From an optimization exercise on the open Yosys and OpenROAD flow, aimed at small area and a short achievable clock period; shortcuts taken in it are not production practice.
Where RTL was checked, it was by simulation tests only, not by an equivalence proof against the original.
Not every run is shown, and edits may drop behaviour that the tests do not exercise.
The RTL of runs 1, 2, 6 and 7 was laid out without a check of its function.

File: flow/config.mk
export PLATFORM = sky130hd
export DESIGN_NAME = MAF
export DESIGN_NICKNAME = MAF
export VERILOG_FILES = /design/flow/design.v
export SDC_FILE = /design/flow/constraint.sdc
export NUM_CORES = 4
export LEC_CHECK = 0
export ABC_CLOCK_PERIOD_IN_PS = 1000
export CAP_MARGIN = 20
export CORE_MARGIN = 2
export CORE_UTILIZATION = 40
export SLEW_MARGIN = 20
File: flow/constraint.sdc
create_clock -name core_clock -period 10.0 [get_ports {clk}]
set_input_delay 2.0000 -clock core_clock [delete_from_list [all_inputs] [get_ports {clk}]]
set_output_delay 2.0000 -clock core_clock [all_outputs]
set_load 0.01 [all_outputs]
File: flow/design.v
`timescale 1ns / 1ps
module MAF(
    input clk,
    input  [31:0] A, B, C,
    input  [1:0]  func,
    output reg [63:0] Result
    );
    wire s1;
    wire c2;
    wire s3;
    wire c4;
    wire s5;
    wire c6;
    wire s7;
    wire c8;
    wire s9;
    wire c10;
    wire s11;
    wire c12;
    wire s13;
    wire c14;
    wire s15;
    wire c16;
    wire s17;
    wire c18;
    wire s19;
    wire c20;
    wire s21;
    wire c22;
    wire s23;
    wire c24;
    wire s25;
    wire c26;
    wire s27;
    wire c28;
    wire s29;
    wire c30;
    wire s31;
    wire c32;
    wire s33;
    wire c34;
    wire s35;
    wire c36;
    wire s37;
    wire c38;
    wire s39;
    wire c40;
    wire s41;
    wire c42;
    wire s43;
    wire c44;
    wire s45;
    wire c46;
    wire s47;
    wire c48;
    wire s49;
    wire c50;
    wire s51;
    wire c52;
    wire s53;
    wire c54;
    wire s55;
    wire c56;
    wire s57;
    wire c58;
    wire s59;
    wire c60;
    wire s61;
    wire c62;
    wire s63;
    wire c64;
    wire s65;
    wire c66;
    wire s67;
    wire c68;
    wire s69;
    wire c70;
    wire s71;
    wire c72;
    wire s73;
    wire c74;
    wire s75;
    wire c76;
    wire s77;
    wire c78;
    wire s79;
    wire c80;
    wire s81;
    wire c82;
    wire s83;
    wire c84;
    wire s85;
    wire c86;
    wire s87;
    wire c88;
    wire s89;
    wire c90;
    wire s91;
    wire c92;
    wire s93;
    wire c94;
    wire s95;
    wire c96;
    wire s97;
    wire c98;
    wire s99;
    wire c100;
    wire s101;
    wire c102;
    wire s103;
    wire c104;
    wire s105;
    wire c106;
    wire s107;
    wire c108;
    wire s109;
    wire c110;
    wire s111;
    wire c112;
    wire s113;
    wire c114;
    wire s115;
    wire c116;
    wire s117;
    wire c118;
    wire s119;
    wire c120;
    wire s121;
    wire c122;
    wire s123;
    wire c124;
    wire s125;
    wire c126;
    wire s127;
    wire c128;
    wire s129;
    wire c130;
    wire s131;
    wire c132;
    wire s133;
    wire c134;
    wire s135;
    wire c136;
    wire s137;
    wire c138;
    wire s139;
    wire c140;
    wire s141;
    wire c142;
    wire s143;
    wire c144;
    wire s145;
    wire c146;
    wire s147;
    wire c148;
    wire s149;
    wire c150;
    wire s151;
    wire c152;
    wire s153;
    wire c154;
    wire s155;
    wire c156;
    wire s157;
    wire c158;
    wire s159;
    wire c160;
    wire s161;
    wire c162;
    wire s163;
    wire c164;
    wire s165;
    wire c166;
    wire s167;
    wire c168;
    wire s169;
    wire c170;
    wire s171;
    wire c172;
    wire s173;
    wire c174;
    wire s175;
    wire c176;
    wire s177;
    wire c178;
    wire s179;
    wire c180;
    wire s181;
    wire c182;
    wire s183;
    wire c184;
    wire s185;
    wire c186;
    wire s187;
    wire c188;
    wire s189;
    wire c190;
    wire s191;
    wire c192;
    wire s193;
    wire c194;
    wire s195;
    wire c196;
    wire s197;
    wire c198;
    wire s199;
    wire c200;
    wire s201;
    wire c202;
    wire s203;
    wire c204;
    wire s205;
    wire c206;
    wire s207;
    wire c208;
    wire s209;
    wire c210;
    wire s211;
    wire c212;
    wire s213;
    wire c214;
    wire s215;
    wire c216;
    wire s217;
    wire c218;
    wire s219;
    wire c220;
    wire s221;
    wire c222;
    wire s223;
    wire c224;
    wire s225;
    wire c226;
    wire s227;
    wire c228;
    wire s229;
    wire c230;
    wire s231;
    wire c232;
    wire s233;
    wire c234;
    wire s235;
    wire c236;
    wire s237;
    wire c238;
    wire s239;
    wire c240;
    wire s241;
    wire c242;
    wire s243;
    wire c244;
    wire s245;
    wire c246;
    wire s247;
    wire c248;
    wire s249;
    wire c250;
    wire s251;
    wire c252;
    wire s253;
    wire c254;
    wire s255;
    wire c256;
    wire s257;
    wire c258;
    wire s259;
    wire c260;
    wire s261;
    wire c262;
    wire s263;
    wire c264;
    wire s265;
    wire c266;
    wire s267;
    wire c268;
    wire s269;
    wire c270;
    wire s271;
    wire c272;
    wire s273;
    wire c274;
    wire s275;
    wire c276;
    wire s277;
    wire c278;
    wire s279;
    wire c280;
    wire s281;
    wire c282;
    wire s283;
    wire c284;
    wire s285;
    wire c286;
    wire s287;
    wire c288;
    wire s289;
    wire c290;
    wire s291;
    wire c292;
    wire s293;
    wire c294;
    wire s295;
    wire c296;
    wire s297;
    wire c298;
    wire s299;
    wire c300;
    wire s301;
    wire c302;
    wire s303;
    wire c304;
    wire s305;
    wire c306;
    wire s307;
    wire c308;
    wire s309;
    wire c310;
    wire s311;
    wire c312;
    wire s313;
    wire c314;
    wire s315;
    wire c316;
    wire s317;
    wire c318;
    wire s319;
    wire c320;
    wire s321;
    wire c322;
    wire s323;
    wire c324;
    wire s325;
    wire c326;
    wire s327;
    wire c328;
    wire s329;
    wire c330;
    wire s331;
    wire c332;
    wire s333;
    wire c334;
    wire s335;
    wire c336;
    wire s337;
    wire c338;
    wire s339;
    wire c340;
    wire s341;
    wire c342;
    wire s343;
    wire c344;
    wire s345;
    wire c346;
    wire s347;
    wire c348;
    wire s349;
    wire c350;
    wire s351;
    wire c352;
    wire s353;
    wire c354;
    wire s355;
    wire c356;
    wire s357;
    wire c358;
    wire s359;
    wire c360;
    wire s361;
    wire c362;
    wire s363;
    wire c364;
    wire s365;
    wire c366;
    wire s367;
    wire c368;
    wire s369;
    wire c370;
    wire s371;
    wire c372;
    wire s373;
    wire c374;
    wire s375;
    wire c376;
    wire s377;
    wire c378;
    wire s379;
    wire c380;
    wire s381;
    wire c382;
    wire s383;
    wire c384;
    wire s385;
    wire c386;
    wire s387;
    wire c388;
    wire s389;
    wire c390;
    wire s391;
    wire c392;
    wire s393;
    wire c394;
    wire s395;
    wire c396;
    wire s397;
    wire c398;
    wire s399;
    wire c400;
    wire s401;
    wire c402;
    wire s403;
    wire c404;
    wire s405;
    wire c406;
    wire s407;
    wire c408;
    wire s409;
    wire c410;
    wire s411;
    wire c412;
    wire s413;
    wire c414;
    wire s415;
    wire c416;
    wire s417;
    wire c418;
    wire s419;
    wire c420;
    wire s421;
    wire c422;
    wire s423;
    wire c424;
    wire s425;
    wire c426;
    wire s427;
    wire c428;
    wire s429;
    wire c430;
    wire s431;
    wire c432;
    wire s433;
    wire c434;
    wire s435;
    wire c436;
    wire s437;
    wire c438;
    wire s439;
    wire c440;
    wire s441;
    wire c442;
    wire s443;
    wire c444;
    wire s445;
    wire c446;
    wire s447;
    wire c448;
    wire s449;
    wire c450;
    wire s451;
    wire c452;
    wire s453;
    wire c454;
    wire s455;
    wire c456;
    wire s457;
    wire c458;
    wire s459;
    wire c460;
    wire s461;
    wire c462;
    wire s463;
    wire c464;
    wire s465;
    wire c466;
    wire s467;
    wire c468;
    wire s469;
    wire c470;
    wire s471;
    wire c472;
    wire s473;
    wire c474;
    wire s475;
    wire c476;
    wire s477;
    wire c478;
    wire s479;
    wire c480;
    wire s481;
    wire c482;
    wire s483;
    wire c484;
    wire s485;
    wire c486;
    wire s487;
    wire c488;
    wire s489;
    wire c490;
    wire s491;
    wire c492;
    wire s493;
    wire c494;
    wire s495;
    wire c496;
    wire s497;
    wire c498;
    wire s499;
    wire c500;
    wire s501;
    wire c502;
    wire s503;
    wire c504;
    wire s505;
    wire c506;
    wire s507;
    wire c508;
    wire s509;
    wire c510;
    wire s511;
    wire c512;
    wire s513;
    wire c514;
    wire s515;
    wire c516;
    wire s517;
    wire c518;
    wire s519;
    wire c520;
    wire s521;
    wire c522;
    wire s523;
    wire c524;
    wire s525;
    wire c526;
    wire s527;
    wire c528;
    wire s529;
    wire c530;
    wire s531;
    wire c532;
    wire s533;
    wire c534;
    wire s535;
    wire c536;
    wire s537;
    wire c538;
    wire s539;
    wire c540;
    wire s541;
    wire c542;
    wire s543;
    wire c544;
    wire s545;
    wire c546;
    wire s547;
    wire c548;
    wire s549;
    wire c550;
    wire s551;
    wire c552;
    wire s553;
    wire c554;
    wire s555;
    wire c556;
    wire s557;
    wire c558;
    wire s559;
    wire c560;
    wire s561;
    wire c562;
    wire s563;
    wire c564;
    wire s565;
    wire c566;
    wire s567;
    wire c568;
    wire s569;
    wire c570;
    wire s571;
    wire c572;
    wire s573;
    wire c574;
    wire s575;
    wire c576;
    wire s577;
    wire c578;
    wire s579;
    wire c580;
    wire s581;
    wire c582;
    wire s583;
    wire c584;
    wire s585;
    wire c586;
    wire s587;
    wire c588;
    wire s589;
    wire c590;
    wire s591;
    wire c592;
    wire s593;
    wire c594;
    wire s595;
    wire c596;
    wire s597;
    wire c598;
    wire s599;
    wire c600;
    wire s601;
    wire c602;
    wire s603;
    wire c604;
    wire s605;
    wire c606;
    wire s607;
    wire c608;
    wire s609;
    wire c610;
    wire s611;
    wire c612;
    wire s613;
    wire c614;
    wire s615;
    wire c616;
    wire s617;
    wire c618;
    wire s619;
    wire c620;
    wire s621;
    wire c622;
    wire s623;
    wire c624;
    wire s625;
    wire c626;
    wire s627;
    wire c628;
    wire s629;
    wire c630;
    wire s631;
    wire c632;
    wire s633;
    wire c634;
    wire s635;
    wire c636;
    wire s637;
    wire c638;
    wire s639;
    wire c640;
    wire s641;
    wire c642;
    wire s643;
    wire c644;
    wire s645;
    wire c646;
    wire s647;
    wire c648;
    wire s649;
    wire c650;
    wire s651;
    wire c652;
    wire s653;
    wire c654;
    wire s655;
    wire c656;
    wire s657;
    wire c658;
    wire s659;
    wire c660;
    wire s661;
    wire c662;
    wire s663;
    wire c664;
    wire s665;
    wire c666;
    wire s667;
    wire c668;
    wire s669;
    wire c670;
    wire s671;
    wire c672;
    wire s673;
    wire c674;
    wire s675;
    wire c676;
    wire s677;
    wire c678;
    wire s679;
    wire c680;
    wire s681;
    wire c682;
    wire s683;
    wire c684;
    wire s685;
    wire c686;
    wire s687;
    wire c688;
    wire s689;
    wire c690;
    wire s691;
    wire c692;
    wire s693;
    wire c694;
    wire s695;
    wire c696;
    wire s697;
    wire c698;
    wire s699;
    wire c700;
    wire s701;
    wire c702;
    wire s703;
    wire c704;
    wire s705;
    wire c706;
    wire s707;
    wire c708;
    wire s709;
    wire c710;
    wire s711;
    wire c712;
    wire s713;
    wire c714;
    wire s715;
    wire c716;
    wire s717;
    wire c718;
    wire s719;
    wire c720;
    wire s721;
    wire c722;
    wire s723;
    wire c724;
    wire s725;
    wire c726;
    wire s727;
    wire c728;
    wire s729;
    wire c730;
    wire s731;
    wire c732;
    wire s733;
    wire c734;
    wire s735;
    wire c736;
    wire s737;
    wire c738;
    wire s739;
    wire c740;
    wire s741;
    wire c742;
    wire s743;
    wire c744;
    wire s745;
    wire c746;
    wire s747;
    wire c748;
    wire s749;
    wire c750;
    wire s751;
    wire c752;
    wire s753;
    wire c754;
    wire s755;
    wire c756;
    wire s757;
    wire c758;
    wire s759;
    wire c760;
    wire s761;
    wire c762;
    wire s763;
    wire c764;
    wire s765;
    wire c766;
    wire s767;
    wire c768;
    wire s769;
    wire c770;
    wire s771;
    wire c772;
    wire s773;
    wire c774;
    wire s775;
    wire c776;
    wire s777;
    wire c778;
    wire s779;
    wire c780;
    wire s781;
    wire c782;
    wire s783;
    wire c784;
    wire s785;
    wire c786;
    wire s787;
    wire c788;
    wire s789;
    wire c790;
    wire s791;
    wire c792;
    wire s793;
    wire c794;
    wire s795;
    wire c796;
    wire s797;
    wire c798;
    wire s799;
    wire c800;
    wire s801;
    wire c802;
    wire s803;
    wire c804;
    wire s805;
    wire c806;
    wire s807;
    wire c808;
    wire s809;
    wire c810;
    wire s811;
    wire c812;
    wire s813;
    wire c814;
    wire s815;
    wire c816;
    wire s817;
    wire c818;
    wire s819;
    wire c820;
    wire s821;
    wire c822;
    wire s823;
    wire c824;
    wire s825;
    wire c826;
    wire s827;
    wire c828;
    wire s829;
    wire c830;
    wire s831;
    wire c832;
    wire s833;
    wire c834;
    wire s835;
    wire c836;
    wire s837;
    wire c838;
    wire s839;
    wire c840;
    wire s841;
    wire c842;
    wire s843;
    wire c844;
    wire s845;
    wire c846;
    wire s847;
    wire c848;
    wire s849;
    wire c850;
    wire s851;
    wire c852;
    wire s853;
    wire c854;
    wire s855;
    wire c856;
    wire s857;
    wire c858;
    wire s859;
    wire c860;
    wire s861;
    wire c862;
    wire s863;
    wire c864;
    wire s865;
    wire c866;
    wire s867;
    wire c868;
    wire s869;
    wire c870;
    wire s871;
    wire c872;
    wire s873;
    wire c874;
    wire s875;
    wire c876;
    wire s877;
    wire c878;
    wire s879;
    wire c880;
    wire s881;
    wire c882;
    wire s883;
    wire c884;
    wire s885;
    wire c886;
    wire s887;
    wire c888;
    wire s889;
    wire c890;
    wire s891;
    wire c892;
    wire s893;
    wire c894;
    wire s895;
    wire c896;
    wire s897;
    wire c898;
    wire s899;
    wire c900;
    wire s901;
    wire c902;
    wire s903;
    wire c904;
    wire s905;
    wire c906;
    wire s907;
    wire c908;
    wire s909;
    wire c910;
    wire s911;
    wire c912;
    wire s913;
    wire c914;
    wire s915;
    wire c916;
    wire s917;
    wire c918;
    wire s919;
    wire c920;
    wire s921;
    wire c922;
    wire s923;
    wire c924;
    wire s925;
    wire c926;
    wire s927;
    wire c928;
    wire s929;
    wire c930;
    wire s931;
    wire c932;
    wire s933;
    wire c934;
    wire s935;
    wire c936;
    wire s937;
    wire c938;
    wire s939;
    wire c940;
    wire s941;
    wire c942;
    wire s943;
    wire c944;
    wire s945;
    wire c946;
    wire s947;
    wire c948;
    wire s949;
    wire c950;
    wire s951;
    wire c952;
    wire s953;
    wire c954;
    wire s955;
    wire c956;
    wire s957;
    wire c958;
    wire s959;
    wire c960;
    wire s961;
    wire c962;
    wire s963;
    wire c964;
    wire s965;
    wire c966;
    wire s967;
    wire c968;
    wire s969;
    wire c970;
    wire s971;
    wire c972;
    wire s973;
    wire c974;
    wire s975;
    wire c976;
    wire s977;
    wire c978;
    wire s979;
    wire c980;
    wire s981;
    wire c982;
    wire s983;
    wire c984;
    wire s985;
    wire c986;
    wire s987;
    wire c988;
    wire s989;
    wire c990;
    wire s991;
    wire c992;
    wire s993;
    wire c994;
    wire s995;
    wire c996;
    wire s997;
    wire c998;
    wire s999;
    wire c1000;
    wire s1001;
    wire c1002;
    wire s1003;
    wire c1004;
    wire s1005;
    wire c1006;
    wire s1007;
    wire c1008;
    wire s1009;
    wire c1010;
    wire s1011;
    wire c1012;
    wire s1013;
    wire c1014;
    wire s1015;
    wire c1016;
    wire s1017;
    wire c1018;
    wire s1019;
    wire c1020;
    wire s1021;
    wire c1022;
    wire s1023;
    wire c1024;
    wire s1025;
    wire c1026;
    wire s1027;
    wire c1028;
    wire s1029;
    wire c1030;
    wire s1031;
    wire c1032;
    wire s1033;
    wire c1034;
    wire s1035;
    wire c1036;
    wire s1037;
    wire c1038;
    wire s1039;
    wire c1040;
    wire s1041;
    wire c1042;
    wire s1043;
    wire c1044;
    wire s1045;
    wire c1046;
    wire s1047;
    wire c1048;
    wire s1049;
    wire c1050;
    wire s1051;
    wire c1052;
    wire s1053;
    wire c1054;
    wire s1055;
    wire c1056;
    wire s1057;
    wire c1058;
    wire s1059;
    wire c1060;
    wire s1061;
    wire c1062;
    wire s1063;
    wire c1064;
    wire s1065;
    wire c1066;
    wire s1067;
    wire c1068;
    wire s1069;
    wire c1070;
    wire s1071;
    wire c1072;
    wire s1073;
    wire c1074;
    wire s1075;
    wire c1076;
    wire s1077;
    wire c1078;
    wire s1079;
    wire c1080;
    wire s1081;
    wire c1082;
    wire s1083;
    wire c1084;
    wire s1085;
    wire c1086;
    wire s1087;
    wire c1088;
    wire s1089;
    wire c1090;
    wire s1091;
    wire c1092;
    wire s1093;
    wire c1094;
    wire s1095;
    wire c1096;
    wire s1097;
    wire c1098;
    wire s1099;
    wire c1100;
    wire s1101;
    wire c1102;
    wire s1103;
    wire c1104;
    wire s1105;
    wire c1106;
    wire s1107;
    wire c1108;
    wire s1109;
    wire c1110;
    wire s1111;
    wire c1112;
    wire s1113;
    wire c1114;
    wire s1115;
    wire c1116;
    wire s1117;
    wire c1118;
    wire s1119;
    wire c1120;
    wire s1121;
    wire c1122;
    wire s1123;
    wire c1124;
    wire s1125;
    wire c1126;
    wire s1127;
    wire c1128;
    wire s1129;
    wire c1130;
    wire s1131;
    wire c1132;
    wire s1133;
    wire c1134;
    wire s1135;
    wire c1136;
    wire s1137;
    wire c1138;
    wire s1139;
    wire c1140;
    wire s1141;
    wire c1142;
    wire s1143;
    wire c1144;
    wire s1145;
    wire c1146;
    wire s1147;
    wire c1148;
    wire pg1149;
    wire pg1150;
    wire pp1151;
    wire pg1152;
    wire pp1153;
    wire pg1154;
    wire pp1155;
    wire pg1156;
    wire pp1157;
    wire pg1158;
    wire pp1159;
    wire pg1160;
    wire pp1161;
    wire pg1162;
    wire pp1163;
    wire pg1164;
    wire pp1165;
    wire pg1166;
    wire pp1167;
    wire pg1168;
    wire pp1169;
    wire pg1170;
    wire pp1171;
    wire pg1172;
    wire pp1173;
    wire pg1174;
    wire pp1175;
    wire pg1176;
    wire pp1177;
    wire pg1178;
    wire pp1179;
    wire pg1180;
    wire pp1181;
    wire pg1182;
    wire pp1183;
    wire pg1184;
    wire pp1185;
    wire pg1186;
    wire pp1187;
    wire pg1188;
    wire pp1189;
    wire pg1190;
    wire pp1191;
    wire pg1192;
    wire pp1193;
    wire pg1194;
    wire pp1195;
    wire pg1196;
    wire pp1197;
    wire pg1198;
    wire pp1199;
    wire pg1200;
    wire pp1201;
    wire pg1202;
    wire pp1203;
    wire pg1204;
    wire pp1205;
    wire pg1206;
    wire pp1207;
    wire pg1208;
    wire pp1209;
    wire pg1210;
    wire pp1211;
    wire pg1212;
    wire pp1213;
    wire pg1214;
    wire pp1215;
    wire pg1216;
    wire pp1217;
    wire pg1218;
    wire pp1219;
    wire pg1220;
    wire pp1221;
    wire pg1222;
    wire pp1223;
    wire pg1224;
    wire pp1225;
    wire pg1226;
    wire pp1227;
    wire pg1228;
    wire pp1229;
    wire pg1230;
    wire pp1231;
    wire pg1232;
    wire pp1233;
    wire pg1234;
    wire pp1235;
    wire pg1236;
    wire pp1237;
    wire pg1238;
    wire pp1239;
    wire pg1240;
    wire pp1241;
    wire pg1242;
    wire pp1243;
    wire pg1244;
    wire pp1245;
    wire pg1246;
    wire pp1247;
    wire pg1248;
    wire pp1249;
    wire pg1250;
    wire pp1251;
    wire pg1252;
    wire pp1253;
    wire pg1254;
    wire pp1255;
    wire pg1256;
    wire pp1257;
    wire pg1258;
    wire pp1259;
    wire pg1260;
    wire pp1261;
    wire pg1262;
    wire pp1263;
    wire pg1264;
    wire pp1265;
    wire pg1266;
    wire pp1267;
    wire pg1268;
    wire pp1269;
    wire pg1270;
    wire pp1271;
    wire pg1272;
    wire pp1273;
    wire pg1274;
    wire pg1275;
    wire pg1276;
    wire pp1277;
    wire pg1278;
    wire pp1279;
    wire pg1280;
    wire pp1281;
    wire pg1282;
    wire pp1283;
    wire pg1284;
    wire pp1285;
    wire pg1286;
    wire pp1287;
    wire pg1288;
    wire pp1289;
    wire pg1290;
    wire pp1291;
    wire pg1292;
    wire pp1293;
    wire pg1294;
    wire pp1295;
    wire pg1296;
    wire pp1297;
    wire pg1298;
    wire pp1299;
    wire pg1300;
    wire pp1301;
    wire pg1302;
    wire pp1303;
    wire pg1304;
    wire pp1305;
    wire pg1306;
    wire pp1307;
    wire pg1308;
    wire pp1309;
    wire pg1310;
    wire pp1311;
    wire pg1312;
    wire pp1313;
    wire pg1314;
    wire pp1315;
    wire pg1316;
    wire pp1317;
    wire pg1318;
    wire pp1319;
    wire pg1320;
    wire pp1321;
    wire pg1322;
    wire pp1323;
    wire pg1324;
    wire pp1325;
    wire pg1326;
    wire pp1327;
    wire pg1328;
    wire pp1329;
    wire pg1330;
    wire pp1331;
    wire pg1332;
    wire pp1333;
    wire pg1334;
    wire pp1335;
    wire pg1336;
    wire pp1337;
    wire pg1338;
    wire pp1339;
    wire pg1340;
    wire pp1341;
    wire pg1342;
    wire pp1343;
    wire pg1344;
    wire pp1345;
    wire pg1346;
    wire pp1347;
    wire pg1348;
    wire pp1349;
    wire pg1350;
    wire pp1351;
    wire pg1352;
    wire pp1353;
    wire pg1354;
    wire pp1355;
    wire pg1356;
    wire pp1357;
    wire pg1358;
    wire pp1359;
    wire pg1360;
    wire pp1361;
    wire pg1362;
    wire pp1363;
    wire pg1364;
    wire pp1365;
    wire pg1366;
    wire pp1367;
    wire pg1368;
    wire pp1369;
    wire pg1370;
    wire pp1371;
    wire pg1372;
    wire pp1373;
    wire pg1374;
    wire pp1375;
    wire pg1376;
    wire pp1377;
    wire pg1378;
    wire pp1379;
    wire pg1380;
    wire pp1381;
    wire pg1382;
    wire pp1383;
    wire pg1384;
    wire pp1385;
    wire pg1386;
    wire pp1387;
    wire pg1388;
    wire pp1389;
    wire pg1390;
    wire pp1391;
    wire pg1392;
    wire pp1393;
    wire pg1394;
    wire pp1395;
    wire pg1396;
    wire pg1397;
    wire pg1398;
    wire pg1399;
    wire pg1400;
    wire pp1401;
    wire pg1402;
    wire pp1403;
    wire pg1404;
    wire pp1405;
    wire pg1406;
    wire pp1407;
    wire pg1408;
    wire pp1409;
    wire pg1410;
    wire pp1411;
    wire pg1412;
    wire pp1413;
    wire pg1414;
    wire pp1415;
    wire pg1416;
    wire pp1417;
    wire pg1418;
    wire pp1419;
    wire pg1420;
    wire pp1421;
    wire pg1422;
    wire pp1423;
    wire pg1424;
    wire pp1425;
    wire pg1426;
    wire pp1427;
    wire pg1428;
    wire pp1429;
    wire pg1430;
    wire pp1431;
    wire pg1432;
    wire pp1433;
    wire pg1434;
    wire pp1435;
    wire pg1436;
    wire pp1437;
    wire pg1438;
    wire pp1439;
    wire pg1440;
    wire pp1441;
    wire pg1442;
    wire pp1443;
    wire pg1444;
    wire pp1445;
    wire pg1446;
    wire pp1447;
    wire pg1448;
    wire pp1449;
    wire pg1450;
    wire pp1451;
    wire pg1452;
    wire pp1453;
    wire pg1454;
    wire pp1455;
    wire pg1456;
    wire pp1457;
    wire pg1458;
    wire pp1459;
    wire pg1460;
    wire pp1461;
    wire pg1462;
    wire pp1463;
    wire pg1464;
    wire pp1465;
    wire pg1466;
    wire pp1467;
    wire pg1468;
    wire pp1469;
    wire pg1470;
    wire pp1471;
    wire pg1472;
    wire pp1473;
    wire pg1474;
    wire pp1475;
    wire pg1476;
    wire pp1477;
    wire pg1478;
    wire pp1479;
    wire pg1480;
    wire pp1481;
    wire pg1482;
    wire pp1483;
    wire pg1484;
    wire pp1485;
    wire pg1486;
    wire pp1487;
    wire pg1488;
    wire pp1489;
    wire pg1490;
    wire pp1491;
    wire pg1492;
    wire pp1493;
    wire pg1494;
    wire pp1495;
    wire pg1496;
    wire pp1497;
    wire pg1498;
    wire pp1499;
    wire pg1500;
    wire pp1501;
    wire pg1502;
    wire pp1503;
    wire pg1504;
    wire pp1505;
    wire pg1506;
    wire pp1507;
    wire pg1508;
    wire pp1509;
    wire pg1510;
    wire pp1511;
    wire pg1512;
    wire pg1513;
    wire pg1514;
    wire pg1515;
    wire pg1516;
    wire pg1517;
    wire pg1518;
    wire pg1519;
    wire pg1520;
    wire pp1521;
    wire pg1522;
    wire pp1523;
    wire pg1524;
    wire pp1525;
    wire pg1526;
    wire pp1527;
    wire pg1528;
    wire pp1529;
    wire pg1530;
    wire pp1531;
    wire pg1532;
    wire pp1533;
    wire pg1534;
    wire pp1535;
    wire pg1536;
    wire pp1537;
    wire pg1538;
    wire pp1539;
    wire pg1540;
    wire pp1541;
    wire pg1542;
    wire pp1543;
    wire pg1544;
    wire pp1545;
    wire pg1546;
    wire pp1547;
    wire pg1548;
    wire pp1549;
    wire pg1550;
    wire pp1551;
    wire pg1552;
    wire pp1553;
    wire pg1554;
    wire pp1555;
    wire pg1556;
    wire pp1557;
    wire pg1558;
    wire pp1559;
    wire pg1560;
    wire pp1561;
    wire pg1562;
    wire pp1563;
    wire pg1564;
    wire pp1565;
    wire pg1566;
    wire pp1567;
    wire pg1568;
    wire pp1569;
    wire pg1570;
    wire pp1571;
    wire pg1572;
    wire pp1573;
    wire pg1574;
    wire pp1575;
    wire pg1576;
    wire pp1577;
    wire pg1578;
    wire pp1579;
    wire pg1580;
    wire pp1581;
    wire pg1582;
    wire pp1583;
    wire pg1584;
    wire pp1585;
    wire pg1586;
    wire pp1587;
    wire pg1588;
    wire pp1589;
    wire pg1590;
    wire pp1591;
    wire pg1592;
    wire pp1593;
    wire pg1594;
    wire pp1595;
    wire pg1596;
    wire pp1597;
    wire pg1598;
    wire pp1599;
    wire pg1600;
    wire pp1601;
    wire pg1602;
    wire pp1603;
    wire pg1604;
    wire pp1605;
    wire pg1606;
    wire pp1607;
    wire pg1608;
    wire pp1609;
    wire pg1610;
    wire pp1611;
    wire pg1612;
    wire pp1613;
    wire pg1614;
    wire pp1615;
    wire pg1616;
    wire pg1617;
    wire pg1618;
    wire pg1619;
    wire pg1620;
    wire pg1621;
    wire pg1622;
    wire pg1623;
    wire pg1624;
    wire pg1625;
    wire pg1626;
    wire pg1627;
    wire pg1628;
    wire pg1629;
    wire pg1630;
    wire pg1631;
    wire pg1632;
    wire pp1633;
    wire pg1634;
    wire pp1635;
    wire pg1636;
    wire pp1637;
    wire pg1638;
    wire pp1639;
    wire pg1640;
    wire pp1641;
    wire pg1642;
    wire pp1643;
    wire pg1644;
    wire pp1645;
    wire pg1646;
    wire pp1647;
    wire pg1648;
    wire pp1649;
    wire pg1650;
    wire pp1651;
    wire pg1652;
    wire pp1653;
    wire pg1654;
    wire pp1655;
    wire pg1656;
    wire pp1657;
    wire pg1658;
    wire pp1659;
    wire pg1660;
    wire pp1661;
    wire pg1662;
    wire pp1663;
    wire pg1664;
    wire pp1665;
    wire pg1666;
    wire pp1667;
    wire pg1668;
    wire pp1669;
    wire pg1670;
    wire pp1671;
    wire pg1672;
    wire pp1673;
    wire pg1674;
    wire pp1675;
    wire pg1676;
    wire pp1677;
    wire pg1678;
    wire pp1679;
    wire pg1680;
    wire pp1681;
    wire pg1682;
    wire pp1683;
    wire pg1684;
    wire pp1685;
    wire pg1686;
    wire pp1687;
    wire pg1688;
    wire pp1689;
    wire pg1690;
    wire pp1691;
    wire pg1692;
    wire pp1693;
    wire pg1694;
    wire pp1695;
    wire pg1696;
    wire pg1697;
    wire pg1698;
    wire pg1699;
    wire pg1700;
    wire pg1701;
    wire pg1702;
    wire pg1703;
    wire pg1704;
    wire pg1705;
    wire pg1706;
    wire pg1707;
    wire pg1708;
    wire pg1709;
    wire pg1710;
    wire pg1711;
    wire pg1712;
    wire pg1713;
    wire pg1714;
    wire pg1715;
    wire pg1716;
    wire pg1717;
    wire pg1718;
    wire pg1719;
    wire pg1720;
    wire pg1721;
    wire pg1722;
    wire pg1723;
    wire pg1724;
    wire pg1725;
    wire pg1726;
    wire pg1727;
    wire f0 = func[0];
    wire addc = func[0] ^ func[1];
    wire [31:0] be = {B[31:1] & {31{~f0}}, B[0] | f0};
    wire [31:0] ce = C & {32{addc}};
    wire [34:0] bx = {2'b00, be, 1'b0};
    wire one0 = bx[1] ^ bx[0];
    wire two0 = (bx[2] & ~bx[1] & ~bx[0]) | (~bx[2] & bx[1] & bx[0]);
    wire neg0 = bx[2];
    wire [32:0] pp0 = (({1'b0, A} & {33{one0}}) | ({A, 1'b0} & {33{two0}})) ^ {33{neg0}};
    wire one1 = bx[3] ^ bx[2];
    wire two1 = (bx[4] & ~bx[3] & ~bx[2]) | (~bx[4] & bx[3] & bx[2]);
    wire neg1 = bx[4];
    wire [32:0] pp1 = (({1'b0, A} & {33{one1}}) | ({A, 1'b0} & {33{two1}})) ^ {33{neg1}};
    wire one2 = bx[5] ^ bx[4];
    wire two2 = (bx[6] & ~bx[5] & ~bx[4]) | (~bx[6] & bx[5] & bx[4]);
    wire neg2 = bx[6];
    wire [32:0] pp2 = (({1'b0, A} & {33{one2}}) | ({A, 1'b0} & {33{two2}})) ^ {33{neg2}};
    wire one3 = bx[7] ^ bx[6];
    wire two3 = (bx[8] & ~bx[7] & ~bx[6]) | (~bx[8] & bx[7] & bx[6]);
    wire neg3 = bx[8];
    wire [32:0] pp3 = (({1'b0, A} & {33{one3}}) | ({A, 1'b0} & {33{two3}})) ^ {33{neg3}};
    wire one4 = bx[9] ^ bx[8];
    wire two4 = (bx[10] & ~bx[9] & ~bx[8]) | (~bx[10] & bx[9] & bx[8]);
    wire neg4 = bx[10];
    wire [32:0] pp4 = (({1'b0, A} & {33{one4}}) | ({A, 1'b0} & {33{two4}})) ^ {33{neg4}};
    wire one5 = bx[11] ^ bx[10];
    wire two5 = (bx[12] & ~bx[11] & ~bx[10]) | (~bx[12] & bx[11] & bx[10]);
    wire neg5 = bx[12];
    wire [32:0] pp5 = (({1'b0, A} & {33{one5}}) | ({A, 1'b0} & {33{two5}})) ^ {33{neg5}};
    wire one6 = bx[13] ^ bx[12];
    wire two6 = (bx[14] & ~bx[13] & ~bx[12]) | (~bx[14] & bx[13] & bx[12]);
    wire neg6 = bx[14];
    wire [32:0] pp6 = (({1'b0, A} & {33{one6}}) | ({A, 1'b0} & {33{two6}})) ^ {33{neg6}};
    wire one7 = bx[15] ^ bx[14];
    wire two7 = (bx[16] & ~bx[15] & ~bx[14]) | (~bx[16] & bx[15] & bx[14]);
    wire neg7 = bx[16];
    wire [32:0] pp7 = (({1'b0, A} & {33{one7}}) | ({A, 1'b0} & {33{two7}})) ^ {33{neg7}};
    wire one8 = bx[17] ^ bx[16];
    wire two8 = (bx[18] & ~bx[17] & ~bx[16]) | (~bx[18] & bx[17] & bx[16]);
    wire neg8 = bx[18];
    wire [32:0] pp8 = (({1'b0, A} & {33{one8}}) | ({A, 1'b0} & {33{two8}})) ^ {33{neg8}};
    wire one9 = bx[19] ^ bx[18];
    wire two9 = (bx[20] & ~bx[19] & ~bx[18]) | (~bx[20] & bx[19] & bx[18]);
    wire neg9 = bx[20];
    wire [32:0] pp9 = (({1'b0, A} & {33{one9}}) | ({A, 1'b0} & {33{two9}})) ^ {33{neg9}};
    wire one10 = bx[21] ^ bx[20];
    wire two10 = (bx[22] & ~bx[21] & ~bx[20]) | (~bx[22] & bx[21] & bx[20]);
    wire neg10 = bx[22];
    wire [32:0] pp10 = (({1'b0, A} & {33{one10}}) | ({A, 1'b0} & {33{two10}})) ^ {33{neg10}};
    wire one11 = bx[23] ^ bx[22];
    wire two11 = (bx[24] & ~bx[23] & ~bx[22]) | (~bx[24] & bx[23] & bx[22]);
    wire neg11 = bx[24];
    wire [32:0] pp11 = (({1'b0, A} & {33{one11}}) | ({A, 1'b0} & {33{two11}})) ^ {33{neg11}};
    wire one12 = bx[25] ^ bx[24];
    wire two12 = (bx[26] & ~bx[25] & ~bx[24]) | (~bx[26] & bx[25] & bx[24]);
    wire neg12 = bx[26];
    wire [32:0] pp12 = (({1'b0, A} & {33{one12}}) | ({A, 1'b0} & {33{two12}})) ^ {33{neg12}};
    wire one13 = bx[27] ^ bx[26];
    wire two13 = (bx[28] & ~bx[27] & ~bx[26]) | (~bx[28] & bx[27] & bx[26]);
    wire neg13 = bx[28];
    wire [32:0] pp13 = (({1'b0, A} & {33{one13}}) | ({A, 1'b0} & {33{two13}})) ^ {33{neg13}};
    wire one14 = bx[29] ^ bx[28];
    wire two14 = (bx[30] & ~bx[29] & ~bx[28]) | (~bx[30] & bx[29] & bx[28]);
    wire neg14 = bx[30];
    wire [32:0] pp14 = (({1'b0, A} & {33{one14}}) | ({A, 1'b0} & {33{two14}})) ^ {33{neg14}};
    wire one15 = bx[31] ^ bx[30];
    wire two15 = (bx[32] & ~bx[31] & ~bx[30]) | (~bx[32] & bx[31] & bx[30]);
    wire neg15 = bx[32];
    wire [32:0] pp15 = (({1'b0, A} & {33{one15}}) | ({A, 1'b0} & {33{two15}})) ^ {33{neg15}};
    assign s1 = ce[22] ^ neg11;
    assign c2 = ce[22] & neg11;
    assign s3 = ce[23] ^ pp0[23];
    assign c4 = ce[23] & pp0[23];
    assign s5 = ce[24] ^ neg12 ^ pp0[24];
    assign c6 = (ce[24] & neg12) | (ce[24] & pp0[24]) | (neg12 & pp0[24]);
    assign s7 = pp1[22] ^ pp2[20];
    assign c8 = pp1[22] & pp2[20];
    assign s9 = ce[25] ^ pp0[25] ^ pp1[23];
    assign c10 = (ce[25] & pp0[25]) | (ce[25] & pp1[23]) | (pp0[25] & pp1[23]);
    assign s11 = pp2[21] ^ pp3[19];
    assign c12 = pp2[21] & pp3[19];
    assign s13 = ce[26] ^ neg13 ^ pp0[26];
    assign c14 = (ce[26] & neg13) | (ce[26] & pp0[26]) | (neg13 & pp0[26]);
    assign s15 = pp1[24] ^ pp2[22] ^ pp3[20];
    assign c16 = (pp1[24] & pp2[22]) | (pp1[24] & pp3[20]) | (pp2[22] & pp3[20]);
    assign s17 = pp4[18] ^ pp5[16];
    assign c18 = pp4[18] & pp5[16];
    assign s19 = ce[27] ^ pp0[27] ^ pp1[25];
    assign c20 = (ce[27] & pp0[27]) | (ce[27] & pp1[25]) | (pp0[27] & pp1[25]);
    assign s21 = pp2[23] ^ pp3[21] ^ pp4[19];
    assign c22 = (pp2[23] & pp3[21]) | (pp2[23] & pp4[19]) | (pp3[21] & pp4[19]);
    assign s23 = pp5[17] ^ pp6[15];
    assign c24 = pp5[17] & pp6[15];
    assign s25 = ce[28] ^ neg14 ^ pp0[28];
    assign c26 = (ce[28] & neg14) | (ce[28] & pp0[28]) | (neg14 & pp0[28]);
    assign s27 = pp1[26] ^ pp2[24] ^ pp3[22];
    assign c28 = (pp1[26] & pp2[24]) | (pp1[26] & pp3[22]) | (pp2[24] & pp3[22]);
    assign s29 = pp4[20] ^ pp5[18] ^ pp6[16];
    assign c30 = (pp4[20] & pp5[18]) | (pp4[20] & pp6[16]) | (pp5[18] & pp6[16]);
    assign s31 = pp7[14] ^ pp8[12];
    assign c32 = pp7[14] & pp8[12];
    assign s33 = ce[29] ^ pp0[29] ^ pp1[27];
    assign c34 = (ce[29] & pp0[29]) | (ce[29] & pp1[27]) | (pp0[29] & pp1[27]);
    assign s35 = pp2[25] ^ pp3[23] ^ pp4[21];
    assign c36 = (pp2[25] & pp3[23]) | (pp2[25] & pp4[21]) | (pp3[23] & pp4[21]);
    assign s37 = pp5[19] ^ pp6[17] ^ pp7[15];
    assign c38 = (pp5[19] & pp6[17]) | (pp5[19] & pp7[15]) | (pp6[17] & pp7[15]);
    assign s39 = pp8[13] ^ pp9[11];
    assign c40 = pp8[13] & pp9[11];
    assign s41 = ce[30] ^ neg15 ^ pp0[30];
    assign c42 = (ce[30] & neg15) | (ce[30] & pp0[30]) | (neg15 & pp0[30]);
    assign s43 = pp1[28] ^ pp2[26] ^ pp3[24];
    assign c44 = (pp1[28] & pp2[26]) | (pp1[28] & pp3[24]) | (pp2[26] & pp3[24]);
    assign s45 = pp4[22] ^ pp5[20] ^ pp6[18];
    assign c46 = (pp4[22] & pp5[20]) | (pp4[22] & pp6[18]) | (pp5[20] & pp6[18]);
    assign s47 = pp7[16] ^ pp8[14] ^ pp9[12];
    assign c48 = (pp7[16] & pp8[14]) | (pp7[16] & pp9[12]) | (pp8[14] & pp9[12]);
    assign s49 = pp10[10] ^ pp11[8];
    assign c50 = pp10[10] & pp11[8];
    assign s51 = ce[31] ^ pp0[31] ^ pp1[29];
    assign c52 = (ce[31] & pp0[31]) | (ce[31] & pp1[29]) | (pp0[31] & pp1[29]);
    assign s53 = pp2[27] ^ pp3[25] ^ pp4[23];
    assign c54 = (pp2[27] & pp3[25]) | (pp2[27] & pp4[23]) | (pp3[25] & pp4[23]);
    assign s55 = pp5[21] ^ pp6[19] ^ pp7[17];
    assign c56 = (pp5[21] & pp6[19]) | (pp5[21] & pp7[17]) | (pp6[19] & pp7[17]);
    assign s57 = pp8[15] ^ pp9[13] ^ pp10[11];
    assign c58 = (pp8[15] & pp9[13]) | (pp8[15] & pp10[11]) | (pp9[13] & pp10[11]);
    assign s59 = pp11[9] ^ pp12[7];
    assign c60 = pp11[9] & pp12[7];
    assign s61 = (A[0] & bx[32]) ^ pp0[32] ^ pp1[30];
    assign c62 = ((A[0] & bx[32]) & pp0[32]) | ((A[0] & bx[32]) & pp1[30]) | (pp0[32] & pp1[30]);
    assign s63 = pp2[28] ^ pp3[26] ^ pp4[24];
    assign c64 = (pp2[28] & pp3[26]) | (pp2[28] & pp4[24]) | (pp3[26] & pp4[24]);
    assign s65 = pp5[22] ^ pp6[20] ^ pp7[18];
    assign c66 = (pp5[22] & pp6[20]) | (pp5[22] & pp7[18]) | (pp6[20] & pp7[18]);
    assign s67 = pp8[16] ^ pp9[14] ^ pp10[12];
    assign c68 = (pp8[16] & pp9[14]) | (pp8[16] & pp10[12]) | (pp9[14] & pp10[12]);
    assign s69 = pp11[10] ^ pp12[8];
    assign c70 = pp11[10] & pp12[8];
    assign s71 = ~((A[1] & bx[32])) ^ ~neg0 ^ pp1[31];
    assign c72 = (~((A[1] & bx[32])) & ~neg0) | (~((A[1] & bx[32])) & pp1[31]) | (~neg0 & pp1[31]);
    assign s73 = pp2[29] ^ pp3[27] ^ pp4[25];
    assign c74 = (pp2[29] & pp3[27]) | (pp2[29] & pp4[25]) | (pp3[27] & pp4[25]);
    assign s75 = pp5[23] ^ pp6[21] ^ pp7[19];
    assign c76 = (pp5[23] & pp6[21]) | (pp5[23] & pp7[19]) | (pp6[21] & pp7[19]);
    assign s77 = pp8[17] ^ pp9[15] ^ pp10[13];
    assign c78 = (pp8[17] & pp9[15]) | (pp8[17] & pp10[13]) | (pp9[15] & pp10[13]);
    assign s79 = pp11[11] ^ pp12[9];
    assign c80 = pp11[11] & pp12[9];
    assign s81 = (A[1] & bx[32]) ^ ~((A[2] & bx[32])) ^ pp1[32];
    assign c82 = ((A[1] & bx[32]) & ~((A[2] & bx[32]))) | ((A[1] & bx[32]) & pp1[32]) | (~((A[2] & bx[32])) & pp1[32]);
    assign s83 = pp2[30] ^ pp3[28] ^ pp4[26];
    assign c84 = (pp2[30] & pp3[28]) | (pp2[30] & pp4[26]) | (pp3[28] & pp4[26]);
    assign s85 = pp5[24] ^ pp6[22] ^ pp7[20];
    assign c86 = (pp5[24] & pp6[22]) | (pp5[24] & pp7[20]) | (pp6[22] & pp7[20]);
    assign s87 = pp8[18] ^ pp9[16] ^ pp10[14];
    assign c88 = (pp8[18] & pp9[16]) | (pp8[18] & pp10[14]) | (pp9[16] & pp10[14]);
    assign s89 = pp11[12] ^ pp12[10];
    assign c90 = pp11[12] & pp12[10];
    assign s91 = (A[3] & bx[32]) ^ (A[2] & bx[32]) ^ ~neg1;
    assign c92 = ((A[3] & bx[32]) & (A[2] & bx[32])) | ((A[3] & bx[32]) & ~neg1) | ((A[2] & bx[32]) & ~neg1);
    assign s93 = pp2[31] ^ pp3[29] ^ pp4[27];
    assign c94 = (pp2[31] & pp3[29]) | (pp2[31] & pp4[27]) | (pp3[29] & pp4[27]);
    assign s95 = pp5[25] ^ pp6[23] ^ pp7[21];
    assign c96 = (pp5[25] & pp6[23]) | (pp5[25] & pp7[21]) | (pp6[23] & pp7[21]);
    assign s97 = pp8[19] ^ pp9[17] ^ pp10[15];
    assign c98 = (pp8[19] & pp9[17]) | (pp8[19] & pp10[15]) | (pp9[17] & pp10[15]);
    assign s99 = pp11[13] ^ pp12[11];
    assign c100 = pp11[13] & pp12[11];
    assign s101 = ~((A[4] & bx[32])) ^ pp2[32] ^ pp3[30];
    assign c102 = (~((A[4] & bx[32])) & pp2[32]) | (~((A[4] & bx[32])) & pp3[30]) | (pp2[32] & pp3[30]);
    assign s103 = pp4[28] ^ pp5[26] ^ pp6[24];
    assign c104 = (pp4[28] & pp5[26]) | (pp4[28] & pp6[24]) | (pp5[26] & pp6[24]);
    assign s105 = pp7[22] ^ pp8[20] ^ pp9[18];
    assign c106 = (pp7[22] & pp8[20]) | (pp7[22] & pp9[18]) | (pp8[20] & pp9[18]);
    assign s107 = pp10[16] ^ pp11[14];
    assign c108 = pp10[16] & pp11[14];
    assign s109 = (A[5] & bx[32]) ^ (A[4] & bx[32]) ^ ~neg2;
    assign c110 = ((A[5] & bx[32]) & (A[4] & bx[32])) | ((A[5] & bx[32]) & ~neg2) | ((A[4] & bx[32]) & ~neg2);
    assign s111 = pp3[31] ^ pp4[29] ^ pp5[27];
    assign c112 = (pp3[31] & pp4[29]) | (pp3[31] & pp5[27]) | (pp4[29] & pp5[27]);
    assign s113 = pp6[25] ^ pp7[23] ^ pp8[21];
    assign c114 = (pp6[25] & pp7[23]) | (pp6[25] & pp8[21]) | (pp7[23] & pp8[21]);
    assign s115 = pp9[19] ^ pp10[17];
    assign c116 = pp9[19] & pp10[17];
    assign s117 = ~((A[6] & bx[32])) ^ pp3[32] ^ pp4[30];
    assign c118 = (~((A[6] & bx[32])) & pp3[32]) | (~((A[6] & bx[32])) & pp4[30]) | (pp3[32] & pp4[30]);
    assign s119 = pp5[28] ^ pp6[26] ^ pp7[24];
    assign c120 = (pp5[28] & pp6[26]) | (pp5[28] & pp7[24]) | (pp6[26] & pp7[24]);
    assign s121 = pp8[22] ^ pp9[20];
    assign c122 = pp8[22] & pp9[20];
    assign s123 = (A[7] & bx[32]) ^ (A[6] & bx[32]) ^ ~neg3;
    assign c124 = ((A[7] & bx[32]) & (A[6] & bx[32])) | ((A[7] & bx[32]) & ~neg3) | ((A[6] & bx[32]) & ~neg3);
    assign s125 = pp4[31] ^ pp5[29] ^ pp6[27];
    assign c126 = (pp4[31] & pp5[29]) | (pp4[31] & pp6[27]) | (pp5[29] & pp6[27]);
    assign s127 = pp7[25] ^ pp8[23];
    assign c128 = pp7[25] & pp8[23];
    assign s129 = ~((A[8] & bx[32])) ^ pp4[32] ^ pp5[30];
    assign c130 = (~((A[8] & bx[32])) & pp4[32]) | (~((A[8] & bx[32])) & pp5[30]) | (pp4[32] & pp5[30]);
    assign s131 = pp6[28] ^ pp7[26];
    assign c132 = pp6[28] & pp7[26];
    assign s133 = (A[9] & bx[32]) ^ (A[8] & bx[32]) ^ ~neg4;
    assign c134 = ((A[9] & bx[32]) & (A[8] & bx[32])) | ((A[9] & bx[32]) & ~neg4) | ((A[8] & bx[32]) & ~neg4);
    assign s135 = pp5[31] ^ pp6[29];
    assign c136 = pp5[31] & pp6[29];
    assign s137 = ~((A[10] & bx[32])) ^ pp5[32];
    assign c138 = ~((A[10] & bx[32])) & pp5[32];
    assign s139 = (A[11] & bx[32]) ^ (A[10] & bx[32]);
    assign c140 = (A[11] & bx[32]) & (A[10] & bx[32]);
    assign s141 = ce[14] ^ neg7;
    assign c142 = ce[14] & neg7;
    assign s143 = ce[15] ^ pp0[15];
    assign c144 = ce[15] & pp0[15];
    assign s145 = ce[16] ^ neg8 ^ pp0[16];
    assign c146 = (ce[16] & neg8) | (ce[16] & pp0[16]) | (neg8 & pp0[16]);
    assign s147 = pp1[14] ^ pp2[12];
    assign c148 = pp1[14] & pp2[12];
    assign s149 = ce[17] ^ pp0[17] ^ pp1[15];
    assign c150 = (ce[17] & pp0[17]) | (ce[17] & pp1[15]) | (pp0[17] & pp1[15]);
    assign s151 = pp2[13] ^ pp3[11];
    assign c152 = pp2[13] & pp3[11];
    assign s153 = ce[18] ^ neg9 ^ pp0[18];
    assign c154 = (ce[18] & neg9) | (ce[18] & pp0[18]) | (neg9 & pp0[18]);
    assign s155 = pp1[16] ^ pp2[14] ^ pp3[12];
    assign c156 = (pp1[16] & pp2[14]) | (pp1[16] & pp3[12]) | (pp2[14] & pp3[12]);
    assign s157 = pp4[10] ^ pp5[8];
    assign c158 = pp4[10] & pp5[8];
    assign s159 = ce[19] ^ pp0[19] ^ pp1[17];
    assign c160 = (ce[19] & pp0[19]) | (ce[19] & pp1[17]) | (pp0[19] & pp1[17]);
    assign s161 = pp2[15] ^ pp3[13] ^ pp4[11];
    assign c162 = (pp2[15] & pp3[13]) | (pp2[15] & pp4[11]) | (pp3[13] & pp4[11]);
    assign s163 = pp5[9] ^ pp6[7];
    assign c164 = pp5[9] & pp6[7];
    assign s165 = ce[20] ^ neg10 ^ pp0[20];
    assign c166 = (ce[20] & neg10) | (ce[20] & pp0[20]) | (neg10 & pp0[20]);
    assign s167 = pp1[18] ^ pp2[16] ^ pp3[14];
    assign c168 = (pp1[18] & pp2[16]) | (pp1[18] & pp3[14]) | (pp2[16] & pp3[14]);
    assign s169 = pp4[12] ^ pp5[10] ^ pp6[8];
    assign c170 = (pp4[12] & pp5[10]) | (pp4[12] & pp6[8]) | (pp5[10] & pp6[8]);
    assign s171 = pp7[6] ^ pp8[4];
    assign c172 = pp7[6] & pp8[4];
    assign s173 = ce[21] ^ pp0[21] ^ pp1[19];
    assign c174 = (ce[21] & pp0[21]) | (ce[21] & pp1[19]) | (pp0[21] & pp1[19]);
    assign s175 = pp2[17] ^ pp3[15] ^ pp4[13];
    assign c176 = (pp2[17] & pp3[15]) | (pp2[17] & pp4[13]) | (pp3[15] & pp4[13]);
    assign s177 = pp5[11] ^ pp6[9] ^ pp7[7];
    assign c178 = (pp5[11] & pp6[9]) | (pp5[11] & pp7[7]) | (pp6[9] & pp7[7]);
    assign s179 = pp8[5] ^ pp9[3];
    assign c180 = pp8[5] & pp9[3];
    assign s181 = s1 ^ pp0[22] ^ pp1[20];
    assign c182 = (s1 & pp0[22]) | (s1 & pp1[20]) | (pp0[22] & pp1[20]);
    assign s183 = pp2[18] ^ pp3[16] ^ pp4[14];
    assign c184 = (pp2[18] & pp3[16]) | (pp2[18] & pp4[14]) | (pp3[16] & pp4[14]);
    assign s185 = pp5[12] ^ pp6[10] ^ pp7[8];
    assign c186 = (pp5[12] & pp6[10]) | (pp5[12] & pp7[8]) | (pp6[10] & pp7[8]);
    assign s187 = pp8[6] ^ pp9[4] ^ pp10[2];
    assign c188 = (pp8[6] & pp9[4]) | (pp8[6] & pp10[2]) | (pp9[4] & pp10[2]);
    assign s189 = c2 ^ pp1[21] ^ pp2[19];
    assign c190 = (c2 & pp1[21]) | (c2 & pp2[19]) | (pp1[21] & pp2[19]);
    assign s191 = pp3[17] ^ pp4[15] ^ pp5[13];
    assign c192 = (pp3[17] & pp4[15]) | (pp3[17] & pp5[13]) | (pp4[15] & pp5[13]);
    assign s193 = pp6[11] ^ pp7[9] ^ pp8[7];
    assign c194 = (pp6[11] & pp7[9]) | (pp6[11] & pp8[7]) | (pp7[9] & pp8[7]);
    assign s195 = pp9[5] ^ pp10[3] ^ pp11[1];
    assign c196 = (pp9[5] & pp10[3]) | (pp9[5] & pp11[1]) | (pp10[3] & pp11[1]);
    assign s197 = pp3[18] ^ pp4[16] ^ pp5[14];
    assign c198 = (pp3[18] & pp4[16]) | (pp3[18] & pp5[14]) | (pp4[16] & pp5[14]);
    assign s199 = pp6[12] ^ pp7[10] ^ pp8[8];
    assign c200 = (pp6[12] & pp7[10]) | (pp6[12] & pp8[8]) | (pp7[10] & pp8[8]);
    assign s201 = pp9[6] ^ pp10[4] ^ pp11[2];
    assign c202 = (pp9[6] & pp10[4]) | (pp9[6] & pp11[2]) | (pp10[4] & pp11[2]);
    assign s203 = pp12[0] ^ c4 ^ s7;
    assign c204 = (pp12[0] & c4) | (pp12[0] & s7) | (c4 & s7);
    assign s205 = pp4[17] ^ pp5[15] ^ pp6[13];
    assign c206 = (pp4[17] & pp5[15]) | (pp4[17] & pp6[13]) | (pp5[15] & pp6[13]);
    assign s207 = pp7[11] ^ pp8[9] ^ pp9[7];
    assign c208 = (pp7[11] & pp8[9]) | (pp7[11] & pp9[7]) | (pp8[9] & pp9[7]);
    assign s209 = pp10[5] ^ pp11[3] ^ pp12[1];
    assign c210 = (pp10[5] & pp11[3]) | (pp10[5] & pp12[1]) | (pp11[3] & pp12[1]);
    assign s211 = c8 ^ s11 ^ c6;
    assign c212 = (c8 & s11) | (c8 & c6) | (s11 & c6);
    assign s213 = pp6[14] ^ pp7[12] ^ pp8[10];
    assign c214 = (pp6[14] & pp7[12]) | (pp6[14] & pp8[10]) | (pp7[12] & pp8[10]);
    assign s215 = pp9[8] ^ pp10[6] ^ pp11[4];
    assign c216 = (pp9[8] & pp10[6]) | (pp9[8] & pp11[4]) | (pp10[6] & pp11[4]);
    assign s217 = pp12[2] ^ pp13[0] ^ c12;
    assign c218 = (pp12[2] & pp13[0]) | (pp12[2] & c12) | (pp13[0] & c12);
    assign s219 = s17 ^ s13 ^ c10;
    assign c220 = (s17 & s13) | (s17 & c10) | (s13 & c10);
    assign s221 = pp7[13] ^ pp8[11] ^ pp9[9];
    assign c222 = (pp7[13] & pp8[11]) | (pp7[13] & pp9[9]) | (pp8[11] & pp9[9]);
    assign s223 = pp10[7] ^ pp11[5] ^ pp12[3];
    assign c224 = (pp10[7] & pp11[5]) | (pp10[7] & pp12[3]) | (pp11[5] & pp12[3]);
    assign s225 = pp13[1] ^ c18 ^ s23;
    assign c226 = (pp13[1] & c18) | (pp13[1] & s23) | (c18 & s23);
    assign s227 = c14 ^ c16 ^ s19;
    assign c228 = (c14 & c16) | (c14 & s19) | (c16 & s19);
    assign s229 = pp9[10] ^ pp10[8] ^ pp11[6];
    assign c230 = (pp9[10] & pp10[8]) | (pp9[10] & pp11[6]) | (pp10[8] & pp11[6]);
    assign s231 = pp12[4] ^ pp13[2] ^ pp14[0];
    assign c232 = (pp12[4] & pp13[2]) | (pp12[4] & pp14[0]) | (pp13[2] & pp14[0]);
    assign s233 = c24 ^ s31 ^ s25;
    assign c234 = (c24 & s31) | (c24 & s25) | (s31 & s25);
    assign s235 = c20 ^ c22 ^ s27;
    assign c236 = (c20 & c22) | (c20 & s27) | (c22 & s27);
    assign s237 = pp10[9] ^ pp11[7] ^ pp12[5];
    assign c238 = (pp10[9] & pp11[7]) | (pp10[9] & pp12[5]) | (pp11[7] & pp12[5]);
    assign s239 = pp13[3] ^ pp14[1] ^ c32;
    assign c240 = (pp13[3] & pp14[1]) | (pp13[3] & c32) | (pp14[1] & c32);
    assign s241 = s39 ^ c26 ^ c28;
    assign c242 = (s39 & c26) | (s39 & c28) | (c26 & c28);
    assign s243 = c30 ^ s33 ^ s35;
    assign c244 = (c30 & s33) | (c30 & s35) | (s33 & s35);
    assign s245 = pp12[6] ^ pp13[4] ^ pp14[2];
    assign c246 = (pp12[6] & pp13[4]) | (pp12[6] & pp14[2]) | (pp13[4] & pp14[2]);
    assign s247 = pp15[0] ^ c40 ^ s49;
    assign c248 = (pp15[0] & c40) | (pp15[0] & s49) | (c40 & s49);
    assign s249 = s41 ^ c34 ^ c36;
    assign c250 = (s41 & c34) | (s41 & c36) | (c34 & c36);
    assign s251 = c38 ^ s43 ^ s45;
    assign c252 = (c38 & s43) | (c38 & s45) | (s43 & s45);
    assign s253 = pp13[5] ^ pp14[3] ^ pp15[1];
    assign c254 = (pp13[5] & pp14[3]) | (pp13[5] & pp15[1]) | (pp14[3] & pp15[1]);
    assign s255 = c50 ^ s59 ^ c42;
    assign c256 = (c50 & s59) | (c50 & c42) | (s59 & c42);
    assign s257 = c44 ^ c46 ^ c48;
    assign c258 = (c44 & c46) | (c44 & c48) | (c46 & c48);
    assign s259 = s51 ^ s53 ^ s55;
    assign c260 = (s51 & s53) | (s51 & s55) | (s53 & s55);
    assign s261 = pp13[6] ^ pp14[4] ^ pp15[2];
    assign c262 = (pp13[6] & pp14[4]) | (pp13[6] & pp15[2]) | (pp14[4] & pp15[2]);
    assign s263 = c60 ^ s69 ^ c52;
    assign c264 = (c60 & s69) | (c60 & c52) | (s69 & c52);
    assign s265 = c54 ^ c56 ^ c58;
    assign c266 = (c54 & c56) | (c54 & c58) | (c56 & c58);
    assign s267 = s61 ^ s63 ^ s65;
    assign c268 = (s61 & s63) | (s61 & s65) | (s63 & s65);
    assign s269 = pp13[7] ^ pp14[5] ^ pp15[3];
    assign c270 = (pp13[7] & pp14[5]) | (pp13[7] & pp15[3]) | (pp14[5] & pp15[3]);
    assign s271 = c70 ^ s79 ^ s71;
    assign c272 = (c70 & s79) | (c70 & s71) | (s79 & s71);
    assign s273 = c62 ^ c64 ^ c66;
    assign c274 = (c62 & c64) | (c62 & c66) | (c64 & c66);
    assign s275 = c68 ^ s73 ^ s75;
    assign c276 = (c68 & s73) | (c68 & s75) | (s73 & s75);
    assign s277 = pp13[8] ^ pp14[6] ^ pp15[4];
    assign c278 = (pp13[8] & pp14[6]) | (pp13[8] & pp15[4]) | (pp14[6] & pp15[4]);
    assign s279 = c80 ^ s89 ^ c72;
    assign c280 = (c80 & s89) | (c80 & c72) | (s89 & c72);
    assign s281 = s81 ^ c74 ^ c76;
    assign c282 = (s81 & c74) | (s81 & c76) | (c74 & c76);
    assign s283 = c78 ^ s83 ^ s85;
    assign c284 = (c78 & s83) | (c78 & s85) | (s83 & s85);
    assign s285 = s91 ^ pp13[9] ^ pp14[7];
    assign c286 = (s91 & pp13[9]) | (s91 & pp14[7]) | (pp13[9] & pp14[7]);
    assign s287 = pp15[5] ^ c90 ^ s99;
    assign c288 = (pp15[5] & c90) | (pp15[5] & s99) | (c90 & s99);
    assign s289 = c82 ^ c84 ^ c86;
    assign c290 = (c82 & c84) | (c82 & c86) | (c84 & c86);
    assign s291 = c88 ^ s93 ^ s95;
    assign c292 = (c88 & s93) | (c88 & s95) | (s93 & s95);
    assign s293 = c92 ^ pp12[12] ^ pp13[10];
    assign c294 = (c92 & pp12[12]) | (c92 & pp13[10]) | (pp12[12] & pp13[10]);
    assign s295 = pp14[8] ^ pp15[6] ^ c100;
    assign c296 = (pp14[8] & pp15[6]) | (pp14[8] & c100) | (pp15[6] & c100);
    assign s297 = s107 ^ c94 ^ c96;
    assign c298 = (s107 & c94) | (s107 & c96) | (c94 & c96);
    assign s299 = c98 ^ s101 ^ s103;
    assign c300 = (c98 & s101) | (c98 & s103) | (s101 & s103);
    assign s301 = s109 ^ pp11[15] ^ pp12[13];
    assign c302 = (s109 & pp11[15]) | (s109 & pp12[13]) | (pp11[15] & pp12[13]);
    assign s303 = pp13[11] ^ pp14[9] ^ pp15[7];
    assign c304 = (pp13[11] & pp14[9]) | (pp13[11] & pp15[7]) | (pp14[9] & pp15[7]);
    assign s305 = c108 ^ s115 ^ c102;
    assign c306 = (c108 & s115) | (c108 & c102) | (s115 & c102);
    assign s307 = c104 ^ c106 ^ s111;
    assign c308 = (c104 & c106) | (c104 & s111) | (c106 & s111);
    assign s309 = c110 ^ pp10[18] ^ pp11[16];
    assign c310 = (c110 & pp10[18]) | (c110 & pp11[16]) | (pp10[18] & pp11[16]);
    assign s311 = pp12[14] ^ pp13[12] ^ pp14[10];
    assign c312 = (pp12[14] & pp13[12]) | (pp12[14] & pp14[10]) | (pp13[12] & pp14[10]);
    assign s313 = pp15[8] ^ c116 ^ s121;
    assign c314 = (pp15[8] & c116) | (pp15[8] & s121) | (c116 & s121);
    assign s315 = c112 ^ c114 ^ s117;
    assign c316 = (c112 & c114) | (c112 & s117) | (c114 & s117);
    assign s317 = s123 ^ pp9[21] ^ pp10[19];
    assign c318 = (s123 & pp9[21]) | (s123 & pp10[19]) | (pp9[21] & pp10[19]);
    assign s319 = pp11[17] ^ pp12[15] ^ pp13[13];
    assign c320 = (pp11[17] & pp12[15]) | (pp11[17] & pp13[13]) | (pp12[15] & pp13[13]);
    assign s321 = pp14[11] ^ pp15[9] ^ c122;
    assign c322 = (pp14[11] & pp15[9]) | (pp14[11] & c122) | (pp15[9] & c122);
    assign s323 = s127 ^ c118 ^ c120;
    assign c324 = (s127 & c118) | (s127 & c120) | (c118 & c120);
    assign s325 = c124 ^ pp8[24] ^ pp9[22];
    assign c326 = (c124 & pp8[24]) | (c124 & pp9[22]) | (pp8[24] & pp9[22]);
    assign s327 = pp10[20] ^ pp11[18] ^ pp12[16];
    assign c328 = (pp10[20] & pp11[18]) | (pp10[20] & pp12[16]) | (pp11[18] & pp12[16]);
    assign s329 = pp13[14] ^ pp14[12] ^ pp15[10];
    assign c330 = (pp13[14] & pp14[12]) | (pp13[14] & pp15[10]) | (pp14[12] & pp15[10]);
    assign s331 = c128 ^ s131 ^ c126;
    assign c332 = (c128 & s131) | (c128 & c126) | (s131 & c126);
    assign s333 = s133 ^ pp7[27] ^ pp8[25];
    assign c334 = (s133 & pp7[27]) | (s133 & pp8[25]) | (pp7[27] & pp8[25]);
    assign s335 = pp9[23] ^ pp10[21] ^ pp11[19];
    assign c336 = (pp9[23] & pp10[21]) | (pp9[23] & pp11[19]) | (pp10[21] & pp11[19]);
    assign s337 = pp12[17] ^ pp13[15] ^ pp14[13];
    assign c338 = (pp12[17] & pp13[15]) | (pp12[17] & pp14[13]) | (pp13[15] & pp14[13]);
    assign s339 = pp15[11] ^ c132 ^ s135;
    assign c340 = (pp15[11] & c132) | (pp15[11] & s135) | (c132 & s135);
    assign s341 = c134 ^ pp6[30] ^ pp7[28];
    assign c342 = (c134 & pp6[30]) | (c134 & pp7[28]) | (pp6[30] & pp7[28]);
    assign s343 = pp8[26] ^ pp9[24] ^ pp10[22];
    assign c344 = (pp8[26] & pp9[24]) | (pp8[26] & pp10[22]) | (pp9[24] & pp10[22]);
    assign s345 = pp11[20] ^ pp12[18] ^ pp13[16];
    assign c346 = (pp11[20] & pp12[18]) | (pp11[20] & pp13[16]) | (pp12[18] & pp13[16]);
    assign s347 = pp14[14] ^ pp15[12] ^ c136;
    assign c348 = (pp14[14] & pp15[12]) | (pp14[14] & c136) | (pp15[12] & c136);
    assign s349 = ~neg5 ^ s139 ^ pp6[31];
    assign c350 = (~neg5 & s139) | (~neg5 & pp6[31]) | (s139 & pp6[31]);
    assign s351 = pp7[29] ^ pp8[27] ^ pp9[25];
    assign c352 = (pp7[29] & pp8[27]) | (pp7[29] & pp9[25]) | (pp8[27] & pp9[25]);
    assign s353 = pp10[23] ^ pp11[21] ^ pp12[19];
    assign c354 = (pp10[23] & pp11[21]) | (pp10[23] & pp12[19]) | (pp11[21] & pp12[19]);
    assign s355 = pp13[17] ^ pp14[15] ^ pp15[13];
    assign c356 = (pp13[17] & pp14[15]) | (pp13[17] & pp15[13]) | (pp14[15] & pp15[13]);
    assign s357 = ~((A[12] & bx[32])) ^ c140 ^ pp6[32];
    assign c358 = (~((A[12] & bx[32])) & c140) | (~((A[12] & bx[32])) & pp6[32]) | (c140 & pp6[32]);
    assign s359 = pp7[30] ^ pp8[28] ^ pp9[26];
    assign c360 = (pp7[30] & pp8[28]) | (pp7[30] & pp9[26]) | (pp8[28] & pp9[26]);
    assign s361 = pp10[24] ^ pp11[22] ^ pp12[20];
    assign c362 = (pp10[24] & pp11[22]) | (pp10[24] & pp12[20]) | (pp11[22] & pp12[20]);
    assign s363 = pp13[18] ^ pp14[16];
    assign c364 = pp13[18] & pp14[16];
    assign s365 = (A[13] & bx[32]) ^ (A[12] & bx[32]) ^ ~neg6;
    assign c366 = ((A[13] & bx[32]) & (A[12] & bx[32])) | ((A[13] & bx[32]) & ~neg6) | ((A[12] & bx[32]) & ~neg6);
    assign s367 = pp7[31] ^ pp8[29] ^ pp9[27];
    assign c368 = (pp7[31] & pp8[29]) | (pp7[31] & pp9[27]) | (pp8[29] & pp9[27]);
    assign s369 = pp10[25] ^ pp11[23] ^ pp12[21];
    assign c370 = (pp10[25] & pp11[23]) | (pp10[25] & pp12[21]) | (pp11[23] & pp12[21]);
    assign s371 = pp13[19] ^ pp14[17];
    assign c372 = pp13[19] & pp14[17];
    assign s373 = ~((A[14] & bx[32])) ^ pp7[32] ^ pp8[30];
    assign c374 = (~((A[14] & bx[32])) & pp7[32]) | (~((A[14] & bx[32])) & pp8[30]) | (pp7[32] & pp8[30]);
    assign s375 = pp9[28] ^ pp10[26] ^ pp11[24];
    assign c376 = (pp9[28] & pp10[26]) | (pp9[28] & pp11[24]) | (pp10[26] & pp11[24]);
    assign s377 = pp12[22] ^ pp13[20];
    assign c378 = pp12[22] & pp13[20];
    assign s379 = (A[15] & bx[32]) ^ (A[14] & bx[32]) ^ ~neg7;
    assign c380 = ((A[15] & bx[32]) & (A[14] & bx[32])) | ((A[15] & bx[32]) & ~neg7) | ((A[14] & bx[32]) & ~neg7);
    assign s381 = pp8[31] ^ pp9[29] ^ pp10[27];
    assign c382 = (pp8[31] & pp9[29]) | (pp8[31] & pp10[27]) | (pp9[29] & pp10[27]);
    assign s383 = pp11[25] ^ pp12[23];
    assign c384 = pp11[25] & pp12[23];
    assign s385 = ~((A[16] & bx[32])) ^ pp8[32] ^ pp9[30];
    assign c386 = (~((A[16] & bx[32])) & pp8[32]) | (~((A[16] & bx[32])) & pp9[30]) | (pp8[32] & pp9[30]);
    assign s387 = pp10[28] ^ pp11[26];
    assign c388 = pp10[28] & pp11[26];
    assign s389 = (A[17] & bx[32]) ^ (A[16] & bx[32]) ^ ~neg8;
    assign c390 = ((A[17] & bx[32]) & (A[16] & bx[32])) | ((A[17] & bx[32]) & ~neg8) | ((A[16] & bx[32]) & ~neg8);
    assign s391 = pp9[31] ^ pp10[29];
    assign c392 = pp9[31] & pp10[29];
    assign s393 = ~((A[18] & bx[32])) ^ pp9[32];
    assign c394 = ~((A[18] & bx[32])) & pp9[32];
    assign s395 = (A[19] & bx[32]) ^ (A[18] & bx[32]);
    assign c396 = (A[19] & bx[32]) & (A[18] & bx[32]);
    assign s397 = ce[8] ^ neg4;
    assign c398 = ce[8] & neg4;
    assign s399 = ce[9] ^ pp0[9];
    assign c400 = ce[9] & pp0[9];
    assign s401 = ce[10] ^ neg5 ^ pp0[10];
    assign c402 = (ce[10] & neg5) | (ce[10] & pp0[10]) | (neg5 & pp0[10]);
    assign s403 = pp1[8] ^ pp2[6];
    assign c404 = pp1[8] & pp2[6];
    assign s405 = ce[11] ^ pp0[11] ^ pp1[9];
    assign c406 = (ce[11] & pp0[11]) | (ce[11] & pp1[9]) | (pp0[11] & pp1[9]);
    assign s407 = pp2[7] ^ pp3[5];
    assign c408 = pp2[7] & pp3[5];
    assign s409 = ce[12] ^ neg6 ^ pp0[12];
    assign c410 = (ce[12] & neg6) | (ce[12] & pp0[12]) | (neg6 & pp0[12]);
    assign s411 = pp1[10] ^ pp2[8] ^ pp3[6];
    assign c412 = (pp1[10] & pp2[8]) | (pp1[10] & pp3[6]) | (pp2[8] & pp3[6]);
    assign s413 = pp4[4] ^ pp5[2];
    assign c414 = pp4[4] & pp5[2];
    assign s415 = ce[13] ^ pp0[13] ^ pp1[11];
    assign c416 = (ce[13] & pp0[13]) | (ce[13] & pp1[11]) | (pp0[13] & pp1[11]);
    assign s417 = pp2[9] ^ pp3[7] ^ pp4[5];
    assign c418 = (pp2[9] & pp3[7]) | (pp2[9] & pp4[5]) | (pp3[7] & pp4[5]);
    assign s419 = pp5[3] ^ pp6[1];
    assign c420 = pp5[3] & pp6[1];
    assign s421 = s141 ^ pp0[14] ^ pp1[12];
    assign c422 = (s141 & pp0[14]) | (s141 & pp1[12]) | (pp0[14] & pp1[12]);
    assign s423 = pp2[10] ^ pp3[8] ^ pp4[6];
    assign c424 = (pp2[10] & pp3[8]) | (pp2[10] & pp4[6]) | (pp3[8] & pp4[6]);
    assign s425 = pp5[4] ^ pp6[2] ^ pp7[0];
    assign c426 = (pp5[4] & pp6[2]) | (pp5[4] & pp7[0]) | (pp6[2] & pp7[0]);
    assign s427 = c142 ^ pp1[13] ^ pp2[11];
    assign c428 = (c142 & pp1[13]) | (c142 & pp2[11]) | (pp1[13] & pp2[11]);
    assign s429 = pp3[9] ^ pp4[7] ^ pp5[5];
    assign c430 = (pp3[9] & pp4[7]) | (pp3[9] & pp5[5]) | (pp4[7] & pp5[5]);
    assign s431 = pp6[3] ^ pp7[1] ^ s143;
    assign c432 = (pp6[3] & pp7[1]) | (pp6[3] & s143) | (pp7[1] & s143);
    assign s433 = pp3[10] ^ pp4[8] ^ pp5[6];
    assign c434 = (pp3[10] & pp4[8]) | (pp3[10] & pp5[6]) | (pp4[8] & pp5[6]);
    assign s435 = pp6[4] ^ pp7[2] ^ pp8[0];
    assign c436 = (pp6[4] & pp7[2]) | (pp6[4] & pp8[0]) | (pp7[2] & pp8[0]);
    assign s437 = c144 ^ s147 ^ s145;
    assign c438 = (c144 & s147) | (c144 & s145) | (s147 & s145);
    assign s439 = pp4[9] ^ pp5[7] ^ pp6[5];
    assign c440 = (pp4[9] & pp5[7]) | (pp4[9] & pp6[5]) | (pp5[7] & pp6[5]);
    assign s441 = pp7[3] ^ pp8[1] ^ c148;
    assign c442 = (pp7[3] & pp8[1]) | (pp7[3] & c148) | (pp8[1] & c148);
    assign s443 = s151 ^ c146 ^ s149;
    assign c444 = (s151 & c146) | (s151 & s149) | (c146 & s149);
    assign s445 = pp6[6] ^ pp7[4] ^ pp8[2];
    assign c446 = (pp6[6] & pp7[4]) | (pp6[6] & pp8[2]) | (pp7[4] & pp8[2]);
    assign s447 = pp9[0] ^ c152 ^ s157;
    assign c448 = (pp9[0] & c152) | (pp9[0] & s157) | (c152 & s157);
    assign s449 = s153 ^ c150 ^ s155;
    assign c450 = (s153 & c150) | (s153 & s155) | (c150 & s155);
    assign s451 = pp7[5] ^ pp8[3] ^ pp9[1];
    assign c452 = (pp7[5] & pp8[3]) | (pp7[5] & pp9[1]) | (pp8[3] & pp9[1]);
    assign s453 = c158 ^ s163 ^ c154;
    assign c454 = (c158 & s163) | (c158 & c154) | (s163 & c154);
    assign s455 = c156 ^ s159 ^ s161;
    assign c456 = (c156 & s159) | (c156 & s161) | (s159 & s161);
    assign s457 = pp9[2] ^ pp10[0] ^ c164;
    assign c458 = (pp9[2] & pp10[0]) | (pp9[2] & c164) | (pp10[0] & c164);
    assign s459 = s171 ^ s165 ^ c160;
    assign c460 = (s171 & s165) | (s171 & c160) | (s165 & c160);
    assign s461 = c162 ^ s167 ^ s169;
    assign c462 = (c162 & s167) | (c162 & s169) | (s167 & s169);
    assign s463 = pp10[1] ^ c172 ^ s179;
    assign c464 = (pp10[1] & c172) | (pp10[1] & s179) | (c172 & s179);
    assign s465 = c166 ^ c168 ^ c170;
    assign c466 = (c166 & c168) | (c166 & c170) | (c168 & c170);
    assign s467 = s173 ^ s175 ^ s177;
    assign c468 = (s173 & s175) | (s173 & s177) | (s175 & s177);
    assign s469 = pp11[0] ^ c180 ^ c174;
    assign c470 = (pp11[0] & c180) | (pp11[0] & c174) | (c180 & c174);
    assign s471 = c176 ^ c178 ^ s181;
    assign c472 = (c176 & c178) | (c176 & s181) | (c178 & s181);
    assign s473 = s183 ^ s185 ^ s187;
    assign c474 = (s183 & s185) | (s183 & s187) | (s185 & s187);
    assign s475 = s3 ^ c182 ^ c184;
    assign c476 = (s3 & c182) | (s3 & c184) | (c182 & c184);
    assign s477 = c186 ^ c188 ^ s189;
    assign c478 = (c186 & c188) | (c186 & s189) | (c188 & s189);
    assign s479 = s191 ^ s193 ^ s195;
    assign c480 = (s191 & s193) | (s191 & s195) | (s193 & s195);
    assign s481 = s5 ^ c190 ^ c192;
    assign c482 = (s5 & c190) | (s5 & c192) | (c190 & c192);
    assign s483 = c194 ^ c196 ^ s197;
    assign c484 = (c194 & c196) | (c194 & s197) | (c196 & s197);
    assign s485 = s199 ^ s201 ^ s203;
    assign c486 = (s199 & s201) | (s199 & s203) | (s201 & s203);
    assign s487 = c198 ^ c200 ^ c202;
    assign c488 = (c198 & c200) | (c198 & c202) | (c200 & c202);
    assign s489 = s205 ^ s207 ^ s209;
    assign c490 = (s205 & s207) | (s205 & s209) | (s207 & s209);
    assign s491 = s9 ^ c204 ^ s211;
    assign c492 = (s9 & c204) | (s9 & s211) | (c204 & s211);
    assign s493 = c206 ^ c208 ^ c210;
    assign c494 = (c206 & c208) | (c206 & c210) | (c208 & c210);
    assign s495 = s213 ^ s215 ^ s15;
    assign c496 = (s213 & s215) | (s213 & s15) | (s215 & s15);
    assign s497 = s217 ^ c212 ^ s219;
    assign c498 = (s217 & c212) | (s217 & s219) | (c212 & s219);
    assign s499 = c214 ^ c216 ^ s221;
    assign c500 = (c214 & c216) | (c214 & s221) | (c216 & s221);
    assign s501 = s223 ^ s21 ^ c218;
    assign c502 = (s223 & s21) | (s223 & c218) | (s21 & c218);
    assign s503 = s225 ^ c220 ^ s227;
    assign c504 = (s225 & c220) | (s225 & s227) | (c220 & s227);
    assign s505 = c222 ^ c224 ^ s229;
    assign c506 = (c222 & c224) | (c222 & s229) | (c224 & s229);
    assign s507 = s231 ^ s29 ^ c226;
    assign c508 = (s231 & s29) | (s231 & c226) | (s29 & c226);
    assign s509 = s233 ^ c228 ^ s235;
    assign c510 = (s233 & c228) | (s233 & s235) | (c228 & s235);
    assign s511 = c230 ^ c232 ^ s237;
    assign c512 = (c230 & c232) | (c230 & s237) | (c232 & s237);
    assign s513 = s37 ^ s239 ^ c234;
    assign c514 = (s37 & s239) | (s37 & c234) | (s239 & c234);
    assign s515 = s241 ^ c236 ^ s243;
    assign c516 = (s241 & c236) | (s241 & s243) | (c236 & s243);
    assign s517 = c238 ^ s245 ^ s47;
    assign c518 = (c238 & s245) | (c238 & s47) | (s245 & s47);
    assign s519 = c240 ^ s247 ^ c242;
    assign c520 = (c240 & s247) | (c240 & c242) | (s247 & c242);
    assign s521 = c244 ^ s249 ^ s251;
    assign c522 = (c244 & s249) | (c244 & s251) | (s249 & s251);
    assign s523 = c246 ^ s253 ^ s57;
    assign c524 = (c246 & s253) | (c246 & s57) | (s253 & s57);
    assign s525 = c248 ^ s255 ^ c250;
    assign c526 = (c248 & s255) | (c248 & c250) | (s255 & c250);
    assign s527 = c252 ^ s257 ^ s259;
    assign c528 = (c252 & s257) | (c252 & s259) | (s257 & s259);
    assign s529 = c254 ^ s261 ^ s67;
    assign c530 = (c254 & s261) | (c254 & s67) | (s261 & s67);
    assign s531 = c256 ^ s263 ^ c258;
    assign c532 = (c256 & s263) | (c256 & c258) | (s263 & c258);
    assign s533 = c260 ^ s265 ^ s267;
    assign c534 = (c260 & s265) | (c260 & s267) | (s265 & s267);
    assign s535 = c262 ^ s269 ^ s77;
    assign c536 = (c262 & s269) | (c262 & s77) | (s269 & s77);
    assign s537 = s271 ^ c264 ^ c266;
    assign c538 = (s271 & c264) | (s271 & c266) | (c264 & c266);
    assign s539 = c268 ^ s273 ^ s275;
    assign c540 = (c268 & s273) | (c268 & s275) | (s273 & s275);
    assign s541 = c270 ^ s277 ^ s87;
    assign c542 = (c270 & s277) | (c270 & s87) | (s277 & s87);
    assign s543 = c272 ^ s279 ^ c274;
    assign c544 = (c272 & s279) | (c272 & c274) | (s279 & c274);
    assign s545 = c276 ^ s281 ^ s283;
    assign c546 = (c276 & s281) | (c276 & s283) | (s281 & s283);
    assign s547 = c278 ^ s285 ^ s97;
    assign c548 = (c278 & s285) | (c278 & s97) | (s285 & s97);
    assign s549 = s287 ^ c280 ^ c282;
    assign c550 = (s287 & c280) | (s287 & c282) | (c280 & c282);
    assign s551 = c284 ^ s289 ^ s291;
    assign c552 = (c284 & s289) | (c284 & s291) | (s289 & s291);
    assign s553 = c286 ^ s293 ^ s105;
    assign c554 = (c286 & s293) | (c286 & s105) | (s293 & s105);
    assign s555 = s295 ^ c288 ^ c290;
    assign c556 = (s295 & c288) | (s295 & c290) | (c288 & c290);
    assign s557 = c292 ^ s297 ^ s299;
    assign c558 = (c292 & s297) | (c292 & s299) | (s297 & s299);
    assign s559 = c294 ^ s301 ^ s303;
    assign c560 = (c294 & s301) | (c294 & s303) | (s301 & s303);
    assign s561 = s113 ^ c296 ^ s305;
    assign c562 = (s113 & c296) | (s113 & s305) | (c296 & s305);
    assign s563 = c298 ^ c300 ^ s307;
    assign c564 = (c298 & c300) | (c298 & s307) | (c300 & s307);
    assign s565 = c302 ^ c304 ^ s309;
    assign c566 = (c302 & c304) | (c302 & s309) | (c304 & s309);
    assign s567 = s311 ^ s119 ^ s313;
    assign c568 = (s311 & s119) | (s311 & s313) | (s119 & s313);
    assign s569 = c306 ^ c308 ^ s315;
    assign c570 = (c306 & c308) | (c306 & s315) | (c308 & s315);
    assign s571 = c310 ^ c312 ^ s317;
    assign c572 = (c310 & c312) | (c310 & s317) | (c312 & s317);
    assign s573 = s319 ^ s125 ^ s321;
    assign c574 = (s319 & s125) | (s319 & s321) | (s125 & s321);
    assign s575 = c314 ^ c316 ^ s323;
    assign c576 = (c314 & c316) | (c314 & s323) | (c316 & s323);
    assign s577 = c318 ^ c320 ^ s325;
    assign c578 = (c318 & c320) | (c318 & s325) | (c320 & s325);
    assign s579 = s327 ^ s329 ^ s129;
    assign c580 = (s327 & s329) | (s327 & s129) | (s329 & s129);
    assign s581 = c322 ^ s331 ^ c324;
    assign c582 = (c322 & s331) | (c322 & c324) | (s331 & c324);
    assign s583 = c326 ^ c328 ^ c330;
    assign c584 = (c326 & c328) | (c326 & c330) | (c328 & c330);
    assign s585 = c130 ^ s333 ^ s335;
    assign c586 = (c130 & s333) | (c130 & s335) | (s333 & s335);
    assign s587 = s337 ^ s339 ^ c332;
    assign c588 = (s337 & s339) | (s337 & c332) | (s339 & c332);
    assign s589 = s137 ^ c334 ^ c336;
    assign c590 = (s137 & c334) | (s137 & c336) | (c334 & c336);
    assign s591 = c338 ^ s341 ^ s343;
    assign c592 = (c338 & s341) | (c338 & s343) | (s341 & s343);
    assign s593 = s345 ^ s347 ^ c340;
    assign c594 = (s345 & s347) | (s345 & c340) | (s347 & c340);
    assign s595 = c138 ^ s349 ^ c342;
    assign c596 = (c138 & s349) | (c138 & c342) | (s349 & c342);
    assign s597 = c344 ^ c346 ^ s351;
    assign c598 = (c344 & c346) | (c344 & s351) | (c346 & s351);
    assign s599 = s353 ^ s355 ^ c348;
    assign c600 = (s353 & s355) | (s353 & c348) | (s355 & c348);
    assign s601 = pp15[14] ^ s363 ^ c350;
    assign c602 = (pp15[14] & s363) | (pp15[14] & c350) | (s363 & c350);
    assign s603 = s357 ^ c352 ^ c354;
    assign c604 = (s357 & c352) | (s357 & c354) | (c352 & c354);
    assign s605 = c356 ^ s359 ^ s361;
    assign c606 = (c356 & s359) | (c356 & s361) | (s359 & s361);
    assign s607 = s365 ^ pp15[15] ^ c364;
    assign c608 = (s365 & pp15[15]) | (s365 & c364) | (pp15[15] & c364);
    assign s609 = s371 ^ c358 ^ c360;
    assign c610 = (s371 & c358) | (s371 & c360) | (c358 & c360);
    assign s611 = c362 ^ s367 ^ s369;
    assign c612 = (c362 & s367) | (c362 & s369) | (s367 & s369);
    assign s613 = c366 ^ pp14[18] ^ pp15[16];
    assign c614 = (c366 & pp14[18]) | (c366 & pp15[16]) | (pp14[18] & pp15[16]);
    assign s615 = c372 ^ s377 ^ c368;
    assign c616 = (c372 & s377) | (c372 & c368) | (s377 & c368);
    assign s617 = c370 ^ s373 ^ s375;
    assign c618 = (c370 & s373) | (c370 & s375) | (s373 & s375);
    assign s619 = s379 ^ pp13[21] ^ pp14[19];
    assign c620 = (s379 & pp13[21]) | (s379 & pp14[19]) | (pp13[21] & pp14[19]);
    assign s621 = pp15[17] ^ c378 ^ s383;
    assign c622 = (pp15[17] & c378) | (pp15[17] & s383) | (c378 & s383);
    assign s623 = c374 ^ c376 ^ s381;
    assign c624 = (c374 & c376) | (c374 & s381) | (c376 & s381);
    assign s625 = c380 ^ pp12[24] ^ pp13[22];
    assign c626 = (c380 & pp12[24]) | (c380 & pp13[22]) | (pp12[24] & pp13[22]);
    assign s627 = pp14[20] ^ pp15[18] ^ c384;
    assign c628 = (pp14[20] & pp15[18]) | (pp14[20] & c384) | (pp15[18] & c384);
    assign s629 = s387 ^ c382 ^ s385;
    assign c630 = (s387 & c382) | (s387 & s385) | (c382 & s385);
    assign s631 = s389 ^ pp11[27] ^ pp12[25];
    assign c632 = (s389 & pp11[27]) | (s389 & pp12[25]) | (pp11[27] & pp12[25]);
    assign s633 = pp13[23] ^ pp14[21] ^ pp15[19];
    assign c634 = (pp13[23] & pp14[21]) | (pp13[23] & pp15[19]) | (pp14[21] & pp15[19]);
    assign s635 = c388 ^ s391 ^ c386;
    assign c636 = (c388 & s391) | (c388 & c386) | (s391 & c386);
    assign s637 = c390 ^ pp10[30] ^ pp11[28];
    assign c638 = (c390 & pp10[30]) | (c390 & pp11[28]) | (pp10[30] & pp11[28]);
    assign s639 = pp12[26] ^ pp13[24] ^ pp14[22];
    assign c640 = (pp12[26] & pp13[24]) | (pp12[26] & pp14[22]) | (pp13[24] & pp14[22]);
    assign s641 = pp15[20] ^ c392 ^ s393;
    assign c642 = (pp15[20] & c392) | (pp15[20] & s393) | (c392 & s393);
    assign s643 = ~neg9 ^ s395 ^ pp10[31];
    assign c644 = (~neg9 & s395) | (~neg9 & pp10[31]) | (s395 & pp10[31]);
    assign s645 = pp11[29] ^ pp12[27] ^ pp13[25];
    assign c646 = (pp11[29] & pp12[27]) | (pp11[29] & pp13[25]) | (pp12[27] & pp13[25]);
    assign s647 = pp14[23] ^ pp15[21] ^ c394;
    assign c648 = (pp14[23] & pp15[21]) | (pp14[23] & c394) | (pp15[21] & c394);
    assign s649 = ~((A[20] & bx[32])) ^ c396 ^ pp10[32];
    assign c650 = (~((A[20] & bx[32])) & c396) | (~((A[20] & bx[32])) & pp10[32]) | (c396 & pp10[32]);
    assign s651 = pp11[30] ^ pp12[28] ^ pp13[26];
    assign c652 = (pp11[30] & pp12[28]) | (pp11[30] & pp13[26]) | (pp12[28] & pp13[26]);
    assign s653 = pp14[24] ^ pp15[22];
    assign c654 = pp14[24] & pp15[22];
    assign s655 = (A[21] & bx[32]) ^ (A[20] & bx[32]) ^ ~neg10;
    assign c656 = ((A[21] & bx[32]) & (A[20] & bx[32])) | ((A[21] & bx[32]) & ~neg10) | ((A[20] & bx[32]) & ~neg10);
    assign s657 = pp11[31] ^ pp12[29] ^ pp13[27];
    assign c658 = (pp11[31] & pp12[29]) | (pp11[31] & pp13[27]) | (pp12[29] & pp13[27]);
    assign s659 = pp14[25] ^ pp15[23];
    assign c660 = pp14[25] & pp15[23];
    assign s661 = ~((A[22] & bx[32])) ^ pp11[32] ^ pp12[30];
    assign c662 = (~((A[22] & bx[32])) & pp11[32]) | (~((A[22] & bx[32])) & pp12[30]) | (pp11[32] & pp12[30]);
    assign s663 = pp13[28] ^ pp14[26];
    assign c664 = pp13[28] & pp14[26];
    assign s665 = (A[23] & bx[32]) ^ (A[22] & bx[32]) ^ ~neg11;
    assign c666 = ((A[23] & bx[32]) & (A[22] & bx[32])) | ((A[23] & bx[32]) & ~neg11) | ((A[22] & bx[32]) & ~neg11);
    assign s667 = pp12[31] ^ pp13[29];
    assign c668 = pp12[31] & pp13[29];
    assign s669 = ~((A[24] & bx[32])) ^ pp12[32];
    assign c670 = ~((A[24] & bx[32])) & pp12[32];
    assign s671 = (A[25] & bx[32]) ^ (A[24] & bx[32]);
    assign c672 = (A[25] & bx[32]) & (A[24] & bx[32]);
    assign s673 = ce[4] ^ neg2;
    assign c674 = ce[4] & neg2;
    assign s675 = ce[5] ^ pp0[5];
    assign c676 = ce[5] & pp0[5];
    assign s677 = ce[6] ^ neg3 ^ pp0[6];
    assign c678 = (ce[6] & neg3) | (ce[6] & pp0[6]) | (neg3 & pp0[6]);
    assign s679 = pp1[4] ^ pp2[2];
    assign c680 = pp1[4] & pp2[2];
    assign s681 = ce[7] ^ pp0[7] ^ pp1[5];
    assign c682 = (ce[7] & pp0[7]) | (ce[7] & pp1[5]) | (pp0[7] & pp1[5]);
    assign s683 = pp2[3] ^ pp3[1];
    assign c684 = pp2[3] & pp3[1];
    assign s685 = s397 ^ pp0[8] ^ pp1[6];
    assign c686 = (s397 & pp0[8]) | (s397 & pp1[6]) | (pp0[8] & pp1[6]);
    assign s687 = pp2[4] ^ pp3[2] ^ pp4[0];
    assign c688 = (pp2[4] & pp3[2]) | (pp2[4] & pp4[0]) | (pp3[2] & pp4[0]);
    assign s689 = c398 ^ pp1[7] ^ pp2[5];
    assign c690 = (c398 & pp1[7]) | (c398 & pp2[5]) | (pp1[7] & pp2[5]);
    assign s691 = pp3[3] ^ pp4[1] ^ s399;
    assign c692 = (pp3[3] & pp4[1]) | (pp3[3] & s399) | (pp4[1] & s399);
    assign s693 = pp3[4] ^ pp4[2] ^ pp5[0];
    assign c694 = (pp3[4] & pp4[2]) | (pp3[4] & pp5[0]) | (pp4[2] & pp5[0]);
    assign s695 = c400 ^ s403 ^ s401;
    assign c696 = (c400 & s403) | (c400 & s401) | (s403 & s401);
    assign s697 = pp4[3] ^ pp5[1] ^ c404;
    assign c698 = (pp4[3] & pp5[1]) | (pp4[3] & c404) | (pp5[1] & c404);
    assign s699 = s407 ^ c402 ^ s405;
    assign c700 = (s407 & c402) | (s407 & s405) | (c402 & s405);
    assign s701 = pp6[0] ^ c408 ^ s413;
    assign c702 = (pp6[0] & c408) | (pp6[0] & s413) | (c408 & s413);
    assign s703 = s409 ^ c406 ^ s411;
    assign c704 = (s409 & c406) | (s409 & s411) | (c406 & s411);
    assign s705 = c414 ^ s419 ^ c410;
    assign c706 = (c414 & s419) | (c414 & c410) | (s419 & c410);
    assign s707 = c412 ^ s415 ^ s417;
    assign c708 = (c412 & s415) | (c412 & s417) | (s415 & s417);
    assign s709 = c420 ^ c416 ^ c418;
    assign c710 = (c420 & c416) | (c420 & c418) | (c416 & c418);
    assign s711 = s421 ^ s423 ^ s425;
    assign c712 = (s421 & s423) | (s421 & s425) | (s423 & s425);
    assign s713 = c422 ^ c424 ^ c426;
    assign c714 = (c422 & c424) | (c422 & c426) | (c424 & c426);
    assign s715 = s427 ^ s429 ^ s431;
    assign c716 = (s427 & s429) | (s427 & s431) | (s429 & s431);
    assign s717 = c428 ^ c430 ^ s433;
    assign c718 = (c428 & c430) | (c428 & s433) | (c430 & s433);
    assign s719 = s435 ^ c432 ^ s437;
    assign c720 = (s435 & c432) | (s435 & s437) | (c432 & s437);
    assign s721 = c434 ^ c436 ^ s439;
    assign c722 = (c434 & c436) | (c434 & s439) | (c436 & s439);
    assign s723 = s441 ^ c438 ^ s443;
    assign c724 = (s441 & c438) | (s441 & s443) | (c438 & s443);
    assign s725 = c440 ^ s445 ^ c442;
    assign c726 = (c440 & s445) | (c440 & c442) | (s445 & c442);
    assign s727 = s447 ^ c444 ^ s449;
    assign c728 = (s447 & c444) | (s447 & s449) | (c444 & s449);
    assign s729 = c446 ^ s451 ^ c448;
    assign c730 = (c446 & s451) | (c446 & c448) | (s451 & c448);
    assign s731 = s453 ^ c450 ^ s455;
    assign c732 = (s453 & c450) | (s453 & s455) | (c450 & s455);
    assign s733 = c452 ^ s457 ^ c454;
    assign c734 = (c452 & s457) | (c452 & c454) | (s457 & c454);
    assign s735 = s459 ^ c456 ^ s461;
    assign c736 = (s459 & c456) | (s459 & s461) | (c456 & s461);
    assign s737 = c458 ^ s463 ^ c460;
    assign c738 = (c458 & s463) | (c458 & c460) | (s463 & c460);
    assign s739 = c462 ^ s465 ^ s467;
    assign c740 = (c462 & s465) | (c462 & s467) | (s465 & s467);
    assign s741 = c464 ^ s469 ^ c466;
    assign c742 = (c464 & s469) | (c464 & c466) | (s469 & c466);
    assign s743 = c468 ^ s471 ^ s473;
    assign c744 = (c468 & s471) | (c468 & s473) | (s471 & s473);
    assign s745 = c470 ^ c472 ^ c474;
    assign c746 = (c470 & c472) | (c470 & c474) | (c472 & c474);
    assign s747 = s475 ^ s477 ^ s479;
    assign c748 = (s475 & s477) | (s475 & s479) | (s477 & s479);
    assign s749 = c476 ^ c478 ^ c480;
    assign c750 = (c476 & c478) | (c476 & c480) | (c478 & c480);
    assign s751 = s481 ^ s483 ^ s485;
    assign c752 = (s481 & s483) | (s481 & s485) | (s483 & s485);
    assign s753 = c482 ^ c484 ^ s487;
    assign c754 = (c482 & c484) | (c482 & s487) | (c484 & s487);
    assign s755 = s489 ^ c486 ^ s491;
    assign c756 = (s489 & c486) | (s489 & s491) | (c486 & s491);
    assign s757 = c488 ^ c490 ^ s493;
    assign c758 = (c488 & c490) | (c488 & s493) | (c490 & s493);
    assign s759 = s495 ^ c492 ^ s497;
    assign c760 = (s495 & c492) | (s495 & s497) | (c492 & s497);
    assign s761 = c494 ^ c496 ^ s499;
    assign c762 = (c494 & c496) | (c494 & s499) | (c496 & s499);
    assign s763 = s501 ^ c498 ^ s503;
    assign c764 = (s501 & c498) | (s501 & s503) | (c498 & s503);
    assign s765 = c500 ^ s505 ^ c502;
    assign c766 = (c500 & s505) | (c500 & c502) | (s505 & c502);
    assign s767 = s507 ^ c504 ^ s509;
    assign c768 = (s507 & c504) | (s507 & s509) | (c504 & s509);
    assign s769 = c506 ^ s511 ^ c508;
    assign c770 = (c506 & s511) | (c506 & c508) | (s511 & c508);
    assign s771 = s513 ^ c510 ^ s515;
    assign c772 = (s513 & c510) | (s513 & s515) | (c510 & s515);
    assign s773 = c512 ^ s517 ^ c514;
    assign c774 = (c512 & s517) | (c512 & c514) | (s517 & c514);
    assign s775 = s519 ^ c516 ^ s521;
    assign c776 = (s519 & c516) | (s519 & s521) | (c516 & s521);
    assign s777 = c518 ^ s523 ^ c520;
    assign c778 = (c518 & s523) | (c518 & c520) | (s523 & c520);
    assign s779 = s525 ^ c522 ^ s527;
    assign c780 = (s525 & c522) | (s525 & s527) | (c522 & s527);
    assign s781 = c524 ^ s529 ^ c526;
    assign c782 = (c524 & s529) | (c524 & c526) | (s529 & c526);
    assign s783 = s531 ^ c528 ^ s533;
    assign c784 = (s531 & c528) | (s531 & s533) | (c528 & s533);
    assign s785 = c530 ^ s535 ^ c532;
    assign c786 = (c530 & s535) | (c530 & c532) | (s535 & c532);
    assign s787 = s537 ^ c534 ^ s539;
    assign c788 = (s537 & c534) | (s537 & s539) | (c534 & s539);
    assign s789 = c536 ^ s541 ^ c538;
    assign c790 = (c536 & s541) | (c536 & c538) | (s541 & c538);
    assign s791 = s543 ^ c540 ^ s545;
    assign c792 = (s543 & c540) | (s543 & s545) | (c540 & s545);
    assign s793 = c542 ^ s547 ^ c544;
    assign c794 = (c542 & s547) | (c542 & c544) | (s547 & c544);
    assign s795 = s549 ^ c546 ^ s551;
    assign c796 = (s549 & c546) | (s549 & s551) | (c546 & s551);
    assign s797 = c548 ^ s553 ^ c550;
    assign c798 = (c548 & s553) | (c548 & c550) | (s553 & c550);
    assign s799 = s555 ^ c552 ^ s557;
    assign c800 = (s555 & c552) | (s555 & s557) | (c552 & s557);
    assign s801 = c554 ^ s559 ^ s561;
    assign c802 = (c554 & s559) | (c554 & s561) | (s559 & s561);
    assign s803 = c556 ^ c558 ^ s563;
    assign c804 = (c556 & c558) | (c556 & s563) | (c558 & s563);
    assign s805 = c560 ^ s565 ^ s567;
    assign c806 = (c560 & s565) | (c560 & s567) | (s565 & s567);
    assign s807 = c562 ^ c564 ^ s569;
    assign c808 = (c562 & c564) | (c562 & s569) | (c564 & s569);
    assign s809 = c566 ^ s571 ^ s573;
    assign c810 = (c566 & s571) | (c566 & s573) | (s571 & s573);
    assign s811 = c568 ^ c570 ^ s575;
    assign c812 = (c568 & c570) | (c568 & s575) | (c570 & s575);
    assign s813 = c572 ^ s577 ^ c574;
    assign c814 = (c572 & s577) | (c572 & c574) | (s577 & c574);
    assign s815 = s579 ^ c576 ^ s581;
    assign c816 = (s579 & c576) | (s579 & s581) | (c576 & s581);
    assign s817 = c578 ^ c580 ^ s583;
    assign c818 = (c578 & c580) | (c578 & s583) | (c580 & s583);
    assign s819 = s585 ^ s587 ^ c582;
    assign c820 = (s585 & s587) | (s585 & c582) | (s587 & c582);
    assign s821 = c584 ^ c586 ^ s589;
    assign c822 = (c584 & c586) | (c584 & s589) | (c586 & s589);
    assign s823 = s591 ^ s593 ^ c588;
    assign c824 = (s591 & s593) | (s591 & c588) | (s593 & c588);
    assign s825 = c590 ^ s595 ^ c592;
    assign c826 = (c590 & s595) | (c590 & c592) | (s595 & c592);
    assign s827 = s597 ^ s599 ^ c594;
    assign c828 = (s597 & s599) | (s597 & c594) | (s599 & c594);
    assign s829 = s601 ^ c596 ^ c598;
    assign c830 = (s601 & c596) | (s601 & c598) | (c596 & c598);
    assign s831 = s603 ^ c600 ^ s605;
    assign c832 = (s603 & c600) | (s603 & s605) | (c600 & s605);
    assign s833 = s607 ^ c602 ^ s609;
    assign c834 = (s607 & c602) | (s607 & s609) | (c602 & s609);
    assign s835 = c604 ^ c606 ^ s611;
    assign c836 = (c604 & c606) | (c604 & s611) | (c606 & s611);
    assign s837 = s613 ^ c608 ^ c610;
    assign c838 = (s613 & c608) | (s613 & c610) | (c608 & c610);
    assign s839 = s615 ^ c612 ^ s617;
    assign c840 = (s615 & c612) | (s615 & s617) | (c612 & s617);
    assign s841 = c614 ^ s619 ^ s621;
    assign c842 = (c614 & s619) | (c614 & s621) | (s619 & s621);
    assign s843 = c616 ^ c618 ^ s623;
    assign c844 = (c616 & c618) | (c616 & s623) | (c618 & s623);
    assign s845 = c620 ^ s625 ^ s627;
    assign c846 = (c620 & s625) | (c620 & s627) | (s625 & s627);
    assign s847 = c622 ^ c624 ^ s629;
    assign c848 = (c622 & c624) | (c622 & s629) | (c624 & s629);
    assign s849 = c626 ^ s631 ^ s633;
    assign c850 = (c626 & s631) | (c626 & s633) | (s631 & s633);
    assign s851 = c628 ^ s635 ^ c630;
    assign c852 = (c628 & s635) | (c628 & c630) | (s635 & c630);
    assign s853 = c632 ^ c634 ^ s637;
    assign c854 = (c632 & c634) | (c632 & s637) | (c634 & s637);
    assign s855 = s639 ^ s641 ^ c636;
    assign c856 = (s639 & s641) | (s639 & c636) | (s641 & c636);
    assign s857 = s643 ^ c638 ^ c640;
    assign c858 = (s643 & c638) | (s643 & c640) | (c638 & c640);
    assign s859 = s645 ^ s647 ^ c642;
    assign c860 = (s645 & s647) | (s645 & c642) | (s647 & c642);
    assign s861 = s653 ^ c644 ^ s649;
    assign c862 = (s653 & c644) | (s653 & s649) | (c644 & s649);
    assign s863 = c646 ^ s651 ^ c648;
    assign c864 = (c646 & s651) | (c646 & c648) | (s651 & c648);
    assign s865 = s655 ^ c654 ^ s659;
    assign c866 = (s655 & c654) | (s655 & s659) | (c654 & s659);
    assign s867 = c650 ^ c652 ^ s657;
    assign c868 = (c650 & c652) | (c650 & s657) | (c652 & s657);
    assign s869 = c656 ^ pp15[24] ^ c660;
    assign c870 = (c656 & pp15[24]) | (c656 & c660) | (pp15[24] & c660);
    assign s871 = s663 ^ c658 ^ s661;
    assign c872 = (s663 & c658) | (s663 & s661) | (c658 & s661);
    assign s873 = s665 ^ pp14[27] ^ pp15[25];
    assign c874 = (s665 & pp14[27]) | (s665 & pp15[25]) | (pp14[27] & pp15[25]);
    assign s875 = c664 ^ s667 ^ c662;
    assign c876 = (c664 & s667) | (c664 & c662) | (s667 & c662);
    assign s877 = c666 ^ pp13[30] ^ pp14[28];
    assign c878 = (c666 & pp13[30]) | (c666 & pp14[28]) | (pp13[30] & pp14[28]);
    assign s879 = pp15[26] ^ c668 ^ s669;
    assign c880 = (pp15[26] & c668) | (pp15[26] & s669) | (c668 & s669);
    assign s881 = ~neg12 ^ s671 ^ pp13[31];
    assign c882 = (~neg12 & s671) | (~neg12 & pp13[31]) | (s671 & pp13[31]);
    assign s883 = pp14[29] ^ pp15[27] ^ c670;
    assign c884 = (pp14[29] & pp15[27]) | (pp14[29] & c670) | (pp15[27] & c670);
    assign s885 = ~((A[26] & bx[32])) ^ c672 ^ pp13[32];
    assign c886 = (~((A[26] & bx[32])) & c672) | (~((A[26] & bx[32])) & pp13[32]) | (c672 & pp13[32]);
    assign s887 = pp14[30] ^ pp15[28];
    assign c888 = pp14[30] & pp15[28];
    assign s889 = (A[27] & bx[32]) ^ (A[26] & bx[32]) ^ ~neg13;
    assign c890 = ((A[27] & bx[32]) & (A[26] & bx[32])) | ((A[27] & bx[32]) & ~neg13) | ((A[26] & bx[32]) & ~neg13);
    assign s891 = pp14[31] ^ pp15[29];
    assign c892 = pp14[31] & pp15[29];
    assign s893 = ~((A[28] & bx[32])) ^ pp14[32];
    assign c894 = ~((A[28] & bx[32])) & pp14[32];
    assign s895 = (A[29] & bx[32]) ^ (A[28] & bx[32]);
    assign c896 = (A[29] & bx[32]) & (A[28] & bx[32]);
    assign s897 = ce[2] ^ neg1;
    assign c898 = ce[2] & neg1;
    assign s899 = ce[3] ^ pp0[3];
    assign c900 = ce[3] & pp0[3];
    assign s901 = s673 ^ pp0[4] ^ pp1[2];
    assign c902 = (s673 & pp0[4]) | (s673 & pp1[2]) | (pp0[4] & pp1[2]);
    assign s903 = c674 ^ pp1[3] ^ pp2[1];
    assign c904 = (c674 & pp1[3]) | (c674 & pp2[1]) | (pp1[3] & pp2[1]);
    assign s905 = pp3[0] ^ c676 ^ s679;
    assign c906 = (pp3[0] & c676) | (pp3[0] & s679) | (c676 & s679);
    assign s907 = c680 ^ s683 ^ c678;
    assign c908 = (c680 & s683) | (c680 & c678) | (s683 & c678);
    assign s909 = c684 ^ c682 ^ s685;
    assign c910 = (c684 & c682) | (c684 & s685) | (c682 & s685);
    assign s911 = c686 ^ c688 ^ s689;
    assign c912 = (c686 & c688) | (c686 & s689) | (c688 & s689);
    assign s913 = c690 ^ s693 ^ c692;
    assign c914 = (c690 & s693) | (c690 & c692) | (s693 & c692);
    assign s915 = c694 ^ s697 ^ c696;
    assign c916 = (c694 & s697) | (c694 & c696) | (s697 & c696);
    assign s917 = c698 ^ s701 ^ c700;
    assign c918 = (c698 & s701) | (c698 & c700) | (s701 & c700);
    assign s919 = c702 ^ s705 ^ c704;
    assign c920 = (c702 & s705) | (c702 & c704) | (s705 & c704);
    assign s921 = c706 ^ c708 ^ s709;
    assign c922 = (c706 & c708) | (c706 & s709) | (c708 & s709);
    assign s923 = c710 ^ c712 ^ s713;
    assign c924 = (c710 & c712) | (c710 & s713) | (c712 & s713);
    assign s925 = c714 ^ s717 ^ c716;
    assign c926 = (c714 & s717) | (c714 & c716) | (s717 & c716);
    assign s927 = c718 ^ s721 ^ c720;
    assign c928 = (c718 & s721) | (c718 & c720) | (s721 & c720);
    assign s929 = c722 ^ s725 ^ c724;
    assign c930 = (c722 & s725) | (c722 & c724) | (s725 & c724);
    assign s931 = c726 ^ s729 ^ c728;
    assign c932 = (c726 & s729) | (c726 & c728) | (s729 & c728);
    assign s933 = c730 ^ s733 ^ c732;
    assign c934 = (c730 & s733) | (c730 & c732) | (s733 & c732);
    assign s935 = c734 ^ s737 ^ c736;
    assign c936 = (c734 & s737) | (c734 & c736) | (s737 & c736);
    assign s937 = c738 ^ s741 ^ c740;
    assign c938 = (c738 & s741) | (c738 & c740) | (s741 & c740);
    assign s939 = c742 ^ c744 ^ s745;
    assign c940 = (c742 & c744) | (c742 & s745) | (c744 & s745);
    assign s941 = c746 ^ c748 ^ s749;
    assign c942 = (c746 & c748) | (c746 & s749) | (c748 & s749);
    assign s943 = c750 ^ s753 ^ c752;
    assign c944 = (c750 & s753) | (c750 & c752) | (s753 & c752);
    assign s945 = c754 ^ s757 ^ c756;
    assign c946 = (c754 & s757) | (c754 & c756) | (s757 & c756);
    assign s947 = c758 ^ s761 ^ c760;
    assign c948 = (c758 & s761) | (c758 & c760) | (s761 & c760);
    assign s949 = c762 ^ s765 ^ c764;
    assign c950 = (c762 & s765) | (c762 & c764) | (s765 & c764);
    assign s951 = c766 ^ s769 ^ c768;
    assign c952 = (c766 & s769) | (c766 & c768) | (s769 & c768);
    assign s953 = c770 ^ s773 ^ c772;
    assign c954 = (c770 & s773) | (c770 & c772) | (s773 & c772);
    assign s955 = c774 ^ s777 ^ c776;
    assign c956 = (c774 & s777) | (c774 & c776) | (s777 & c776);
    assign s957 = c778 ^ s781 ^ c780;
    assign c958 = (c778 & s781) | (c778 & c780) | (s781 & c780);
    assign s959 = c782 ^ s785 ^ c784;
    assign c960 = (c782 & s785) | (c782 & c784) | (s785 & c784);
    assign s961 = c786 ^ s789 ^ c788;
    assign c962 = (c786 & s789) | (c786 & c788) | (s789 & c788);
    assign s963 = c790 ^ s793 ^ c792;
    assign c964 = (c790 & s793) | (c790 & c792) | (s793 & c792);
    assign s965 = c794 ^ s797 ^ c796;
    assign c966 = (c794 & s797) | (c794 & c796) | (s797 & c796);
    assign s967 = s801 ^ c798 ^ c800;
    assign c968 = (s801 & c798) | (s801 & c800) | (c798 & c800);
    assign s969 = s805 ^ c802 ^ c804;
    assign c970 = (s805 & c802) | (s805 & c804) | (c802 & c804);
    assign s971 = s809 ^ c806 ^ c808;
    assign c972 = (s809 & c806) | (s809 & c808) | (c806 & c808);
    assign s973 = c810 ^ s813 ^ c812;
    assign c974 = (c810 & s813) | (c810 & c812) | (s813 & c812);
    assign s975 = c814 ^ s817 ^ s819;
    assign c976 = (c814 & s817) | (c814 & s819) | (s817 & s819);
    assign s977 = c818 ^ s821 ^ s823;
    assign c978 = (c818 & s821) | (c818 & s823) | (s821 & s823);
    assign s979 = c822 ^ s825 ^ s827;
    assign c980 = (c822 & s825) | (c822 & s827) | (s825 & s827);
    assign s981 = s829 ^ c826 ^ c828;
    assign c982 = (s829 & c826) | (s829 & c828) | (c826 & c828);
    assign s983 = s833 ^ c830 ^ c832;
    assign c984 = (s833 & c830) | (s833 & c832) | (c830 & c832);
    assign s985 = s837 ^ c834 ^ c836;
    assign c986 = (s837 & c834) | (s837 & c836) | (c834 & c836);
    assign s987 = s841 ^ c838 ^ c840;
    assign c988 = (s841 & c838) | (s841 & c840) | (c838 & c840);
    assign s989 = s845 ^ c842 ^ c844;
    assign c990 = (s845 & c842) | (s845 & c844) | (c842 & c844);
    assign s991 = c846 ^ s849 ^ c848;
    assign c992 = (c846 & s849) | (c846 & c848) | (s849 & c848);
    assign s993 = c850 ^ s853 ^ s855;
    assign c994 = (c850 & s853) | (c850 & s855) | (s853 & s855);
    assign s995 = c854 ^ s857 ^ s859;
    assign c996 = (c854 & s857) | (c854 & s859) | (s857 & s859);
    assign s997 = s861 ^ c858 ^ s863;
    assign c998 = (s861 & c858) | (s861 & s863) | (c858 & s863);
    assign s999 = s865 ^ c862 ^ s867;
    assign c1000 = (s865 & c862) | (s865 & s867) | (c862 & s867);
    assign s1001 = s869 ^ c866 ^ c868;
    assign c1002 = (s869 & c866) | (s869 & c868) | (c866 & c868);
    assign s1003 = s873 ^ c870 ^ s875;
    assign c1004 = (s873 & c870) | (s873 & s875) | (c870 & s875);
    assign s1005 = c874 ^ s877 ^ s879;
    assign c1006 = (c874 & s877) | (c874 & s879) | (s877 & s879);
    assign s1007 = s881 ^ c878 ^ s883;
    assign c1008 = (s881 & c878) | (s881 & s883) | (c878 & s883);
    assign s1009 = s887 ^ c882 ^ s885;
    assign c1010 = (s887 & c882) | (s887 & s885) | (c882 & s885);
    assign s1011 = s889 ^ c888 ^ s891;
    assign c1012 = (s889 & c888) | (s889 & s891) | (c888 & s891);
    assign s1013 = c890 ^ pp15[30] ^ c892;
    assign c1014 = (c890 & pp15[30]) | (c890 & c892) | (pp15[30] & c892);
    assign s1015 = ~neg14 ^ s895 ^ pp15[31];
    assign c1016 = (~neg14 & s895) | (~neg14 & pp15[31]) | (s895 & pp15[31]);
    assign s1017 = ~((A[30] & bx[32])) ^ c896;
    assign c1018 = ~((A[30] & bx[32])) & c896;
    assign s1019 = (A[31] & bx[32]) ^ (A[30] & bx[32]);
    assign c1020 = (A[31] & bx[32]) & (A[30] & bx[32]);
    assign s1021 = ce[0] ^ neg0;
    assign c1022 = ce[0] & neg0;
    assign s1023 = ce[1] ^ pp0[1];
    assign c1024 = ce[1] & pp0[1];
    assign s1025 = s897 ^ pp0[2] ^ pp1[0];
    assign c1026 = (s897 & pp0[2]) | (s897 & pp1[0]) | (pp0[2] & pp1[0]);
    assign s1027 = c898 ^ pp1[1] ^ s899;
    assign c1028 = (c898 & pp1[1]) | (c898 & s899) | (pp1[1] & s899);
    assign s1029 = pp2[0] ^ c900 ^ s901;
    assign c1030 = (pp2[0] & c900) | (pp2[0] & s901) | (c900 & s901);
    assign s1031 = s675 ^ c902 ^ s903;
    assign c1032 = (s675 & c902) | (s675 & s903) | (c902 & s903);
    assign s1033 = s677 ^ c904 ^ s905;
    assign c1034 = (s677 & c904) | (s677 & s905) | (c904 & s905);
    assign s1035 = s681 ^ c906 ^ s907;
    assign c1036 = (s681 & c906) | (s681 & s907) | (c906 & s907);
    assign s1037 = s687 ^ c908 ^ s909;
    assign c1038 = (s687 & c908) | (s687 & s909) | (c908 & s909);
    assign s1039 = s691 ^ c910 ^ s911;
    assign c1040 = (s691 & c910) | (s691 & s911) | (c910 & s911);
    assign s1041 = s695 ^ c912 ^ s913;
    assign c1042 = (s695 & c912) | (s695 & s913) | (c912 & s913);
    assign s1043 = s699 ^ c914 ^ s915;
    assign c1044 = (s699 & c914) | (s699 & s915) | (c914 & s915);
    assign s1045 = s703 ^ c916 ^ s917;
    assign c1046 = (s703 & c916) | (s703 & s917) | (c916 & s917);
    assign s1047 = s707 ^ c918 ^ s919;
    assign c1048 = (s707 & c918) | (s707 & s919) | (c918 & s919);
    assign s1049 = s711 ^ c920 ^ s921;
    assign c1050 = (s711 & c920) | (s711 & s921) | (c920 & s921);
    assign s1051 = s715 ^ c922 ^ s923;
    assign c1052 = (s715 & c922) | (s715 & s923) | (c922 & s923);
    assign s1053 = s719 ^ c924 ^ s925;
    assign c1054 = (s719 & c924) | (s719 & s925) | (c924 & s925);
    assign s1055 = s723 ^ c926 ^ s927;
    assign c1056 = (s723 & c926) | (s723 & s927) | (c926 & s927);
    assign s1057 = s727 ^ c928 ^ s929;
    assign c1058 = (s727 & c928) | (s727 & s929) | (c928 & s929);
    assign s1059 = s731 ^ c930 ^ s931;
    assign c1060 = (s731 & c930) | (s731 & s931) | (c930 & s931);
    assign s1061 = s735 ^ c932 ^ s933;
    assign c1062 = (s735 & c932) | (s735 & s933) | (c932 & s933);
    assign s1063 = s739 ^ c934 ^ s935;
    assign c1064 = (s739 & c934) | (s739 & s935) | (c934 & s935);
    assign s1065 = s743 ^ c936 ^ s937;
    assign c1066 = (s743 & c936) | (s743 & s937) | (c936 & s937);
    assign s1067 = s747 ^ c938 ^ s939;
    assign c1068 = (s747 & c938) | (s747 & s939) | (c938 & s939);
    assign s1069 = s751 ^ c940 ^ s941;
    assign c1070 = (s751 & c940) | (s751 & s941) | (c940 & s941);
    assign s1071 = s755 ^ c942 ^ s943;
    assign c1072 = (s755 & c942) | (s755 & s943) | (c942 & s943);
    assign s1073 = s759 ^ c944 ^ s945;
    assign c1074 = (s759 & c944) | (s759 & s945) | (c944 & s945);
    assign s1075 = s763 ^ c946 ^ s947;
    assign c1076 = (s763 & c946) | (s763 & s947) | (c946 & s947);
    assign s1077 = s767 ^ c948 ^ s949;
    assign c1078 = (s767 & c948) | (s767 & s949) | (c948 & s949);
    assign s1079 = s771 ^ c950 ^ s951;
    assign c1080 = (s771 & c950) | (s771 & s951) | (c950 & s951);
    assign s1081 = s775 ^ c952 ^ s953;
    assign c1082 = (s775 & c952) | (s775 & s953) | (c952 & s953);
    assign s1083 = s779 ^ c954 ^ s955;
    assign c1084 = (s779 & c954) | (s779 & s955) | (c954 & s955);
    assign s1085 = s783 ^ c956 ^ s957;
    assign c1086 = (s783 & c956) | (s783 & s957) | (c956 & s957);
    assign s1087 = s787 ^ c958 ^ s959;
    assign c1088 = (s787 & c958) | (s787 & s959) | (c958 & s959);
    assign s1089 = s791 ^ c960 ^ s961;
    assign c1090 = (s791 & c960) | (s791 & s961) | (c960 & s961);
    assign s1091 = s795 ^ c962 ^ s963;
    assign c1092 = (s795 & c962) | (s795 & s963) | (c962 & s963);
    assign s1093 = s799 ^ c964 ^ s965;
    assign c1094 = (s799 & c964) | (s799 & s965) | (c964 & s965);
    assign s1095 = s803 ^ c966 ^ s967;
    assign c1096 = (s803 & c966) | (s803 & s967) | (c966 & s967);
    assign s1097 = s807 ^ c968 ^ s969;
    assign c1098 = (s807 & c968) | (s807 & s969) | (c968 & s969);
    assign s1099 = s811 ^ c970 ^ s971;
    assign c1100 = (s811 & c970) | (s811 & s971) | (c970 & s971);
    assign s1101 = s815 ^ s973 ^ c972;
    assign c1102 = (s815 & s973) | (s815 & c972) | (s973 & c972);
    assign s1103 = c816 ^ s975 ^ c974;
    assign c1104 = (c816 & s975) | (c816 & c974) | (s975 & c974);
    assign s1105 = c820 ^ s977 ^ c976;
    assign c1106 = (c820 & s977) | (c820 & c976) | (s977 & c976);
    assign s1107 = c824 ^ s979 ^ c978;
    assign c1108 = (c824 & s979) | (c824 & c978) | (s979 & c978);
    assign s1109 = s831 ^ s981 ^ c980;
    assign c1110 = (s831 & s981) | (s831 & c980) | (s981 & c980);
    assign s1111 = s835 ^ s983 ^ c982;
    assign c1112 = (s835 & s983) | (s835 & c982) | (s983 & c982);
    assign s1113 = s839 ^ c984 ^ s985;
    assign c1114 = (s839 & c984) | (s839 & s985) | (c984 & s985);
    assign s1115 = s843 ^ c986 ^ s987;
    assign c1116 = (s843 & c986) | (s843 & s987) | (c986 & s987);
    assign s1117 = s847 ^ c988 ^ s989;
    assign c1118 = (s847 & c988) | (s847 & s989) | (c988 & s989);
    assign s1119 = s851 ^ s991 ^ c990;
    assign c1120 = (s851 & s991) | (s851 & c990) | (s991 & c990);
    assign s1121 = c852 ^ s993 ^ c992;
    assign c1122 = (c852 & s993) | (c852 & c992) | (s993 & c992);
    assign s1123 = c856 ^ s995 ^ c994;
    assign c1124 = (c856 & s995) | (c856 & c994) | (s995 & c994);
    assign s1125 = c860 ^ s997 ^ c996;
    assign c1126 = (c860 & s997) | (c860 & c996) | (s997 & c996);
    assign s1127 = c864 ^ s999 ^ c998;
    assign c1128 = (c864 & s999) | (c864 & c998) | (s999 & c998);
    assign s1129 = s871 ^ s1001 ^ c1000;
    assign c1130 = (s871 & s1001) | (s871 & c1000) | (s1001 & c1000);
    assign s1131 = c872 ^ s1003 ^ c1002;
    assign c1132 = (c872 & s1003) | (c872 & c1002) | (s1003 & c1002);
    assign s1133 = c876 ^ s1005 ^ c1004;
    assign c1134 = (c876 & s1005) | (c876 & c1004) | (s1005 & c1004);
    assign s1135 = c880 ^ s1007 ^ c1006;
    assign c1136 = (c880 & s1007) | (c880 & c1006) | (s1007 & c1006);
    assign s1137 = c884 ^ s1009 ^ c1008;
    assign c1138 = (c884 & s1009) | (c884 & c1008) | (s1009 & c1008);
    assign s1139 = c886 ^ s1011 ^ c1010;
    assign c1140 = (c886 & s1011) | (c886 & c1010) | (s1011 & c1010);
    assign s1141 = s893 ^ s1013 ^ c1012;
    assign c1142 = (s893 & s1013) | (s893 & c1012) | (s1013 & c1012);
    assign s1143 = c894 ^ s1015 ^ c1014;
    assign c1144 = (c894 & s1015) | (c894 & c1014) | (s1015 & c1014);
    assign s1145 = s1017 ^ pp15[32] ^ c1016;
    assign c1146 = (s1017 & pp15[32]) | (s1017 & c1016) | (pp15[32] & c1016);
    assign s1147 = ~neg15 ^ s1019 ^ c1018;
    assign c1148 = (~neg15 & s1019) | (~neg15 & c1018) | (s1019 & c1018);
    wire [63:0] ra = {c1146, c1144, c1142, c1140, c1138, c1136, c1134, c1132, c1130, c1128, c1126, c1124, c1122, c1120, c1118, c1116, c1114, c1112, c1110, c1108, c1106, c1104, c1102, c1100, c1098, c1096, c1094, c1092, c1090, c1088, c1086, c1084, c1082, c1080, c1078, c1076, c1074, c1072, c1070, c1068, c1066, c1064, c1062, c1060, c1058, c1056, c1054, c1052, c1050, c1048, c1046, c1044, c1042, c1040, c1038, c1036, c1034, c1032, c1030, c1028, c1026, c1024, c1022, s1021};
    wire [63:0] rb = {s1147, s1145, s1143, s1141, s1139, s1137, s1135, s1133, s1131, s1129, s1127, s1125, s1123, s1121, s1119, s1117, s1115, s1113, s1111, s1109, s1107, s1105, s1103, s1101, s1099, s1097, s1095, s1093, s1091, s1089, s1087, s1085, s1083, s1081, s1079, s1077, s1075, s1073, s1071, s1069, s1067, s1065, s1063, s1061, s1059, s1057, s1055, s1053, s1051, s1049, s1047, s1045, s1043, s1041, s1039, s1037, s1035, s1033, s1031, s1029, s1027, s1025, s1023, pp0[0]};
    wire [63:0] fa_g = ra[63:0] & rb[63:0];
    wire [63:0] fa_p = ra[63:0] ^ rb[63:0];
    assign pg1149 = fa_g[1] | (fa_p[1] & fa_g[0]);
    assign pg1150 = fa_g[2] | (fa_p[2] & fa_g[1]);
    assign pp1151 = fa_p[2] & fa_p[1];
    assign pg1152 = fa_g[3] | (fa_p[3] & fa_g[2]);
    assign pp1153 = fa_p[3] & fa_p[2];
    assign pg1154 = fa_g[4] | (fa_p[4] & fa_g[3]);
    assign pp1155 = fa_p[4] & fa_p[3];
    assign pg1156 = fa_g[5] | (fa_p[5] & fa_g[4]);
    assign pp1157 = fa_p[5] & fa_p[4];
    assign pg1158 = fa_g[6] | (fa_p[6] & fa_g[5]);
    assign pp1159 = fa_p[6] & fa_p[5];
    assign pg1160 = fa_g[7] | (fa_p[7] & fa_g[6]);
    assign pp1161 = fa_p[7] & fa_p[6];
    assign pg1162 = fa_g[8] | (fa_p[8] & fa_g[7]);
    assign pp1163 = fa_p[8] & fa_p[7];
    assign pg1164 = fa_g[9] | (fa_p[9] & fa_g[8]);
    assign pp1165 = fa_p[9] & fa_p[8];
    assign pg1166 = fa_g[10] | (fa_p[10] & fa_g[9]);
    assign pp1167 = fa_p[10] & fa_p[9];
    assign pg1168 = fa_g[11] | (fa_p[11] & fa_g[10]);
    assign pp1169 = fa_p[11] & fa_p[10];
    assign pg1170 = fa_g[12] | (fa_p[12] & fa_g[11]);
    assign pp1171 = fa_p[12] & fa_p[11];
    assign pg1172 = fa_g[13] | (fa_p[13] & fa_g[12]);
    assign pp1173 = fa_p[13] & fa_p[12];
    assign pg1174 = fa_g[14] | (fa_p[14] & fa_g[13]);
    assign pp1175 = fa_p[14] & fa_p[13];
    assign pg1176 = fa_g[15] | (fa_p[15] & fa_g[14]);
    assign pp1177 = fa_p[15] & fa_p[14];
    assign pg1178 = fa_g[16] | (fa_p[16] & fa_g[15]);
    assign pp1179 = fa_p[16] & fa_p[15];
    assign pg1180 = fa_g[17] | (fa_p[17] & fa_g[16]);
    assign pp1181 = fa_p[17] & fa_p[16];
    assign pg1182 = fa_g[18] | (fa_p[18] & fa_g[17]);
    assign pp1183 = fa_p[18] & fa_p[17];
    assign pg1184 = fa_g[19] | (fa_p[19] & fa_g[18]);
    assign pp1185 = fa_p[19] & fa_p[18];
    assign pg1186 = fa_g[20] | (fa_p[20] & fa_g[19]);
    assign pp1187 = fa_p[20] & fa_p[19];
    assign pg1188 = fa_g[21] | (fa_p[21] & fa_g[20]);
    assign pp1189 = fa_p[21] & fa_p[20];
    assign pg1190 = fa_g[22] | (fa_p[22] & fa_g[21]);
    assign pp1191 = fa_p[22] & fa_p[21];
    assign pg1192 = fa_g[23] | (fa_p[23] & fa_g[22]);
    assign pp1193 = fa_p[23] & fa_p[22];
    assign pg1194 = fa_g[24] | (fa_p[24] & fa_g[23]);
    assign pp1195 = fa_p[24] & fa_p[23];
    assign pg1196 = fa_g[25] | (fa_p[25] & fa_g[24]);
    assign pp1197 = fa_p[25] & fa_p[24];
    assign pg1198 = fa_g[26] | (fa_p[26] & fa_g[25]);
    assign pp1199 = fa_p[26] & fa_p[25];
    assign pg1200 = fa_g[27] | (fa_p[27] & fa_g[26]);
    assign pp1201 = fa_p[27] & fa_p[26];
    assign pg1202 = fa_g[28] | (fa_p[28] & fa_g[27]);
    assign pp1203 = fa_p[28] & fa_p[27];
    assign pg1204 = fa_g[29] | (fa_p[29] & fa_g[28]);
    assign pp1205 = fa_p[29] & fa_p[28];
    assign pg1206 = fa_g[30] | (fa_p[30] & fa_g[29]);
    assign pp1207 = fa_p[30] & fa_p[29];
    assign pg1208 = fa_g[31] | (fa_p[31] & fa_g[30]);
    assign pp1209 = fa_p[31] & fa_p[30];
    assign pg1210 = fa_g[32] | (fa_p[32] & fa_g[31]);
    assign pp1211 = fa_p[32] & fa_p[31];
    assign pg1212 = fa_g[33] | (fa_p[33] & fa_g[32]);
    assign pp1213 = fa_p[33] & fa_p[32];
    assign pg1214 = fa_g[34] | (fa_p[34] & fa_g[33]);
    assign pp1215 = fa_p[34] & fa_p[33];
    assign pg1216 = fa_g[35] | (fa_p[35] & fa_g[34]);
    assign pp1217 = fa_p[35] & fa_p[34];
    assign pg1218 = fa_g[36] | (fa_p[36] & fa_g[35]);
    assign pp1219 = fa_p[36] & fa_p[35];
    assign pg1220 = fa_g[37] | (fa_p[37] & fa_g[36]);
    assign pp1221 = fa_p[37] & fa_p[36];
    assign pg1222 = fa_g[38] | (fa_p[38] & fa_g[37]);
    assign pp1223 = fa_p[38] & fa_p[37];
    assign pg1224 = fa_g[39] | (fa_p[39] & fa_g[38]);
    assign pp1225 = fa_p[39] & fa_p[38];
    assign pg1226 = fa_g[40] | (fa_p[40] & fa_g[39]);
    assign pp1227 = fa_p[40] & fa_p[39];
    assign pg1228 = fa_g[41] | (fa_p[41] & fa_g[40]);
    assign pp1229 = fa_p[41] & fa_p[40];
    assign pg1230 = fa_g[42] | (fa_p[42] & fa_g[41]);
    assign pp1231 = fa_p[42] & fa_p[41];
    assign pg1232 = fa_g[43] | (fa_p[43] & fa_g[42]);
    assign pp1233 = fa_p[43] & fa_p[42];
    assign pg1234 = fa_g[44] | (fa_p[44] & fa_g[43]);
    assign pp1235 = fa_p[44] & fa_p[43];
    assign pg1236 = fa_g[45] | (fa_p[45] & fa_g[44]);
    assign pp1237 = fa_p[45] & fa_p[44];
    assign pg1238 = fa_g[46] | (fa_p[46] & fa_g[45]);
    assign pp1239 = fa_p[46] & fa_p[45];
    assign pg1240 = fa_g[47] | (fa_p[47] & fa_g[46]);
    assign pp1241 = fa_p[47] & fa_p[46];
    assign pg1242 = fa_g[48] | (fa_p[48] & fa_g[47]);
    assign pp1243 = fa_p[48] & fa_p[47];
    assign pg1244 = fa_g[49] | (fa_p[49] & fa_g[48]);
    assign pp1245 = fa_p[49] & fa_p[48];
    assign pg1246 = fa_g[50] | (fa_p[50] & fa_g[49]);
    assign pp1247 = fa_p[50] & fa_p[49];
    assign pg1248 = fa_g[51] | (fa_p[51] & fa_g[50]);
    assign pp1249 = fa_p[51] & fa_p[50];
    assign pg1250 = fa_g[52] | (fa_p[52] & fa_g[51]);
    assign pp1251 = fa_p[52] & fa_p[51];
    assign pg1252 = fa_g[53] | (fa_p[53] & fa_g[52]);
    assign pp1253 = fa_p[53] & fa_p[52];
    assign pg1254 = fa_g[54] | (fa_p[54] & fa_g[53]);
    assign pp1255 = fa_p[54] & fa_p[53];
    assign pg1256 = fa_g[55] | (fa_p[55] & fa_g[54]);
    assign pp1257 = fa_p[55] & fa_p[54];
    assign pg1258 = fa_g[56] | (fa_p[56] & fa_g[55]);
    assign pp1259 = fa_p[56] & fa_p[55];
    assign pg1260 = fa_g[57] | (fa_p[57] & fa_g[56]);
    assign pp1261 = fa_p[57] & fa_p[56];
    assign pg1262 = fa_g[58] | (fa_p[58] & fa_g[57]);
    assign pp1263 = fa_p[58] & fa_p[57];
    assign pg1264 = fa_g[59] | (fa_p[59] & fa_g[58]);
    assign pp1265 = fa_p[59] & fa_p[58];
    assign pg1266 = fa_g[60] | (fa_p[60] & fa_g[59]);
    assign pp1267 = fa_p[60] & fa_p[59];
    assign pg1268 = fa_g[61] | (fa_p[61] & fa_g[60]);
    assign pp1269 = fa_p[61] & fa_p[60];
    assign pg1270 = fa_g[62] | (fa_p[62] & fa_g[61]);
    assign pp1271 = fa_p[62] & fa_p[61];
    assign pg1272 = fa_g[63] | (fa_p[63] & fa_g[62]);
    assign pp1273 = fa_p[63] & fa_p[62];
    assign pg1274 = pg1150 | (pp1151 & fa_g[0]);
    assign pg1275 = pg1152 | (pp1153 & pg1149);
    assign pg1276 = pg1154 | (pp1155 & pg1150);
    assign pp1277 = pp1155 & pp1151;
    assign pg1278 = pg1156 | (pp1157 & pg1152);
    assign pp1279 = pp1157 & pp1153;
    assign pg1280 = pg1158 | (pp1159 & pg1154);
    assign pp1281 = pp1159 & pp1155;
    assign pg1282 = pg1160 | (pp1161 & pg1156);
    assign pp1283 = pp1161 & pp1157;
    assign pg1284 = pg1162 | (pp1163 & pg1158);
    assign pp1285 = pp1163 & pp1159;
    assign pg1286 = pg1164 | (pp1165 & pg1160);
    assign pp1287 = pp1165 & pp1161;
    assign pg1288 = pg1166 | (pp1167 & pg1162);
    assign pp1289 = pp1167 & pp1163;
    assign pg1290 = pg1168 | (pp1169 & pg1164);
    assign pp1291 = pp1169 & pp1165;
    assign pg1292 = pg1170 | (pp1171 & pg1166);
    assign pp1293 = pp1171 & pp1167;
    assign pg1294 = pg1172 | (pp1173 & pg1168);
    assign pp1295 = pp1173 & pp1169;
    assign pg1296 = pg1174 | (pp1175 & pg1170);
    assign pp1297 = pp1175 & pp1171;
    assign pg1298 = pg1176 | (pp1177 & pg1172);
    assign pp1299 = pp1177 & pp1173;
    assign pg1300 = pg1178 | (pp1179 & pg1174);
    assign pp1301 = pp1179 & pp1175;
    assign pg1302 = pg1180 | (pp1181 & pg1176);
    assign pp1303 = pp1181 & pp1177;
    assign pg1304 = pg1182 | (pp1183 & pg1178);
    assign pp1305 = pp1183 & pp1179;
    assign pg1306 = pg1184 | (pp1185 & pg1180);
    assign pp1307 = pp1185 & pp1181;
    assign pg1308 = pg1186 | (pp1187 & pg1182);
    assign pp1309 = pp1187 & pp1183;
    assign pg1310 = pg1188 | (pp1189 & pg1184);
    assign pp1311 = pp1189 & pp1185;
    assign pg1312 = pg1190 | (pp1191 & pg1186);
    assign pp1313 = pp1191 & pp1187;
    assign pg1314 = pg1192 | (pp1193 & pg1188);
    assign pp1315 = pp1193 & pp1189;
    assign pg1316 = pg1194 | (pp1195 & pg1190);
    assign pp1317 = pp1195 & pp1191;
    assign pg1318 = pg1196 | (pp1197 & pg1192);
    assign pp1319 = pp1197 & pp1193;
    assign pg1320 = pg1198 | (pp1199 & pg1194);
    assign pp1321 = pp1199 & pp1195;
    assign pg1322 = pg1200 | (pp1201 & pg1196);
    assign pp1323 = pp1201 & pp1197;
    assign pg1324 = pg1202 | (pp1203 & pg1198);
    assign pp1325 = pp1203 & pp1199;
    assign pg1326 = pg1204 | (pp1205 & pg1200);
    assign pp1327 = pp1205 & pp1201;
    assign pg1328 = pg1206 | (pp1207 & pg1202);
    assign pp1329 = pp1207 & pp1203;
    assign pg1330 = pg1208 | (pp1209 & pg1204);
    assign pp1331 = pp1209 & pp1205;
    assign pg1332 = pg1210 | (pp1211 & pg1206);
    assign pp1333 = pp1211 & pp1207;
    assign pg1334 = pg1212 | (pp1213 & pg1208);
    assign pp1335 = pp1213 & pp1209;
    assign pg1336 = pg1214 | (pp1215 & pg1210);
    assign pp1337 = pp1215 & pp1211;
    assign pg1338 = pg1216 | (pp1217 & pg1212);
    assign pp1339 = pp1217 & pp1213;
    assign pg1340 = pg1218 | (pp1219 & pg1214);
    assign pp1341 = pp1219 & pp1215;
    assign pg1342 = pg1220 | (pp1221 & pg1216);
    assign pp1343 = pp1221 & pp1217;
    assign pg1344 = pg1222 | (pp1223 & pg1218);
    assign pp1345 = pp1223 & pp1219;
    assign pg1346 = pg1224 | (pp1225 & pg1220);
    assign pp1347 = pp1225 & pp1221;
    assign pg1348 = pg1226 | (pp1227 & pg1222);
    assign pp1349 = pp1227 & pp1223;
    assign pg1350 = pg1228 | (pp1229 & pg1224);
    assign pp1351 = pp1229 & pp1225;
    assign pg1352 = pg1230 | (pp1231 & pg1226);
    assign pp1353 = pp1231 & pp1227;
    assign pg1354 = pg1232 | (pp1233 & pg1228);
    assign pp1355 = pp1233 & pp1229;
    assign pg1356 = pg1234 | (pp1235 & pg1230);
    assign pp1357 = pp1235 & pp1231;
    assign pg1358 = pg1236 | (pp1237 & pg1232);
    assign pp1359 = pp1237 & pp1233;
    assign pg1360 = pg1238 | (pp1239 & pg1234);
    assign pp1361 = pp1239 & pp1235;
    assign pg1362 = pg1240 | (pp1241 & pg1236);
    assign pp1363 = pp1241 & pp1237;
    assign pg1364 = pg1242 | (pp1243 & pg1238);
    assign pp1365 = pp1243 & pp1239;
    assign pg1366 = pg1244 | (pp1245 & pg1240);
    assign pp1367 = pp1245 & pp1241;
    assign pg1368 = pg1246 | (pp1247 & pg1242);
    assign pp1369 = pp1247 & pp1243;
    assign pg1370 = pg1248 | (pp1249 & pg1244);
    assign pp1371 = pp1249 & pp1245;
    assign pg1372 = pg1250 | (pp1251 & pg1246);
    assign pp1373 = pp1251 & pp1247;
    assign pg1374 = pg1252 | (pp1253 & pg1248);
    assign pp1375 = pp1253 & pp1249;
    assign pg1376 = pg1254 | (pp1255 & pg1250);
    assign pp1377 = pp1255 & pp1251;
    assign pg1378 = pg1256 | (pp1257 & pg1252);
    assign pp1379 = pp1257 & pp1253;
    assign pg1380 = pg1258 | (pp1259 & pg1254);
    assign pp1381 = pp1259 & pp1255;
    assign pg1382 = pg1260 | (pp1261 & pg1256);
    assign pp1383 = pp1261 & pp1257;
    assign pg1384 = pg1262 | (pp1263 & pg1258);
    assign pp1385 = pp1263 & pp1259;
    assign pg1386 = pg1264 | (pp1265 & pg1260);
    assign pp1387 = pp1265 & pp1261;
    assign pg1388 = pg1266 | (pp1267 & pg1262);
    assign pp1389 = pp1267 & pp1263;
    assign pg1390 = pg1268 | (pp1269 & pg1264);
    assign pp1391 = pp1269 & pp1265;
    assign pg1392 = pg1270 | (pp1271 & pg1266);
    assign pp1393 = pp1271 & pp1267;
    assign pg1394 = pg1272 | (pp1273 & pg1268);
    assign pp1395 = pp1273 & pp1269;
    assign pg1396 = pg1276 | (pp1277 & fa_g[0]);
    assign pg1397 = pg1278 | (pp1279 & pg1149);
    assign pg1398 = pg1280 | (pp1281 & pg1274);
    assign pg1399 = pg1282 | (pp1283 & pg1275);
    assign pg1400 = pg1284 | (pp1285 & pg1276);
    assign pp1401 = pp1285 & pp1277;
    assign pg1402 = pg1286 | (pp1287 & pg1278);
    assign pp1403 = pp1287 & pp1279;
    assign pg1404 = pg1288 | (pp1289 & pg1280);
    assign pp1405 = pp1289 & pp1281;
    assign pg1406 = pg1290 | (pp1291 & pg1282);
    assign pp1407 = pp1291 & pp1283;
    assign pg1408 = pg1292 | (pp1293 & pg1284);
    assign pp1409 = pp1293 & pp1285;
    assign pg1410 = pg1294 | (pp1295 & pg1286);
    assign pp1411 = pp1295 & pp1287;
    assign pg1412 = pg1296 | (pp1297 & pg1288);
    assign pp1413 = pp1297 & pp1289;
    assign pg1414 = pg1298 | (pp1299 & pg1290);
    assign pp1415 = pp1299 & pp1291;
    assign pg1416 = pg1300 | (pp1301 & pg1292);
    assign pp1417 = pp1301 & pp1293;
    assign pg1418 = pg1302 | (pp1303 & pg1294);
    assign pp1419 = pp1303 & pp1295;
    assign pg1420 = pg1304 | (pp1305 & pg1296);
    assign pp1421 = pp1305 & pp1297;
    assign pg1422 = pg1306 | (pp1307 & pg1298);
    assign pp1423 = pp1307 & pp1299;
    assign pg1424 = pg1308 | (pp1309 & pg1300);
    assign pp1425 = pp1309 & pp1301;
    assign pg1426 = pg1310 | (pp1311 & pg1302);
    assign pp1427 = pp1311 & pp1303;
    assign pg1428 = pg1312 | (pp1313 & pg1304);
    assign pp1429 = pp1313 & pp1305;
    assign pg1430 = pg1314 | (pp1315 & pg1306);
    assign pp1431 = pp1315 & pp1307;
    assign pg1432 = pg1316 | (pp1317 & pg1308);
    assign pp1433 = pp1317 & pp1309;
    assign pg1434 = pg1318 | (pp1319 & pg1310);
    assign pp1435 = pp1319 & pp1311;
    assign pg1436 = pg1320 | (pp1321 & pg1312);
    assign pp1437 = pp1321 & pp1313;
    assign pg1438 = pg1322 | (pp1323 & pg1314);
    assign pp1439 = pp1323 & pp1315;
    assign pg1440 = pg1324 | (pp1325 & pg1316);
    assign pp1441 = pp1325 & pp1317;
    assign pg1442 = pg1326 | (pp1327 & pg1318);
    assign pp1443 = pp1327 & pp1319;
    assign pg1444 = pg1328 | (pp1329 & pg1320);
    assign pp1445 = pp1329 & pp1321;
    assign pg1446 = pg1330 | (pp1331 & pg1322);
    assign pp1447 = pp1331 & pp1323;
    assign pg1448 = pg1332 | (pp1333 & pg1324);
    assign pp1449 = pp1333 & pp1325;
    assign pg1450 = pg1334 | (pp1335 & pg1326);
    assign pp1451 = pp1335 & pp1327;
    assign pg1452 = pg1336 | (pp1337 & pg1328);
    assign pp1453 = pp1337 & pp1329;
    assign pg1454 = pg1338 | (pp1339 & pg1330);
    assign pp1455 = pp1339 & pp1331;
    assign pg1456 = pg1340 | (pp1341 & pg1332);
    assign pp1457 = pp1341 & pp1333;
    assign pg1458 = pg1342 | (pp1343 & pg1334);
    assign pp1459 = pp1343 & pp1335;
    assign pg1460 = pg1344 | (pp1345 & pg1336);
    assign pp1461 = pp1345 & pp1337;
    assign pg1462 = pg1346 | (pp1347 & pg1338);
    assign pp1463 = pp1347 & pp1339;
    assign pg1464 = pg1348 | (pp1349 & pg1340);
    assign pp1465 = pp1349 & pp1341;
    assign pg1466 = pg1350 | (pp1351 & pg1342);
    assign pp1467 = pp1351 & pp1343;
    assign pg1468 = pg1352 | (pp1353 & pg1344);
    assign pp1469 = pp1353 & pp1345;
    assign pg1470 = pg1354 | (pp1355 & pg1346);
    assign pp1471 = pp1355 & pp1347;
    assign pg1472 = pg1356 | (pp1357 & pg1348);
    assign pp1473 = pp1357 & pp1349;
    assign pg1474 = pg1358 | (pp1359 & pg1350);
    assign pp1475 = pp1359 & pp1351;
    assign pg1476 = pg1360 | (pp1361 & pg1352);
    assign pp1477 = pp1361 & pp1353;
    assign pg1478 = pg1362 | (pp1363 & pg1354);
    assign pp1479 = pp1363 & pp1355;
    assign pg1480 = pg1364 | (pp1365 & pg1356);
    assign pp1481 = pp1365 & pp1357;
    assign pg1482 = pg1366 | (pp1367 & pg1358);
    assign pp1483 = pp1367 & pp1359;
    assign pg1484 = pg1368 | (pp1369 & pg1360);
    assign pp1485 = pp1369 & pp1361;
    assign pg1486 = pg1370 | (pp1371 & pg1362);
    assign pp1487 = pp1371 & pp1363;
    assign pg1488 = pg1372 | (pp1373 & pg1364);
    assign pp1489 = pp1373 & pp1365;
    assign pg1490 = pg1374 | (pp1375 & pg1366);
    assign pp1491 = pp1375 & pp1367;
    assign pg1492 = pg1376 | (pp1377 & pg1368);
    assign pp1493 = pp1377 & pp1369;
    assign pg1494 = pg1378 | (pp1379 & pg1370);
    assign pp1495 = pp1379 & pp1371;
    assign pg1496 = pg1380 | (pp1381 & pg1372);
    assign pp1497 = pp1381 & pp1373;
    assign pg1498 = pg1382 | (pp1383 & pg1374);
    assign pp1499 = pp1383 & pp1375;
    assign pg1500 = pg1384 | (pp1385 & pg1376);
    assign pp1501 = pp1385 & pp1377;
    assign pg1502 = pg1386 | (pp1387 & pg1378);
    assign pp1503 = pp1387 & pp1379;
    assign pg1504 = pg1388 | (pp1389 & pg1380);
    assign pp1505 = pp1389 & pp1381;
    assign pg1506 = pg1390 | (pp1391 & pg1382);
    assign pp1507 = pp1391 & pp1383;
    assign pg1508 = pg1392 | (pp1393 & pg1384);
    assign pp1509 = pp1393 & pp1385;
    assign pg1510 = pg1394 | (pp1395 & pg1386);
    assign pp1511 = pp1395 & pp1387;
    assign pg1512 = pg1400 | (pp1401 & fa_g[0]);
    assign pg1513 = pg1402 | (pp1403 & pg1149);
    assign pg1514 = pg1404 | (pp1405 & pg1274);
    assign pg1515 = pg1406 | (pp1407 & pg1275);
    assign pg1516 = pg1408 | (pp1409 & pg1396);
    assign pg1517 = pg1410 | (pp1411 & pg1397);
    assign pg1518 = pg1412 | (pp1413 & pg1398);
    assign pg1519 = pg1414 | (pp1415 & pg1399);
    assign pg1520 = pg1416 | (pp1417 & pg1400);
    assign pp1521 = pp1417 & pp1401;
    assign pg1522 = pg1418 | (pp1419 & pg1402);
    assign pp1523 = pp1419 & pp1403;
    assign pg1524 = pg1420 | (pp1421 & pg1404);
    assign pp1525 = pp1421 & pp1405;
    assign pg1526 = pg1422 | (pp1423 & pg1406);
    assign pp1527 = pp1423 & pp1407;
    assign pg1528 = pg1424 | (pp1425 & pg1408);
    assign pp1529 = pp1425 & pp1409;
    assign pg1530 = pg1426 | (pp1427 & pg1410);
    assign pp1531 = pp1427 & pp1411;
    assign pg1532 = pg1428 | (pp1429 & pg1412);
    assign pp1533 = pp1429 & pp1413;
    assign pg1534 = pg1430 | (pp1431 & pg1414);
    assign pp1535 = pp1431 & pp1415;
    assign pg1536 = pg1432 | (pp1433 & pg1416);
    assign pp1537 = pp1433 & pp1417;
    assign pg1538 = pg1434 | (pp1435 & pg1418);
    assign pp1539 = pp1435 & pp1419;
    assign pg1540 = pg1436 | (pp1437 & pg1420);
    assign pp1541 = pp1437 & pp1421;
    assign pg1542 = pg1438 | (pp1439 & pg1422);
    assign pp1543 = pp1439 & pp1423;
    assign pg1544 = pg1440 | (pp1441 & pg1424);
    assign pp1545 = pp1441 & pp1425;
    assign pg1546 = pg1442 | (pp1443 & pg1426);
    assign pp1547 = pp1443 & pp1427;
    assign pg1548 = pg1444 | (pp1445 & pg1428);
    assign pp1549 = pp1445 & pp1429;
    assign pg1550 = pg1446 | (pp1447 & pg1430);
    assign pp1551 = pp1447 & pp1431;
    assign pg1552 = pg1448 | (pp1449 & pg1432);
    assign pp1553 = pp1449 & pp1433;
    assign pg1554 = pg1450 | (pp1451 & pg1434);
    assign pp1555 = pp1451 & pp1435;
    assign pg1556 = pg1452 | (pp1453 & pg1436);
    assign pp1557 = pp1453 & pp1437;
    assign pg1558 = pg1454 | (pp1455 & pg1438);
    assign pp1559 = pp1455 & pp1439;
    assign pg1560 = pg1456 | (pp1457 & pg1440);
    assign pp1561 = pp1457 & pp1441;
    assign pg1562 = pg1458 | (pp1459 & pg1442);
    assign pp1563 = pp1459 & pp1443;
    assign pg1564 = pg1460 | (pp1461 & pg1444);
    assign pp1565 = pp1461 & pp1445;
    assign pg1566 = pg1462 | (pp1463 & pg1446);
    assign pp1567 = pp1463 & pp1447;
    assign pg1568 = pg1464 | (pp1465 & pg1448);
    assign pp1569 = pp1465 & pp1449;
    assign pg1570 = pg1466 | (pp1467 & pg1450);
    assign pp1571 = pp1467 & pp1451;
    assign pg1572 = pg1468 | (pp1469 & pg1452);
    assign pp1573 = pp1469 & pp1453;
    assign pg1574 = pg1470 | (pp1471 & pg1454);
    assign pp1575 = pp1471 & pp1455;
    assign pg1576 = pg1472 | (pp1473 & pg1456);
    assign pp1577 = pp1473 & pp1457;
    assign pg1578 = pg1474 | (pp1475 & pg1458);
    assign pp1579 = pp1475 & pp1459;
    assign pg1580 = pg1476 | (pp1477 & pg1460);
    assign pp1581 = pp1477 & pp1461;
    assign pg1582 = pg1478 | (pp1479 & pg1462);
    assign pp1583 = pp1479 & pp1463;
    assign pg1584 = pg1480 | (pp1481 & pg1464);
    assign pp1585 = pp1481 & pp1465;
    assign pg1586 = pg1482 | (pp1483 & pg1466);
    assign pp1587 = pp1483 & pp1467;
    assign pg1588 = pg1484 | (pp1485 & pg1468);
    assign pp1589 = pp1485 & pp1469;
    assign pg1590 = pg1486 | (pp1487 & pg1470);
    assign pp1591 = pp1487 & pp1471;
    assign pg1592 = pg1488 | (pp1489 & pg1472);
    assign pp1593 = pp1489 & pp1473;
    assign pg1594 = pg1490 | (pp1491 & pg1474);
    assign pp1595 = pp1491 & pp1475;
    assign pg1596 = pg1492 | (pp1493 & pg1476);
    assign pp1597 = pp1493 & pp1477;
    assign pg1598 = pg1494 | (pp1495 & pg1478);
    assign pp1599 = pp1495 & pp1479;
    assign pg1600 = pg1496 | (pp1497 & pg1480);
    assign pp1601 = pp1497 & pp1481;
    assign pg1602 = pg1498 | (pp1499 & pg1482);
    assign pp1603 = pp1499 & pp1483;
    assign pg1604 = pg1500 | (pp1501 & pg1484);
    assign pp1605 = pp1501 & pp1485;
    assign pg1606 = pg1502 | (pp1503 & pg1486);
    assign pp1607 = pp1503 & pp1487;
    assign pg1608 = pg1504 | (pp1505 & pg1488);
    assign pp1609 = pp1505 & pp1489;
    assign pg1610 = pg1506 | (pp1507 & pg1490);
    assign pp1611 = pp1507 & pp1491;
    assign pg1612 = pg1508 | (pp1509 & pg1492);
    assign pp1613 = pp1509 & pp1493;
    assign pg1614 = pg1510 | (pp1511 & pg1494);
    assign pp1615 = pp1511 & pp1495;
    assign pg1616 = pg1520 | (pp1521 & fa_g[0]);
    assign pg1617 = pg1522 | (pp1523 & pg1149);
    assign pg1618 = pg1524 | (pp1525 & pg1274);
    assign pg1619 = pg1526 | (pp1527 & pg1275);
    assign pg1620 = pg1528 | (pp1529 & pg1396);
    assign pg1621 = pg1530 | (pp1531 & pg1397);
    assign pg1622 = pg1532 | (pp1533 & pg1398);
    assign pg1623 = pg1534 | (pp1535 & pg1399);
    assign pg1624 = pg1536 | (pp1537 & pg1512);
    assign pg1625 = pg1538 | (pp1539 & pg1513);
    assign pg1626 = pg1540 | (pp1541 & pg1514);
    assign pg1627 = pg1542 | (pp1543 & pg1515);
    assign pg1628 = pg1544 | (pp1545 & pg1516);
    assign pg1629 = pg1546 | (pp1547 & pg1517);
    assign pg1630 = pg1548 | (pp1549 & pg1518);
    assign pg1631 = pg1550 | (pp1551 & pg1519);
    assign pg1632 = pg1552 | (pp1553 & pg1520);
    assign pp1633 = pp1553 & pp1521;
    assign pg1634 = pg1554 | (pp1555 & pg1522);
    assign pp1635 = pp1555 & pp1523;
    assign pg1636 = pg1556 | (pp1557 & pg1524);
    assign pp1637 = pp1557 & pp1525;
    assign pg1638 = pg1558 | (pp1559 & pg1526);
    assign pp1639 = pp1559 & pp1527;
    assign pg1640 = pg1560 | (pp1561 & pg1528);
    assign pp1641 = pp1561 & pp1529;
    assign pg1642 = pg1562 | (pp1563 & pg1530);
    assign pp1643 = pp1563 & pp1531;
    assign pg1644 = pg1564 | (pp1565 & pg1532);
    assign pp1645 = pp1565 & pp1533;
    assign pg1646 = pg1566 | (pp1567 & pg1534);
    assign pp1647 = pp1567 & pp1535;
    assign pg1648 = pg1568 | (pp1569 & pg1536);
    assign pp1649 = pp1569 & pp1537;
    assign pg1650 = pg1570 | (pp1571 & pg1538);
    assign pp1651 = pp1571 & pp1539;
    assign pg1652 = pg1572 | (pp1573 & pg1540);
    assign pp1653 = pp1573 & pp1541;
    assign pg1654 = pg1574 | (pp1575 & pg1542);
    assign pp1655 = pp1575 & pp1543;
    assign pg1656 = pg1576 | (pp1577 & pg1544);
    assign pp1657 = pp1577 & pp1545;
    assign pg1658 = pg1578 | (pp1579 & pg1546);
    assign pp1659 = pp1579 & pp1547;
    assign pg1660 = pg1580 | (pp1581 & pg1548);
    assign pp1661 = pp1581 & pp1549;
    assign pg1662 = pg1582 | (pp1583 & pg1550);
    assign pp1663 = pp1583 & pp1551;
    assign pg1664 = pg1584 | (pp1585 & pg1552);
    assign pp1665 = pp1585 & pp1553;
    assign pg1666 = pg1586 | (pp1587 & pg1554);
    assign pp1667 = pp1587 & pp1555;
    assign pg1668 = pg1588 | (pp1589 & pg1556);
    assign pp1669 = pp1589 & pp1557;
    assign pg1670 = pg1590 | (pp1591 & pg1558);
    assign pp1671 = pp1591 & pp1559;
    assign pg1672 = pg1592 | (pp1593 & pg1560);
    assign pp1673 = pp1593 & pp1561;
    assign pg1674 = pg1594 | (pp1595 & pg1562);
    assign pp1675 = pp1595 & pp1563;
    assign pg1676 = pg1596 | (pp1597 & pg1564);
    assign pp1677 = pp1597 & pp1565;
    assign pg1678 = pg1598 | (pp1599 & pg1566);
    assign pp1679 = pp1599 & pp1567;
    assign pg1680 = pg1600 | (pp1601 & pg1568);
    assign pp1681 = pp1601 & pp1569;
    assign pg1682 = pg1602 | (pp1603 & pg1570);
    assign pp1683 = pp1603 & pp1571;
    assign pg1684 = pg1604 | (pp1605 & pg1572);
    assign pp1685 = pp1605 & pp1573;
    assign pg1686 = pg1606 | (pp1607 & pg1574);
    assign pp1687 = pp1607 & pp1575;
    assign pg1688 = pg1608 | (pp1609 & pg1576);
    assign pp1689 = pp1609 & pp1577;
    assign pg1690 = pg1610 | (pp1611 & pg1578);
    assign pp1691 = pp1611 & pp1579;
    assign pg1692 = pg1612 | (pp1613 & pg1580);
    assign pp1693 = pp1613 & pp1581;
    assign pg1694 = pg1614 | (pp1615 & pg1582);
    assign pp1695 = pp1615 & pp1583;
    assign pg1696 = pg1632 | (pp1633 & fa_g[0]);
    assign pg1697 = pg1634 | (pp1635 & pg1149);
    assign pg1698 = pg1636 | (pp1637 & pg1274);
    assign pg1699 = pg1638 | (pp1639 & pg1275);
    assign pg1700 = pg1640 | (pp1641 & pg1396);
    assign pg1701 = pg1642 | (pp1643 & pg1397);
    assign pg1702 = pg1644 | (pp1645 & pg1398);
    assign pg1703 = pg1646 | (pp1647 & pg1399);
    assign pg1704 = pg1648 | (pp1649 & pg1512);
    assign pg1705 = pg1650 | (pp1651 & pg1513);
    assign pg1706 = pg1652 | (pp1653 & pg1514);
    assign pg1707 = pg1654 | (pp1655 & pg1515);
    assign pg1708 = pg1656 | (pp1657 & pg1516);
    assign pg1709 = pg1658 | (pp1659 & pg1517);
    assign pg1710 = pg1660 | (pp1661 & pg1518);
    assign pg1711 = pg1662 | (pp1663 & pg1519);
    assign pg1712 = pg1664 | (pp1665 & pg1616);
    assign pg1713 = pg1666 | (pp1667 & pg1617);
    assign pg1714 = pg1668 | (pp1669 & pg1618);
    assign pg1715 = pg1670 | (pp1671 & pg1619);
    assign pg1716 = pg1672 | (pp1673 & pg1620);
    assign pg1717 = pg1674 | (pp1675 & pg1621);
    assign pg1718 = pg1676 | (pp1677 & pg1622);
    assign pg1719 = pg1678 | (pp1679 & pg1623);
    assign pg1720 = pg1680 | (pp1681 & pg1624);
    assign pg1721 = pg1682 | (pp1683 & pg1625);
    assign pg1722 = pg1684 | (pp1685 & pg1626);
    assign pg1723 = pg1686 | (pp1687 & pg1627);
    assign pg1724 = pg1688 | (pp1689 & pg1628);
    assign pg1725 = pg1690 | (pp1691 & pg1629);
    assign pg1726 = pg1692 | (pp1693 & pg1630);
    assign pg1727 = pg1694 | (pp1695 & pg1631);
    wire [63:0] fa_sum = fa_p ^ {pg1726, pg1725, pg1724, pg1723, pg1722, pg1721, pg1720, pg1719, pg1718, pg1717, pg1716, pg1715, pg1714, pg1713, pg1712, pg1711, pg1710, pg1709, pg1708, pg1707, pg1706, pg1705, pg1704, pg1703, pg1702, pg1701, pg1700, pg1699, pg1698, pg1697, pg1696, pg1631, pg1630, pg1629, pg1628, pg1627, pg1626, pg1625, pg1624, pg1623, pg1622, pg1621, pg1620, pg1619, pg1618, pg1617, pg1616, pg1519, pg1518, pg1517, pg1516, pg1515, pg1514, pg1513, pg1512, pg1399, pg1398, pg1397, pg1396, pg1275, pg1274, pg1149, fa_g[0], 1'b0};
    wire [63:0] sum = fa_sum;
    always @(posedge clk) Result <= sum;
endmodule
File: flow/flow/run.sh
#!/bin/bash
# Standard ORFS layout with two changes:
#  - synthesis runs `synth -noabc` (the quick generic ABC pass inside synth is
#    skipped), so extract_fa sees the RTL's XOR/majority structure and maps
#    full adders without the inverters it otherwise puts around them;
#  - extra make variables from flow/make_args.txt (e.g. the port buffer cell).
# Each tool's output goes to its own log here and under orfs/logs.
set -euo pipefail
here=$(pwd)
sed '1s/yosys synth -nofsm -noshare/yosys synth -nofsm -noshare -noabc/' synth_recipe.tcl > my_synth.tcl
grep -q -- '-noabc' my_synth.tcl
sed "s#SYNTH_SCRIPT=[^ ]*#SYNTH_SCRIPT=$here/my_synth.tcl#" standard.sh > my_standard.sh
grep -q "SYNTH_SCRIPT=$here/my_synth.tcl" my_standard.sh
extra=()
if [[ -f flow/make_args.txt ]]; then
  while IFS= read -r line; do [[ -n "$line" ]] && extra+=("$line"); done < flow/make_args.txt
fi
bash my_standard.sh "${extra[@]}" synth > synth.log 2>&1
bash my_standard.sh "${extra[@]}" finish > layout.log 2>&1
test -f out/final.def
File: flow/flow/make_args.txt
BUFFER_PORTS_ARGS=-buffer_cell sky130_fd_sc_hd__buf_4
File: flow/standard.sh
#!/bin/bash
# synth_recipe.tcl (not shown) runs the flow's synth.tcl, then flattens the netlist and writes it again
# the make line also repeats each setting of config.mk as NAME=value (left out here)
make -C /OpenROAD-flow-scripts/flow DESIGN_CONFIG=/design/flow/config.mk WORK_HOME=/design/flow/orfs CLKGATE_MAP_FILE= SYNTH_SCRIPT=/design/flow/synth_recipe.tcl "${@:-finish}"
**Run 1: cell density map**

(1.5 px per um) The die is cut into 26 by 26 equal tiles; dark purple is low, yellow is high, 0 to 100% covered.
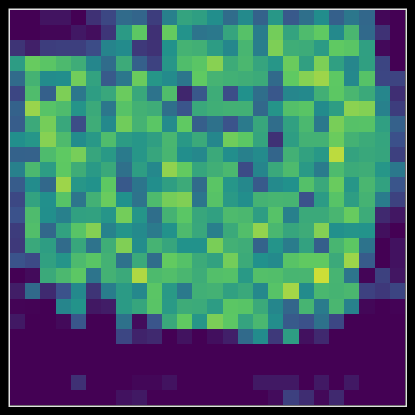
emptiest ninth of the die: bottom left
fullest tile: 93%
mean over tiles: 40%
densest ninth of the die: middle
Core ar.: 66900 um^2
Final Util: 43.5%

**Run 1: gate-type map**

(1.5 px per um)
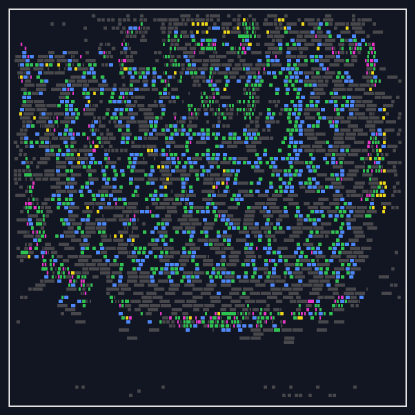
[xor and xnor cells] blue | cells: 573
[nand cells] magenta | cells: 143 | where: widely spread
[and/or cells] yellow | cells: 73
[aoi and oai cells] green | cells: 717
fraction of area in multi-input gates: 83.3%
non-filler instance count after layout: 3633
most common cell after layout, fill and taps aside: xnor2_1

==> reports/qor.csv, run 1 <==
metric,value,unit
fin_tns_setup,0,ns
seq_area_frac_synth,4.75,%
fin_crit_sh,93.6,%
grt_antenna_before_repair,0,
crit_path_start_kind,input pin,
area_growth,7.88,%
io_pins,163,
final_max_slew_viol_count,0,
status,no timing/DRC/antenna violations,
worstSetupPathType,in -> reg,
synth-edff-count,0,
syn-num-nets,3571,
yosysTopAreaCell,fa_1,
start_util,40.3,%
max-cap-violations,0,
largest_reg_flops,64,
grt_max_degree,52,
synth.distinct_cells,71,
regMostFlops,Result,
largestRegisters,Result (64),
synthCells,2836,
cts_root_buffer,clkbuf_16,
ys.flop_type,dfxtp_1,
grtUsageMet2,47.2,%
synthTopCellsByArea,"fa_1, xnor2_1, a22oi_1, ha_1, dfxtp_1",
cts_setup_buffers,0,
slew_headroom,29.5,%
finalWeightedCongestion,0.956,
required,10.26,ns
numPortBuffers,162,
final_nets,3490,
grtUsageMet3,6.51,%
post_route_cells_drive_above_1_share,12.0,%
hold_path.class,in -> reg,
final-setup-viol-count,0,
cts_resized,0,
finalCriticalPeriod,9.36,ns
cts_max_level,3,
antenna_cells,0,
drt_wl_total,104,mm
ys_seq_elements,64,
overflow,0,
first_global_vias,24227,
**Run 1: placed cells, one color a class**

(2 px per um)
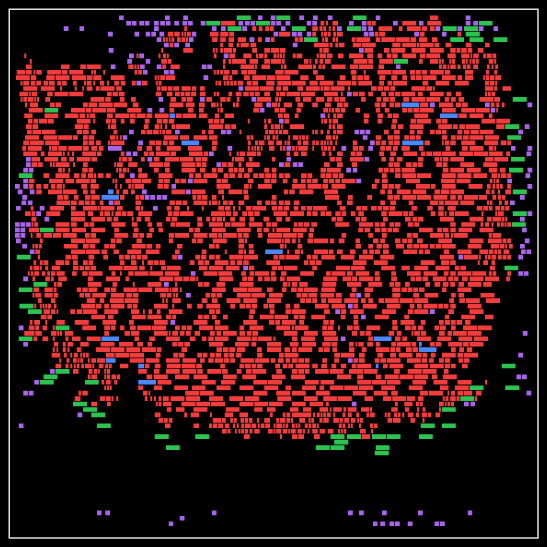
[remaining buffers and delay cells] purple | cells: 239 | share of their area: 6.5%
[clock drivers and dummy loads] blue | cells: 16 | share of their area: 1.1%
[combinational and other logic] red | cells: 2441 | share of their area: 88%
[sequential cells] green | cells: 64 | share of their area: 4.6%
FP Rows: 95
design area: 29100 um^2
sequential cell area share: 4.40%

**Run 1: M1 wires**

(1.5 px per um)
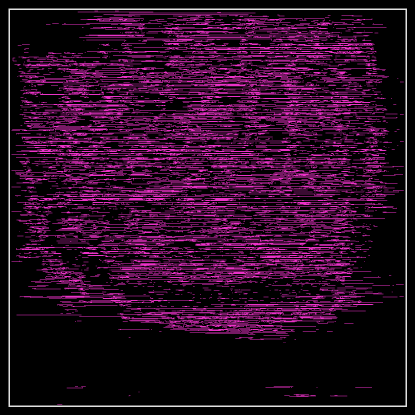
share of all routed wire: 37%
nets with wire on the layer: 3092
main direction: horizontal
longest straight run: 96.6 um
wire length on this layer: 39.0 mm
Vias: 23170
met1 Track Usage GR: 37.1%

==> run 1: kinds of logic (layout without fill, tap and decap cells) <==
| kind of cell | count (synthesis) | in the layout | synth area share [%] |
|---|---|---|---|
| xor+xnor | 573 | 573 | 18.6 |
| simple gates | 353 | 353 | 6.38 |
| flops | 64 | 64 | 4.75 |
| fa+ha+maj | 636 | 636 | 43.7 |
| buf+inv | 431 | 355 | 6.13 |
| compound gates | 778 | 778 | 20.4 |
| mux | 1 | 1 | 0.0371 |
==> run 1: per-stage QoR <==
step | hold WS [ns] | instance area (um^2) | instances | worst slack (ns)
floorplan | 2.30 | 27000 | 2836 | 1.72
global placement | 2.39 | 28800 | 3617 | 0.409
detailed placement | 2.39 | 28800 | 3617 | 0.354
CTS | 2.07 | 29100 | 3633 | 0.795
global route | 2.11 | 29100 | 3633 | 0.425
finish | 2.07 | 29100 | 3633 | 0.638
==> run 1: synth_stat cells, drive strengths merged, types with 2 or more instances <==
library cell and n:
a211oi 5, a21boi 4, a21o 16, a21oi 151, a22oi 465, a311oi 3, a31oi 11, and2 61
buf 58, clkbuf 273, dfxtp 64, fa 510, ha 126, inv 100, nand2 109, nand2b 2
nand3 11, nand3b 3, nand4 17, nor2 96, nor2b 22, nor3 13, nor4 4, o211ai 8
o21a 8, o21ai 40, o21bai 15, o221ai 2, o22a 32, o31ai 8, o41ai 3, or2 3
or3 5, or3b 2, xnor2 542, xor2 31
==> run 1: final cells by class <==
class	instances	area [um^2]
Tap cell	873	1090
Clock inverter	6	66.3
Inverter	100	375
Sequential cell	64	1280
Timing Repair Buffer	239	1810
Fill cell	6381	37800
Clock buffer	10	239
Multi-Input combinational cell	2341	24200
==> run 1: routing by layer <==
layer / up-vias / part of all wire [%]
li1: 9497 / -
met1: 11757 / 37
met2: 1517 / 46
met3: 399 / 9.4
met4: 0 / 7.4
met5: - / 0
==> run 1: layout by cell type (no fill, tap or decap), drive strengths merged, types with 40 or more instances in the layout <==
cell	instances
dfxtp	64
and2	61
fa	510
o21ai	40
a22oi	465
buf	239
xnor2	542
inv	102
ha	126
a21oi	151
nor2	96
nand2	109
==> run 1: critical path, stage by stage <==
cell and delay [ns]:
buf_4 0.35, nor2b_4 0.92, inv_1 0.29, xnor2_1 0.23, fa_1 0.51, inv_1 0.05, fa_1 0.52, fa_1 0.43
fa_1 0.48, fa_1 0.56, fa_1 0.42, ha_1 0.43, nand4_1 0.17, or3_1 0.47, nor4_1 0.18, o21ai_1 0.12
nand3_1 0.36, a21oi_1 0.25, o31ai_1 0.65, xor2_1 0.14
==> run 1: path summary, 6_finish.rpt <==
path    start                 end  slack [ns]  cells after the start
max   func[0]  Result[62]$_DFF_P_        0.64                     20
min      C[0]   Result[0]$_DFF_P_        2.07                      4
--- run 2 (diff from run 1) ---
--- a/flow/design.v
+++ b/flow/design.v
@@ -1802,10 +1802,10 @@
     wire neg15 = bx[32];
     wire [32:0] pp15 = (({1'b0, A} & {33{one15}}) | ({A, 1'b0} & {33{two15}})) ^ {33{neg15}};
-    assign s1 = ce[22] ^ neg11;
-    assign c2 = ce[22] & neg11;
+    assign s1 = neg11 ^ ce[22];
+    assign c2 = neg11 & ce[22];
     assign s3 = ce[23] ^ pp0[23];
     assign c4 = ce[23] & pp0[23];
-    assign s5 = ce[24] ^ neg12 ^ pp0[24];
-    assign c6 = (ce[24] & neg12) | (ce[24] & pp0[24]) | (neg12 & pp0[24]);
+    assign s5 = neg12 ^ ce[24] ^ pp0[24];
+    assign c6 = (neg12 & ce[24]) | (neg12 & pp0[24]) | (ce[24] & pp0[24]);
     assign s7 = pp1[22] ^ pp2[20];
     assign c8 = pp1[22] & pp2[20];
@@ -1814,6 +1814,6 @@
     assign s11 = pp2[21] ^ pp3[19];
     assign c12 = pp2[21] & pp3[19];
-    assign s13 = ce[26] ^ neg13 ^ pp0[26];
-    assign c14 = (ce[26] & neg13) | (ce[26] & pp0[26]) | (neg13 & pp0[26]);
+    assign s13 = neg13 ^ ce[26] ^ pp0[26];
+    assign c14 = (neg13 & ce[26]) | (neg13 & pp0[26]) | (ce[26] & pp0[26]);
     assign s15 = pp1[24] ^ pp2[22] ^ pp3[20];
     assign c16 = (pp1[24] & pp2[22]) | (pp1[24] & pp3[20]) | (pp2[22] & pp3[20]);
@@ -1826,6 +1826,6 @@
     assign s23 = pp5[17] ^ pp6[15];
     assign c24 = pp5[17] & pp6[15];
-    assign s25 = ce[28] ^ neg14 ^ pp0[28];
-    assign c26 = (ce[28] & neg14) | (ce[28] & pp0[28]) | (neg14 & pp0[28]);
+    assign s25 = neg14 ^ ce[28] ^ pp0[28];
+    assign c26 = (neg14 & ce[28]) | (neg14 & pp0[28]) | (ce[28] & pp0[28]);
     assign s27 = pp1[26] ^ pp2[24] ^ pp3[22];
     assign c28 = (pp1[26] & pp2[24]) | (pp1[26] & pp3[22]) | (pp2[24] & pp3[22]);
@@ -1842,6 +1842,6 @@
     assign s39 = pp8[13] ^ pp9[11];
     assign c40 = pp8[13] & pp9[11];
-    assign s41 = ce[30] ^ neg15 ^ pp0[30];
-    assign c42 = (ce[30] & neg15) | (ce[30] & pp0[30]) | (neg15 & pp0[30]);
+    assign s41 = neg15 ^ ce[30] ^ pp0[30];
+    assign c42 = (neg15 & ce[30]) | (neg15 & pp0[30]) | (ce[30] & pp0[30]);
     assign s43 = pp1[28] ^ pp2[26] ^ pp3[24];
     assign c44 = (pp1[28] & pp2[26]) | (pp1[28] & pp3[24]) | (pp2[26] & pp3[24]);
@@ -1942,10 +1942,10 @@
     assign s139 = (A[11] & bx[32]) ^ (A[10] & bx[32]);
     assign c140 = (A[11] & bx[32]) & (A[10] & bx[32]);
-    assign s141 = ce[14] ^ neg7;
-    assign c142 = ce[14] & neg7;
+    assign s141 = neg7 ^ ce[14];
+    assign c142 = neg7 & ce[14];
     assign s143 = ce[15] ^ pp0[15];
     assign c144 = ce[15] & pp0[15];
-    assign s145 = ce[16] ^ neg8 ^ pp0[16];
-    assign c146 = (ce[16] & neg8) | (ce[16] & pp0[16]) | (neg8 & pp0[16]);
+    assign s145 = neg8 ^ ce[16] ^ pp0[16];
+    assign c146 = (neg8 & ce[16]) | (neg8 & pp0[16]) | (ce[16] & pp0[16]);
     assign s147 = pp1[14] ^ pp2[12];
     assign c148 = pp1[14] & pp2[12];
@@ -1954,6 +1954,6 @@
     assign s151 = pp2[13] ^ pp3[11];
     assign c152 = pp2[13] & pp3[11];
-    assign s153 = ce[18] ^ neg9 ^ pp0[18];
-    assign c154 = (ce[18] & neg9) | (ce[18] & pp0[18]) | (neg9 & pp0[18]);
+    assign s153 = neg9 ^ ce[18] ^ pp0[18];
+    assign c154 = (neg9 & ce[18]) | (neg9 & pp0[18]) | (ce[18] & pp0[18]);
     assign s155 = pp1[16] ^ pp2[14] ^ pp3[12];
     assign c156 = (pp1[16] & pp2[14]) | (pp1[16] & pp3[12]) | (pp2[14] & pp3[12]);
@@ -1966,6 +1966,6 @@
     assign s163 = pp5[9] ^ pp6[7];
     assign c164 = pp5[9] & pp6[7];
-    assign s165 = ce[20] ^ neg10 ^ pp0[20];
-    assign c166 = (ce[20] & neg10) | (ce[20] & pp0[20]) | (neg10 & pp0[20]);
+    assign s165 = neg10 ^ ce[20] ^ pp0[20];
+    assign c166 = (neg10 & ce[20]) | (neg10 & pp0[20]) | (ce[20] & pp0[20]);
     assign s167 = pp1[18] ^ pp2[16] ^ pp3[14];
     assign c168 = (pp1[18] & pp2[16]) | (pp1[18] & pp3[14]) | (pp2[16] & pp3[14]);
@@ -1982,12 +1982,12 @@
     assign s179 = pp8[5] ^ pp9[3];
     assign c180 = pp8[5] & pp9[3];
-    assign s181 = s1 ^ pp0[22] ^ pp1[20];
-    assign c182 = (s1 & pp0[22]) | (s1 & pp1[20]) | (pp0[22] & pp1[20]);
-    assign s183 = pp2[18] ^ pp3[16] ^ pp4[14];
-    assign c184 = (pp2[18] & pp3[16]) | (pp2[18] & pp4[14]) | (pp3[16] & pp4[14]);
-    assign s185 = pp5[12] ^ pp6[10] ^ pp7[8];
-    assign c186 = (pp5[12] & pp6[10]) | (pp5[12] & pp7[8]) | (pp6[10] & pp7[8]);
-    assign s187 = pp8[6] ^ pp9[4] ^ pp10[2];
-    assign c188 = (pp8[6] & pp9[4]) | (pp8[6] & pp10[2]) | (pp9[4] & pp10[2]);
+    assign s181 = pp0[22] ^ pp1[20] ^ pp2[18];
+    assign c182 = (pp0[22] & pp1[20]) | (pp0[22] & pp2[18]) | (pp1[20] & pp2[18]);
+    assign s183 = pp3[16] ^ pp4[14] ^ pp5[12];
+    assign c184 = (pp3[16] & pp4[14]) | (pp3[16] & pp5[12]) | (pp4[14] & pp5[12]);
+    assign s185 = pp6[10] ^ pp7[8] ^ pp8[6];
+    assign c186 = (pp6[10] & pp7[8]) | (pp6[10] & pp8[6]) | (pp7[8] & pp8[6]);
+    assign s187 = pp9[4] ^ pp10[2] ^ pp11[0];
+    assign c188 = (pp9[4] & pp10[2]) | (pp9[4] & pp11[0]) | (pp10[2] & pp11[0]);
     assign s189 = c2 ^ pp1[21] ^ pp2[19];
     assign c190 = (c2 & pp1[21]) | (c2 & pp2[19]) | (pp1[21] & pp2[19]);
@@ -2198,10 +2198,10 @@
     assign s395 = (A[19] & bx[32]) ^ (A[18] & bx[32]);
     assign c396 = (A[19] & bx[32]) & (A[18] & bx[32]);
-    assign s397 = ce[8] ^ neg4;
-    assign c398 = ce[8] & neg4;
+    assign s397 = neg4 ^ ce[8];
+    assign c398 = neg4 & ce[8];
     assign s399 = ce[9] ^ pp0[9];
     assign c400 = ce[9] & pp0[9];
-    assign s401 = ce[10] ^ neg5 ^ pp0[10];
-    assign c402 = (ce[10] & neg5) | (ce[10] & pp0[10]) | (neg5 & pp0[10]);
+    assign s401 = neg5 ^ ce[10] ^ pp0[10];
+    assign c402 = (neg5 & ce[10]) | (neg5 & pp0[10]) | (ce[10] & pp0[10]);
     assign s403 = pp1[8] ^ pp2[6];
     assign c404 = pp1[8] & pp2[6];
@@ -2210,6 +2210,6 @@
     assign s407 = pp2[7] ^ pp3[5];
     assign c408 = pp2[7] & pp3[5];
-    assign s409 = ce[12] ^ neg6 ^ pp0[12];
-    assign c410 = (ce[12] & neg6) | (ce[12] & pp0[12]) | (neg6 & pp0[12]);
+    assign s409 = neg6 ^ ce[12] ^ pp0[12];
+    assign c410 = (neg6 & ce[12]) | (neg6 & pp0[12]) | (ce[12] & pp0[12]);
     assign s411 = pp1[10] ^ pp2[8] ^ pp3[6];
     assign c412 = (pp1[10] & pp2[8]) | (pp1[10] & pp3[6]) | (pp2[8] & pp3[6]);
@@ -2222,10 +2222,10 @@
     assign s419 = pp5[3] ^ pp6[1];
     assign c420 = pp5[3] & pp6[1];
-    assign s421 = s141 ^ pp0[14] ^ pp1[12];
-    assign c422 = (s141 & pp0[14]) | (s141 & pp1[12]) | (pp0[14] & pp1[12]);
-    assign s423 = pp2[10] ^ pp3[8] ^ pp4[6];
-    assign c424 = (pp2[10] & pp3[8]) | (pp2[10] & pp4[6]) | (pp3[8] & pp4[6]);
-    assign s425 = pp5[4] ^ pp6[2] ^ pp7[0];
-    assign c426 = (pp5[4] & pp6[2]) | (pp5[4] & pp7[0]) | (pp6[2] & pp7[0]);
+    assign s421 = pp0[14] ^ pp1[12] ^ pp2[10];
+    assign c422 = (pp0[14] & pp1[12]) | (pp0[14] & pp2[10]) | (pp1[12] & pp2[10]);
+    assign s423 = pp3[8] ^ pp4[6] ^ pp5[4];
+    assign c424 = (pp3[8] & pp4[6]) | (pp3[8] & pp5[4]) | (pp4[6] & pp5[4]);
+    assign s425 = pp6[2] ^ pp7[0] ^ s141;
+    assign c426 = (pp6[2] & pp7[0]) | (pp6[2] & s141) | (pp7[0] & s141);
     assign s427 = c142 ^ pp1[13] ^ pp2[11];
     assign c428 = (c142 & pp1[13]) | (c142 & pp2[11]) | (pp1[13] & pp2[11]);
@@ -2270,6 +2270,6 @@
     assign s467 = s173 ^ s175 ^ s177;
     assign c468 = (s173 & s175) | (s173 & s177) | (s175 & s177);
-    assign s469 = pp11[0] ^ c180 ^ c174;
-    assign c470 = (pp11[0] & c180) | (pp11[0] & c174) | (c180 & c174);
+    assign s469 = s1 ^ c180 ^ c174;
+    assign c470 = (s1 & c180) | (s1 & c174) | (c180 & c174);
     assign s471 = c176 ^ c178 ^ s181;
     assign c472 = (c176 & c178) | (c176 & s181) | (c178 & s181);
@@ -2474,10 +2474,10 @@
     assign s671 = (A[25] & bx[32]) ^ (A[24] & bx[32]);
     assign c672 = (A[25] & bx[32]) & (A[24] & bx[32]);
-    assign s673 = ce[4] ^ neg2;
-    assign c674 = ce[4] & neg2;
+    assign s673 = neg2 ^ ce[4];
+    assign c674 = neg2 & ce[4];
     assign s675 = ce[5] ^ pp0[5];
     assign c676 = ce[5] & pp0[5];
-    assign s677 = ce[6] ^ neg3 ^ pp0[6];
-    assign c678 = (ce[6] & neg3) | (ce[6] & pp0[6]) | (neg3 & pp0[6]);
+    assign s677 = neg3 ^ ce[6] ^ pp0[6];
+    assign c678 = (neg3 & ce[6]) | (neg3 & pp0[6]) | (ce[6] & pp0[6]);
     assign s679 = pp1[4] ^ pp2[2];
     assign c680 = pp1[4] & pp2[2];
@@ -2486,8 +2486,8 @@
     assign s683 = pp2[3] ^ pp3[1];
     assign c684 = pp2[3] & pp3[1];
-    assign s685 = s397 ^ pp0[8] ^ pp1[6];
-    assign c686 = (s397 & pp0[8]) | (s397 & pp1[6]) | (pp0[8] & pp1[6]);
-    assign s687 = pp2[4] ^ pp3[2] ^ pp4[0];
-    assign c688 = (pp2[4] & pp3[2]) | (pp2[4] & pp4[0]) | (pp3[2] & pp4[0]);
+    assign s685 = pp0[8] ^ pp1[6] ^ pp2[4];
+    assign c686 = (pp0[8] & pp1[6]) | (pp0[8] & pp2[4]) | (pp1[6] & pp2[4]);
+    assign s687 = pp3[2] ^ pp4[0] ^ s397;
+    assign c688 = (pp3[2] & pp4[0]) | (pp3[2] & s397) | (pp4[0] & s397);
     assign s689 = c398 ^ pp1[7] ^ pp2[5];
     assign c690 = (c398 & pp1[7]) | (c398 & pp2[5]) | (pp1[7] & pp2[5]);
@@ -2698,10 +2698,10 @@
     assign s895 = (A[29] & bx[32]) ^ (A[28] & bx[32]);
     assign c896 = (A[29] & bx[32]) & (A[28] & bx[32]);
-    assign s897 = ce[2] ^ neg1;
-    assign c898 = ce[2] & neg1;
+    assign s897 = neg1 ^ ce[2];
+    assign c898 = neg1 & ce[2];
     assign s899 = ce[3] ^ pp0[3];
     assign c900 = ce[3] & pp0[3];
-    assign s901 = s673 ^ pp0[4] ^ pp1[2];
-    assign c902 = (s673 & pp0[4]) | (s673 & pp1[2]) | (pp0[4] & pp1[2]);
+    assign s901 = pp0[4] ^ pp1[2] ^ pp2[0];
+    assign c902 = (pp0[4] & pp1[2]) | (pp0[4] & pp2[0]) | (pp1[2] & pp2[0]);
     assign s903 = c674 ^ pp1[3] ^ pp2[1];
     assign c904 = (c674 & pp1[3]) | (c674 & pp2[1]) | (pp1[3] & pp2[1]);
@@ -2822,14 +2822,14 @@
     assign s1019 = (A[31] & bx[32]) ^ (A[30] & bx[32]);
     assign c1020 = (A[31] & bx[32]) & (A[30] & bx[32]);
-    assign s1021 = ce[0] ^ neg0;
-    assign c1022 = ce[0] & neg0;
+    assign s1021 = neg0 ^ ce[0];
+    assign c1022 = neg0 & ce[0];
     assign s1023 = ce[1] ^ pp0[1];
     assign c1024 = ce[1] & pp0[1];
-    assign s1025 = s897 ^ pp0[2] ^ pp1[0];
-    assign c1026 = (s897 & pp0[2]) | (s897 & pp1[0]) | (pp0[2] & pp1[0]);
+    assign s1025 = pp0[2] ^ pp1[0] ^ s897;
+    assign c1026 = (pp0[2] & pp1[0]) | (pp0[2] & s897) | (pp1[0] & s897);
     assign s1027 = c898 ^ pp1[1] ^ s899;
     assign c1028 = (c898 & pp1[1]) | (c898 & s899) | (pp1[1] & s899);
-    assign s1029 = pp2[0] ^ c900 ^ s901;
-    assign c1030 = (pp2[0] & c900) | (pp2[0] & s901) | (c900 & s901);
+    assign s1029 = s673 ^ c900 ^ s901;
+    assign c1030 = (s673 & c900) | (s673 & s901) | (c900 & s901);
     assign s1031 = s675 ^ c902 ^ s903;
     assign c1032 = (s675 & c902) | (s675 & s903) | (c902 & s903);
==> flow/flow/make_args.txt (replaced) <==
BUFFER_PORTS_ARGS=-buffer_cell sky130_fd_sc_hd__buf_2
--- a/flow/config.mk
+++ b/flow/config.mk
@@ -6,7 +6,7 @@
 export NUM_CORES = 4
 export LEC_CHECK = 0
-export ABC_CLOCK_PERIOD_IN_PS = 1000
 export CAP_MARGIN = 20
 export CORE_MARGIN = 2
-export CORE_UTILIZATION = 40
+export CORE_UTILIZATION = 55
+export SETUP_SLACK_MARGIN = 2.3
 export SLEW_MARGIN = 20
**Run 2: M1 wires**

(1.5 px per um)
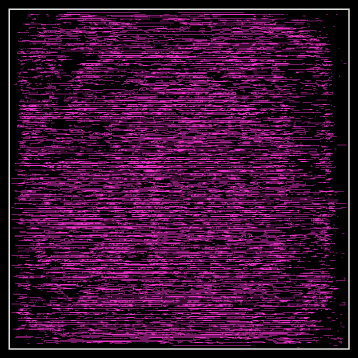
longest straight run: 101 um
main direction: horizontal
wire length on this layer: 41.2 mm
met1 Track Usage GR: 56.3%
Vias: 24363
Total Routed Length: 106 mm

**Run 2: final layout**

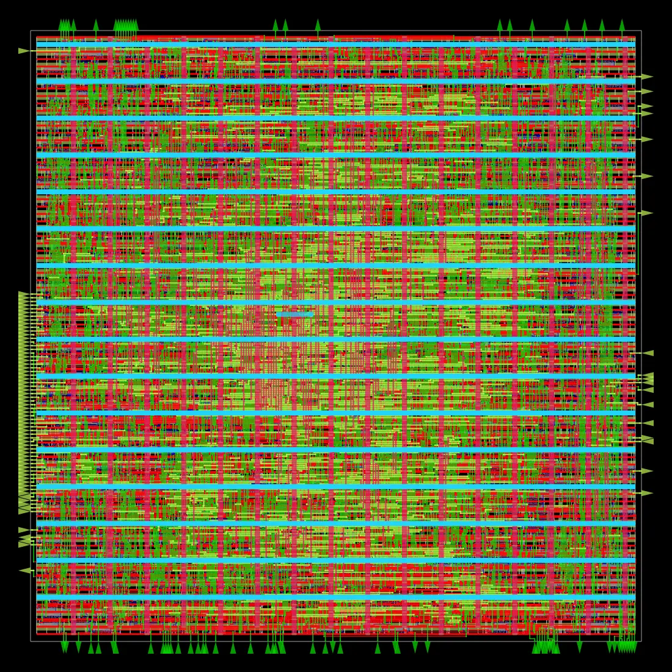
non-filler instance count after layout: 3570
design area: 32100 um^2
area of the die: 50800 um^2

**Run 2: cell density map**

(1.5 px per um) The die is cut into 23 by 23 equal tiles; dark purple is low, yellow is high, 0 to 100% covered.
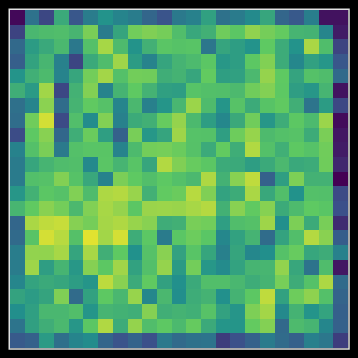
nearly empty tiles: 0.20%
tiles over 75% full: 25%
mean over tiles: 62%
fullest tile: 96%
Core ar.: 48600 um^2
Final Util: 66.0%
Starting Density: 55.4%

==> reports/qor.csv, run 2 <==
metric,value,unit
final_max_slew_viol_count,0,
placedInstanceArea,28600,um^2
final-setup-viol-count,0,
largest_reg_flops,64,
finalCriticalPeriod,8.02,ns
seq_area_frac_synth,4.75,%
cts_root_buffer,clkbuf_16,
first_global_vias,24451,
ys.flop_type,dfxtp_1,
syn-num-nets,3571,
area_growth,19.1,%
yosysTopAreaCell,fa_1,
finalWeightedCongestion,0.958,
cts_tree,yes,
grt_antenna_before_repair,3,
hold_violations,0,
required,10.31,ns
regMostFlops,Result,
final_nets,3676,
slew_headroom,21.7,%
overflow,0,
io_pins,163,
rows,81,
max-cap-violations,0,
synth_most_common_cell,xnor2_1,
fin_tns_setup,0,ns
place_inst,3407,
crit_path_start_kind,input pin,
status,no timing/DRC/antenna violations,
cts_max_level,3,
grt_max_degree,35,
numPortBuffers,162,
clk_pin_slew_worst_paths,0.06,ns
worstSetupPathType,in -> reg,
largestRegisters,Result (64),
synth_common_cells,"xnor2_1, fa_1, a22oi_1",
fillers,3866,
hold_path.class,in -> reg,
synth-edff-count,0,
final_common_cell,xnor2_1,
synthCells,2836,
ys_seq_elements,64,
fin_crit_sh,80.2,%
## run 2: cell counts after synthesis
Identical to the previous run, type by type.
## run 2: area by class of cell
| cell class | instances | area (um^2) | area share (%) |
|---|---|---|---|
| antenna | 2 | 5.00 | 0.0156 |
| clock buffer | 10 | 229 | 0.713 |
| clock inverter | 6 | 60.1 | 0.187 |
| inverter | 100 | 375 | 1.17 |
| multi-input combinational | 2348 | 25600 | 79.6 |
| sequential | 64 | 1280 | 3.99 |
| tap | 622 | 778 | 2.42 |
| timing repair buffer | 418 | 3820 | 11.9 |
## run 2: worst paths after layout
check            endpoint  from  cells after the start
max    Result[63]$_DFF_P_  B[2]                     21
min     Result[0]$_DFF_P_  C[0]                      4
## run 2: timing repair
item,4_1_cts,5_1_grt
setup buffers,60,61
gates resized for setup,169,214
pin swaps,63,101
cloned,16,8
endpoints found under the setup margin,34,29
## run 2: logic make-up after synthesis
group / count (synthesis) / share of synthesized area (%)
AO/OA/AOI/OAI: 778 / 20.4
adder cells (fa/ha/maj): 636 / 43.7
XOR/XNOR: 573 / 18.6
buffers and inverters: 431 / 6.13
AND/OR/NAND/NOR: 353 / 6.38
flip-flops: 64 / 4.75
multiplexers: 1 / 0.0371
## run 2: metrics by stage
stage                     hold WS, ns  worst slack [ns]
final                            2.07              1.98
after global routing             2.12              1.83
after CTS                        2.06              2.09
after detailed placement         2.39             0.460
after global placement           2.39             0.496
after floorplan                  2.30              2.20
## run 2: routing by layer
layer | wire length (um) | vias up | part of all wire [%] | global-route usage [%]
met1 | 41200 | 12156 | 39 | 56.3
met2 | 45100 | 1910 | 42 | 60.8
li1 | - | 9913 | - | -
met3 | 14800 | 382 | 14 | 14.4
met4 | 5180 | 2 | 4.9 | 16.4
met5 | 11 | - | 0.010 | 0
## run 2: critical path: stages
cell and delay [ns]:
buf_6 0.11, xnor2_4 0.18, nor2_4 0.32, a22oi_2 0.16
xnor2_2 0.27, fa_1 0.50, fa_1 0.58, fa_1 0.46
fa_2 0.38, fa_1 0.57, fa_1 0.47, ha_4 0.29
a21oi_2 0.15, o21bai_1 0.12, a21oi_2 0.22, nand3_4 0.11
nor4_4 0.61, o21ai_4 0.20, a31oi_4 0.24, nor2_1 0.09
a311oi_2 0.26
## Run 3: large edit since run 2, in outline
flow/design.v: 3538 -> 3023 lines; modules unchanged: 0
  MAF: edited, 3537 -> 3022 lines
==> flow/flow/make_args.txt (replaced) <==
BUFFER_PORTS_ARGS=-buffer_cell sky130_fd_sc_hd__buf_4
--- a/flow/config.mk
+++ b/flow/config.mk
@@ -8,5 +8,5 @@
 export CAP_MARGIN = 20
 export CORE_MARGIN = 2
-export CORE_UTILIZATION = 55
-export SETUP_SLACK_MARGIN = 2.3
+export CORE_UTILIZATION = 40
+export SETUP_SLACK_MARGIN = 3.9
 export SLEW_MARGIN = 20
**Run 3: gate-type map**

(1.5 px per um)
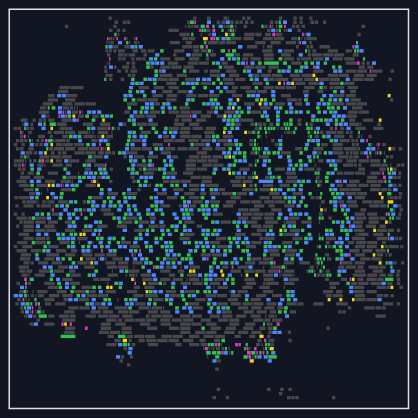
[nand cells] magenta | cells: 95 | where: widely spread
[aoi and oai cells] green | cells: 635
[and/or cells] yellow | cells: 70
[xor and xnor cells] blue | cells: 563
fraction of area in multi-input gates: 78.6%
non-filler instance count after layout: 3542

**Run 3: final layout**

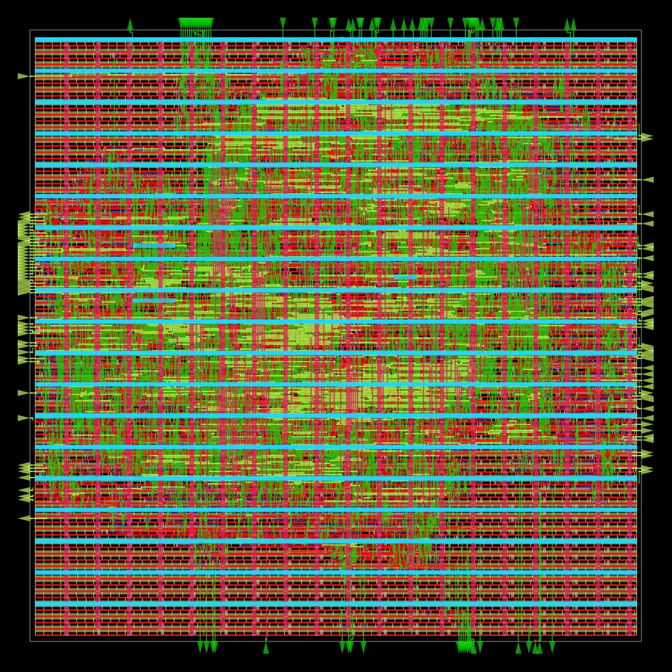
die height: 265 um
IO Pins: 163

**Run 3: cell density map**

(1.5 px per um) The die is cut into 27 by 27 equal tiles; dark purple is low, yellow is high, 0 to 100% covered.
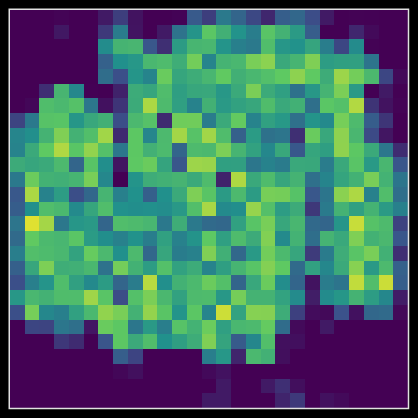
nearly empty tiles: 23%
tiles over 75% full: 10%
emptiest ninth of the die: bottom right
fullest tile: 95%
Final Util: 44.3%
Starting Density: 40.5%

==> reports/qor.csv, run 3 <==
metric,value,unit
worstSetupPathType,in -> reg,
final-setup-viol-count,0,
hold_violations,0,
final_area,29900,um^2
cts_max_level,4,
final_nets,3394,
fin_tns_setup,0,ns
first_global_vias,23728,
grt_antenna_before_repair,4,
crit_path_start_kind,input pin,
yosysTopAreaCell,fa_1,
largestRegisters,"r_a (64), r_b (64)",
grt_max_degree,49,
numPortBuffers,162,
final_cell_mix,"xnor2_1, fa_1, a22oi_1, buf_4, dfxtp_1",
cts_tree,yes,
multiInputGateArea,23500,um^2
overflow,0,
ys_seq_elements,128,
synth_most_common_cell,xnor2_1,
hold_path.class,in -> reg,
final_common_cell,xnor2_1,
drt_wl_total,95.7,mm
status,no timing/DRC/antenna violations,
clk_pin_slew_worst_paths,0.06,ns
finalWeightedCongestion,0.937,
slew_headroom,40.0,%
==> run 3: cell type report <==
| class | instances | area share [%] |
|---|---|---|
| Tap cell | 873 | 3.66 |
| Inverter | 107 | 1.35 |
| Multi-Input combinational cell | 2173 | 78.6 |
| Clock inverter | 15 | 0.419 |
| Timing Repair Buffer | 228 | 5.93 |
| Antenna cell | 1 | 0.00838 |
| Sequential cell | 128 | 8.58 |
| Clock buffer | 17 | 1.43 |
==> run 3: what timing repair did <==
item	CTS	global route
resized for setup	19	9
gates cloned	2	0
endpoints found under the setup margin	81	37
pin swaps	7	1
endpoints found under the hold margin	0	0
buffers inserted	15	0
==> run 3: final timing paths <==
check,startpoint,end,slack (ns),cells after the start
min,C[0],r_a[0]$_DFF_P_,1.84,3
max,func[0],r_b[32]$_DFF_P_,3.98,10
==> run 3: metal layers <==
layer / vias up / part of all wire [%] / wire length [um] / GRT usage, %
met5: - / 0.043 / 41 / 0
met4: 6 / 4.7 / 4460 / 13.1
met3: 287 / 11 / 10400 / 7.92
met2: 1453 / 45 / 43400 / 42.7
met1: 11310 / 39 / 37400 / 35.6
li1: 9063 / - / - / -
==> run 3: cell families after synthesis <==
| logic type | share of synthesized area, % |
|---|---|
| multiplexers | 0.0367 |
| AO/OA/AOI/OAI | 18.4 |
| adder cells (fa/ha/maj) | 43.5 |
| XOR/XNOR | 18.1 |
| AND/OR/NAND/NOR | 4.84 |
| buffers and inverters | 5.76 |
| flip-flops | 9.39 |
==> run 3: critical path, stage by stage <==
cell and delay [ns]:
buf_12 0.19, nor2b_4 0.64, buf_4 0.46, xnor2_1 0.15
fa_1 0.41, fa_1 0.61, fa_1 0.49, fa_1 0.41
fa_1 0.49, fa_1 0.47
==> run 3: stage by stage <==
step                worst slack [ns]  instances
floorplan                       3.90       2717
global placement                2.96       3492
detailed placement              2.91       3492
CTS                             3.90       3541
global route                    3.90       3542
finish                          3.98       3542
--- run 4 (diff from run 3) ---
--- a/flow/design.v
+++ b/flow/design.v
@@ -4,5 +4,5 @@
     input  [31:0] A, B, C,
     input  [1:0]  func,
-    output [63:0] Result
+    output reg [63:0] Result
     );
     wire s1;
@@ -1154,5 +1154,4 @@
     wire s1147;
     wire c1148;
-    reg [63:0] r_a, r_b;
     wire pg1149;
     wire pg1150;
@@ -2695,138 +2694,137 @@
     wire [63:0] ra = {c1146, c1144, c1142, c1140, c1138, c1136, c1134, c1132, c1130, c1128, c1126, c1124, c1122, c1120, c1118, c1116, c1114, c1112, c1110, c1108, c1106, c1104, c1102, c1100, c1098, c1096, c1094, c1092, c1090, c1088, c1086, c1084, c1082, c1080, c1078, c1076, c1074, c1072, c1070, c1068, c1066, c1064, c1062, c1060, c1058, c1056, c1054, c1052, c1050, c1048, c1046, c1044, c1042, c1040, c1038, c1036, c1034, c1032, c1030, c1028, c1026, c1024, c1022, s1021};
     wire [63:0] rb = {s1147, s1145, s1143, s1141, s1139, s1137, s1135, s1133, s1131, s1129, s1127, s1125, s1123, s1121, s1119, s1117, s1115, s1113, s1111, s1109, s1107, s1105, s1103, s1101, s1099, s1097, s1095, s1093, s1091, s1089, s1087, s1085, s1083, s1081, s1079, s1077, s1075, s1073, s1071, s1069, s1067, s1065, s1063, s1061, s1059, s1057, s1055, s1053, s1051, s1049, s1047, s1045, s1043, s1041, s1039, s1037, s1035, s1033, s1031, s1029, s1027, s1025, s1023, pp0[0]};
-    always @(posedge clk) begin r_a <= ra[63:0]; r_b <= rb[63:0]; end
-    wire [63:0] hi_g = r_a[63:0] & r_b[63:0];
-    wire [63:0] hi_p = r_a[63:0] ^ r_b[63:0];
-    assign pg1149 = hi_g[1] | (hi_p[1] & hi_g[0]);
-    assign pg1150 = hi_g[3] | (hi_p[3] & hi_g[2]);
-    assign pp1151 = hi_p[3] & hi_p[2];
-    assign pg1152 = hi_g[5] | (hi_p[5] & hi_g[4]);
-    assign pp1153 = hi_p[5] & hi_p[4];
-    assign pg1154 = hi_g[7] | (hi_p[7] & hi_g[6]);
-    assign pp1155 = hi_p[7] & hi_p[6];
-    assign pg1156 = hi_g[9] | (hi_p[9] & hi_g[8]);
-    assign pp1157 = hi_p[9] & hi_p[8];
-    assign pg1158 = hi_g[11] | (hi_p[11] & hi_g[10]);
-    assign pp1159 = hi_p[11] & hi_p[10];
-    assign pg1160 = hi_g[13] | (hi_p[13] & hi_g[12]);
-    assign pp1161 = hi_p[13] & hi_p[12];
-    assign pg1162 = hi_g[15] | (hi_p[15] & hi_g[14]);
-    assign pp1163 = hi_p[15] & hi_p[14];
-    assign pg1164 = hi_g[17] | (hi_p[17] & hi_g[16]);
-    assign pp1165 = hi_p[17] & hi_p[16];
-    assign pg1166 = hi_g[19] | (hi_p[19] & hi_g[18]);
-    assign pp1167 = hi_p[19] & hi_p[18];
-    assign pg1168 = hi_g[21] | (hi_p[21] & hi_g[20]);
-    assign pp1169 = hi_p[21] & hi_p[20];
-    assign pg1170 = hi_g[23] | (hi_p[23] & hi_g[22]);
-    assign pp1171 = hi_p[23] & hi_p[22];
-    assign pg1172 = hi_g[25] | (hi_p[25] & hi_g[24]);
-    assign pp1173 = hi_p[25] & hi_p[24];
-    assign pg1174 = hi_g[27] | (hi_p[27] & hi_g[26]);
-    assign pp1175 = hi_p[27] & hi_p[26];
-    assign pg1176 = hi_g[29] | (hi_p[29] & hi_g[28]);
-    assign pp1177 = hi_p[29] & hi_p[28];
-    assign pg1178 = hi_g[31] | (hi_p[31] & hi_g[30]);
-    assign pp1179 = hi_p[31] & hi_p[30];
-    assign pg1180 = hi_g[33] | (hi_p[33] & hi_g[32]);
-    assign pp1181 = hi_p[33] & hi_p[32];
-    assign pg1182 = hi_g[35] | (hi_p[35] & hi_g[34]);
-    assign pp1183 = hi_p[35] & hi_p[34];
-    assign pg1184 = hi_g[37] | (hi_p[37] & hi_g[36]);
-    assign pp1185 = hi_p[37] & hi_p[36];
-    assign pg1186 = hi_g[39] | (hi_p[39] & hi_g[38]);
-    assign pp1187 = hi_p[39] & hi_p[38];
-    assign pg1188 = hi_g[41] | (hi_p[41] & hi_g[40]);
-    assign pp1189 = hi_p[41] & hi_p[40];
-    assign pg1190 = hi_g[43] | (hi_p[43] & hi_g[42]);
-    assign pp1191 = hi_p[43] & hi_p[42];
-    assign pg1192 = hi_g[45] | (hi_p[45] & hi_g[44]);
-    assign pp1193 = hi_p[45] & hi_p[44];
-    assign pg1194 = hi_g[47] | (hi_p[47] & hi_g[46]);
-    assign pp1195 = hi_p[47] & hi_p[46];
-    assign pg1196 = hi_g[49] | (hi_p[49] & hi_g[48]);
-    assign pp1197 = hi_p[49] & hi_p[48];
-    assign pg1198 = hi_g[51] | (hi_p[51] & hi_g[50]);
-    assign pp1199 = hi_p[51] & hi_p[50];
-    assign pg1200 = hi_g[53] | (hi_p[53] & hi_g[52]);
-    assign pp1201 = hi_p[53] & hi_p[52];
-    assign pg1202 = hi_g[55] | (hi_p[55] & hi_g[54]);
-    assign pp1203 = hi_p[55] & hi_p[54];
-    assign pg1204 = hi_g[57] | (hi_p[57] & hi_g[56]);
-    assign pp1205 = hi_p[57] & hi_p[56];
-    assign pg1206 = hi_g[59] | (hi_p[59] & hi_g[58]);
-    assign pp1207 = hi_p[59] & hi_p[58];
-    assign pg1208 = hi_g[61] | (hi_p[61] & hi_g[60]);
-    assign pp1209 = hi_p[61] & hi_p[60];
-    assign pg1210 = hi_g[63] | (hi_p[63] & hi_g[62]);
-    assign pp1211 = hi_p[63] & hi_p[62];
-    assign pg1212 = hi_g[2] | (hi_p[2] & pg1149);
+    wire [63:0] fa_g = ra[63:0] & rb[63:0];
+    wire [63:0] fa_p = ra[63:0] ^ rb[63:0];
+    assign pg1149 = fa_g[1] | (fa_p[1] & fa_g[0]);
+    assign pg1150 = fa_g[3] | (fa_p[3] & fa_g[2]);
+    assign pp1151 = fa_p[3] & fa_p[2];
+    assign pg1152 = fa_g[5] | (fa_p[5] & fa_g[4]);
+    assign pp1153 = fa_p[5] & fa_p[4];
+    assign pg1154 = fa_g[7] | (fa_p[7] & fa_g[6]);
+    assign pp1155 = fa_p[7] & fa_p[6];
+    assign pg1156 = fa_g[9] | (fa_p[9] & fa_g[8]);
+    assign pp1157 = fa_p[9] & fa_p[8];
+    assign pg1158 = fa_g[11] | (fa_p[11] & fa_g[10]);
+    assign pp1159 = fa_p[11] & fa_p[10];
+    assign pg1160 = fa_g[13] | (fa_p[13] & fa_g[12]);
+    assign pp1161 = fa_p[13] & fa_p[12];
+    assign pg1162 = fa_g[15] | (fa_p[15] & fa_g[14]);
+    assign pp1163 = fa_p[15] & fa_p[14];
+    assign pg1164 = fa_g[17] | (fa_p[17] & fa_g[16]);
+    assign pp1165 = fa_p[17] & fa_p[16];
+    assign pg1166 = fa_g[19] | (fa_p[19] & fa_g[18]);
+    assign pp1167 = fa_p[19] & fa_p[18];
+    assign pg1168 = fa_g[21] | (fa_p[21] & fa_g[20]);
+    assign pp1169 = fa_p[21] & fa_p[20];
+    assign pg1170 = fa_g[23] | (fa_p[23] & fa_g[22]);
+    assign pp1171 = fa_p[23] & fa_p[22];
+    assign pg1172 = fa_g[25] | (fa_p[25] & fa_g[24]);
+    assign pp1173 = fa_p[25] & fa_p[24];
+    assign pg1174 = fa_g[27] | (fa_p[27] & fa_g[26]);
+    assign pp1175 = fa_p[27] & fa_p[26];
+    assign pg1176 = fa_g[29] | (fa_p[29] & fa_g[28]);
+    assign pp1177 = fa_p[29] & fa_p[28];
+    assign pg1178 = fa_g[31] | (fa_p[31] & fa_g[30]);
+    assign pp1179 = fa_p[31] & fa_p[30];
+    assign pg1180 = fa_g[33] | (fa_p[33] & fa_g[32]);
+    assign pp1181 = fa_p[33] & fa_p[32];
+    assign pg1182 = fa_g[35] | (fa_p[35] & fa_g[34]);
+    assign pp1183 = fa_p[35] & fa_p[34];
+    assign pg1184 = fa_g[37] | (fa_p[37] & fa_g[36]);
+    assign pp1185 = fa_p[37] & fa_p[36];
+    assign pg1186 = fa_g[39] | (fa_p[39] & fa_g[38]);
+    assign pp1187 = fa_p[39] & fa_p[38];
+    assign pg1188 = fa_g[41] | (fa_p[41] & fa_g[40]);
+    assign pp1189 = fa_p[41] & fa_p[40];
+    assign pg1190 = fa_g[43] | (fa_p[43] & fa_g[42]);
+    assign pp1191 = fa_p[43] & fa_p[42];
+    assign pg1192 = fa_g[45] | (fa_p[45] & fa_g[44]);
+    assign pp1193 = fa_p[45] & fa_p[44];
+    assign pg1194 = fa_g[47] | (fa_p[47] & fa_g[46]);
+    assign pp1195 = fa_p[47] & fa_p[46];
+    assign pg1196 = fa_g[49] | (fa_p[49] & fa_g[48]);
+    assign pp1197 = fa_p[49] & fa_p[48];
+    assign pg1198 = fa_g[51] | (fa_p[51] & fa_g[50]);
+    assign pp1199 = fa_p[51] & fa_p[50];
+    assign pg1200 = fa_g[53] | (fa_p[53] & fa_g[52]);
+    assign pp1201 = fa_p[53] & fa_p[52];
+    assign pg1202 = fa_g[55] | (fa_p[55] & fa_g[54]);
+    assign pp1203 = fa_p[55] & fa_p[54];
+    assign pg1204 = fa_g[57] | (fa_p[57] & fa_g[56]);
+    assign pp1205 = fa_p[57] & fa_p[56];
+    assign pg1206 = fa_g[59] | (fa_p[59] & fa_g[58]);
+    assign pp1207 = fa_p[59] & fa_p[58];
+    assign pg1208 = fa_g[61] | (fa_p[61] & fa_g[60]);
+    assign pp1209 = fa_p[61] & fa_p[60];
+    assign pg1210 = fa_g[63] | (fa_p[63] & fa_g[62]);
+    assign pp1211 = fa_p[63] & fa_p[62];
+    assign pg1212 = fa_g[2] | (fa_p[2] & pg1149);
     assign pg1213 = pg1150 | (pp1151 & pg1149);
-    assign pg1214 = hi_g[6] | (hi_p[6] & pg1152);
-    assign pp1215 = hi_p[6] & pp1153;
+    assign pg1214 = fa_g[6] | (fa_p[6] & pg1152);
+    assign pp1215 = fa_p[6] & pp1153;
     assign pg1216 = pg1154 | (pp1155 & pg1152);
     assign pp1217 = pp1155 & pp1153;
-    assign pg1218 = hi_g[10] | (hi_p[10] & pg1156);
-    assign pp1219 = hi_p[10] & pp1157;
+    assign pg1218 = fa_g[10] | (fa_p[10] & pg1156);
+    assign pp1219 = fa_p[10] & pp1157;
     assign pg1220 = pg1158 | (pp1159 & pg1156);
     assign pp1221 = pp1159 & pp1157;
-    assign pg1222 = hi_g[14] | (hi_p[14] & pg1160);
-    assign pp1223 = hi_p[14] & pp1161;
+    assign pg1222 = fa_g[14] | (fa_p[14] & pg1160);
+    assign pp1223 = fa_p[14] & pp1161;
     assign pg1224 = pg1162 | (pp1163 & pg1160);
     assign pp1225 = pp1163 & pp1161;
-    assign pg1226 = hi_g[18] | (hi_p[18] & pg1164);
-    assign pp1227 = hi_p[18] & pp1165;
+    assign pg1226 = fa_g[18] | (fa_p[18] & pg1164);
+    assign pp1227 = fa_p[18] & pp1165;
     assign pg1228 = pg1166 | (pp1167 & pg1164);
     assign pp1229 = pp1167 & pp1165;
-    assign pg1230 = hi_g[22] | (hi_p[22] & pg1168);
-    assign pp1231 = hi_p[22] & pp1169;
+    assign pg1230 = fa_g[22] | (fa_p[22] & pg1168);
+    assign pp1231 = fa_p[22] & pp1169;
     assign pg1232 = pg1170 | (pp1171 & pg1168);
     assign pp1233 = pp1171 & pp1169;
-    assign pg1234 = hi_g[26] | (hi_p[26] & pg1172);
-    assign pp1235 = hi_p[26] & pp1173;
+    assign pg1234 = fa_g[26] | (fa_p[26] & pg1172);
+    assign pp1235 = fa_p[26] & pp1173;
     assign pg1236 = pg1174 | (pp1175 & pg1172);
     assign pp1237 = pp1175 & pp1173;
-    assign pg1238 = hi_g[30] | (hi_p[30] & pg1176);
-    assign pp1239 = hi_p[30] & pp1177;
+    assign pg1238 = fa_g[30] | (fa_p[30] & pg1176);
+    assign pp1239 = fa_p[30] & pp1177;
     assign pg1240 = pg1178 | (pp1179 & pg1176);
     assign pp1241 = pp1179 & pp1177;
-    assign pg1242 = hi_g[34] | (hi_p[34] & pg1180);
-    assign pp1243 = hi_p[34] & pp1181;
+    assign pg1242 = fa_g[34] | (fa_p[34] & pg1180);
+    assign pp1243 = fa_p[34] & pp1181;
     assign pg1244 = pg1182 | (pp1183 & pg1180);
     assign pp1245 = pp1183 & pp1181;
-    assign pg1246 = hi_g[38] | (hi_p[38] & pg1184);
-    assign pp1247 = hi_p[38] & pp1185;
+    assign pg1246 = fa_g[38] | (fa_p[38] & pg1184);
+    assign pp1247 = fa_p[38] & pp1185;
     assign pg1248 = pg1186 | (pp1187 & pg1184);
     assign pp1249 = pp1187 & pp1185;
-    assign pg1250 = hi_g[42] | (hi_p[42] & pg1188);
-    assign pp1251 = hi_p[42] & pp1189;
+    assign pg1250 = fa_g[42] | (fa_p[42] & pg1188);
+    assign pp1251 = fa_p[42] & pp1189;
     assign pg1252 = pg1190 | (pp1191 & pg1188);
     assign pp1253 = pp1191 & pp1189;
-    assign pg1254 = hi_g[46] | (hi_p[46] & pg1192);
-    assign pp1255 = hi_p[46] & pp1193;
+    assign pg1254 = fa_g[46] | (fa_p[46] & pg1192);
+    assign pp1255 = fa_p[46] & pp1193;
     assign pg1256 = pg1194 | (pp1195 & pg1192);
     assign pp1257 = pp1195 & pp1193;
-    assign pg1258 = hi_g[50] | (hi_p[50] & pg1196);
-    assign pp1259 = hi_p[50] & pp1197;
+    assign pg1258 = fa_g[50] | (fa_p[50] & pg1196);
+    assign pp1259 = fa_p[50] & pp1197;
     assign pg1260 = pg1198 | (pp1199 & pg1196);
     assign pp1261 = pp1199 & pp1197;
-    assign pg1262 = hi_g[54] | (hi_p[54] & pg1200);
-    assign pp1263 = hi_p[54] & pp1201;
+    assign pg1262 = fa_g[54] | (fa_p[54] & pg1200);
+    assign pp1263 = fa_p[54] & pp1201;
     assign pg1264 = pg1202 | (pp1203 & pg1200);
     assign pp1265 = pp1203 & pp1201;
-    assign pg1266 = hi_g[58] | (hi_p[58] & pg1204);
-    assign pp1267 = hi_p[58] & pp1205;
+    assign pg1266 = fa_g[58] | (fa_p[58] & pg1204);
+    assign pp1267 = fa_p[58] & pp1205;
     assign pg1268 = pg1206 | (pp1207 & pg1204);
     assign pp1269 = pp1207 & pp1205;
-    assign pg1270 = hi_g[62] | (hi_p[62] & pg1208);
-    assign pp1271 = hi_p[62] & pp1209;
+    assign pg1270 = fa_g[62] | (fa_p[62] & pg1208);
+    assign pp1271 = fa_p[62] & pp1209;
     assign pg1272 = pg1210 | (pp1211 & pg1208);
     assign pp1273 = pp1211 & pp1209;
-    assign pg1274 = hi_g[4] | (hi_p[4] & pg1213);
+    assign pg1274 = fa_g[4] | (fa_p[4] & pg1213);
     assign pg1275 = pg1152 | (pp1153 & pg1213);
     assign pg1276 = pg1214 | (pp1215 & pg1213);
     assign pg1277 = pg1216 | (pp1217 & pg1213);
-    assign pg1278 = hi_g[12] | (hi_p[12] & pg1220);
-    assign pp1279 = hi_p[12] & pp1221;
+    assign pg1278 = fa_g[12] | (fa_p[12] & pg1220);
+    assign pp1279 = fa_p[12] & pp1221;
     assign pg1280 = pg1160 | (pp1161 & pg1220);
     assign pp1281 = pp1161 & pp1221;
@@ -2835,6 +2833,6 @@
     assign pg1284 = pg1224 | (pp1225 & pg1220);
     assign pp1285 = pp1225 & pp1221;
-    assign pg1286 = hi_g[20] | (hi_p[20] & pg1228);
-    assign pp1287 = hi_p[20] & pp1229;
+    assign pg1286 = fa_g[20] | (fa_p[20] & pg1228);
+    assign pp1287 = fa_p[20] & pp1229;
     assign pg1288 = pg1168 | (pp1169 & pg1228);
     assign pp1289 = pp1169 & pp1229;
@@ -2843,6 +2841,6 @@
     assign pg1292 = pg1232 | (pp1233 & pg1228);
     assign pp1293 = pp1233 & pp1229;
-    assign pg1294 = hi_g[28] | (hi_p[28] & pg1236);
-    assign pp1295 = hi_p[28] & pp1237;
+    assign pg1294 = fa_g[28] | (fa_p[28] & pg1236);
+    assign pp1295 = fa_p[28] & pp1237;
     assign pg1296 = pg1176 | (pp1177 & pg1236);
     assign pp1297 = pp1177 & pp1237;
@@ -2851,6 +2849,6 @@
     assign pg1300 = pg1240 | (pp1241 & pg1236);
     assign pp1301 = pp1241 & pp1237;
-    assign pg1302 = hi_g[36] | (hi_p[36] & pg1244);
-    assign pp1303 = hi_p[36] & pp1245;
+    assign pg1302 = fa_g[36] | (fa_p[36] & pg1244);
+    assign pp1303 = fa_p[36] & pp1245;
     assign pg1304 = pg1184 | (pp1185 & pg1244);
     assign pp1305 = pp1185 & pp1245;
@@ -2859,6 +2857,6 @@
     assign pg1308 = pg1248 | (pp1249 & pg1244);
     assign pp1309 = pp1249 & pp1245;
-    assign pg1310 = hi_g[44] | (hi_p[44] & pg1252);
-    assign pp1311 = hi_p[44] & pp1253;
+    assign pg1310 = fa_g[44] | (fa_p[44] & pg1252);
+    assign pp1311 = fa_p[44] & pp1253;
     assign pg1312 = pg1192 | (pp1193 & pg1252);
     assign pp1313 = pp1193 & pp1253;
@@ -2867,6 +2865,6 @@
     assign pg1316 = pg1256 | (pp1257 & pg1252);
     assign pp1317 = pp1257 & pp1253;
-    assign pg1318 = hi_g[52] | (hi_p[52] & pg1260);
-    assign pp1319 = hi_p[52] & pp1261;
+    assign pg1318 = fa_g[52] | (fa_p[52] & pg1260);
+    assign pp1319 = fa_p[52] & pp1261;
     assign pg1320 = pg1200 | (pp1201 & pg1260);
     assign pp1321 = pp1201 & pp1261;
@@ -2875,6 +2873,6 @@
     assign pg1324 = pg1264 | (pp1265 & pg1260);
     assign pp1325 = pp1265 & pp1261;
-    assign pg1326 = hi_g[60] | (hi_p[60] & pg1268);
-    assign pp1327 = hi_p[60] & pp1269;
+    assign pg1326 = fa_g[60] | (fa_p[60] & pg1268);
+    assign pp1327 = fa_p[60] & pp1269;
     assign pg1328 = pg1208 | (pp1209 & pg1268);
     assign pp1329 = pp1209 & pp1269;
@@ -2883,5 +2881,5 @@
     assign pg1332 = pg1272 | (pp1273 & pg1268);
     assign pp1333 = pp1273 & pp1269;
-    assign pg1334 = hi_g[8] | (hi_p[8] & pg1277);
+    assign pg1334 = fa_g[8] | (fa_p[8] & pg1277);
     assign pg1335 = pg1156 | (pp1157 & pg1277);
     assign pg1336 = pg1218 | (pp1219 & pg1277);
@@ -2891,6 +2889,6 @@
     assign pg1340 = pg1282 | (pp1283 & pg1277);
     assign pg1341 = pg1284 | (pp1285 & pg1277);
-    assign pg1342 = hi_g[24] | (hi_p[24] & pg1292);
-    assign pp1343 = hi_p[24] & pp1293;
+    assign pg1342 = fa_g[24] | (fa_p[24] & pg1292);
+    assign pp1343 = fa_p[24] & pp1293;
     assign pg1344 = pg1172 | (pp1173 & pg1292);
     assign pp1345 = pp1173 & pp1293;
@@ -2907,6 +2905,6 @@
     assign pg1356 = pg1300 | (pp1301 & pg1292);
     assign pp1357 = pp1301 & pp1293;
-    assign pg1358 = hi_g[40] | (hi_p[40] & pg1308);
-    assign pp1359 = hi_p[40] & pp1309;
+    assign pg1358 = fa_g[40] | (fa_p[40] & pg1308);
+    assign pp1359 = fa_p[40] & pp1309;
     assign pg1360 = pg1188 | (pp1189 & pg1308);
     assign pp1361 = pp1189 & pp1309;
@@ -2923,6 +2921,6 @@
     assign pg1372 = pg1316 | (pp1317 & pg1308);
     assign pp1373 = pp1317 & pp1309;
-    assign pg1374 = hi_g[56] | (hi_p[56] & pg1324);
-    assign pp1375 = hi_p[56] & pp1325;
+    assign pg1374 = fa_g[56] | (fa_p[56] & pg1324);
+    assign pp1375 = fa_p[56] & pp1325;
     assign pg1376 = pg1204 | (pp1205 & pg1324);
     assign pp1377 = pp1205 & pp1325;
@@ -2939,5 +2937,5 @@
     assign pg1388 = pg1332 | (pp1333 & pg1324);
     assign pp1389 = pp1333 & pp1325;
-    assign pg1390 = hi_g[16] | (hi_p[16] & pg1341);
+    assign pg1390 = fa_g[16] | (fa_p[16] & pg1341);
     assign pg1391 = pg1164 | (pp1165 & pg1341);
     assign pg1392 = pg1226 | (pp1227 & pg1341);
@@ -2955,6 +2953,6 @@
     assign pg1404 = pg1354 | (pp1355 & pg1341);
     assign pg1405 = pg1356 | (pp1357 & pg1341);
-    assign pg1406 = hi_g[48] | (hi_p[48] & pg1372);
-    assign pp1407 = hi_p[48] & pp1373;
+    assign pg1406 = fa_g[48] | (fa_p[48] & pg1372);
+    assign pp1407 = fa_p[48] & pp1373;
     assign pg1408 = pg1196 | (pp1197 & pg1372);
     assign pp1409 = pp1197 & pp1373;
@@ -2987,5 +2985,5 @@
     assign pg1436 = pg1388 | (pp1389 & pg1372);
     assign pp1437 = pp1389 & pp1373;
-    assign pg1438 = hi_g[32] | (hi_p[32] & pg1405);
+    assign pg1438 = fa_g[32] | (fa_p[32] & pg1405);
     assign pg1439 = pg1180 | (pp1181 & pg1405);
     assign pg1440 = pg1242 | (pp1243 & pg1405);
@@ -3019,5 +3017,6 @@
     assign pg1468 = pg1434 | (pp1435 & pg1405);
     assign pg1469 = pg1436 | (pp1437 & pg1405);
-    wire [63:0] hi_sum = hi_p ^ {pg1468, pg1467, pg1466, pg1465, pg1464, pg1463, pg1462, pg1461, pg1460, pg1459, pg1458, pg1457, pg1456, pg1455, pg1454, pg1453, pg1452, pg1451, pg1450, pg1449, pg1448, pg1447, pg1446, pg1445, pg1444, pg1443, pg1442, pg1441, pg1440, pg1439, pg1438, pg1405, pg1404, pg1403, pg1402, pg1401, pg1400, pg1399, pg1398, pg1397, pg1396, pg1395, pg1394, pg1393, pg1392, pg1391, pg1390, pg1341, pg1340, pg1339, pg1338, pg1337, pg1336, pg1335, pg1334, pg1277, pg1276, pg1275, pg1274, pg1213, pg1212, pg1149, hi_g[0], 1'b0};
-    assign Result = hi_sum;
+    wire [63:0] fa_sum = fa_p ^ {pg1468, pg1467, pg1466, pg1465, pg1464, pg1463, pg1462, pg1461, pg1460, pg1459, pg1458, pg1457, pg1456, pg1455, pg1454, pg1453, pg1452, pg1451, pg1450, pg1449, pg1448, pg1447, pg1446, pg1445, pg1444, pg1443, pg1442, pg1441, pg1440, pg1439, pg1438, pg1405, pg1404, pg1403, pg1402, pg1401, pg1400, pg1399, pg1398, pg1397, pg1396, pg1395, pg1394, pg1393, pg1392, pg1391, pg1390, pg1341, pg1340, pg1339, pg1338, pg1337, pg1336, pg1335, pg1334, pg1277, pg1276, pg1275, pg1274, pg1213, pg1212, pg1149, fa_g[0], 1'b0};
+    wire [63:0] sum = fa_sum;
+    always @(posedge clk) Result <= sum;
 endmodule
==> flow/flow/make_args.txt (replaced) <==
BUFFER_PORTS_ARGS=-buffer_cell sky130_fd_sc_hd__buf_2
--- a/flow/config.mk
+++ b/flow/config.mk
@@ -9,4 +9,4 @@
 export CORE_MARGIN = 2
 export CORE_UTILIZATION = 40
-export SETUP_SLACK_MARGIN = 3.9
+export SETUP_SLACK_MARGIN = 2.0
 export SLEW_MARGIN = 20
**Run 4: final layout**

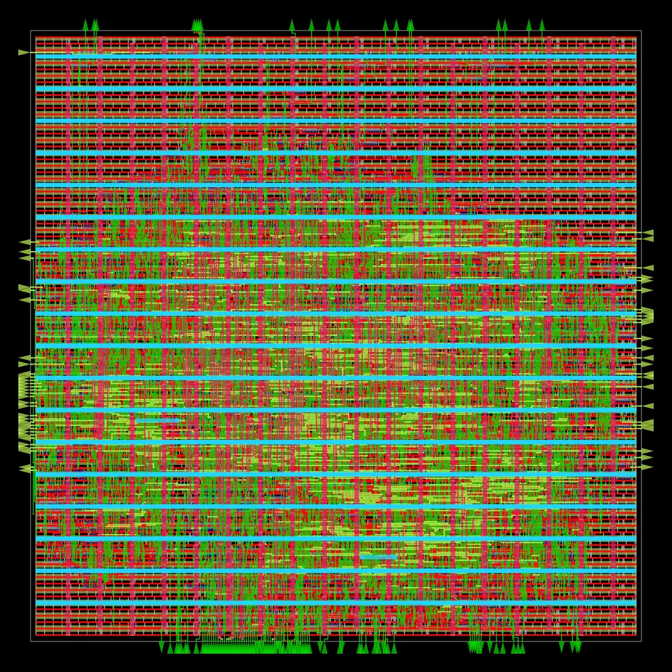
Total Routed Length: 97.3 mm
FP Rows: 93
design area: 30200 um^2

**Run 4: cell density map**

(1.5 px per um) The die is cut into 26 by 26 equal tiles; dark purple is low, yellow is high, 0 to 100% covered.
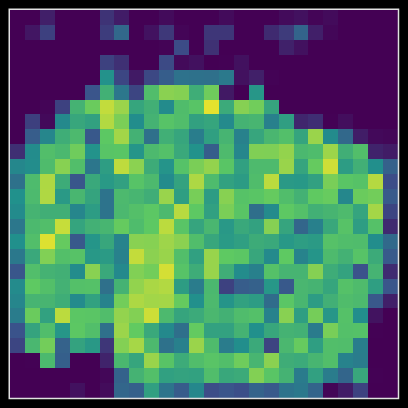
tiles over 75% full: 14%
emptiest ninth of the die: top right
mean over tiles: 44%
fullest tile: 96%
densest ninth of the die: middle
Core ar.: 64200 um^2
Final Util: 47.1%
Starting Density: 40.3%

**Run 4: M1 wires**

(1.5 px per um)
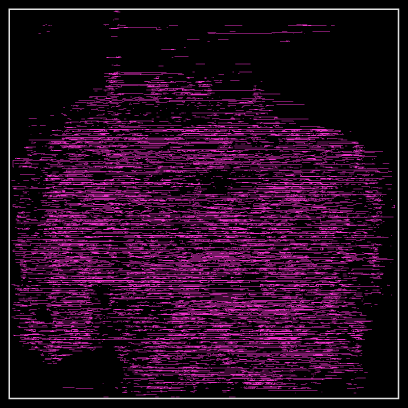
share of all routed wire: 36%
wire length on this layer: 34.9 mm
longest straight run: 63.5 um
main direction: horizontal
met1 Track Usage GR: 34.3%
Vias: 22429

==> reports/qor.csv, run 4 <==
metric,value,unit
first_global_vias,23844,
slowest_stage,fa_2,
worst_path_largest_cell_delay,0.57,ns
finalWeightedCongestion,0.919,
placedInstanceArea,27900,um^2
clk_pin_slew_worst_paths,0.06,ns
io_pins,163,
cts_tree,yes,
fin_hold_ws,2.08,ns
overflow,0,
status,no timing/DRC/antenna violations,
hold_path.class,in -> reg,
fillers,5978,
synth_most_common_cell,xnor2_1,
worstSetupPathType,in -> reg,
yosysTopAreaCell,fa_1,
synth.distinct_cells,56,
crit_top_cell,fa_2,
largestRegisters,Result (64),
synth-edff-count,0,
cts_max_level,3,
synthTopCellsByArea,"fa_1, xnor2_1, a22oi_1, ha_1, dfxtp_1",
max-cap-violations,0,
fin_crit_sh,83.4,%
regMostFlops,Result,
final_common_cell,xnor2_1,
final_nets,3488,
finalCriticalPeriod,8.34,ns
cts_root_buffer,clkbuf_16,
required,10.33,ns
hold_violations,0,
synthCells,2643,
==> run 4: cell type report <==
class	instances	area (um^2)	area share [%]
multi-input combinational	2174	24100	79.6
timing repair buffer	404	3170	10.5
sequential	64	1280	4.24
tap	855	1070	3.54
inverter	96	360	1.19
clock buffer	15	268	0.886
antenna	5	12.5	0.0414
==> run 4: worst max-delay path: cells and delay by family <==
family | cells | cell delay [ns]
XOR/XNOR | 2 | 0.44
adder cells (fa/ha/maj) | 7 | 3.12
AND/OR/NAND/NOR | 3 | 0.73
AO/OA/AOI/OAI | 8 | 1.80
buffers and inverters | 4 | 0.55
==> run 4: what timing repair did <==
| item | CTS | global route |
|---|---|---|
| resized for setup | 99 | 83 |
| setup buffers | 41 | 72 |
| pin swaps | 50 | 74 |
| endpoints found under the setup margin | 39 | 38 |
| cloned | 1 | 1 |
==> run 4: cells by family (layout without fill, tap and decap cells) <==
logic type | Yosys count | after routing | share of synthesized area (%)
AOI/OAI and AO/OA | 687 | 687 | 19.0
adders and majority gates | 640 | 640 | 45.8
xor gates and xnor gates | 559 | 559 | 18.9
buffers and inverters | 406 | 515 | 5.88
and+or+nand+nor | 285 | 286 | 5.40
DFF | 64 | 64 | 4.95
muxes | 2 | 2 | 0.0773
other | 0 | 5 | 0
==> run 4: per-layer routing <==
layer  routed length [um]  vias up  share of wire, %  track usage (%)
li1                     -     9174                 -                -
met3                 9170      393               9.4             5.90
met4                 6380        4               6.6             16.8
met5                   30        -             0.031                0
met1                34900    11393                36             34.3
met2                46800     1465                48             48.6
==> run 4: final timing paths <==
kind              from                  to  slack [ns]  cells after the start
setup / recovery  B[7]  Result[55]$_DFF_P_        1.66                     24
hold / removal    C[0]   Result[0]$_DFF_P_        2.08                      4
==> run 4: per-stage QoR <==
| step | setup slack [ns] | std cells |
|---|---|---|
| floorplan | 1.83 | 2643 |
| global placement | 0.510 | 3478 |
| detailed placement | 0.418 | 3478 |
| CTS | 1.74 | 3535 |
| global route | 1.54 | 3612 |
| finish | 1.66 | 3613 |
--- run 5 (diff from run 4) ---
--- a/flow/config.mk
+++ b/flow/config.mk
@@ -8,5 +8,5 @@
 export CAP_MARGIN = 20
 export CORE_MARGIN = 2
-export CORE_UTILIZATION = 40
+export CORE_UTILIZATION = 55
 export SETUP_SLACK_MARGIN = 2.0
 export SLEW_MARGIN = 20
**Run 5: cell density map**

(1.5 px per um) The die is cut into 22 by 22 equal tiles; dark purple is low, yellow is high, 0 to 100% covered.
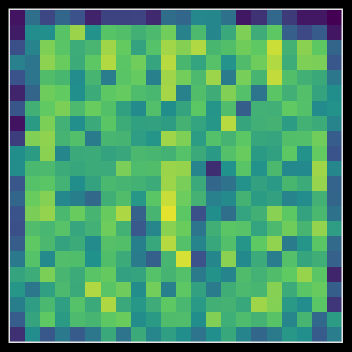
nearly empty tiles: 0.20%
fullest tile: 96%
tiles over 75% full: 18%
mean over tiles: 59%
Core ar.: 46600 um^2
Starting Density: 55.7%
Final Util: 63.3%

**Run 5: M1 wires**

(1.5 px per um)
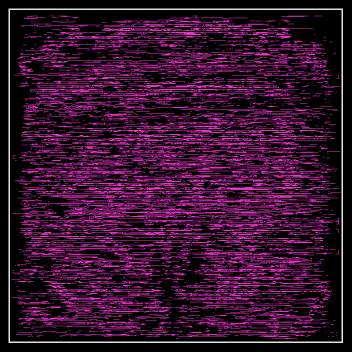
share of all routed wire: 37%
longest straight run: 60.3 um
wire length on this layer: 35.0 mm
main direction: horizontal
met1 Track Usage GR: 48.2%
Total Routed Length: 95.5 mm

**Run 5: CTS result over the die**

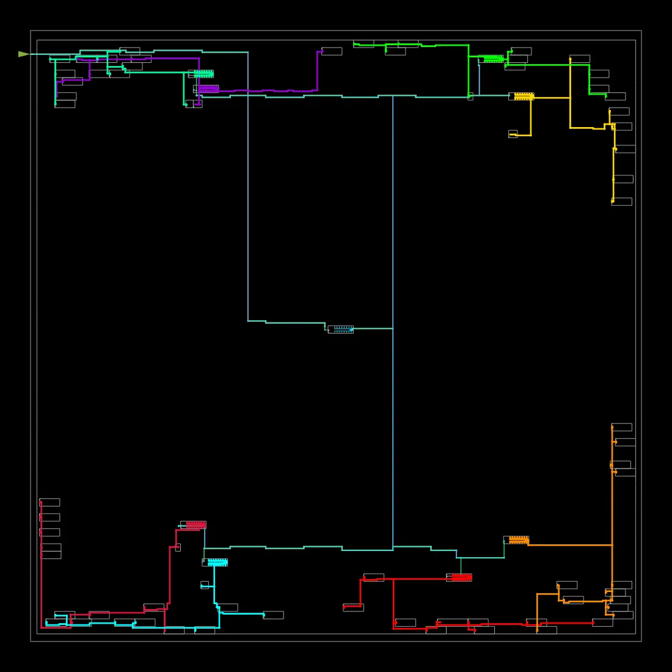
clk sinks: 64
H-tree Lvls: 3

==> reports/qor.csv, run 5 <==
metric,value,unit
overflow,0,
yosysTopAreaCell,fa_1,
post_route_cells_drive_above_1_share,20.0,%
regMostFlops,Result,
hold_violations,0,
synth_common_cells,"xnor2_1, fa_1, a22oi_1",
grt_max_degree,36,
largest_reg_flops,64,
syn-num-nets,3382,
final_area,29500,um^2
max-cap-violations,0,
finalWeightedCongestion,0.940,
die_y,221,um
fin_tns_setup,0,ns
synth_most_common_cell,xnor2_1,
final_cell_mix,"xnor2_1, fa_1, a22oi_1, buf_4, buf_2",
final_common_cell,xnor2_1,
numPortBuffers,162,
final_max_slew_viol_count,0,
fin_crit_sh,84.2,%
area_growth,13.8,%
placedInstanceArea,27700,um^2
min_path_cells,4,
largestRegisters,Result (64),
hold_path.class,in -> reg,
slowest_stage,fa_1,
worst_path_largest_cell_delay,0.55,ns
required,10.32,ns
die-area,48900,um^2
crit_path_start_kind,input pin,
first_global_vias,23461,
synth-edff-count,0,
synth.distinct_cells,56,
cp_cell_sequence,"buf_8, or3b_4, a21oi_4, buf_6, a22oi_2, xnor2_1, fa_2, fa_1, fa_2, fa_2, fa_1, fa_1, ha_4, and4_4, and2_4, nand4_1, buf_6, a2111oi_4, a211oi_4, buf_6, o31ai_4, a211oi_2, o21bai_1, xor2_1",
num_vias,22108,
final_nets,3463,
cts_tree,yes,
status,no timing/DRC/antenna violations,
slew_headroom,39.4,%
ys_seq_elements,64,
ys.flop_type,dfxtp_1,
-- run 5: cell counts after synthesis --
Identical to the previous run, type by type.
-- run 5: through the flow --
step | setup WS (ns) | cells
after CTS | 1.64 | 3315
after floorplan | 1.83 | 2643
after global placement | 0.0857 | 3238
after global routing | 1.34 | 3348
final | 1.58 | 3348
after detailed placement | -0.0552 | 3238
-- run 5: logic make-up (layout without fill, tap and decap cells) --
| kind of cell | count (synthesis) | in the layout | synth area share, % |
|---|---|---|---|
| muxes | 2 | 2 | 0.0773 |
| and+or+nand+nor | 285 | 287 | 5.40 |
| buffers and inverters | 406 | 490 | 5.88 |
| other | 0 | 12 | 0 |
| AOI/OAI and AO/OA | 687 | 687 | 19.0 |
| xor gates and xnor gates | 559 | 559 | 18.9 |
| adders and majority gates | 640 | 640 | 45.8 |
| DFF | 64 | 64 | 4.95 |
-- run 5: layout make-up --
| cell class | count | area (um^2) |
|---|---|---|
| Clock buffer | 9 | 225 |
| Timing Repair Buffer | 378 | 2780 |
| Inverter | 96 | 360 |
| Sequential cell | 64 | 1280 |
| Tap cell | 607 | 759 |
| Fill cell | 3901 | 17100 |
| Antenna cell | 12 | 30.0 |
| Clock inverter | 7 | 72.6 |
| Multi-Input combinational cell | 2175 | 24000 |
-- run 5: critical path, delay by kind of cell --
| kind | cells | cell delay [ns] |
|---|---|---|
| AND/OR/NAND/NOR | 4 | 0.89 |
| adder cells (fa/ha/maj) | 7 | 3.18 |
| buffers and inverters | 4 | 0.63 |
| XOR/XNOR | 2 | 0.44 |
| AO/OA/AOI/OAI | 7 | 1.57 |
-- run 5: worst paths after layout --
check,endpoint,startpoint,slack (ns)
setup / recovery,Result[62]$_DFF_P_,B[7],1.58
hold / removal,Result[0]$_DFF_P_,C[0],2.10
-- run 5: metal layers --
| metal | track usage [%] | wire length, um |
|---|---|---|
| met1 | 48.2 | 35000 |
| met2 | 61.3 | 44400 |
| met3 | 10.0 | 8870 |
| met4 | 27.0 | 7240 |
| met5 | 0 | 0 |
-- run 5: timing repair --
action | CTS | global route
gates resized for setup | 64 | 65
cloned | 2 | 1
pin swaps | 38 | 53
setup endpoints to repair | 37 | 37
buffers inserted | 59 | 20
endpoints found under the hold margin | 0 | 0
--- run 6: outline of the changes from run 5 ---
flow/design.v: 3022 -> 2861 lines; modules unchanged: 0
  MAF: edited, 3021 -> 2860 lines
==> flow/flow/make_args.txt (replaced) <==
BUFFER_PORTS_ARGS=-buffer_cell sky130_fd_sc_hd__buf_4
--- a/flow/config.mk
+++ b/flow/config.mk
@@ -8,5 +8,5 @@
 export CAP_MARGIN = 20
 export CORE_MARGIN = 2
-export CORE_UTILIZATION = 55
-export SETUP_SLACK_MARGIN = 2.0
+export CORE_UTILIZATION = 40
+export SETUP_SLACK_MARGIN = 3.5
 export SLEW_MARGIN = 20
**Run 6: gate-type map**

(1.5 px per um)
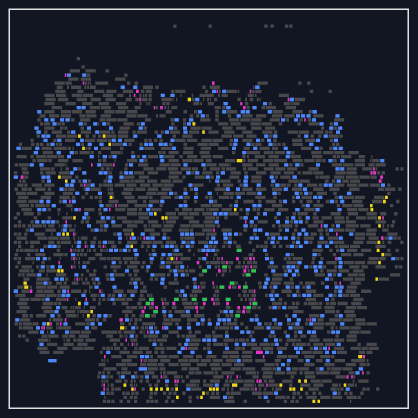
[and/or cells] yellow | cells: 65
[mux cells] green | cells: 19 | where: bottom middle
[nand cells] magenta | cells: 118 | where: widely spread
[xor and xnor cells] blue | cells: 545
fraction of area in multi-input gates: 79.5%
non-filler instance count after layout: 3433
most common cell after layout, fill and taps aside: fa_1

**Run 6: final layout**

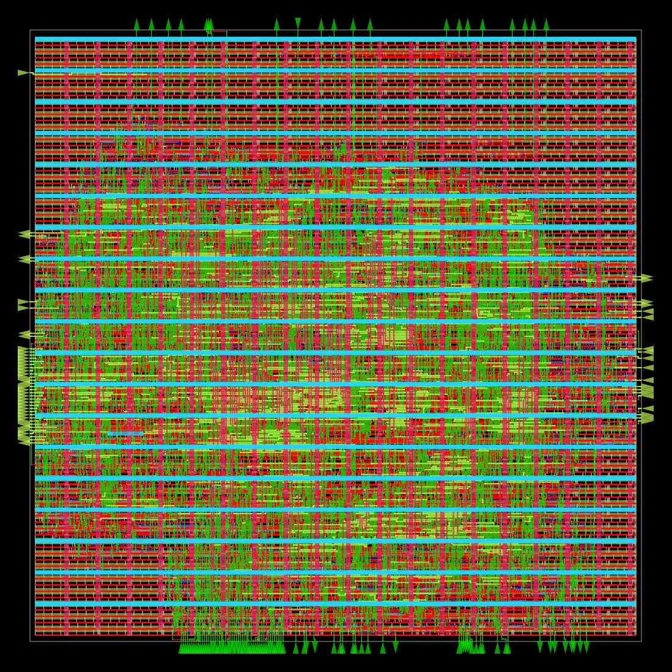
die height: 265 um
Final Util: 44.1%
Total Routed Length: 99.1 mm
FP Rows: 95

**Run 6: CTS result over the die**

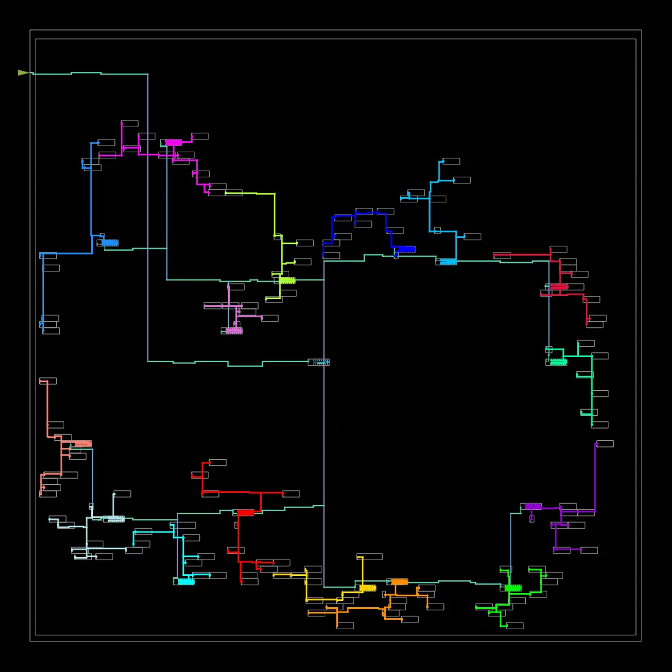
CTS root buf: clkbuf_16
cts bufs inserted: 17
H-tree Lvls: 4

==> reports/qor.csv, run 6 <==
metric,value,unit
status,no timing/DRC/antenna violations,
final-setup-viol-count,0,
hold_end,r_a[2]$_DFF_P_,
cpLargestDelayFamily,compound AO/OA/AOI/OAI gates,
final_cell_mix,"fa_1, xnor2_1, a22oi_1, buf_4, dfxtp_1",
fin_tns_setup,0,ns
ys_seq_elements,128,
largestRegisters,"r_a (64), r_b (64)",
cts_sinks,128,
required,8.00,ns
synth.distinct_cells,56,
cts_tree,yes,
slew_headroom,24.4,%
min_path_cells,3,
hold_violations,0,
hold_path.class,in -> reg,
fin_crit_sh,64.5,%
placedInstanceArea,29000,um^2
antenna_cells,0,
start_util,40.5,%
synthCells,2619,
syn-num-nets,3383,
## run 6: cell types whose count changed after synthesis, moves of 23 or more
cell     change
a21oi_1     -61
a32o_1      +31
dfxtp_1     +64
fa_1        +26
inv_1       -35
o22a_1      -32
xnor2_1     -23
## run 6: worst max-delay path by stage
| stage | end | start | slack (ns) | cells past startpoint |
|---|---|---|---|---|
| after floorplan | r_b[41]$_DFF_P_ | func[0] | 3.68 | 12 |
| final | Result[63] | r_a[0]$_DFF_P_ | 3.55 | 15 |
| after global placement | r_b[39]$_DFF_P_ | func[0] | 3.07 | 13 |
| after detailed placement | r_b[39]$_DFF_P_ | func[0] | 3.03 | 13 |
| after global routing | Result[63] | r_a[0]$_DFF_P_ | 3.40 | 15 |
| after CTS | Result[63] | r_a[0]$_DFF_P_ | 3.52 | 15 |
## run 6: worst min-delay path, cell delays in order
cell,delay (ns)
buf_4,0.07
and2_1,0.14
ha_1,0.14
## run 6: routing by layer
layer	vias to the layer above	global-route usage, %	part of all wire, %
met5	-	0	0.013
met4	2	15.7	5.4
met3	347	6.55	9.7
met2	1501	46.6	48
met1	11336	35.2	37
li1	8709	-	-
## run 6: timing repair
item | CTS | global route
setup endpoints to repair | 16 | 18
gates resized for setup | 8 | 4
pin swaps | 4 | 2
buffers inserted | 1 | 3
cloned | 0 | 0
## run 6: final cells by class
cell class / instances / area [um^2] / share of cell area, %
flip-flops and latches: 128 / 2560 / 8.63
multi-input cells: 2123 / 23600 / 79.5
clock inverters: 10 / 110 / 0.371
clock buffers: 22 / 474 / 1.60
well taps: 873 / 1090 / 3.68
inverters: 62 / 233 / 0.784
repair buffers: 215 / 1620 / 5.45
## run 6: stage by stage
step / hold slack (ns) / setup WS [ns] / instances
global placement: 2.39 / 3.07 / 3397
detailed placement: 2.39 / 3.03 / 3397
finish: 1.88 / 3.55 / 3433
global route: 1.89 / 3.40 / 3433
floorplan: 2.25 / 3.68 / 2619
CTS: 1.85 / 3.52 / 3430
## run 6: kinds of logic after synthesis
family | share of synthesized area, %
AO/OA/AOI/OAI | 16.7
XOR/XNOR | 17.5
adder cells (fa/ha/maj) | 45.4
buffers and inverters | 5.08
flip-flops | 9.40
multiplexers | 0.698
AND/OR/NAND/NOR | 5.19
--- run 7 (diff from run 6) ---
--- a/flow/config.mk
+++ b/flow/config.mk
@@ -6,4 +6,5 @@
 export NUM_CORES = 4
 export LEC_CHECK = 0
+export ABC_AREA = 1
 export CAP_MARGIN = 20
 export CORE_MARGIN = 2
**Run 7: final layout**

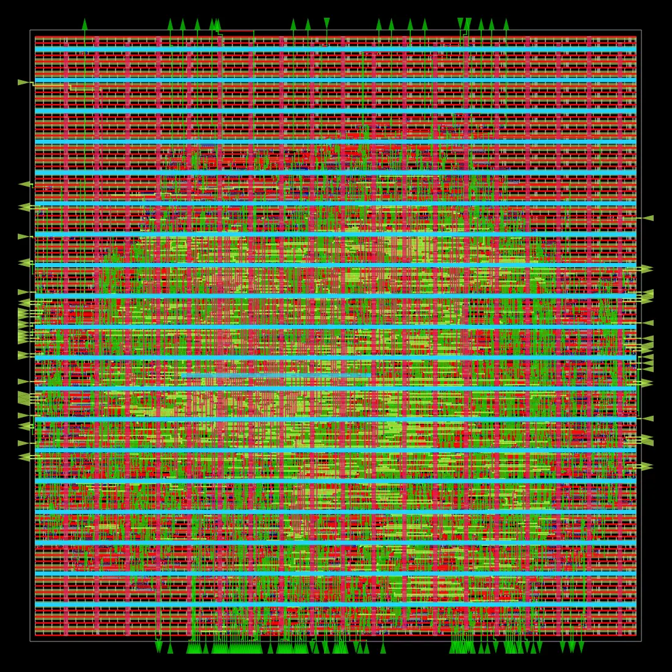
design area: 30800 um^2
die height: 270 um
Final Util: 44.0%

**Run 7: placed cells, one color a class**

(2 px per um)
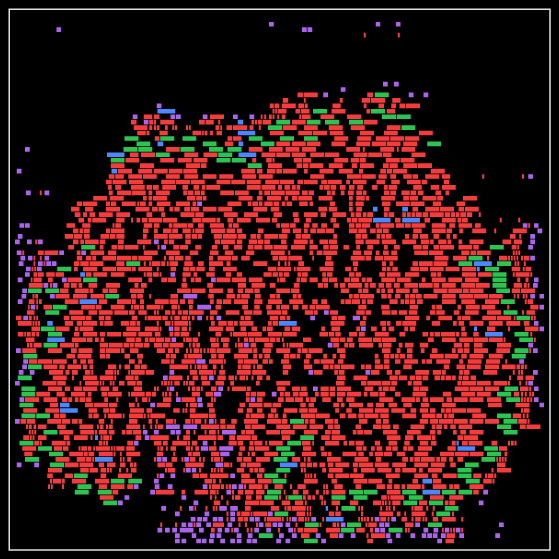
[remaining buffers and delay cells] purple | cells: 243 | share of their area: 6.6%
[clock drivers and dummy loads] blue | cells: 32 | share of their area: 1.8%
[sequential cells] green | cells: 128 | share of their area: 8.7%
[combinational and other logic] red | cells: 2252 | share of their area: 83%
Core ar.: 69900 um^2
sequential cell area share: 8.33%
FP Rows: 97

**Run 7: CTS result over the die**

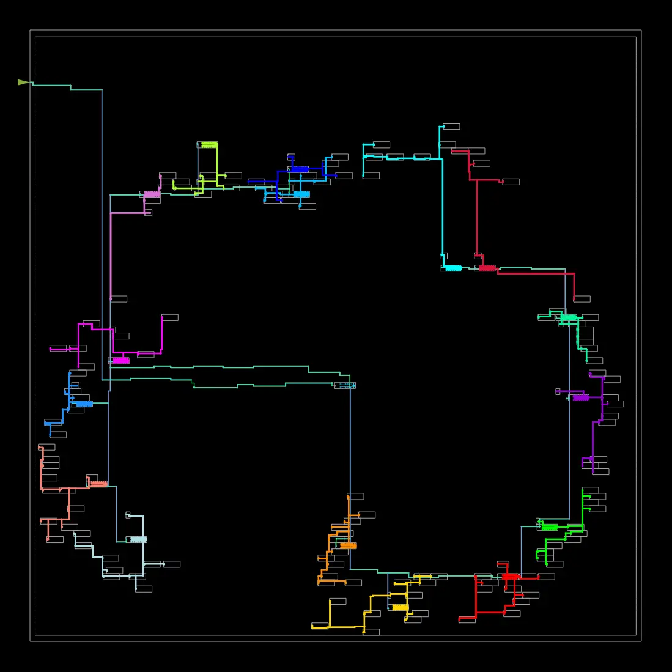
seq_cells: 128
clk sinks: 128

==> reports/qor.csv, run 7 <==
metric,value,unit
post_route_cells_drive_above_1_share,22.4,%
ys_seq_elements,128,
final-setup-viol-count,0,
final_common_cell,xor2_1,
cts_tree,yes,
overflow,0,
synth_most_common_cell,xor2_1,
status,no timing/DRC/antenna violations,
clk_pin_slew_worst_paths,0.06,ns
ys.flop_type,dfxtp_1,
grt_max_degree,37,
crit_top_cell,fa_1,
placedInstanceArea,29900,um^2
worstSetupPathType,in -> reg,
yosysTopAreaCell,fa_1,
max-cap-violations,0,
grt_setup_unrepaired,no,
synth.distinct_cells,43,
drt_wl_total,102,mm
die-area,72700,um^2
io_pins,163,
seq_area_frac_synth,9.08,%
slew_headroom,27.2,%
synth_top_area_share,38.4,%
fin_tns_setup,0,ns
syn-num-nets,3393,
synth_common_cells,"xor2_1, fa_1, o22ai_1",
synthTopCellsByArea,"fa_1, xor2_1, o22ai_2, dfxtp_1, o22ai_1",
num_vias,22090,
numPortBuffers,162,
final_nets,3406,
final_max_slew_viol_count,0,
grt_antenna_before_repair,2,
start_util,40.4,%
finalCriticalPeriod,6.44,ns
final_cell_mix,"xor2_1, fa_1, o22ai_1, buf_4, o22ai_2",
worst_path_largest_cell_delay,0.57,ns
final_antenna_net_count,0,
largestRegisters,"r_a (64), r_b (64)",
cp_cell_sequence,"buf_12, nor2_4, buf_4, inv_2, o21ai_2, inv_4, o22ai_1, xor2_1, ha_1, fa_1, fa_1, fa_1, fa_1, fa_1",
fin_crit_sh,64.4,%
synthCells,2629,
cts_root_buffer,clkbuf_16,
area_growth,9.01,%
slowest_stage,buf_4,
synth-edff-count,0,
cts_buffers,17,
finalWeightedCongestion,0.936,
fillers,6643,
cts_max_level,4,
first_global_vias,24506,
hold_violations,0,
crit_path_start_kind,input pin,
[run 7: cell count changes after synthesis, sizes merged, moves of 149 or more]
cell | previous run | this run
o22ai | 1 | 496
clkbuf | 269 | 66
buf | 37 | 186
a22oi | 465 | 0
xor2 | 36 | 558
xnor2 | 509 | 3
[run 7: critical path, delay by kind of cell]
family	cells	cell delay (ns)
buffers and inverters	4	1.23
AND/OR/NAND/NOR	1	0.13
AO/OA/AOI/OAI	2	0.51
adder cells (fa/ha/maj)	6	2.66
XOR/XNOR	1	0.20
[run 7: per-stage QoR]
stage	hold WS (ns)	std cells	worst slack [ns]
after floorplan	2.22	2629	3.72
after global placement	2.36	3546	2.41
after detailed placement	2.38	3546	2.41
after CTS	1.84	3587	3.50
after global routing	1.90	3595	3.50
final	1.86	3596	3.56
[run 7: final timing paths]
check	from	endpoint	slack (ns)	depth (start not counted)
setup / recovery	func[0]	r_b[37]$_DFF_P_	3.56	14
hold / removal	C[0]	r_a[0]$_DFF_P_	1.86	4
[run 7: area by class of cell]
| class | instances | area, um^2 | area share [%] |
|---|---|---|---|
| Sequential cell | 128 | 2560 | 8.33 |
| Clock buffer | 21 | 460 | 1.50 |
| Multi-Input combinational cell | 2066 | 23800 | 77.4 |
| Antenna cell | 1 | 2.50 | 0.00814 |
| Timing Repair Buffer | 243 | 1950 | 6.33 |
| Inverter | 186 | 728 | 2.37 |
| Tap cell | 940 | 1180 | 3.82 |
| Clock inverter | 11 | 81.3 | 0.264 |
[run 7: cell families (layout without fill, tap and decap cells)]
group | count (synthesis) | in the layout | synth area share (%)
adder cells (fa/ha/maj) | 665 | 665 | 43.9
other | 0 | 1 | 0
AND/OR/NAND/NOR | 270 | 273 | 4.58
AO/OA/AOI/OAI | 567 | 567 | 18.1
XOR/XNOR | 561 | 561 | 17.4
flip-flops | 128 | 128 | 9.08
buffers and inverters | 438 | 461 | 6.93
[run 7: metal layers]
layer	track usage (%)	up-vias	wire, um
met5	0.592	-	81
met4	18.6	2	6940
met3	8.25	436	11100
met2	44.7	1610	47000
met1	34.1	11221	37200
li1	-	8821	-
[run 7: what timing repair did]
action	CTS	global route
setup buffers	7	7
endpoints found under the setup margin	69	35
gates resized for setup	17	19
pin swaps	5	3
gates cloned	2	1
## Run 8: large edit since run 7, in outline
flow/design.v: 2861 -> 2905 lines; modules unchanged: 0
  MAF: edited, 2860 -> 2904 lines
==> flow/flow/make_args.txt (replaced) <==
BUFFER_PORTS_ARGS=-buffer_cell sky130_fd_sc_hd__buf_2
--- a/flow/config.mk
+++ b/flow/config.mk
@@ -6,8 +6,7 @@
 export NUM_CORES = 4
 export LEC_CHECK = 0
-export ABC_AREA = 1
 export CAP_MARGIN = 20
 export CORE_MARGIN = 2
 export CORE_UTILIZATION = 40
-export SETUP_SLACK_MARGIN = 3.5
+export SETUP_SLACK_MARGIN = 4.2
 export SLEW_MARGIN = 20
**Run 8: placed cells, one color a class**

(2 px per um)
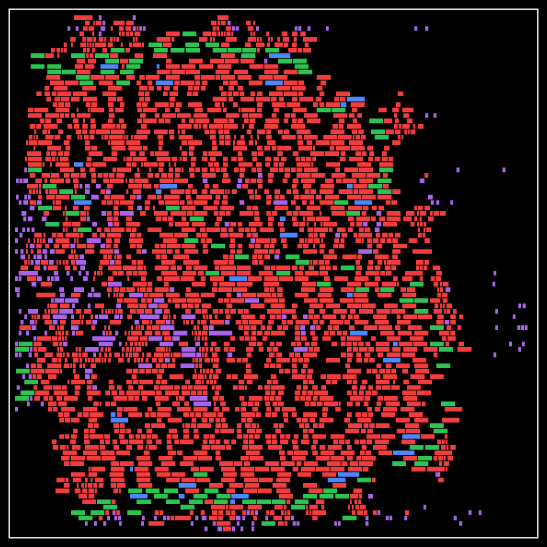
[clock drivers and dummy loads] blue | cells: 32 | share of their area: 2.1%
[remaining buffers and delay cells] purple | cells: 274 | share of their area: 7.4%
[combinational and other logic] red | cells: 2267 | share of their area: 82%
[sequential cells] green | cells: 117 | share of their area: 8.0%
Core ar.: 66900 um^2
sequential cell area share: 7.72%

**Run 8: gate-type map**

(1.5 px per um)
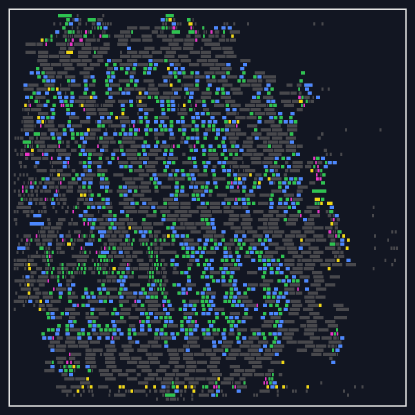
[xor and xnor cells] blue | cells: 556
[nand cells] magenta | cells: 88 | where: widely spread
[and/or cells] yellow | cells: 73 | where: widely spread
[aoi and oai cells] green | cells: 620
non-filler instance count after layout: 3566
fraction of area in multi-input gates: 78.2%
most common cell after layout, fill and taps aside: xnor2_1

**Run 8: CTS result over the die**

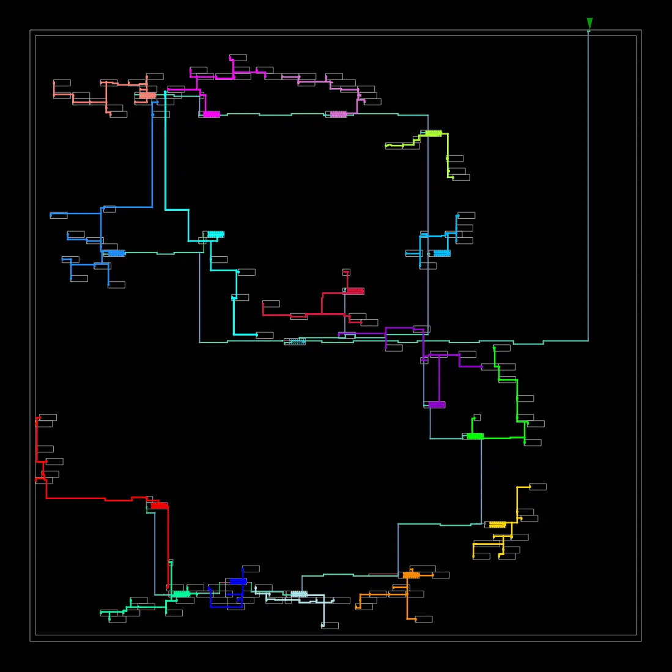
clk sinks: 117
seq_cells: 117

==> reports/qor.csv, run 8 <==
metric,value,unit
status,no timing/DRC/antenna violations,
start_util,40.3,%
ys_seq_elements,117,
synthCells,2686,
cts_buffers,17,
first_global_vias,24129,
worstSetupPathType,in -> reg,
fin_crit_sh,58.8,%
finalWeightedCongestion,0.922,
min_path_cells,4,
max-cap-violations,0,
final_cell_mix,"xnor2_1, fa_1, a22oi_1, buf_2, dfxtp_1",
synth-edff-count,0,
num_vias,22418,
crit_top_cell,fa_1,
seq_area_frac_synth,8.69,%
drt_wl_total,100,mm
ys.flop_type,dfxtp_1,
synth_most_common_cell,xnor2_1,
cpLargestDelayFamily,adder cells,
final_antenna_net_count,0,
slowest_stage,buf_2,
synth_common_cells,"xnor2_1, fa_1, a22oi_1",
fin_tns_setup,0,ns
required,10.38,ns
yosysTopAreaCell,fa_1,
die_y,264,um
finalCriticalPeriod,5.88,ns
setup_ws,4.12,ns
overflow,0,
die-area,69500,um^2
min_from,C[0],
largestRegisters,"r_a (52), r_b (52), r_lo (12)",
hold_path.class,in -> reg,
worst_path_largest_cell_delay,0.77,ns
synth.distinct_cells,53,
## run 8: cell count changes in the layout (fill, tap and decap cells not counted), sizes merged, moves of 21 or more
cell,change
o22a,+33
nand2,-51
nor2b,+22
fa,-21
xor2,-535
xnor2,+530
and2,+62
inv,-80
o22ai,-494
a22oi,+465
nor2,-21
a21oi,+90
## run 8: cell type report
type	count	share of cell area (%)
Timing Repair Buffer	274	7.13
Clock buffer	18	1.45
Antenna cell	3	0.0247
Sequential cell	117	7.72
Tap cell	873	3.60
Clock inverter	14	0.577
Multi-Input combinational cell	2166	78.2
Inverter	101	1.25
## run 8: timing repair
item,4_1_cts,5_1_grt
resized for setup,51,82
hold buffers,0,0
setup buffers,33,19
pin swaps,20,23
gates cloned,8,3
setup endpoints to repair,112,70
## run 8: logic make-up after synthesis
| kind of cell | count (synthesis) | synth area share [%] |
|---|---|---|
| AO/OA/AOI/OAI | 682 | 18.2 |
| XOR/XNOR | 556 | 18.1 |
| adder cells (fa/ha/maj) | 643 | 44.3 |
| buffers and inverters | 410 | 5.71 |
| flip-flops | 117 | 8.69 |
| AND/OR/NAND/NOR | 278 | 4.95 |
## run 8: layer usage
layer  track usage (%)  wire length [um]
met1              37.3             38900
met2              42.1             42900
met3              12.2             13700
met4              12.9              4430
met5             0.762               232
## run 8: how the worst max path moves through the flow
stage | startpoint | endpoint | depth (start not counted)
floorplan | B[1] | r_b[18]$_DFF_P_ | 14
global placement | func[0] | r_b[26]$_DFF_P_ | 11
detailed placement | func[0] | r_b[26]$_DFF_P_ | 11
CTS | r_c$_DFF_P_ | Result[62] | 12
global route | r_c$_DFF_P_ | Result[62] | 12
finish | A[3] | r_b[25]$_DFF_P_ | 8
## run 8: metrics by stage
stage                     cells  hold slack, ns
after global placement     3468            2.40
after CTS                  3541            1.93
after global routing       3564            1.98
final                      3566            1.96
after floorplan            2686            2.30
after detailed placement   3468            2.40
--- run 9 (diff from run 8) ---
--- a/flow/config.mk
+++ b/flow/config.mk
@@ -8,5 +8,5 @@
 export CAP_MARGIN = 20
 export CORE_MARGIN = 2
-export CORE_UTILIZATION = 40
-export SETUP_SLACK_MARGIN = 4.2
+export CORE_UTILIZATION = 65
+export SETUP_SLACK_MARGIN = 4.0
 export SLEW_MARGIN = 20
**Run 9: CTS result over the die**

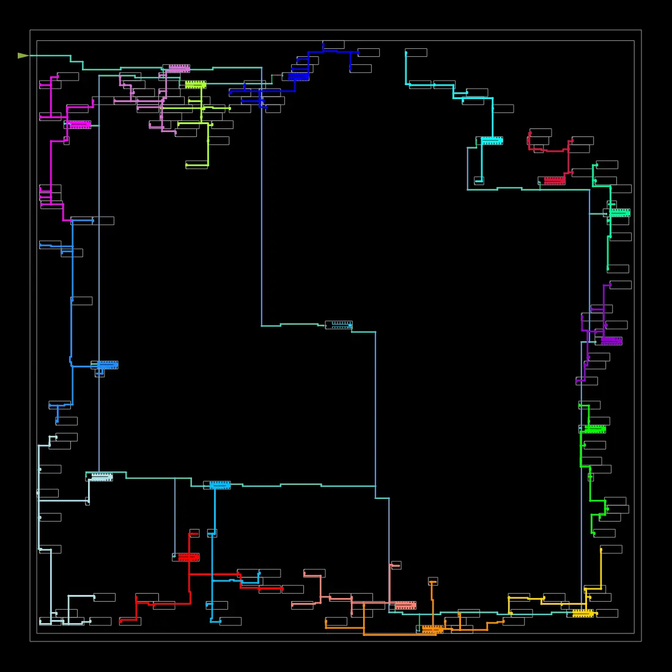

**Run 9: M1 wires**

(2 px per um)
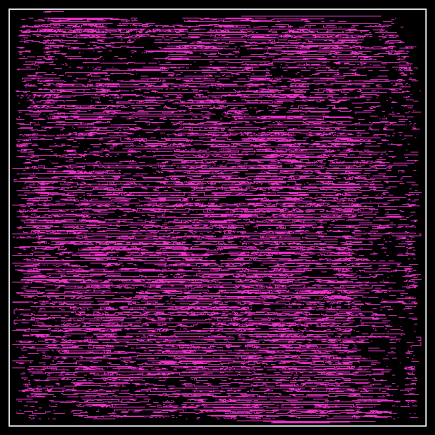
main direction: horizontal
share of all routed wire: 36%
nets with wire on the layer: 2998
Vias: 22805
met1 Track Usage GR: 57.4%
Total Routed Length: 93.0 mm

**Run 9: placed cells, one color a class**

(2 px per um)
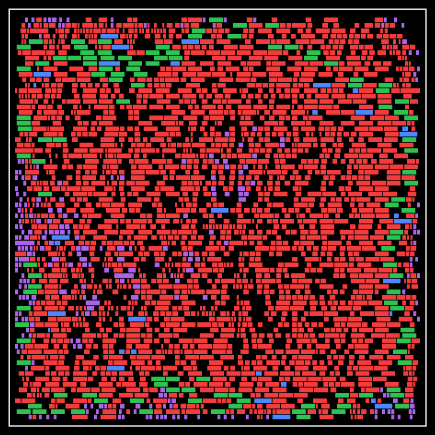
[remaining buffers and delay cells] purple | cells: 256 | share of their area: 5.8%
[combinational and other logic] red | cells: 2265 | share of their area: 84%
[clock drivers and dummy loads] blue | cells: 32 | share of their area: 2.0%
[sequential cells] green | cells: 117 | share of their area: 8.3%
Final Util: 71.1%
design area: 29000 um^2

==> reports/qor.csv, run 9 <==
metric,value,unit
status,no timing/DRC/antenna violations,
required,10.37,ns
worst_path_largest_cell_delay,0.54,ns
min_path_cells,4,
grtUsageMet3,15.6,%
cp-startpoint,func[0],
cts_root_buffer,clkbuf_16,
numPortBuffers,162,
synth_top_family_by_area,adder cells,
cts_max_level,4,
die_y,208,um
cts_sinks,117,
start_util,66.0,%
yosys.area_share.simple,4.95,%
synth_compound_area_share,18.2,%
placedInstanceArea,28000,um^2
grtUsageMet2,65.0,%
synth.distinct_cells,53,
synth.area.mux_share,0,%
ys.flop_type,dfxtp_1,
setup_ws,4.03,ns
max-cap-violations,0,
synthTopCellsByArea,"fa_1, xnor2_1, a22oi_1, dfxtp_1, ha_1",
rows,74,
grt_max_degree,47,
final-setup-viol-count,0,
first_global_vias,24093,
synth_common_cells,"xnor2_1, fa_1, a22oi_1",
crit_top_cell,fa_1,
largestRegisters,"r_a (52), r_b (52), r_lo (12)",
worstSetupPathType,in -> reg,
cp_cell_sequence,"buf_16, nor2b_4, buf_4, xnor2_1, fa_1, fa_1, fa_1, fa_1, fa_1, fa_1",
final_cell_mix,"xnor2_1, fa_1, a22oi_1, buf_2, ha_1",
io_pins,163,
synth_most_common_cell,xnor2_1,
fillers,3174,
seq_area_frac_synth,8.69,%
syn-num-nets,3428,
slew_headroom,33.5,%
place_inst,3144,
hold_buffers,0,
grt_busiest_layer,met2,
overflow,0,
yosysTopAreaCell,fa_1,
hold_violations,0,
hold_path.class,in -> reg,
synthXorXnorAreaFrac,18.1,%
synthCells,2686,
clk_pin_slew_worst_paths,0.06,ns
synth_top_area_share,38.6,%
grt_setup_unrepaired,yes,
area_growth,7.77,%
post_route_cells_drive_above_1_share,13.5,%
grt_antenna_before_repair,8,
final_nets,3399,
==> run 9: metal layers <==
layer | vias up | wire (um)
met5 | - | 55
met4 | 8 | 5040
met3 | 423 | 13200
met2 | 1932 | 40900
met1 | 11403 | 33800
li1 | 9039 | -
==> run 9: final cells by class <==
class                      instances  area [um^2]  share of cell area, %
multi-input combinational       2164        23400                   80.7
sequential                       117         2340                   8.07
timing repair buffer             256         1630                   5.62
tap                              532          666                   2.29
clock buffer                      19          443                   1.53
inverter                         101          379                   1.31
clock inverter                    13          125                  0.431
antenna                            2         5.00                 0.0172
==> run 9: worst min path at each step <==
stage | from | slack (ns) | endpoint
floorplan | r_lo[0]$_DFF_P_ | 2.30 | Result[0]
global placement | r_lo[8]$_DFF_P_ | 2.39 | Result[8]
detailed placement | r_lo[4]$_DFF_P_ | 2.40 | Result[4]
CTS | C[0] | 1.97 | r_lo[0]$_DFF_P_
global route | C[0] | 2.03 | r_lo[0]$_DFF_P_
finish | C[0] | 2.02 | r_lo[0]$_DFF_P_
==> run 9: cells by family after synthesis <==
family | count (synthesis)
AO/OA/AOI/OAI | 682
adder cells (fa/ha/maj) | 643
XOR/XNOR | 556
buffers and inverters | 410
AND/OR/NAND/NOR | 278
flip-flops | 117
==> run 9: worst max-delay path, delay by kind of cell <==
family,cells,cell delay (ns)
adder cells (fa/ha/maj),6,2.89
buffers and inverters,2,0.76
AND/OR/NAND/NOR,1,0.45
XOR/XNOR,1,0.19
==> run 9: repair_timing <==
item                       in CTS  in global routing
setup endpoints to repair      78                 54
setup buffers                   5                 16
pin swaps                       5                 13
gates cloned                    4                  1
gates resized for setup        22                 32
==> run 9: stage by stage <==
stage / util (%) / hold slack [ns]
2_1_floorplan: - / 2.30
3_3_place_gp: 68.6 / 2.39
3_5_place_dp: 68.6 / 2.40
4_1_cts: 70.5 / 1.97
5_1_grt: 71.1 / 2.03
6_report: 71.1 / 2.02
--- run 10 (diff from run 9) ---
--- a/flow/config.mk
+++ b/flow/config.mk
@@ -8,5 +8,6 @@
 export CAP_MARGIN = 20
 export CORE_MARGIN = 2
-export CORE_UTILIZATION = 65
+export CORE_UTILIZATION = 55
 export SETUP_SLACK_MARGIN = 4.0
 export SLEW_MARGIN = 20
+export TNS_END_PERCENT = 20
**Run 10: cell density map**

(1.5 px per um) The die is cut into 23 by 23 equal tiles; dark purple is low, yellow is high, 0 to 100% covered.
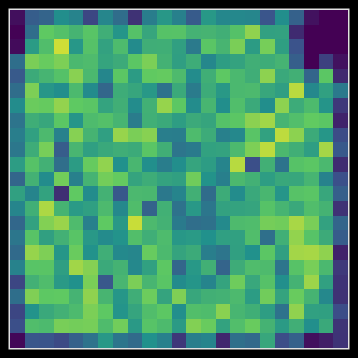
nearly empty tiles: 2.1%
mean over tiles: 56%
emptiest ninth of the die: top right
tiles over 75% full: 15%
fullest tile: 93%
Starting Density: 55.4%
Core ar.: 48600 um^2
Final Util: 60.3%

**Run 10: final layout**

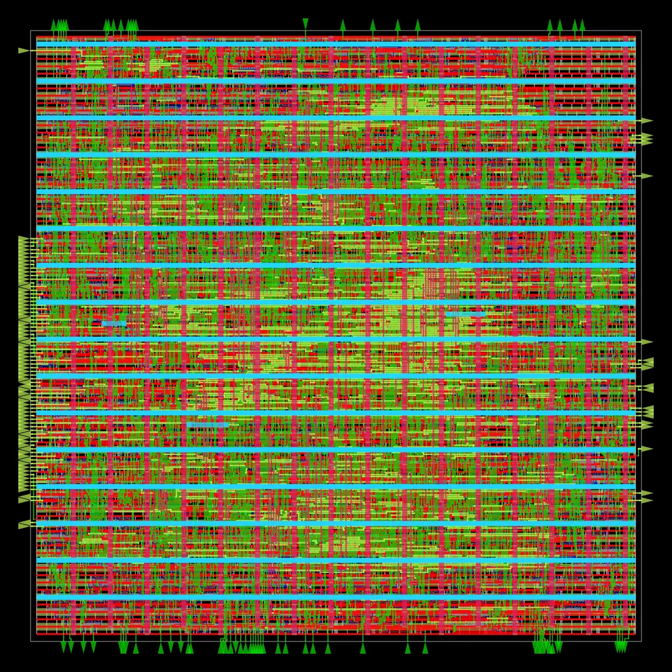
design area: 29300 um^2
non-filler instance count after layout: 3314
Total Routed Length: 94.3 mm

**Run 10: gate-type map**

(1.5 px per um)
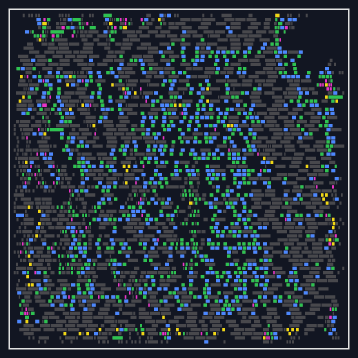
[xor and xnor cells] blue | cells: 556 | where: widely spread
[aoi and oai cells] green | cells: 620 | where: widely spread
[nand cells] magenta | cells: 88 | where: widely spread
[and/or cells] yellow | cells: 72 | where: widely spread
fraction of area in multi-input gates: 79.8%

==> reports/qor.csv, run 10 <==
metric,value,unit
synthTopCellsByArea,"fa_1, xnor2_1, a22oi_1, dfxtp_1, ha_1",
crit_path_start_kind,flop,
status,no timing/DRC/antenna violations,
hold_buffers,0,
cts_root_buffer,clkbuf_16,
synth-edff-count,0,
yosysTopAreaCell,fa_1,
ys_seq_elements,117,
fin_tns_setup,0,ns
worst-path-buf-inv,3,
cts_sinks,117,
seq_area_frac_synth,8.69,%
final_cell_mix,"xnor2_1, fa_1, a22oi_1, buf_2, ha_1",
die_y,225,um
required,8.00,ns
grt_setup_unrepaired,yes,
grt_max_degree,50,
finalWeightedCongestion,0.901,
numPortBuffers,162,
ys.flop_type,dfxtp_1,
final_antenna_net_count,0,
post_route_cells_drive_above_1_share,14.1,%
die-area,50800,um^2
placedInstanceArea,28100,um^2
final_max_slew_viol_count,0,
synth_most_common_cell,xnor2_1,
fin_crit_sh,60.0,%
slew_headroom,27.1,%
setup_ws,4.00,ns
min_from,C[0],
==> run 10: cell counts after synthesis <==
No cell type changed its count.
==> run 10: cells by family (layout without fill, tap and decap cells) <==
family,Yosys count,in the layout,share of synthesized area (%)
simple gates,278,280,4.95
compound gates,682,682,18.2
fa+ha+maj,643,643,44.3
other cells,0,2,0
flops,117,117,8.69
buf+inv,410,412,5.71
xor+xnor,556,556,18.1
==> run 10: worst min-delay path: cells and delay by family <==
| kind | cells | cell delay [ns] |
|---|---|---|
| buffers and inverters | 1 | 0.08 |
| adders and majority gates | 2 | 0.25 |
| and+or+nand+nor | 1 | 0.12 |
==> run 10: what timing repair did <==
item | in CTS | in global routing
setup buffers | 15 | 28
resized for setup | 27 | 28
pin swaps | 11 | 12
setup endpoints to repair | 95 | 61
gates cloned | 1 | 2
==> run 10: final timing paths <==
| path | end | slack [ns] | depth (start not counted) |
|---|---|---|---|
| worst max-delay path | Result[61] | 4.00 | 13 |
| worst min-delay path | r_lo[0]$_DFF_P_ | 1.98 | 4 |
==> run 10: per-stage QoR <==
step / std cells / hold WS [ns]
after global routing: 3312 / 2.00
after CTS: 3282 / 1.95
after detailed placement: 3234 / 2.39
final: 3314 / 1.98
after floorplan: 2686 / 2.30
after global placement: 3234 / 2.40
==> run 10: layout make-up <==
| type | count | area (um^2) |
|---|---|---|
| Multi-Input combinational cell | 2161 | 23400 |
| Fill cell | 4173 | 19300 |
| Sequential cell | 117 | 2340 |
| Timing Repair Buffer | 279 | 1840 |
| Tap cell | 622 | 778 |
| Clock buffer | 18 | 439 |
| Inverter | 101 | 379 |
| Clock inverter | 14 | 140 |
| Antenna cell | 2 | 5.00 |
==> run 10: routing by layer <==
metal,track usage (%),vias to the layer above,wire (um)
met4,16.3,6,4110
met5,0,-,34
met3,12.0,296,10500
met1,49.5,11179,37100
li1,-,9077,-
met2,58.4,1465,42500
--- run 11 (diff from run 10) ---
--- a/flow/config.mk
+++ b/flow/config.mk
@@ -9,5 +9,5 @@
 export CORE_MARGIN = 2
 export CORE_UTILIZATION = 55
+export PLACE_DENSITY = 0.8
 export SETUP_SLACK_MARGIN = 4.0
 export SLEW_MARGIN = 20
-export TNS_END_PERCENT = 20
**Run 11: cell density map**

(1.5 px per um) The die is cut into 23 by 23 equal tiles; dark purple is low, yellow is high, 0 to 100% covered.
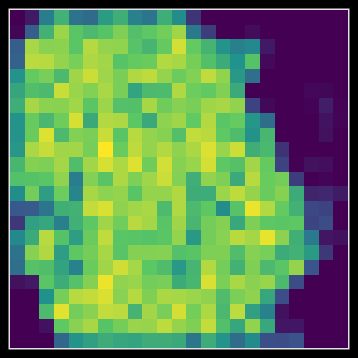
nearly empty tiles: 18%
fullest tile: 100%
emptiest ninth of the die: top right
mean over tiles: 56%
Final Util: 60.3%

**Run 11: gate-type map**

(1.5 px per um)
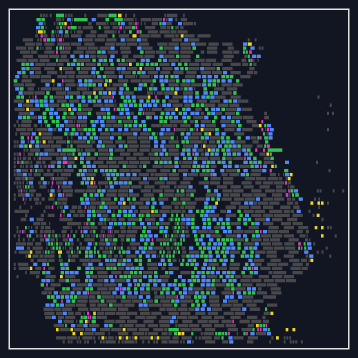
[aoi and oai cells] green | cells: 620
[and/or cells] yellow | cells: 72 | where: widely spread
[xor and xnor cells] blue | cells: 556
[nand cells] magenta | cells: 88 | where: widely spread
non-filler instance count after layout: 3291
fraction of area in multi-input gates: 80.2%

**Run 11: final layout**

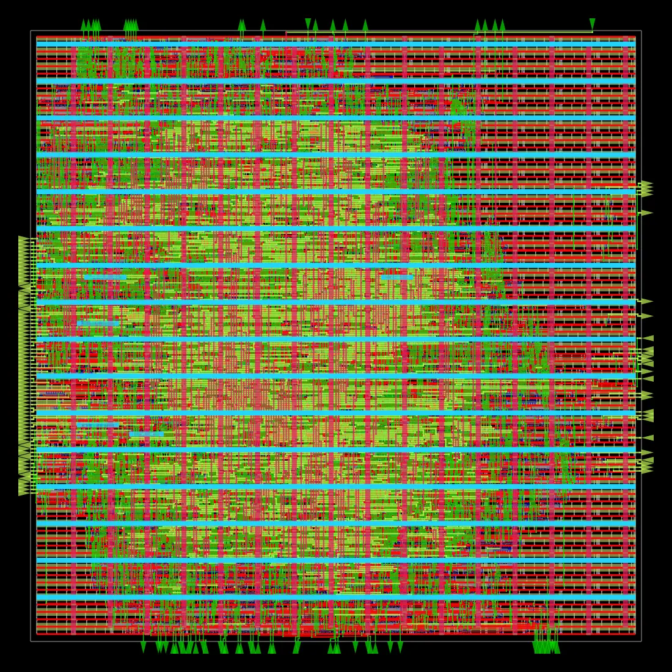
Die X: 225 um
area of the die: 50800 um^2
Total Routed Length: 95.6 mm

==> reports/qor.csv, run 11 <==
metric,value,unit
area_growth,8.83,%
worst-path-buf-inv,2,
start_util,55.4,%
cts_sinks,117,
post_route_cells_drive_above_1_share,13.1,%
synth_top_area_share,38.6,%
syn-num-nets,3428,
cts_buffers,17,
status,no timing/DRC/antenna violations,
fin_tns_setup,0,ns
crit_path_start_kind,input pin,
core_area,48600,um^2
final_area,29300,um^2
largestRegisters,"r_a (52), r_b (52), r_lo (12)",
cp_cell_sequence,"buf_2, xnor2_1, nor2_4, buf_12, a22oi_1, xnor2_1, fa_1, fa_1, fa_1, fa_1, fa_1, fa_1",
ys.flop_type,dfxtp_1,
grt_setup_unrepaired,yes,
synthTopCellsByArea,"fa_1, xnor2_1, a22oi_1, dfxtp_1, ha_1",
clk_pin_slew_worst_paths,0.07,ns
hold_violations,0,
overflow,0,
yosysTopAreaCell,fa_1,
==> run 11: changes by cell type in the layout (fill, tap and decap cells not counted), sizes merged <==
| cell | before | now |
|---|---|---|
| clkbuf | 20 | 23 |
| clkinv | 4 | 1 |
| bufinv | 1 | 4 |
| clkinvlp | 3 | 6 |
| buf | 277 | 238 |
| diode | 2 | 8 |
| inv | 107 | 104 |
| nor2 | 90 | 97 |
==> run 11: tightest hold or removal path: cells and delay by family <==
kind / cells / cell delay [ns]
adder cells (fa/ha/maj): 2 / 0.25
AND/OR/NAND/NOR: 1 / 0.12
buffers and inverters: 1 / 0.08
==> run 11: layer usage <==
layer / track usage [%] / routed length (um) / vias to the layer above
li1: - / - / 9034
met2: 54.8 / 40300 / 2380
met4: 23.1 / 7050 / 10
met1: 44.5 / 31500 / 11256
met5: 0 / 62 / -
met3: 18.4 / 16700 / 720
==> run 11: kinds of logic (layout without fill, tap and decap cells) <==
kind of cell,Yosys count,count (layout),share of synthesized area [%]
compound gates,682,682,18.2
fa+ha+maj,643,643,44.3
xor+xnor,556,556,18.1
buf+inv,410,376,5.71
simple gates,278,287,4.95
flops,117,117,8.69
other cells,0,8,0
==> run 11: worst paths after layout <==
kind / slack, ns / cells after the start / end / startpoint
worst min-delay path: 2.01 / 4 / r_lo[0]$_DFF_P_ / C[0]
worst max-delay path: 3.95 / 12 / r_b[26]$_DFF_P_ / B[19]
==> run 11: layout make-up <==
cell class	instances	area [um^2]	area share, %
diodes	8	20.0	0.0683
clock buffers	18	439	1.50
flip-flops and latches	117	2340	7.99
inverters	101	379	1.29
multi-input cells	2168	23500	80.2
well taps	622	778	2.65
repair buffers	243	1660	5.65
clock inverters	14	200	0.683
==> run 11: repair_timing <==
action / in CTS / in global routing
gates cloned: 9 / 2
setup buffers: 1 / 32
setup endpoints to repair: 82 / 45
resized for setup: 24 / 28
pin swaps: 8 / 10

==> static timing again, ports no longer ideal <==
Ports are ideal in the flow. The routed layouts listed here were re-timed in OpenROAD. Step 1 sets driving cells, clkbuf_16 on the clock port and buf_2 on the other inputs (assumed; they add their load-dependent delay and slew). Step 2 moves the port delays by t, midway between the first and last clock arrival at a register: inputs arrive t later, outputs are due t later. That takes back most of the time a late clock gives input paths. Three values: ideal, step 1, step 2; two values: the first two.
| run | shift t [ns] | setup slack, ns | worst setup path after step 2 | pins driven straight from the clock port |
|---|---|---|---|---|
| run 1 | 0.473 | 0.638 / 0.681 / 0.208 | input to register | 1 |
| run 2 | 0.453 | 1.983 / 1.937 / 1.485 | input to register | 1 |
| run 3 | 0.556 | 3.983 / 3.991 / 3.441 | input to register | 1 |
| run 4 | 0.456 | 1.657 / 1.659 / 1.204 | input to register | 1 |
| run 5 | 0.448 | 1.581 / 1.601 / 1.153 | input to register | 1 |
| run 6 | 0.570 | 3.551 / 3.482 / 3.194 | input to register | 1 |
| run 7 | 0.577 | 3.561 / 3.585 / 3.008 | input to register | 1 |
| run 8 | 0.561 | 4.120 / 4.146 / 3.585 | input to register | 1 |
| run 9 | 0.556 | 4.031 / 4.019 / 3.476 | input to register | 1 |
| run 10 | 0.548 | 4.003 / 3.939 / 3.474 | input to register | 1 |
| run 11 | 0.523 | 3.950 / 3.954 / 3.431 | input to register | 1 |
After both steps every run listed still meets setup and hold. For run 9, which loses most, drivers alone change the setup slack by -0.012 ns; drivers and shift together by -0.555 ns.
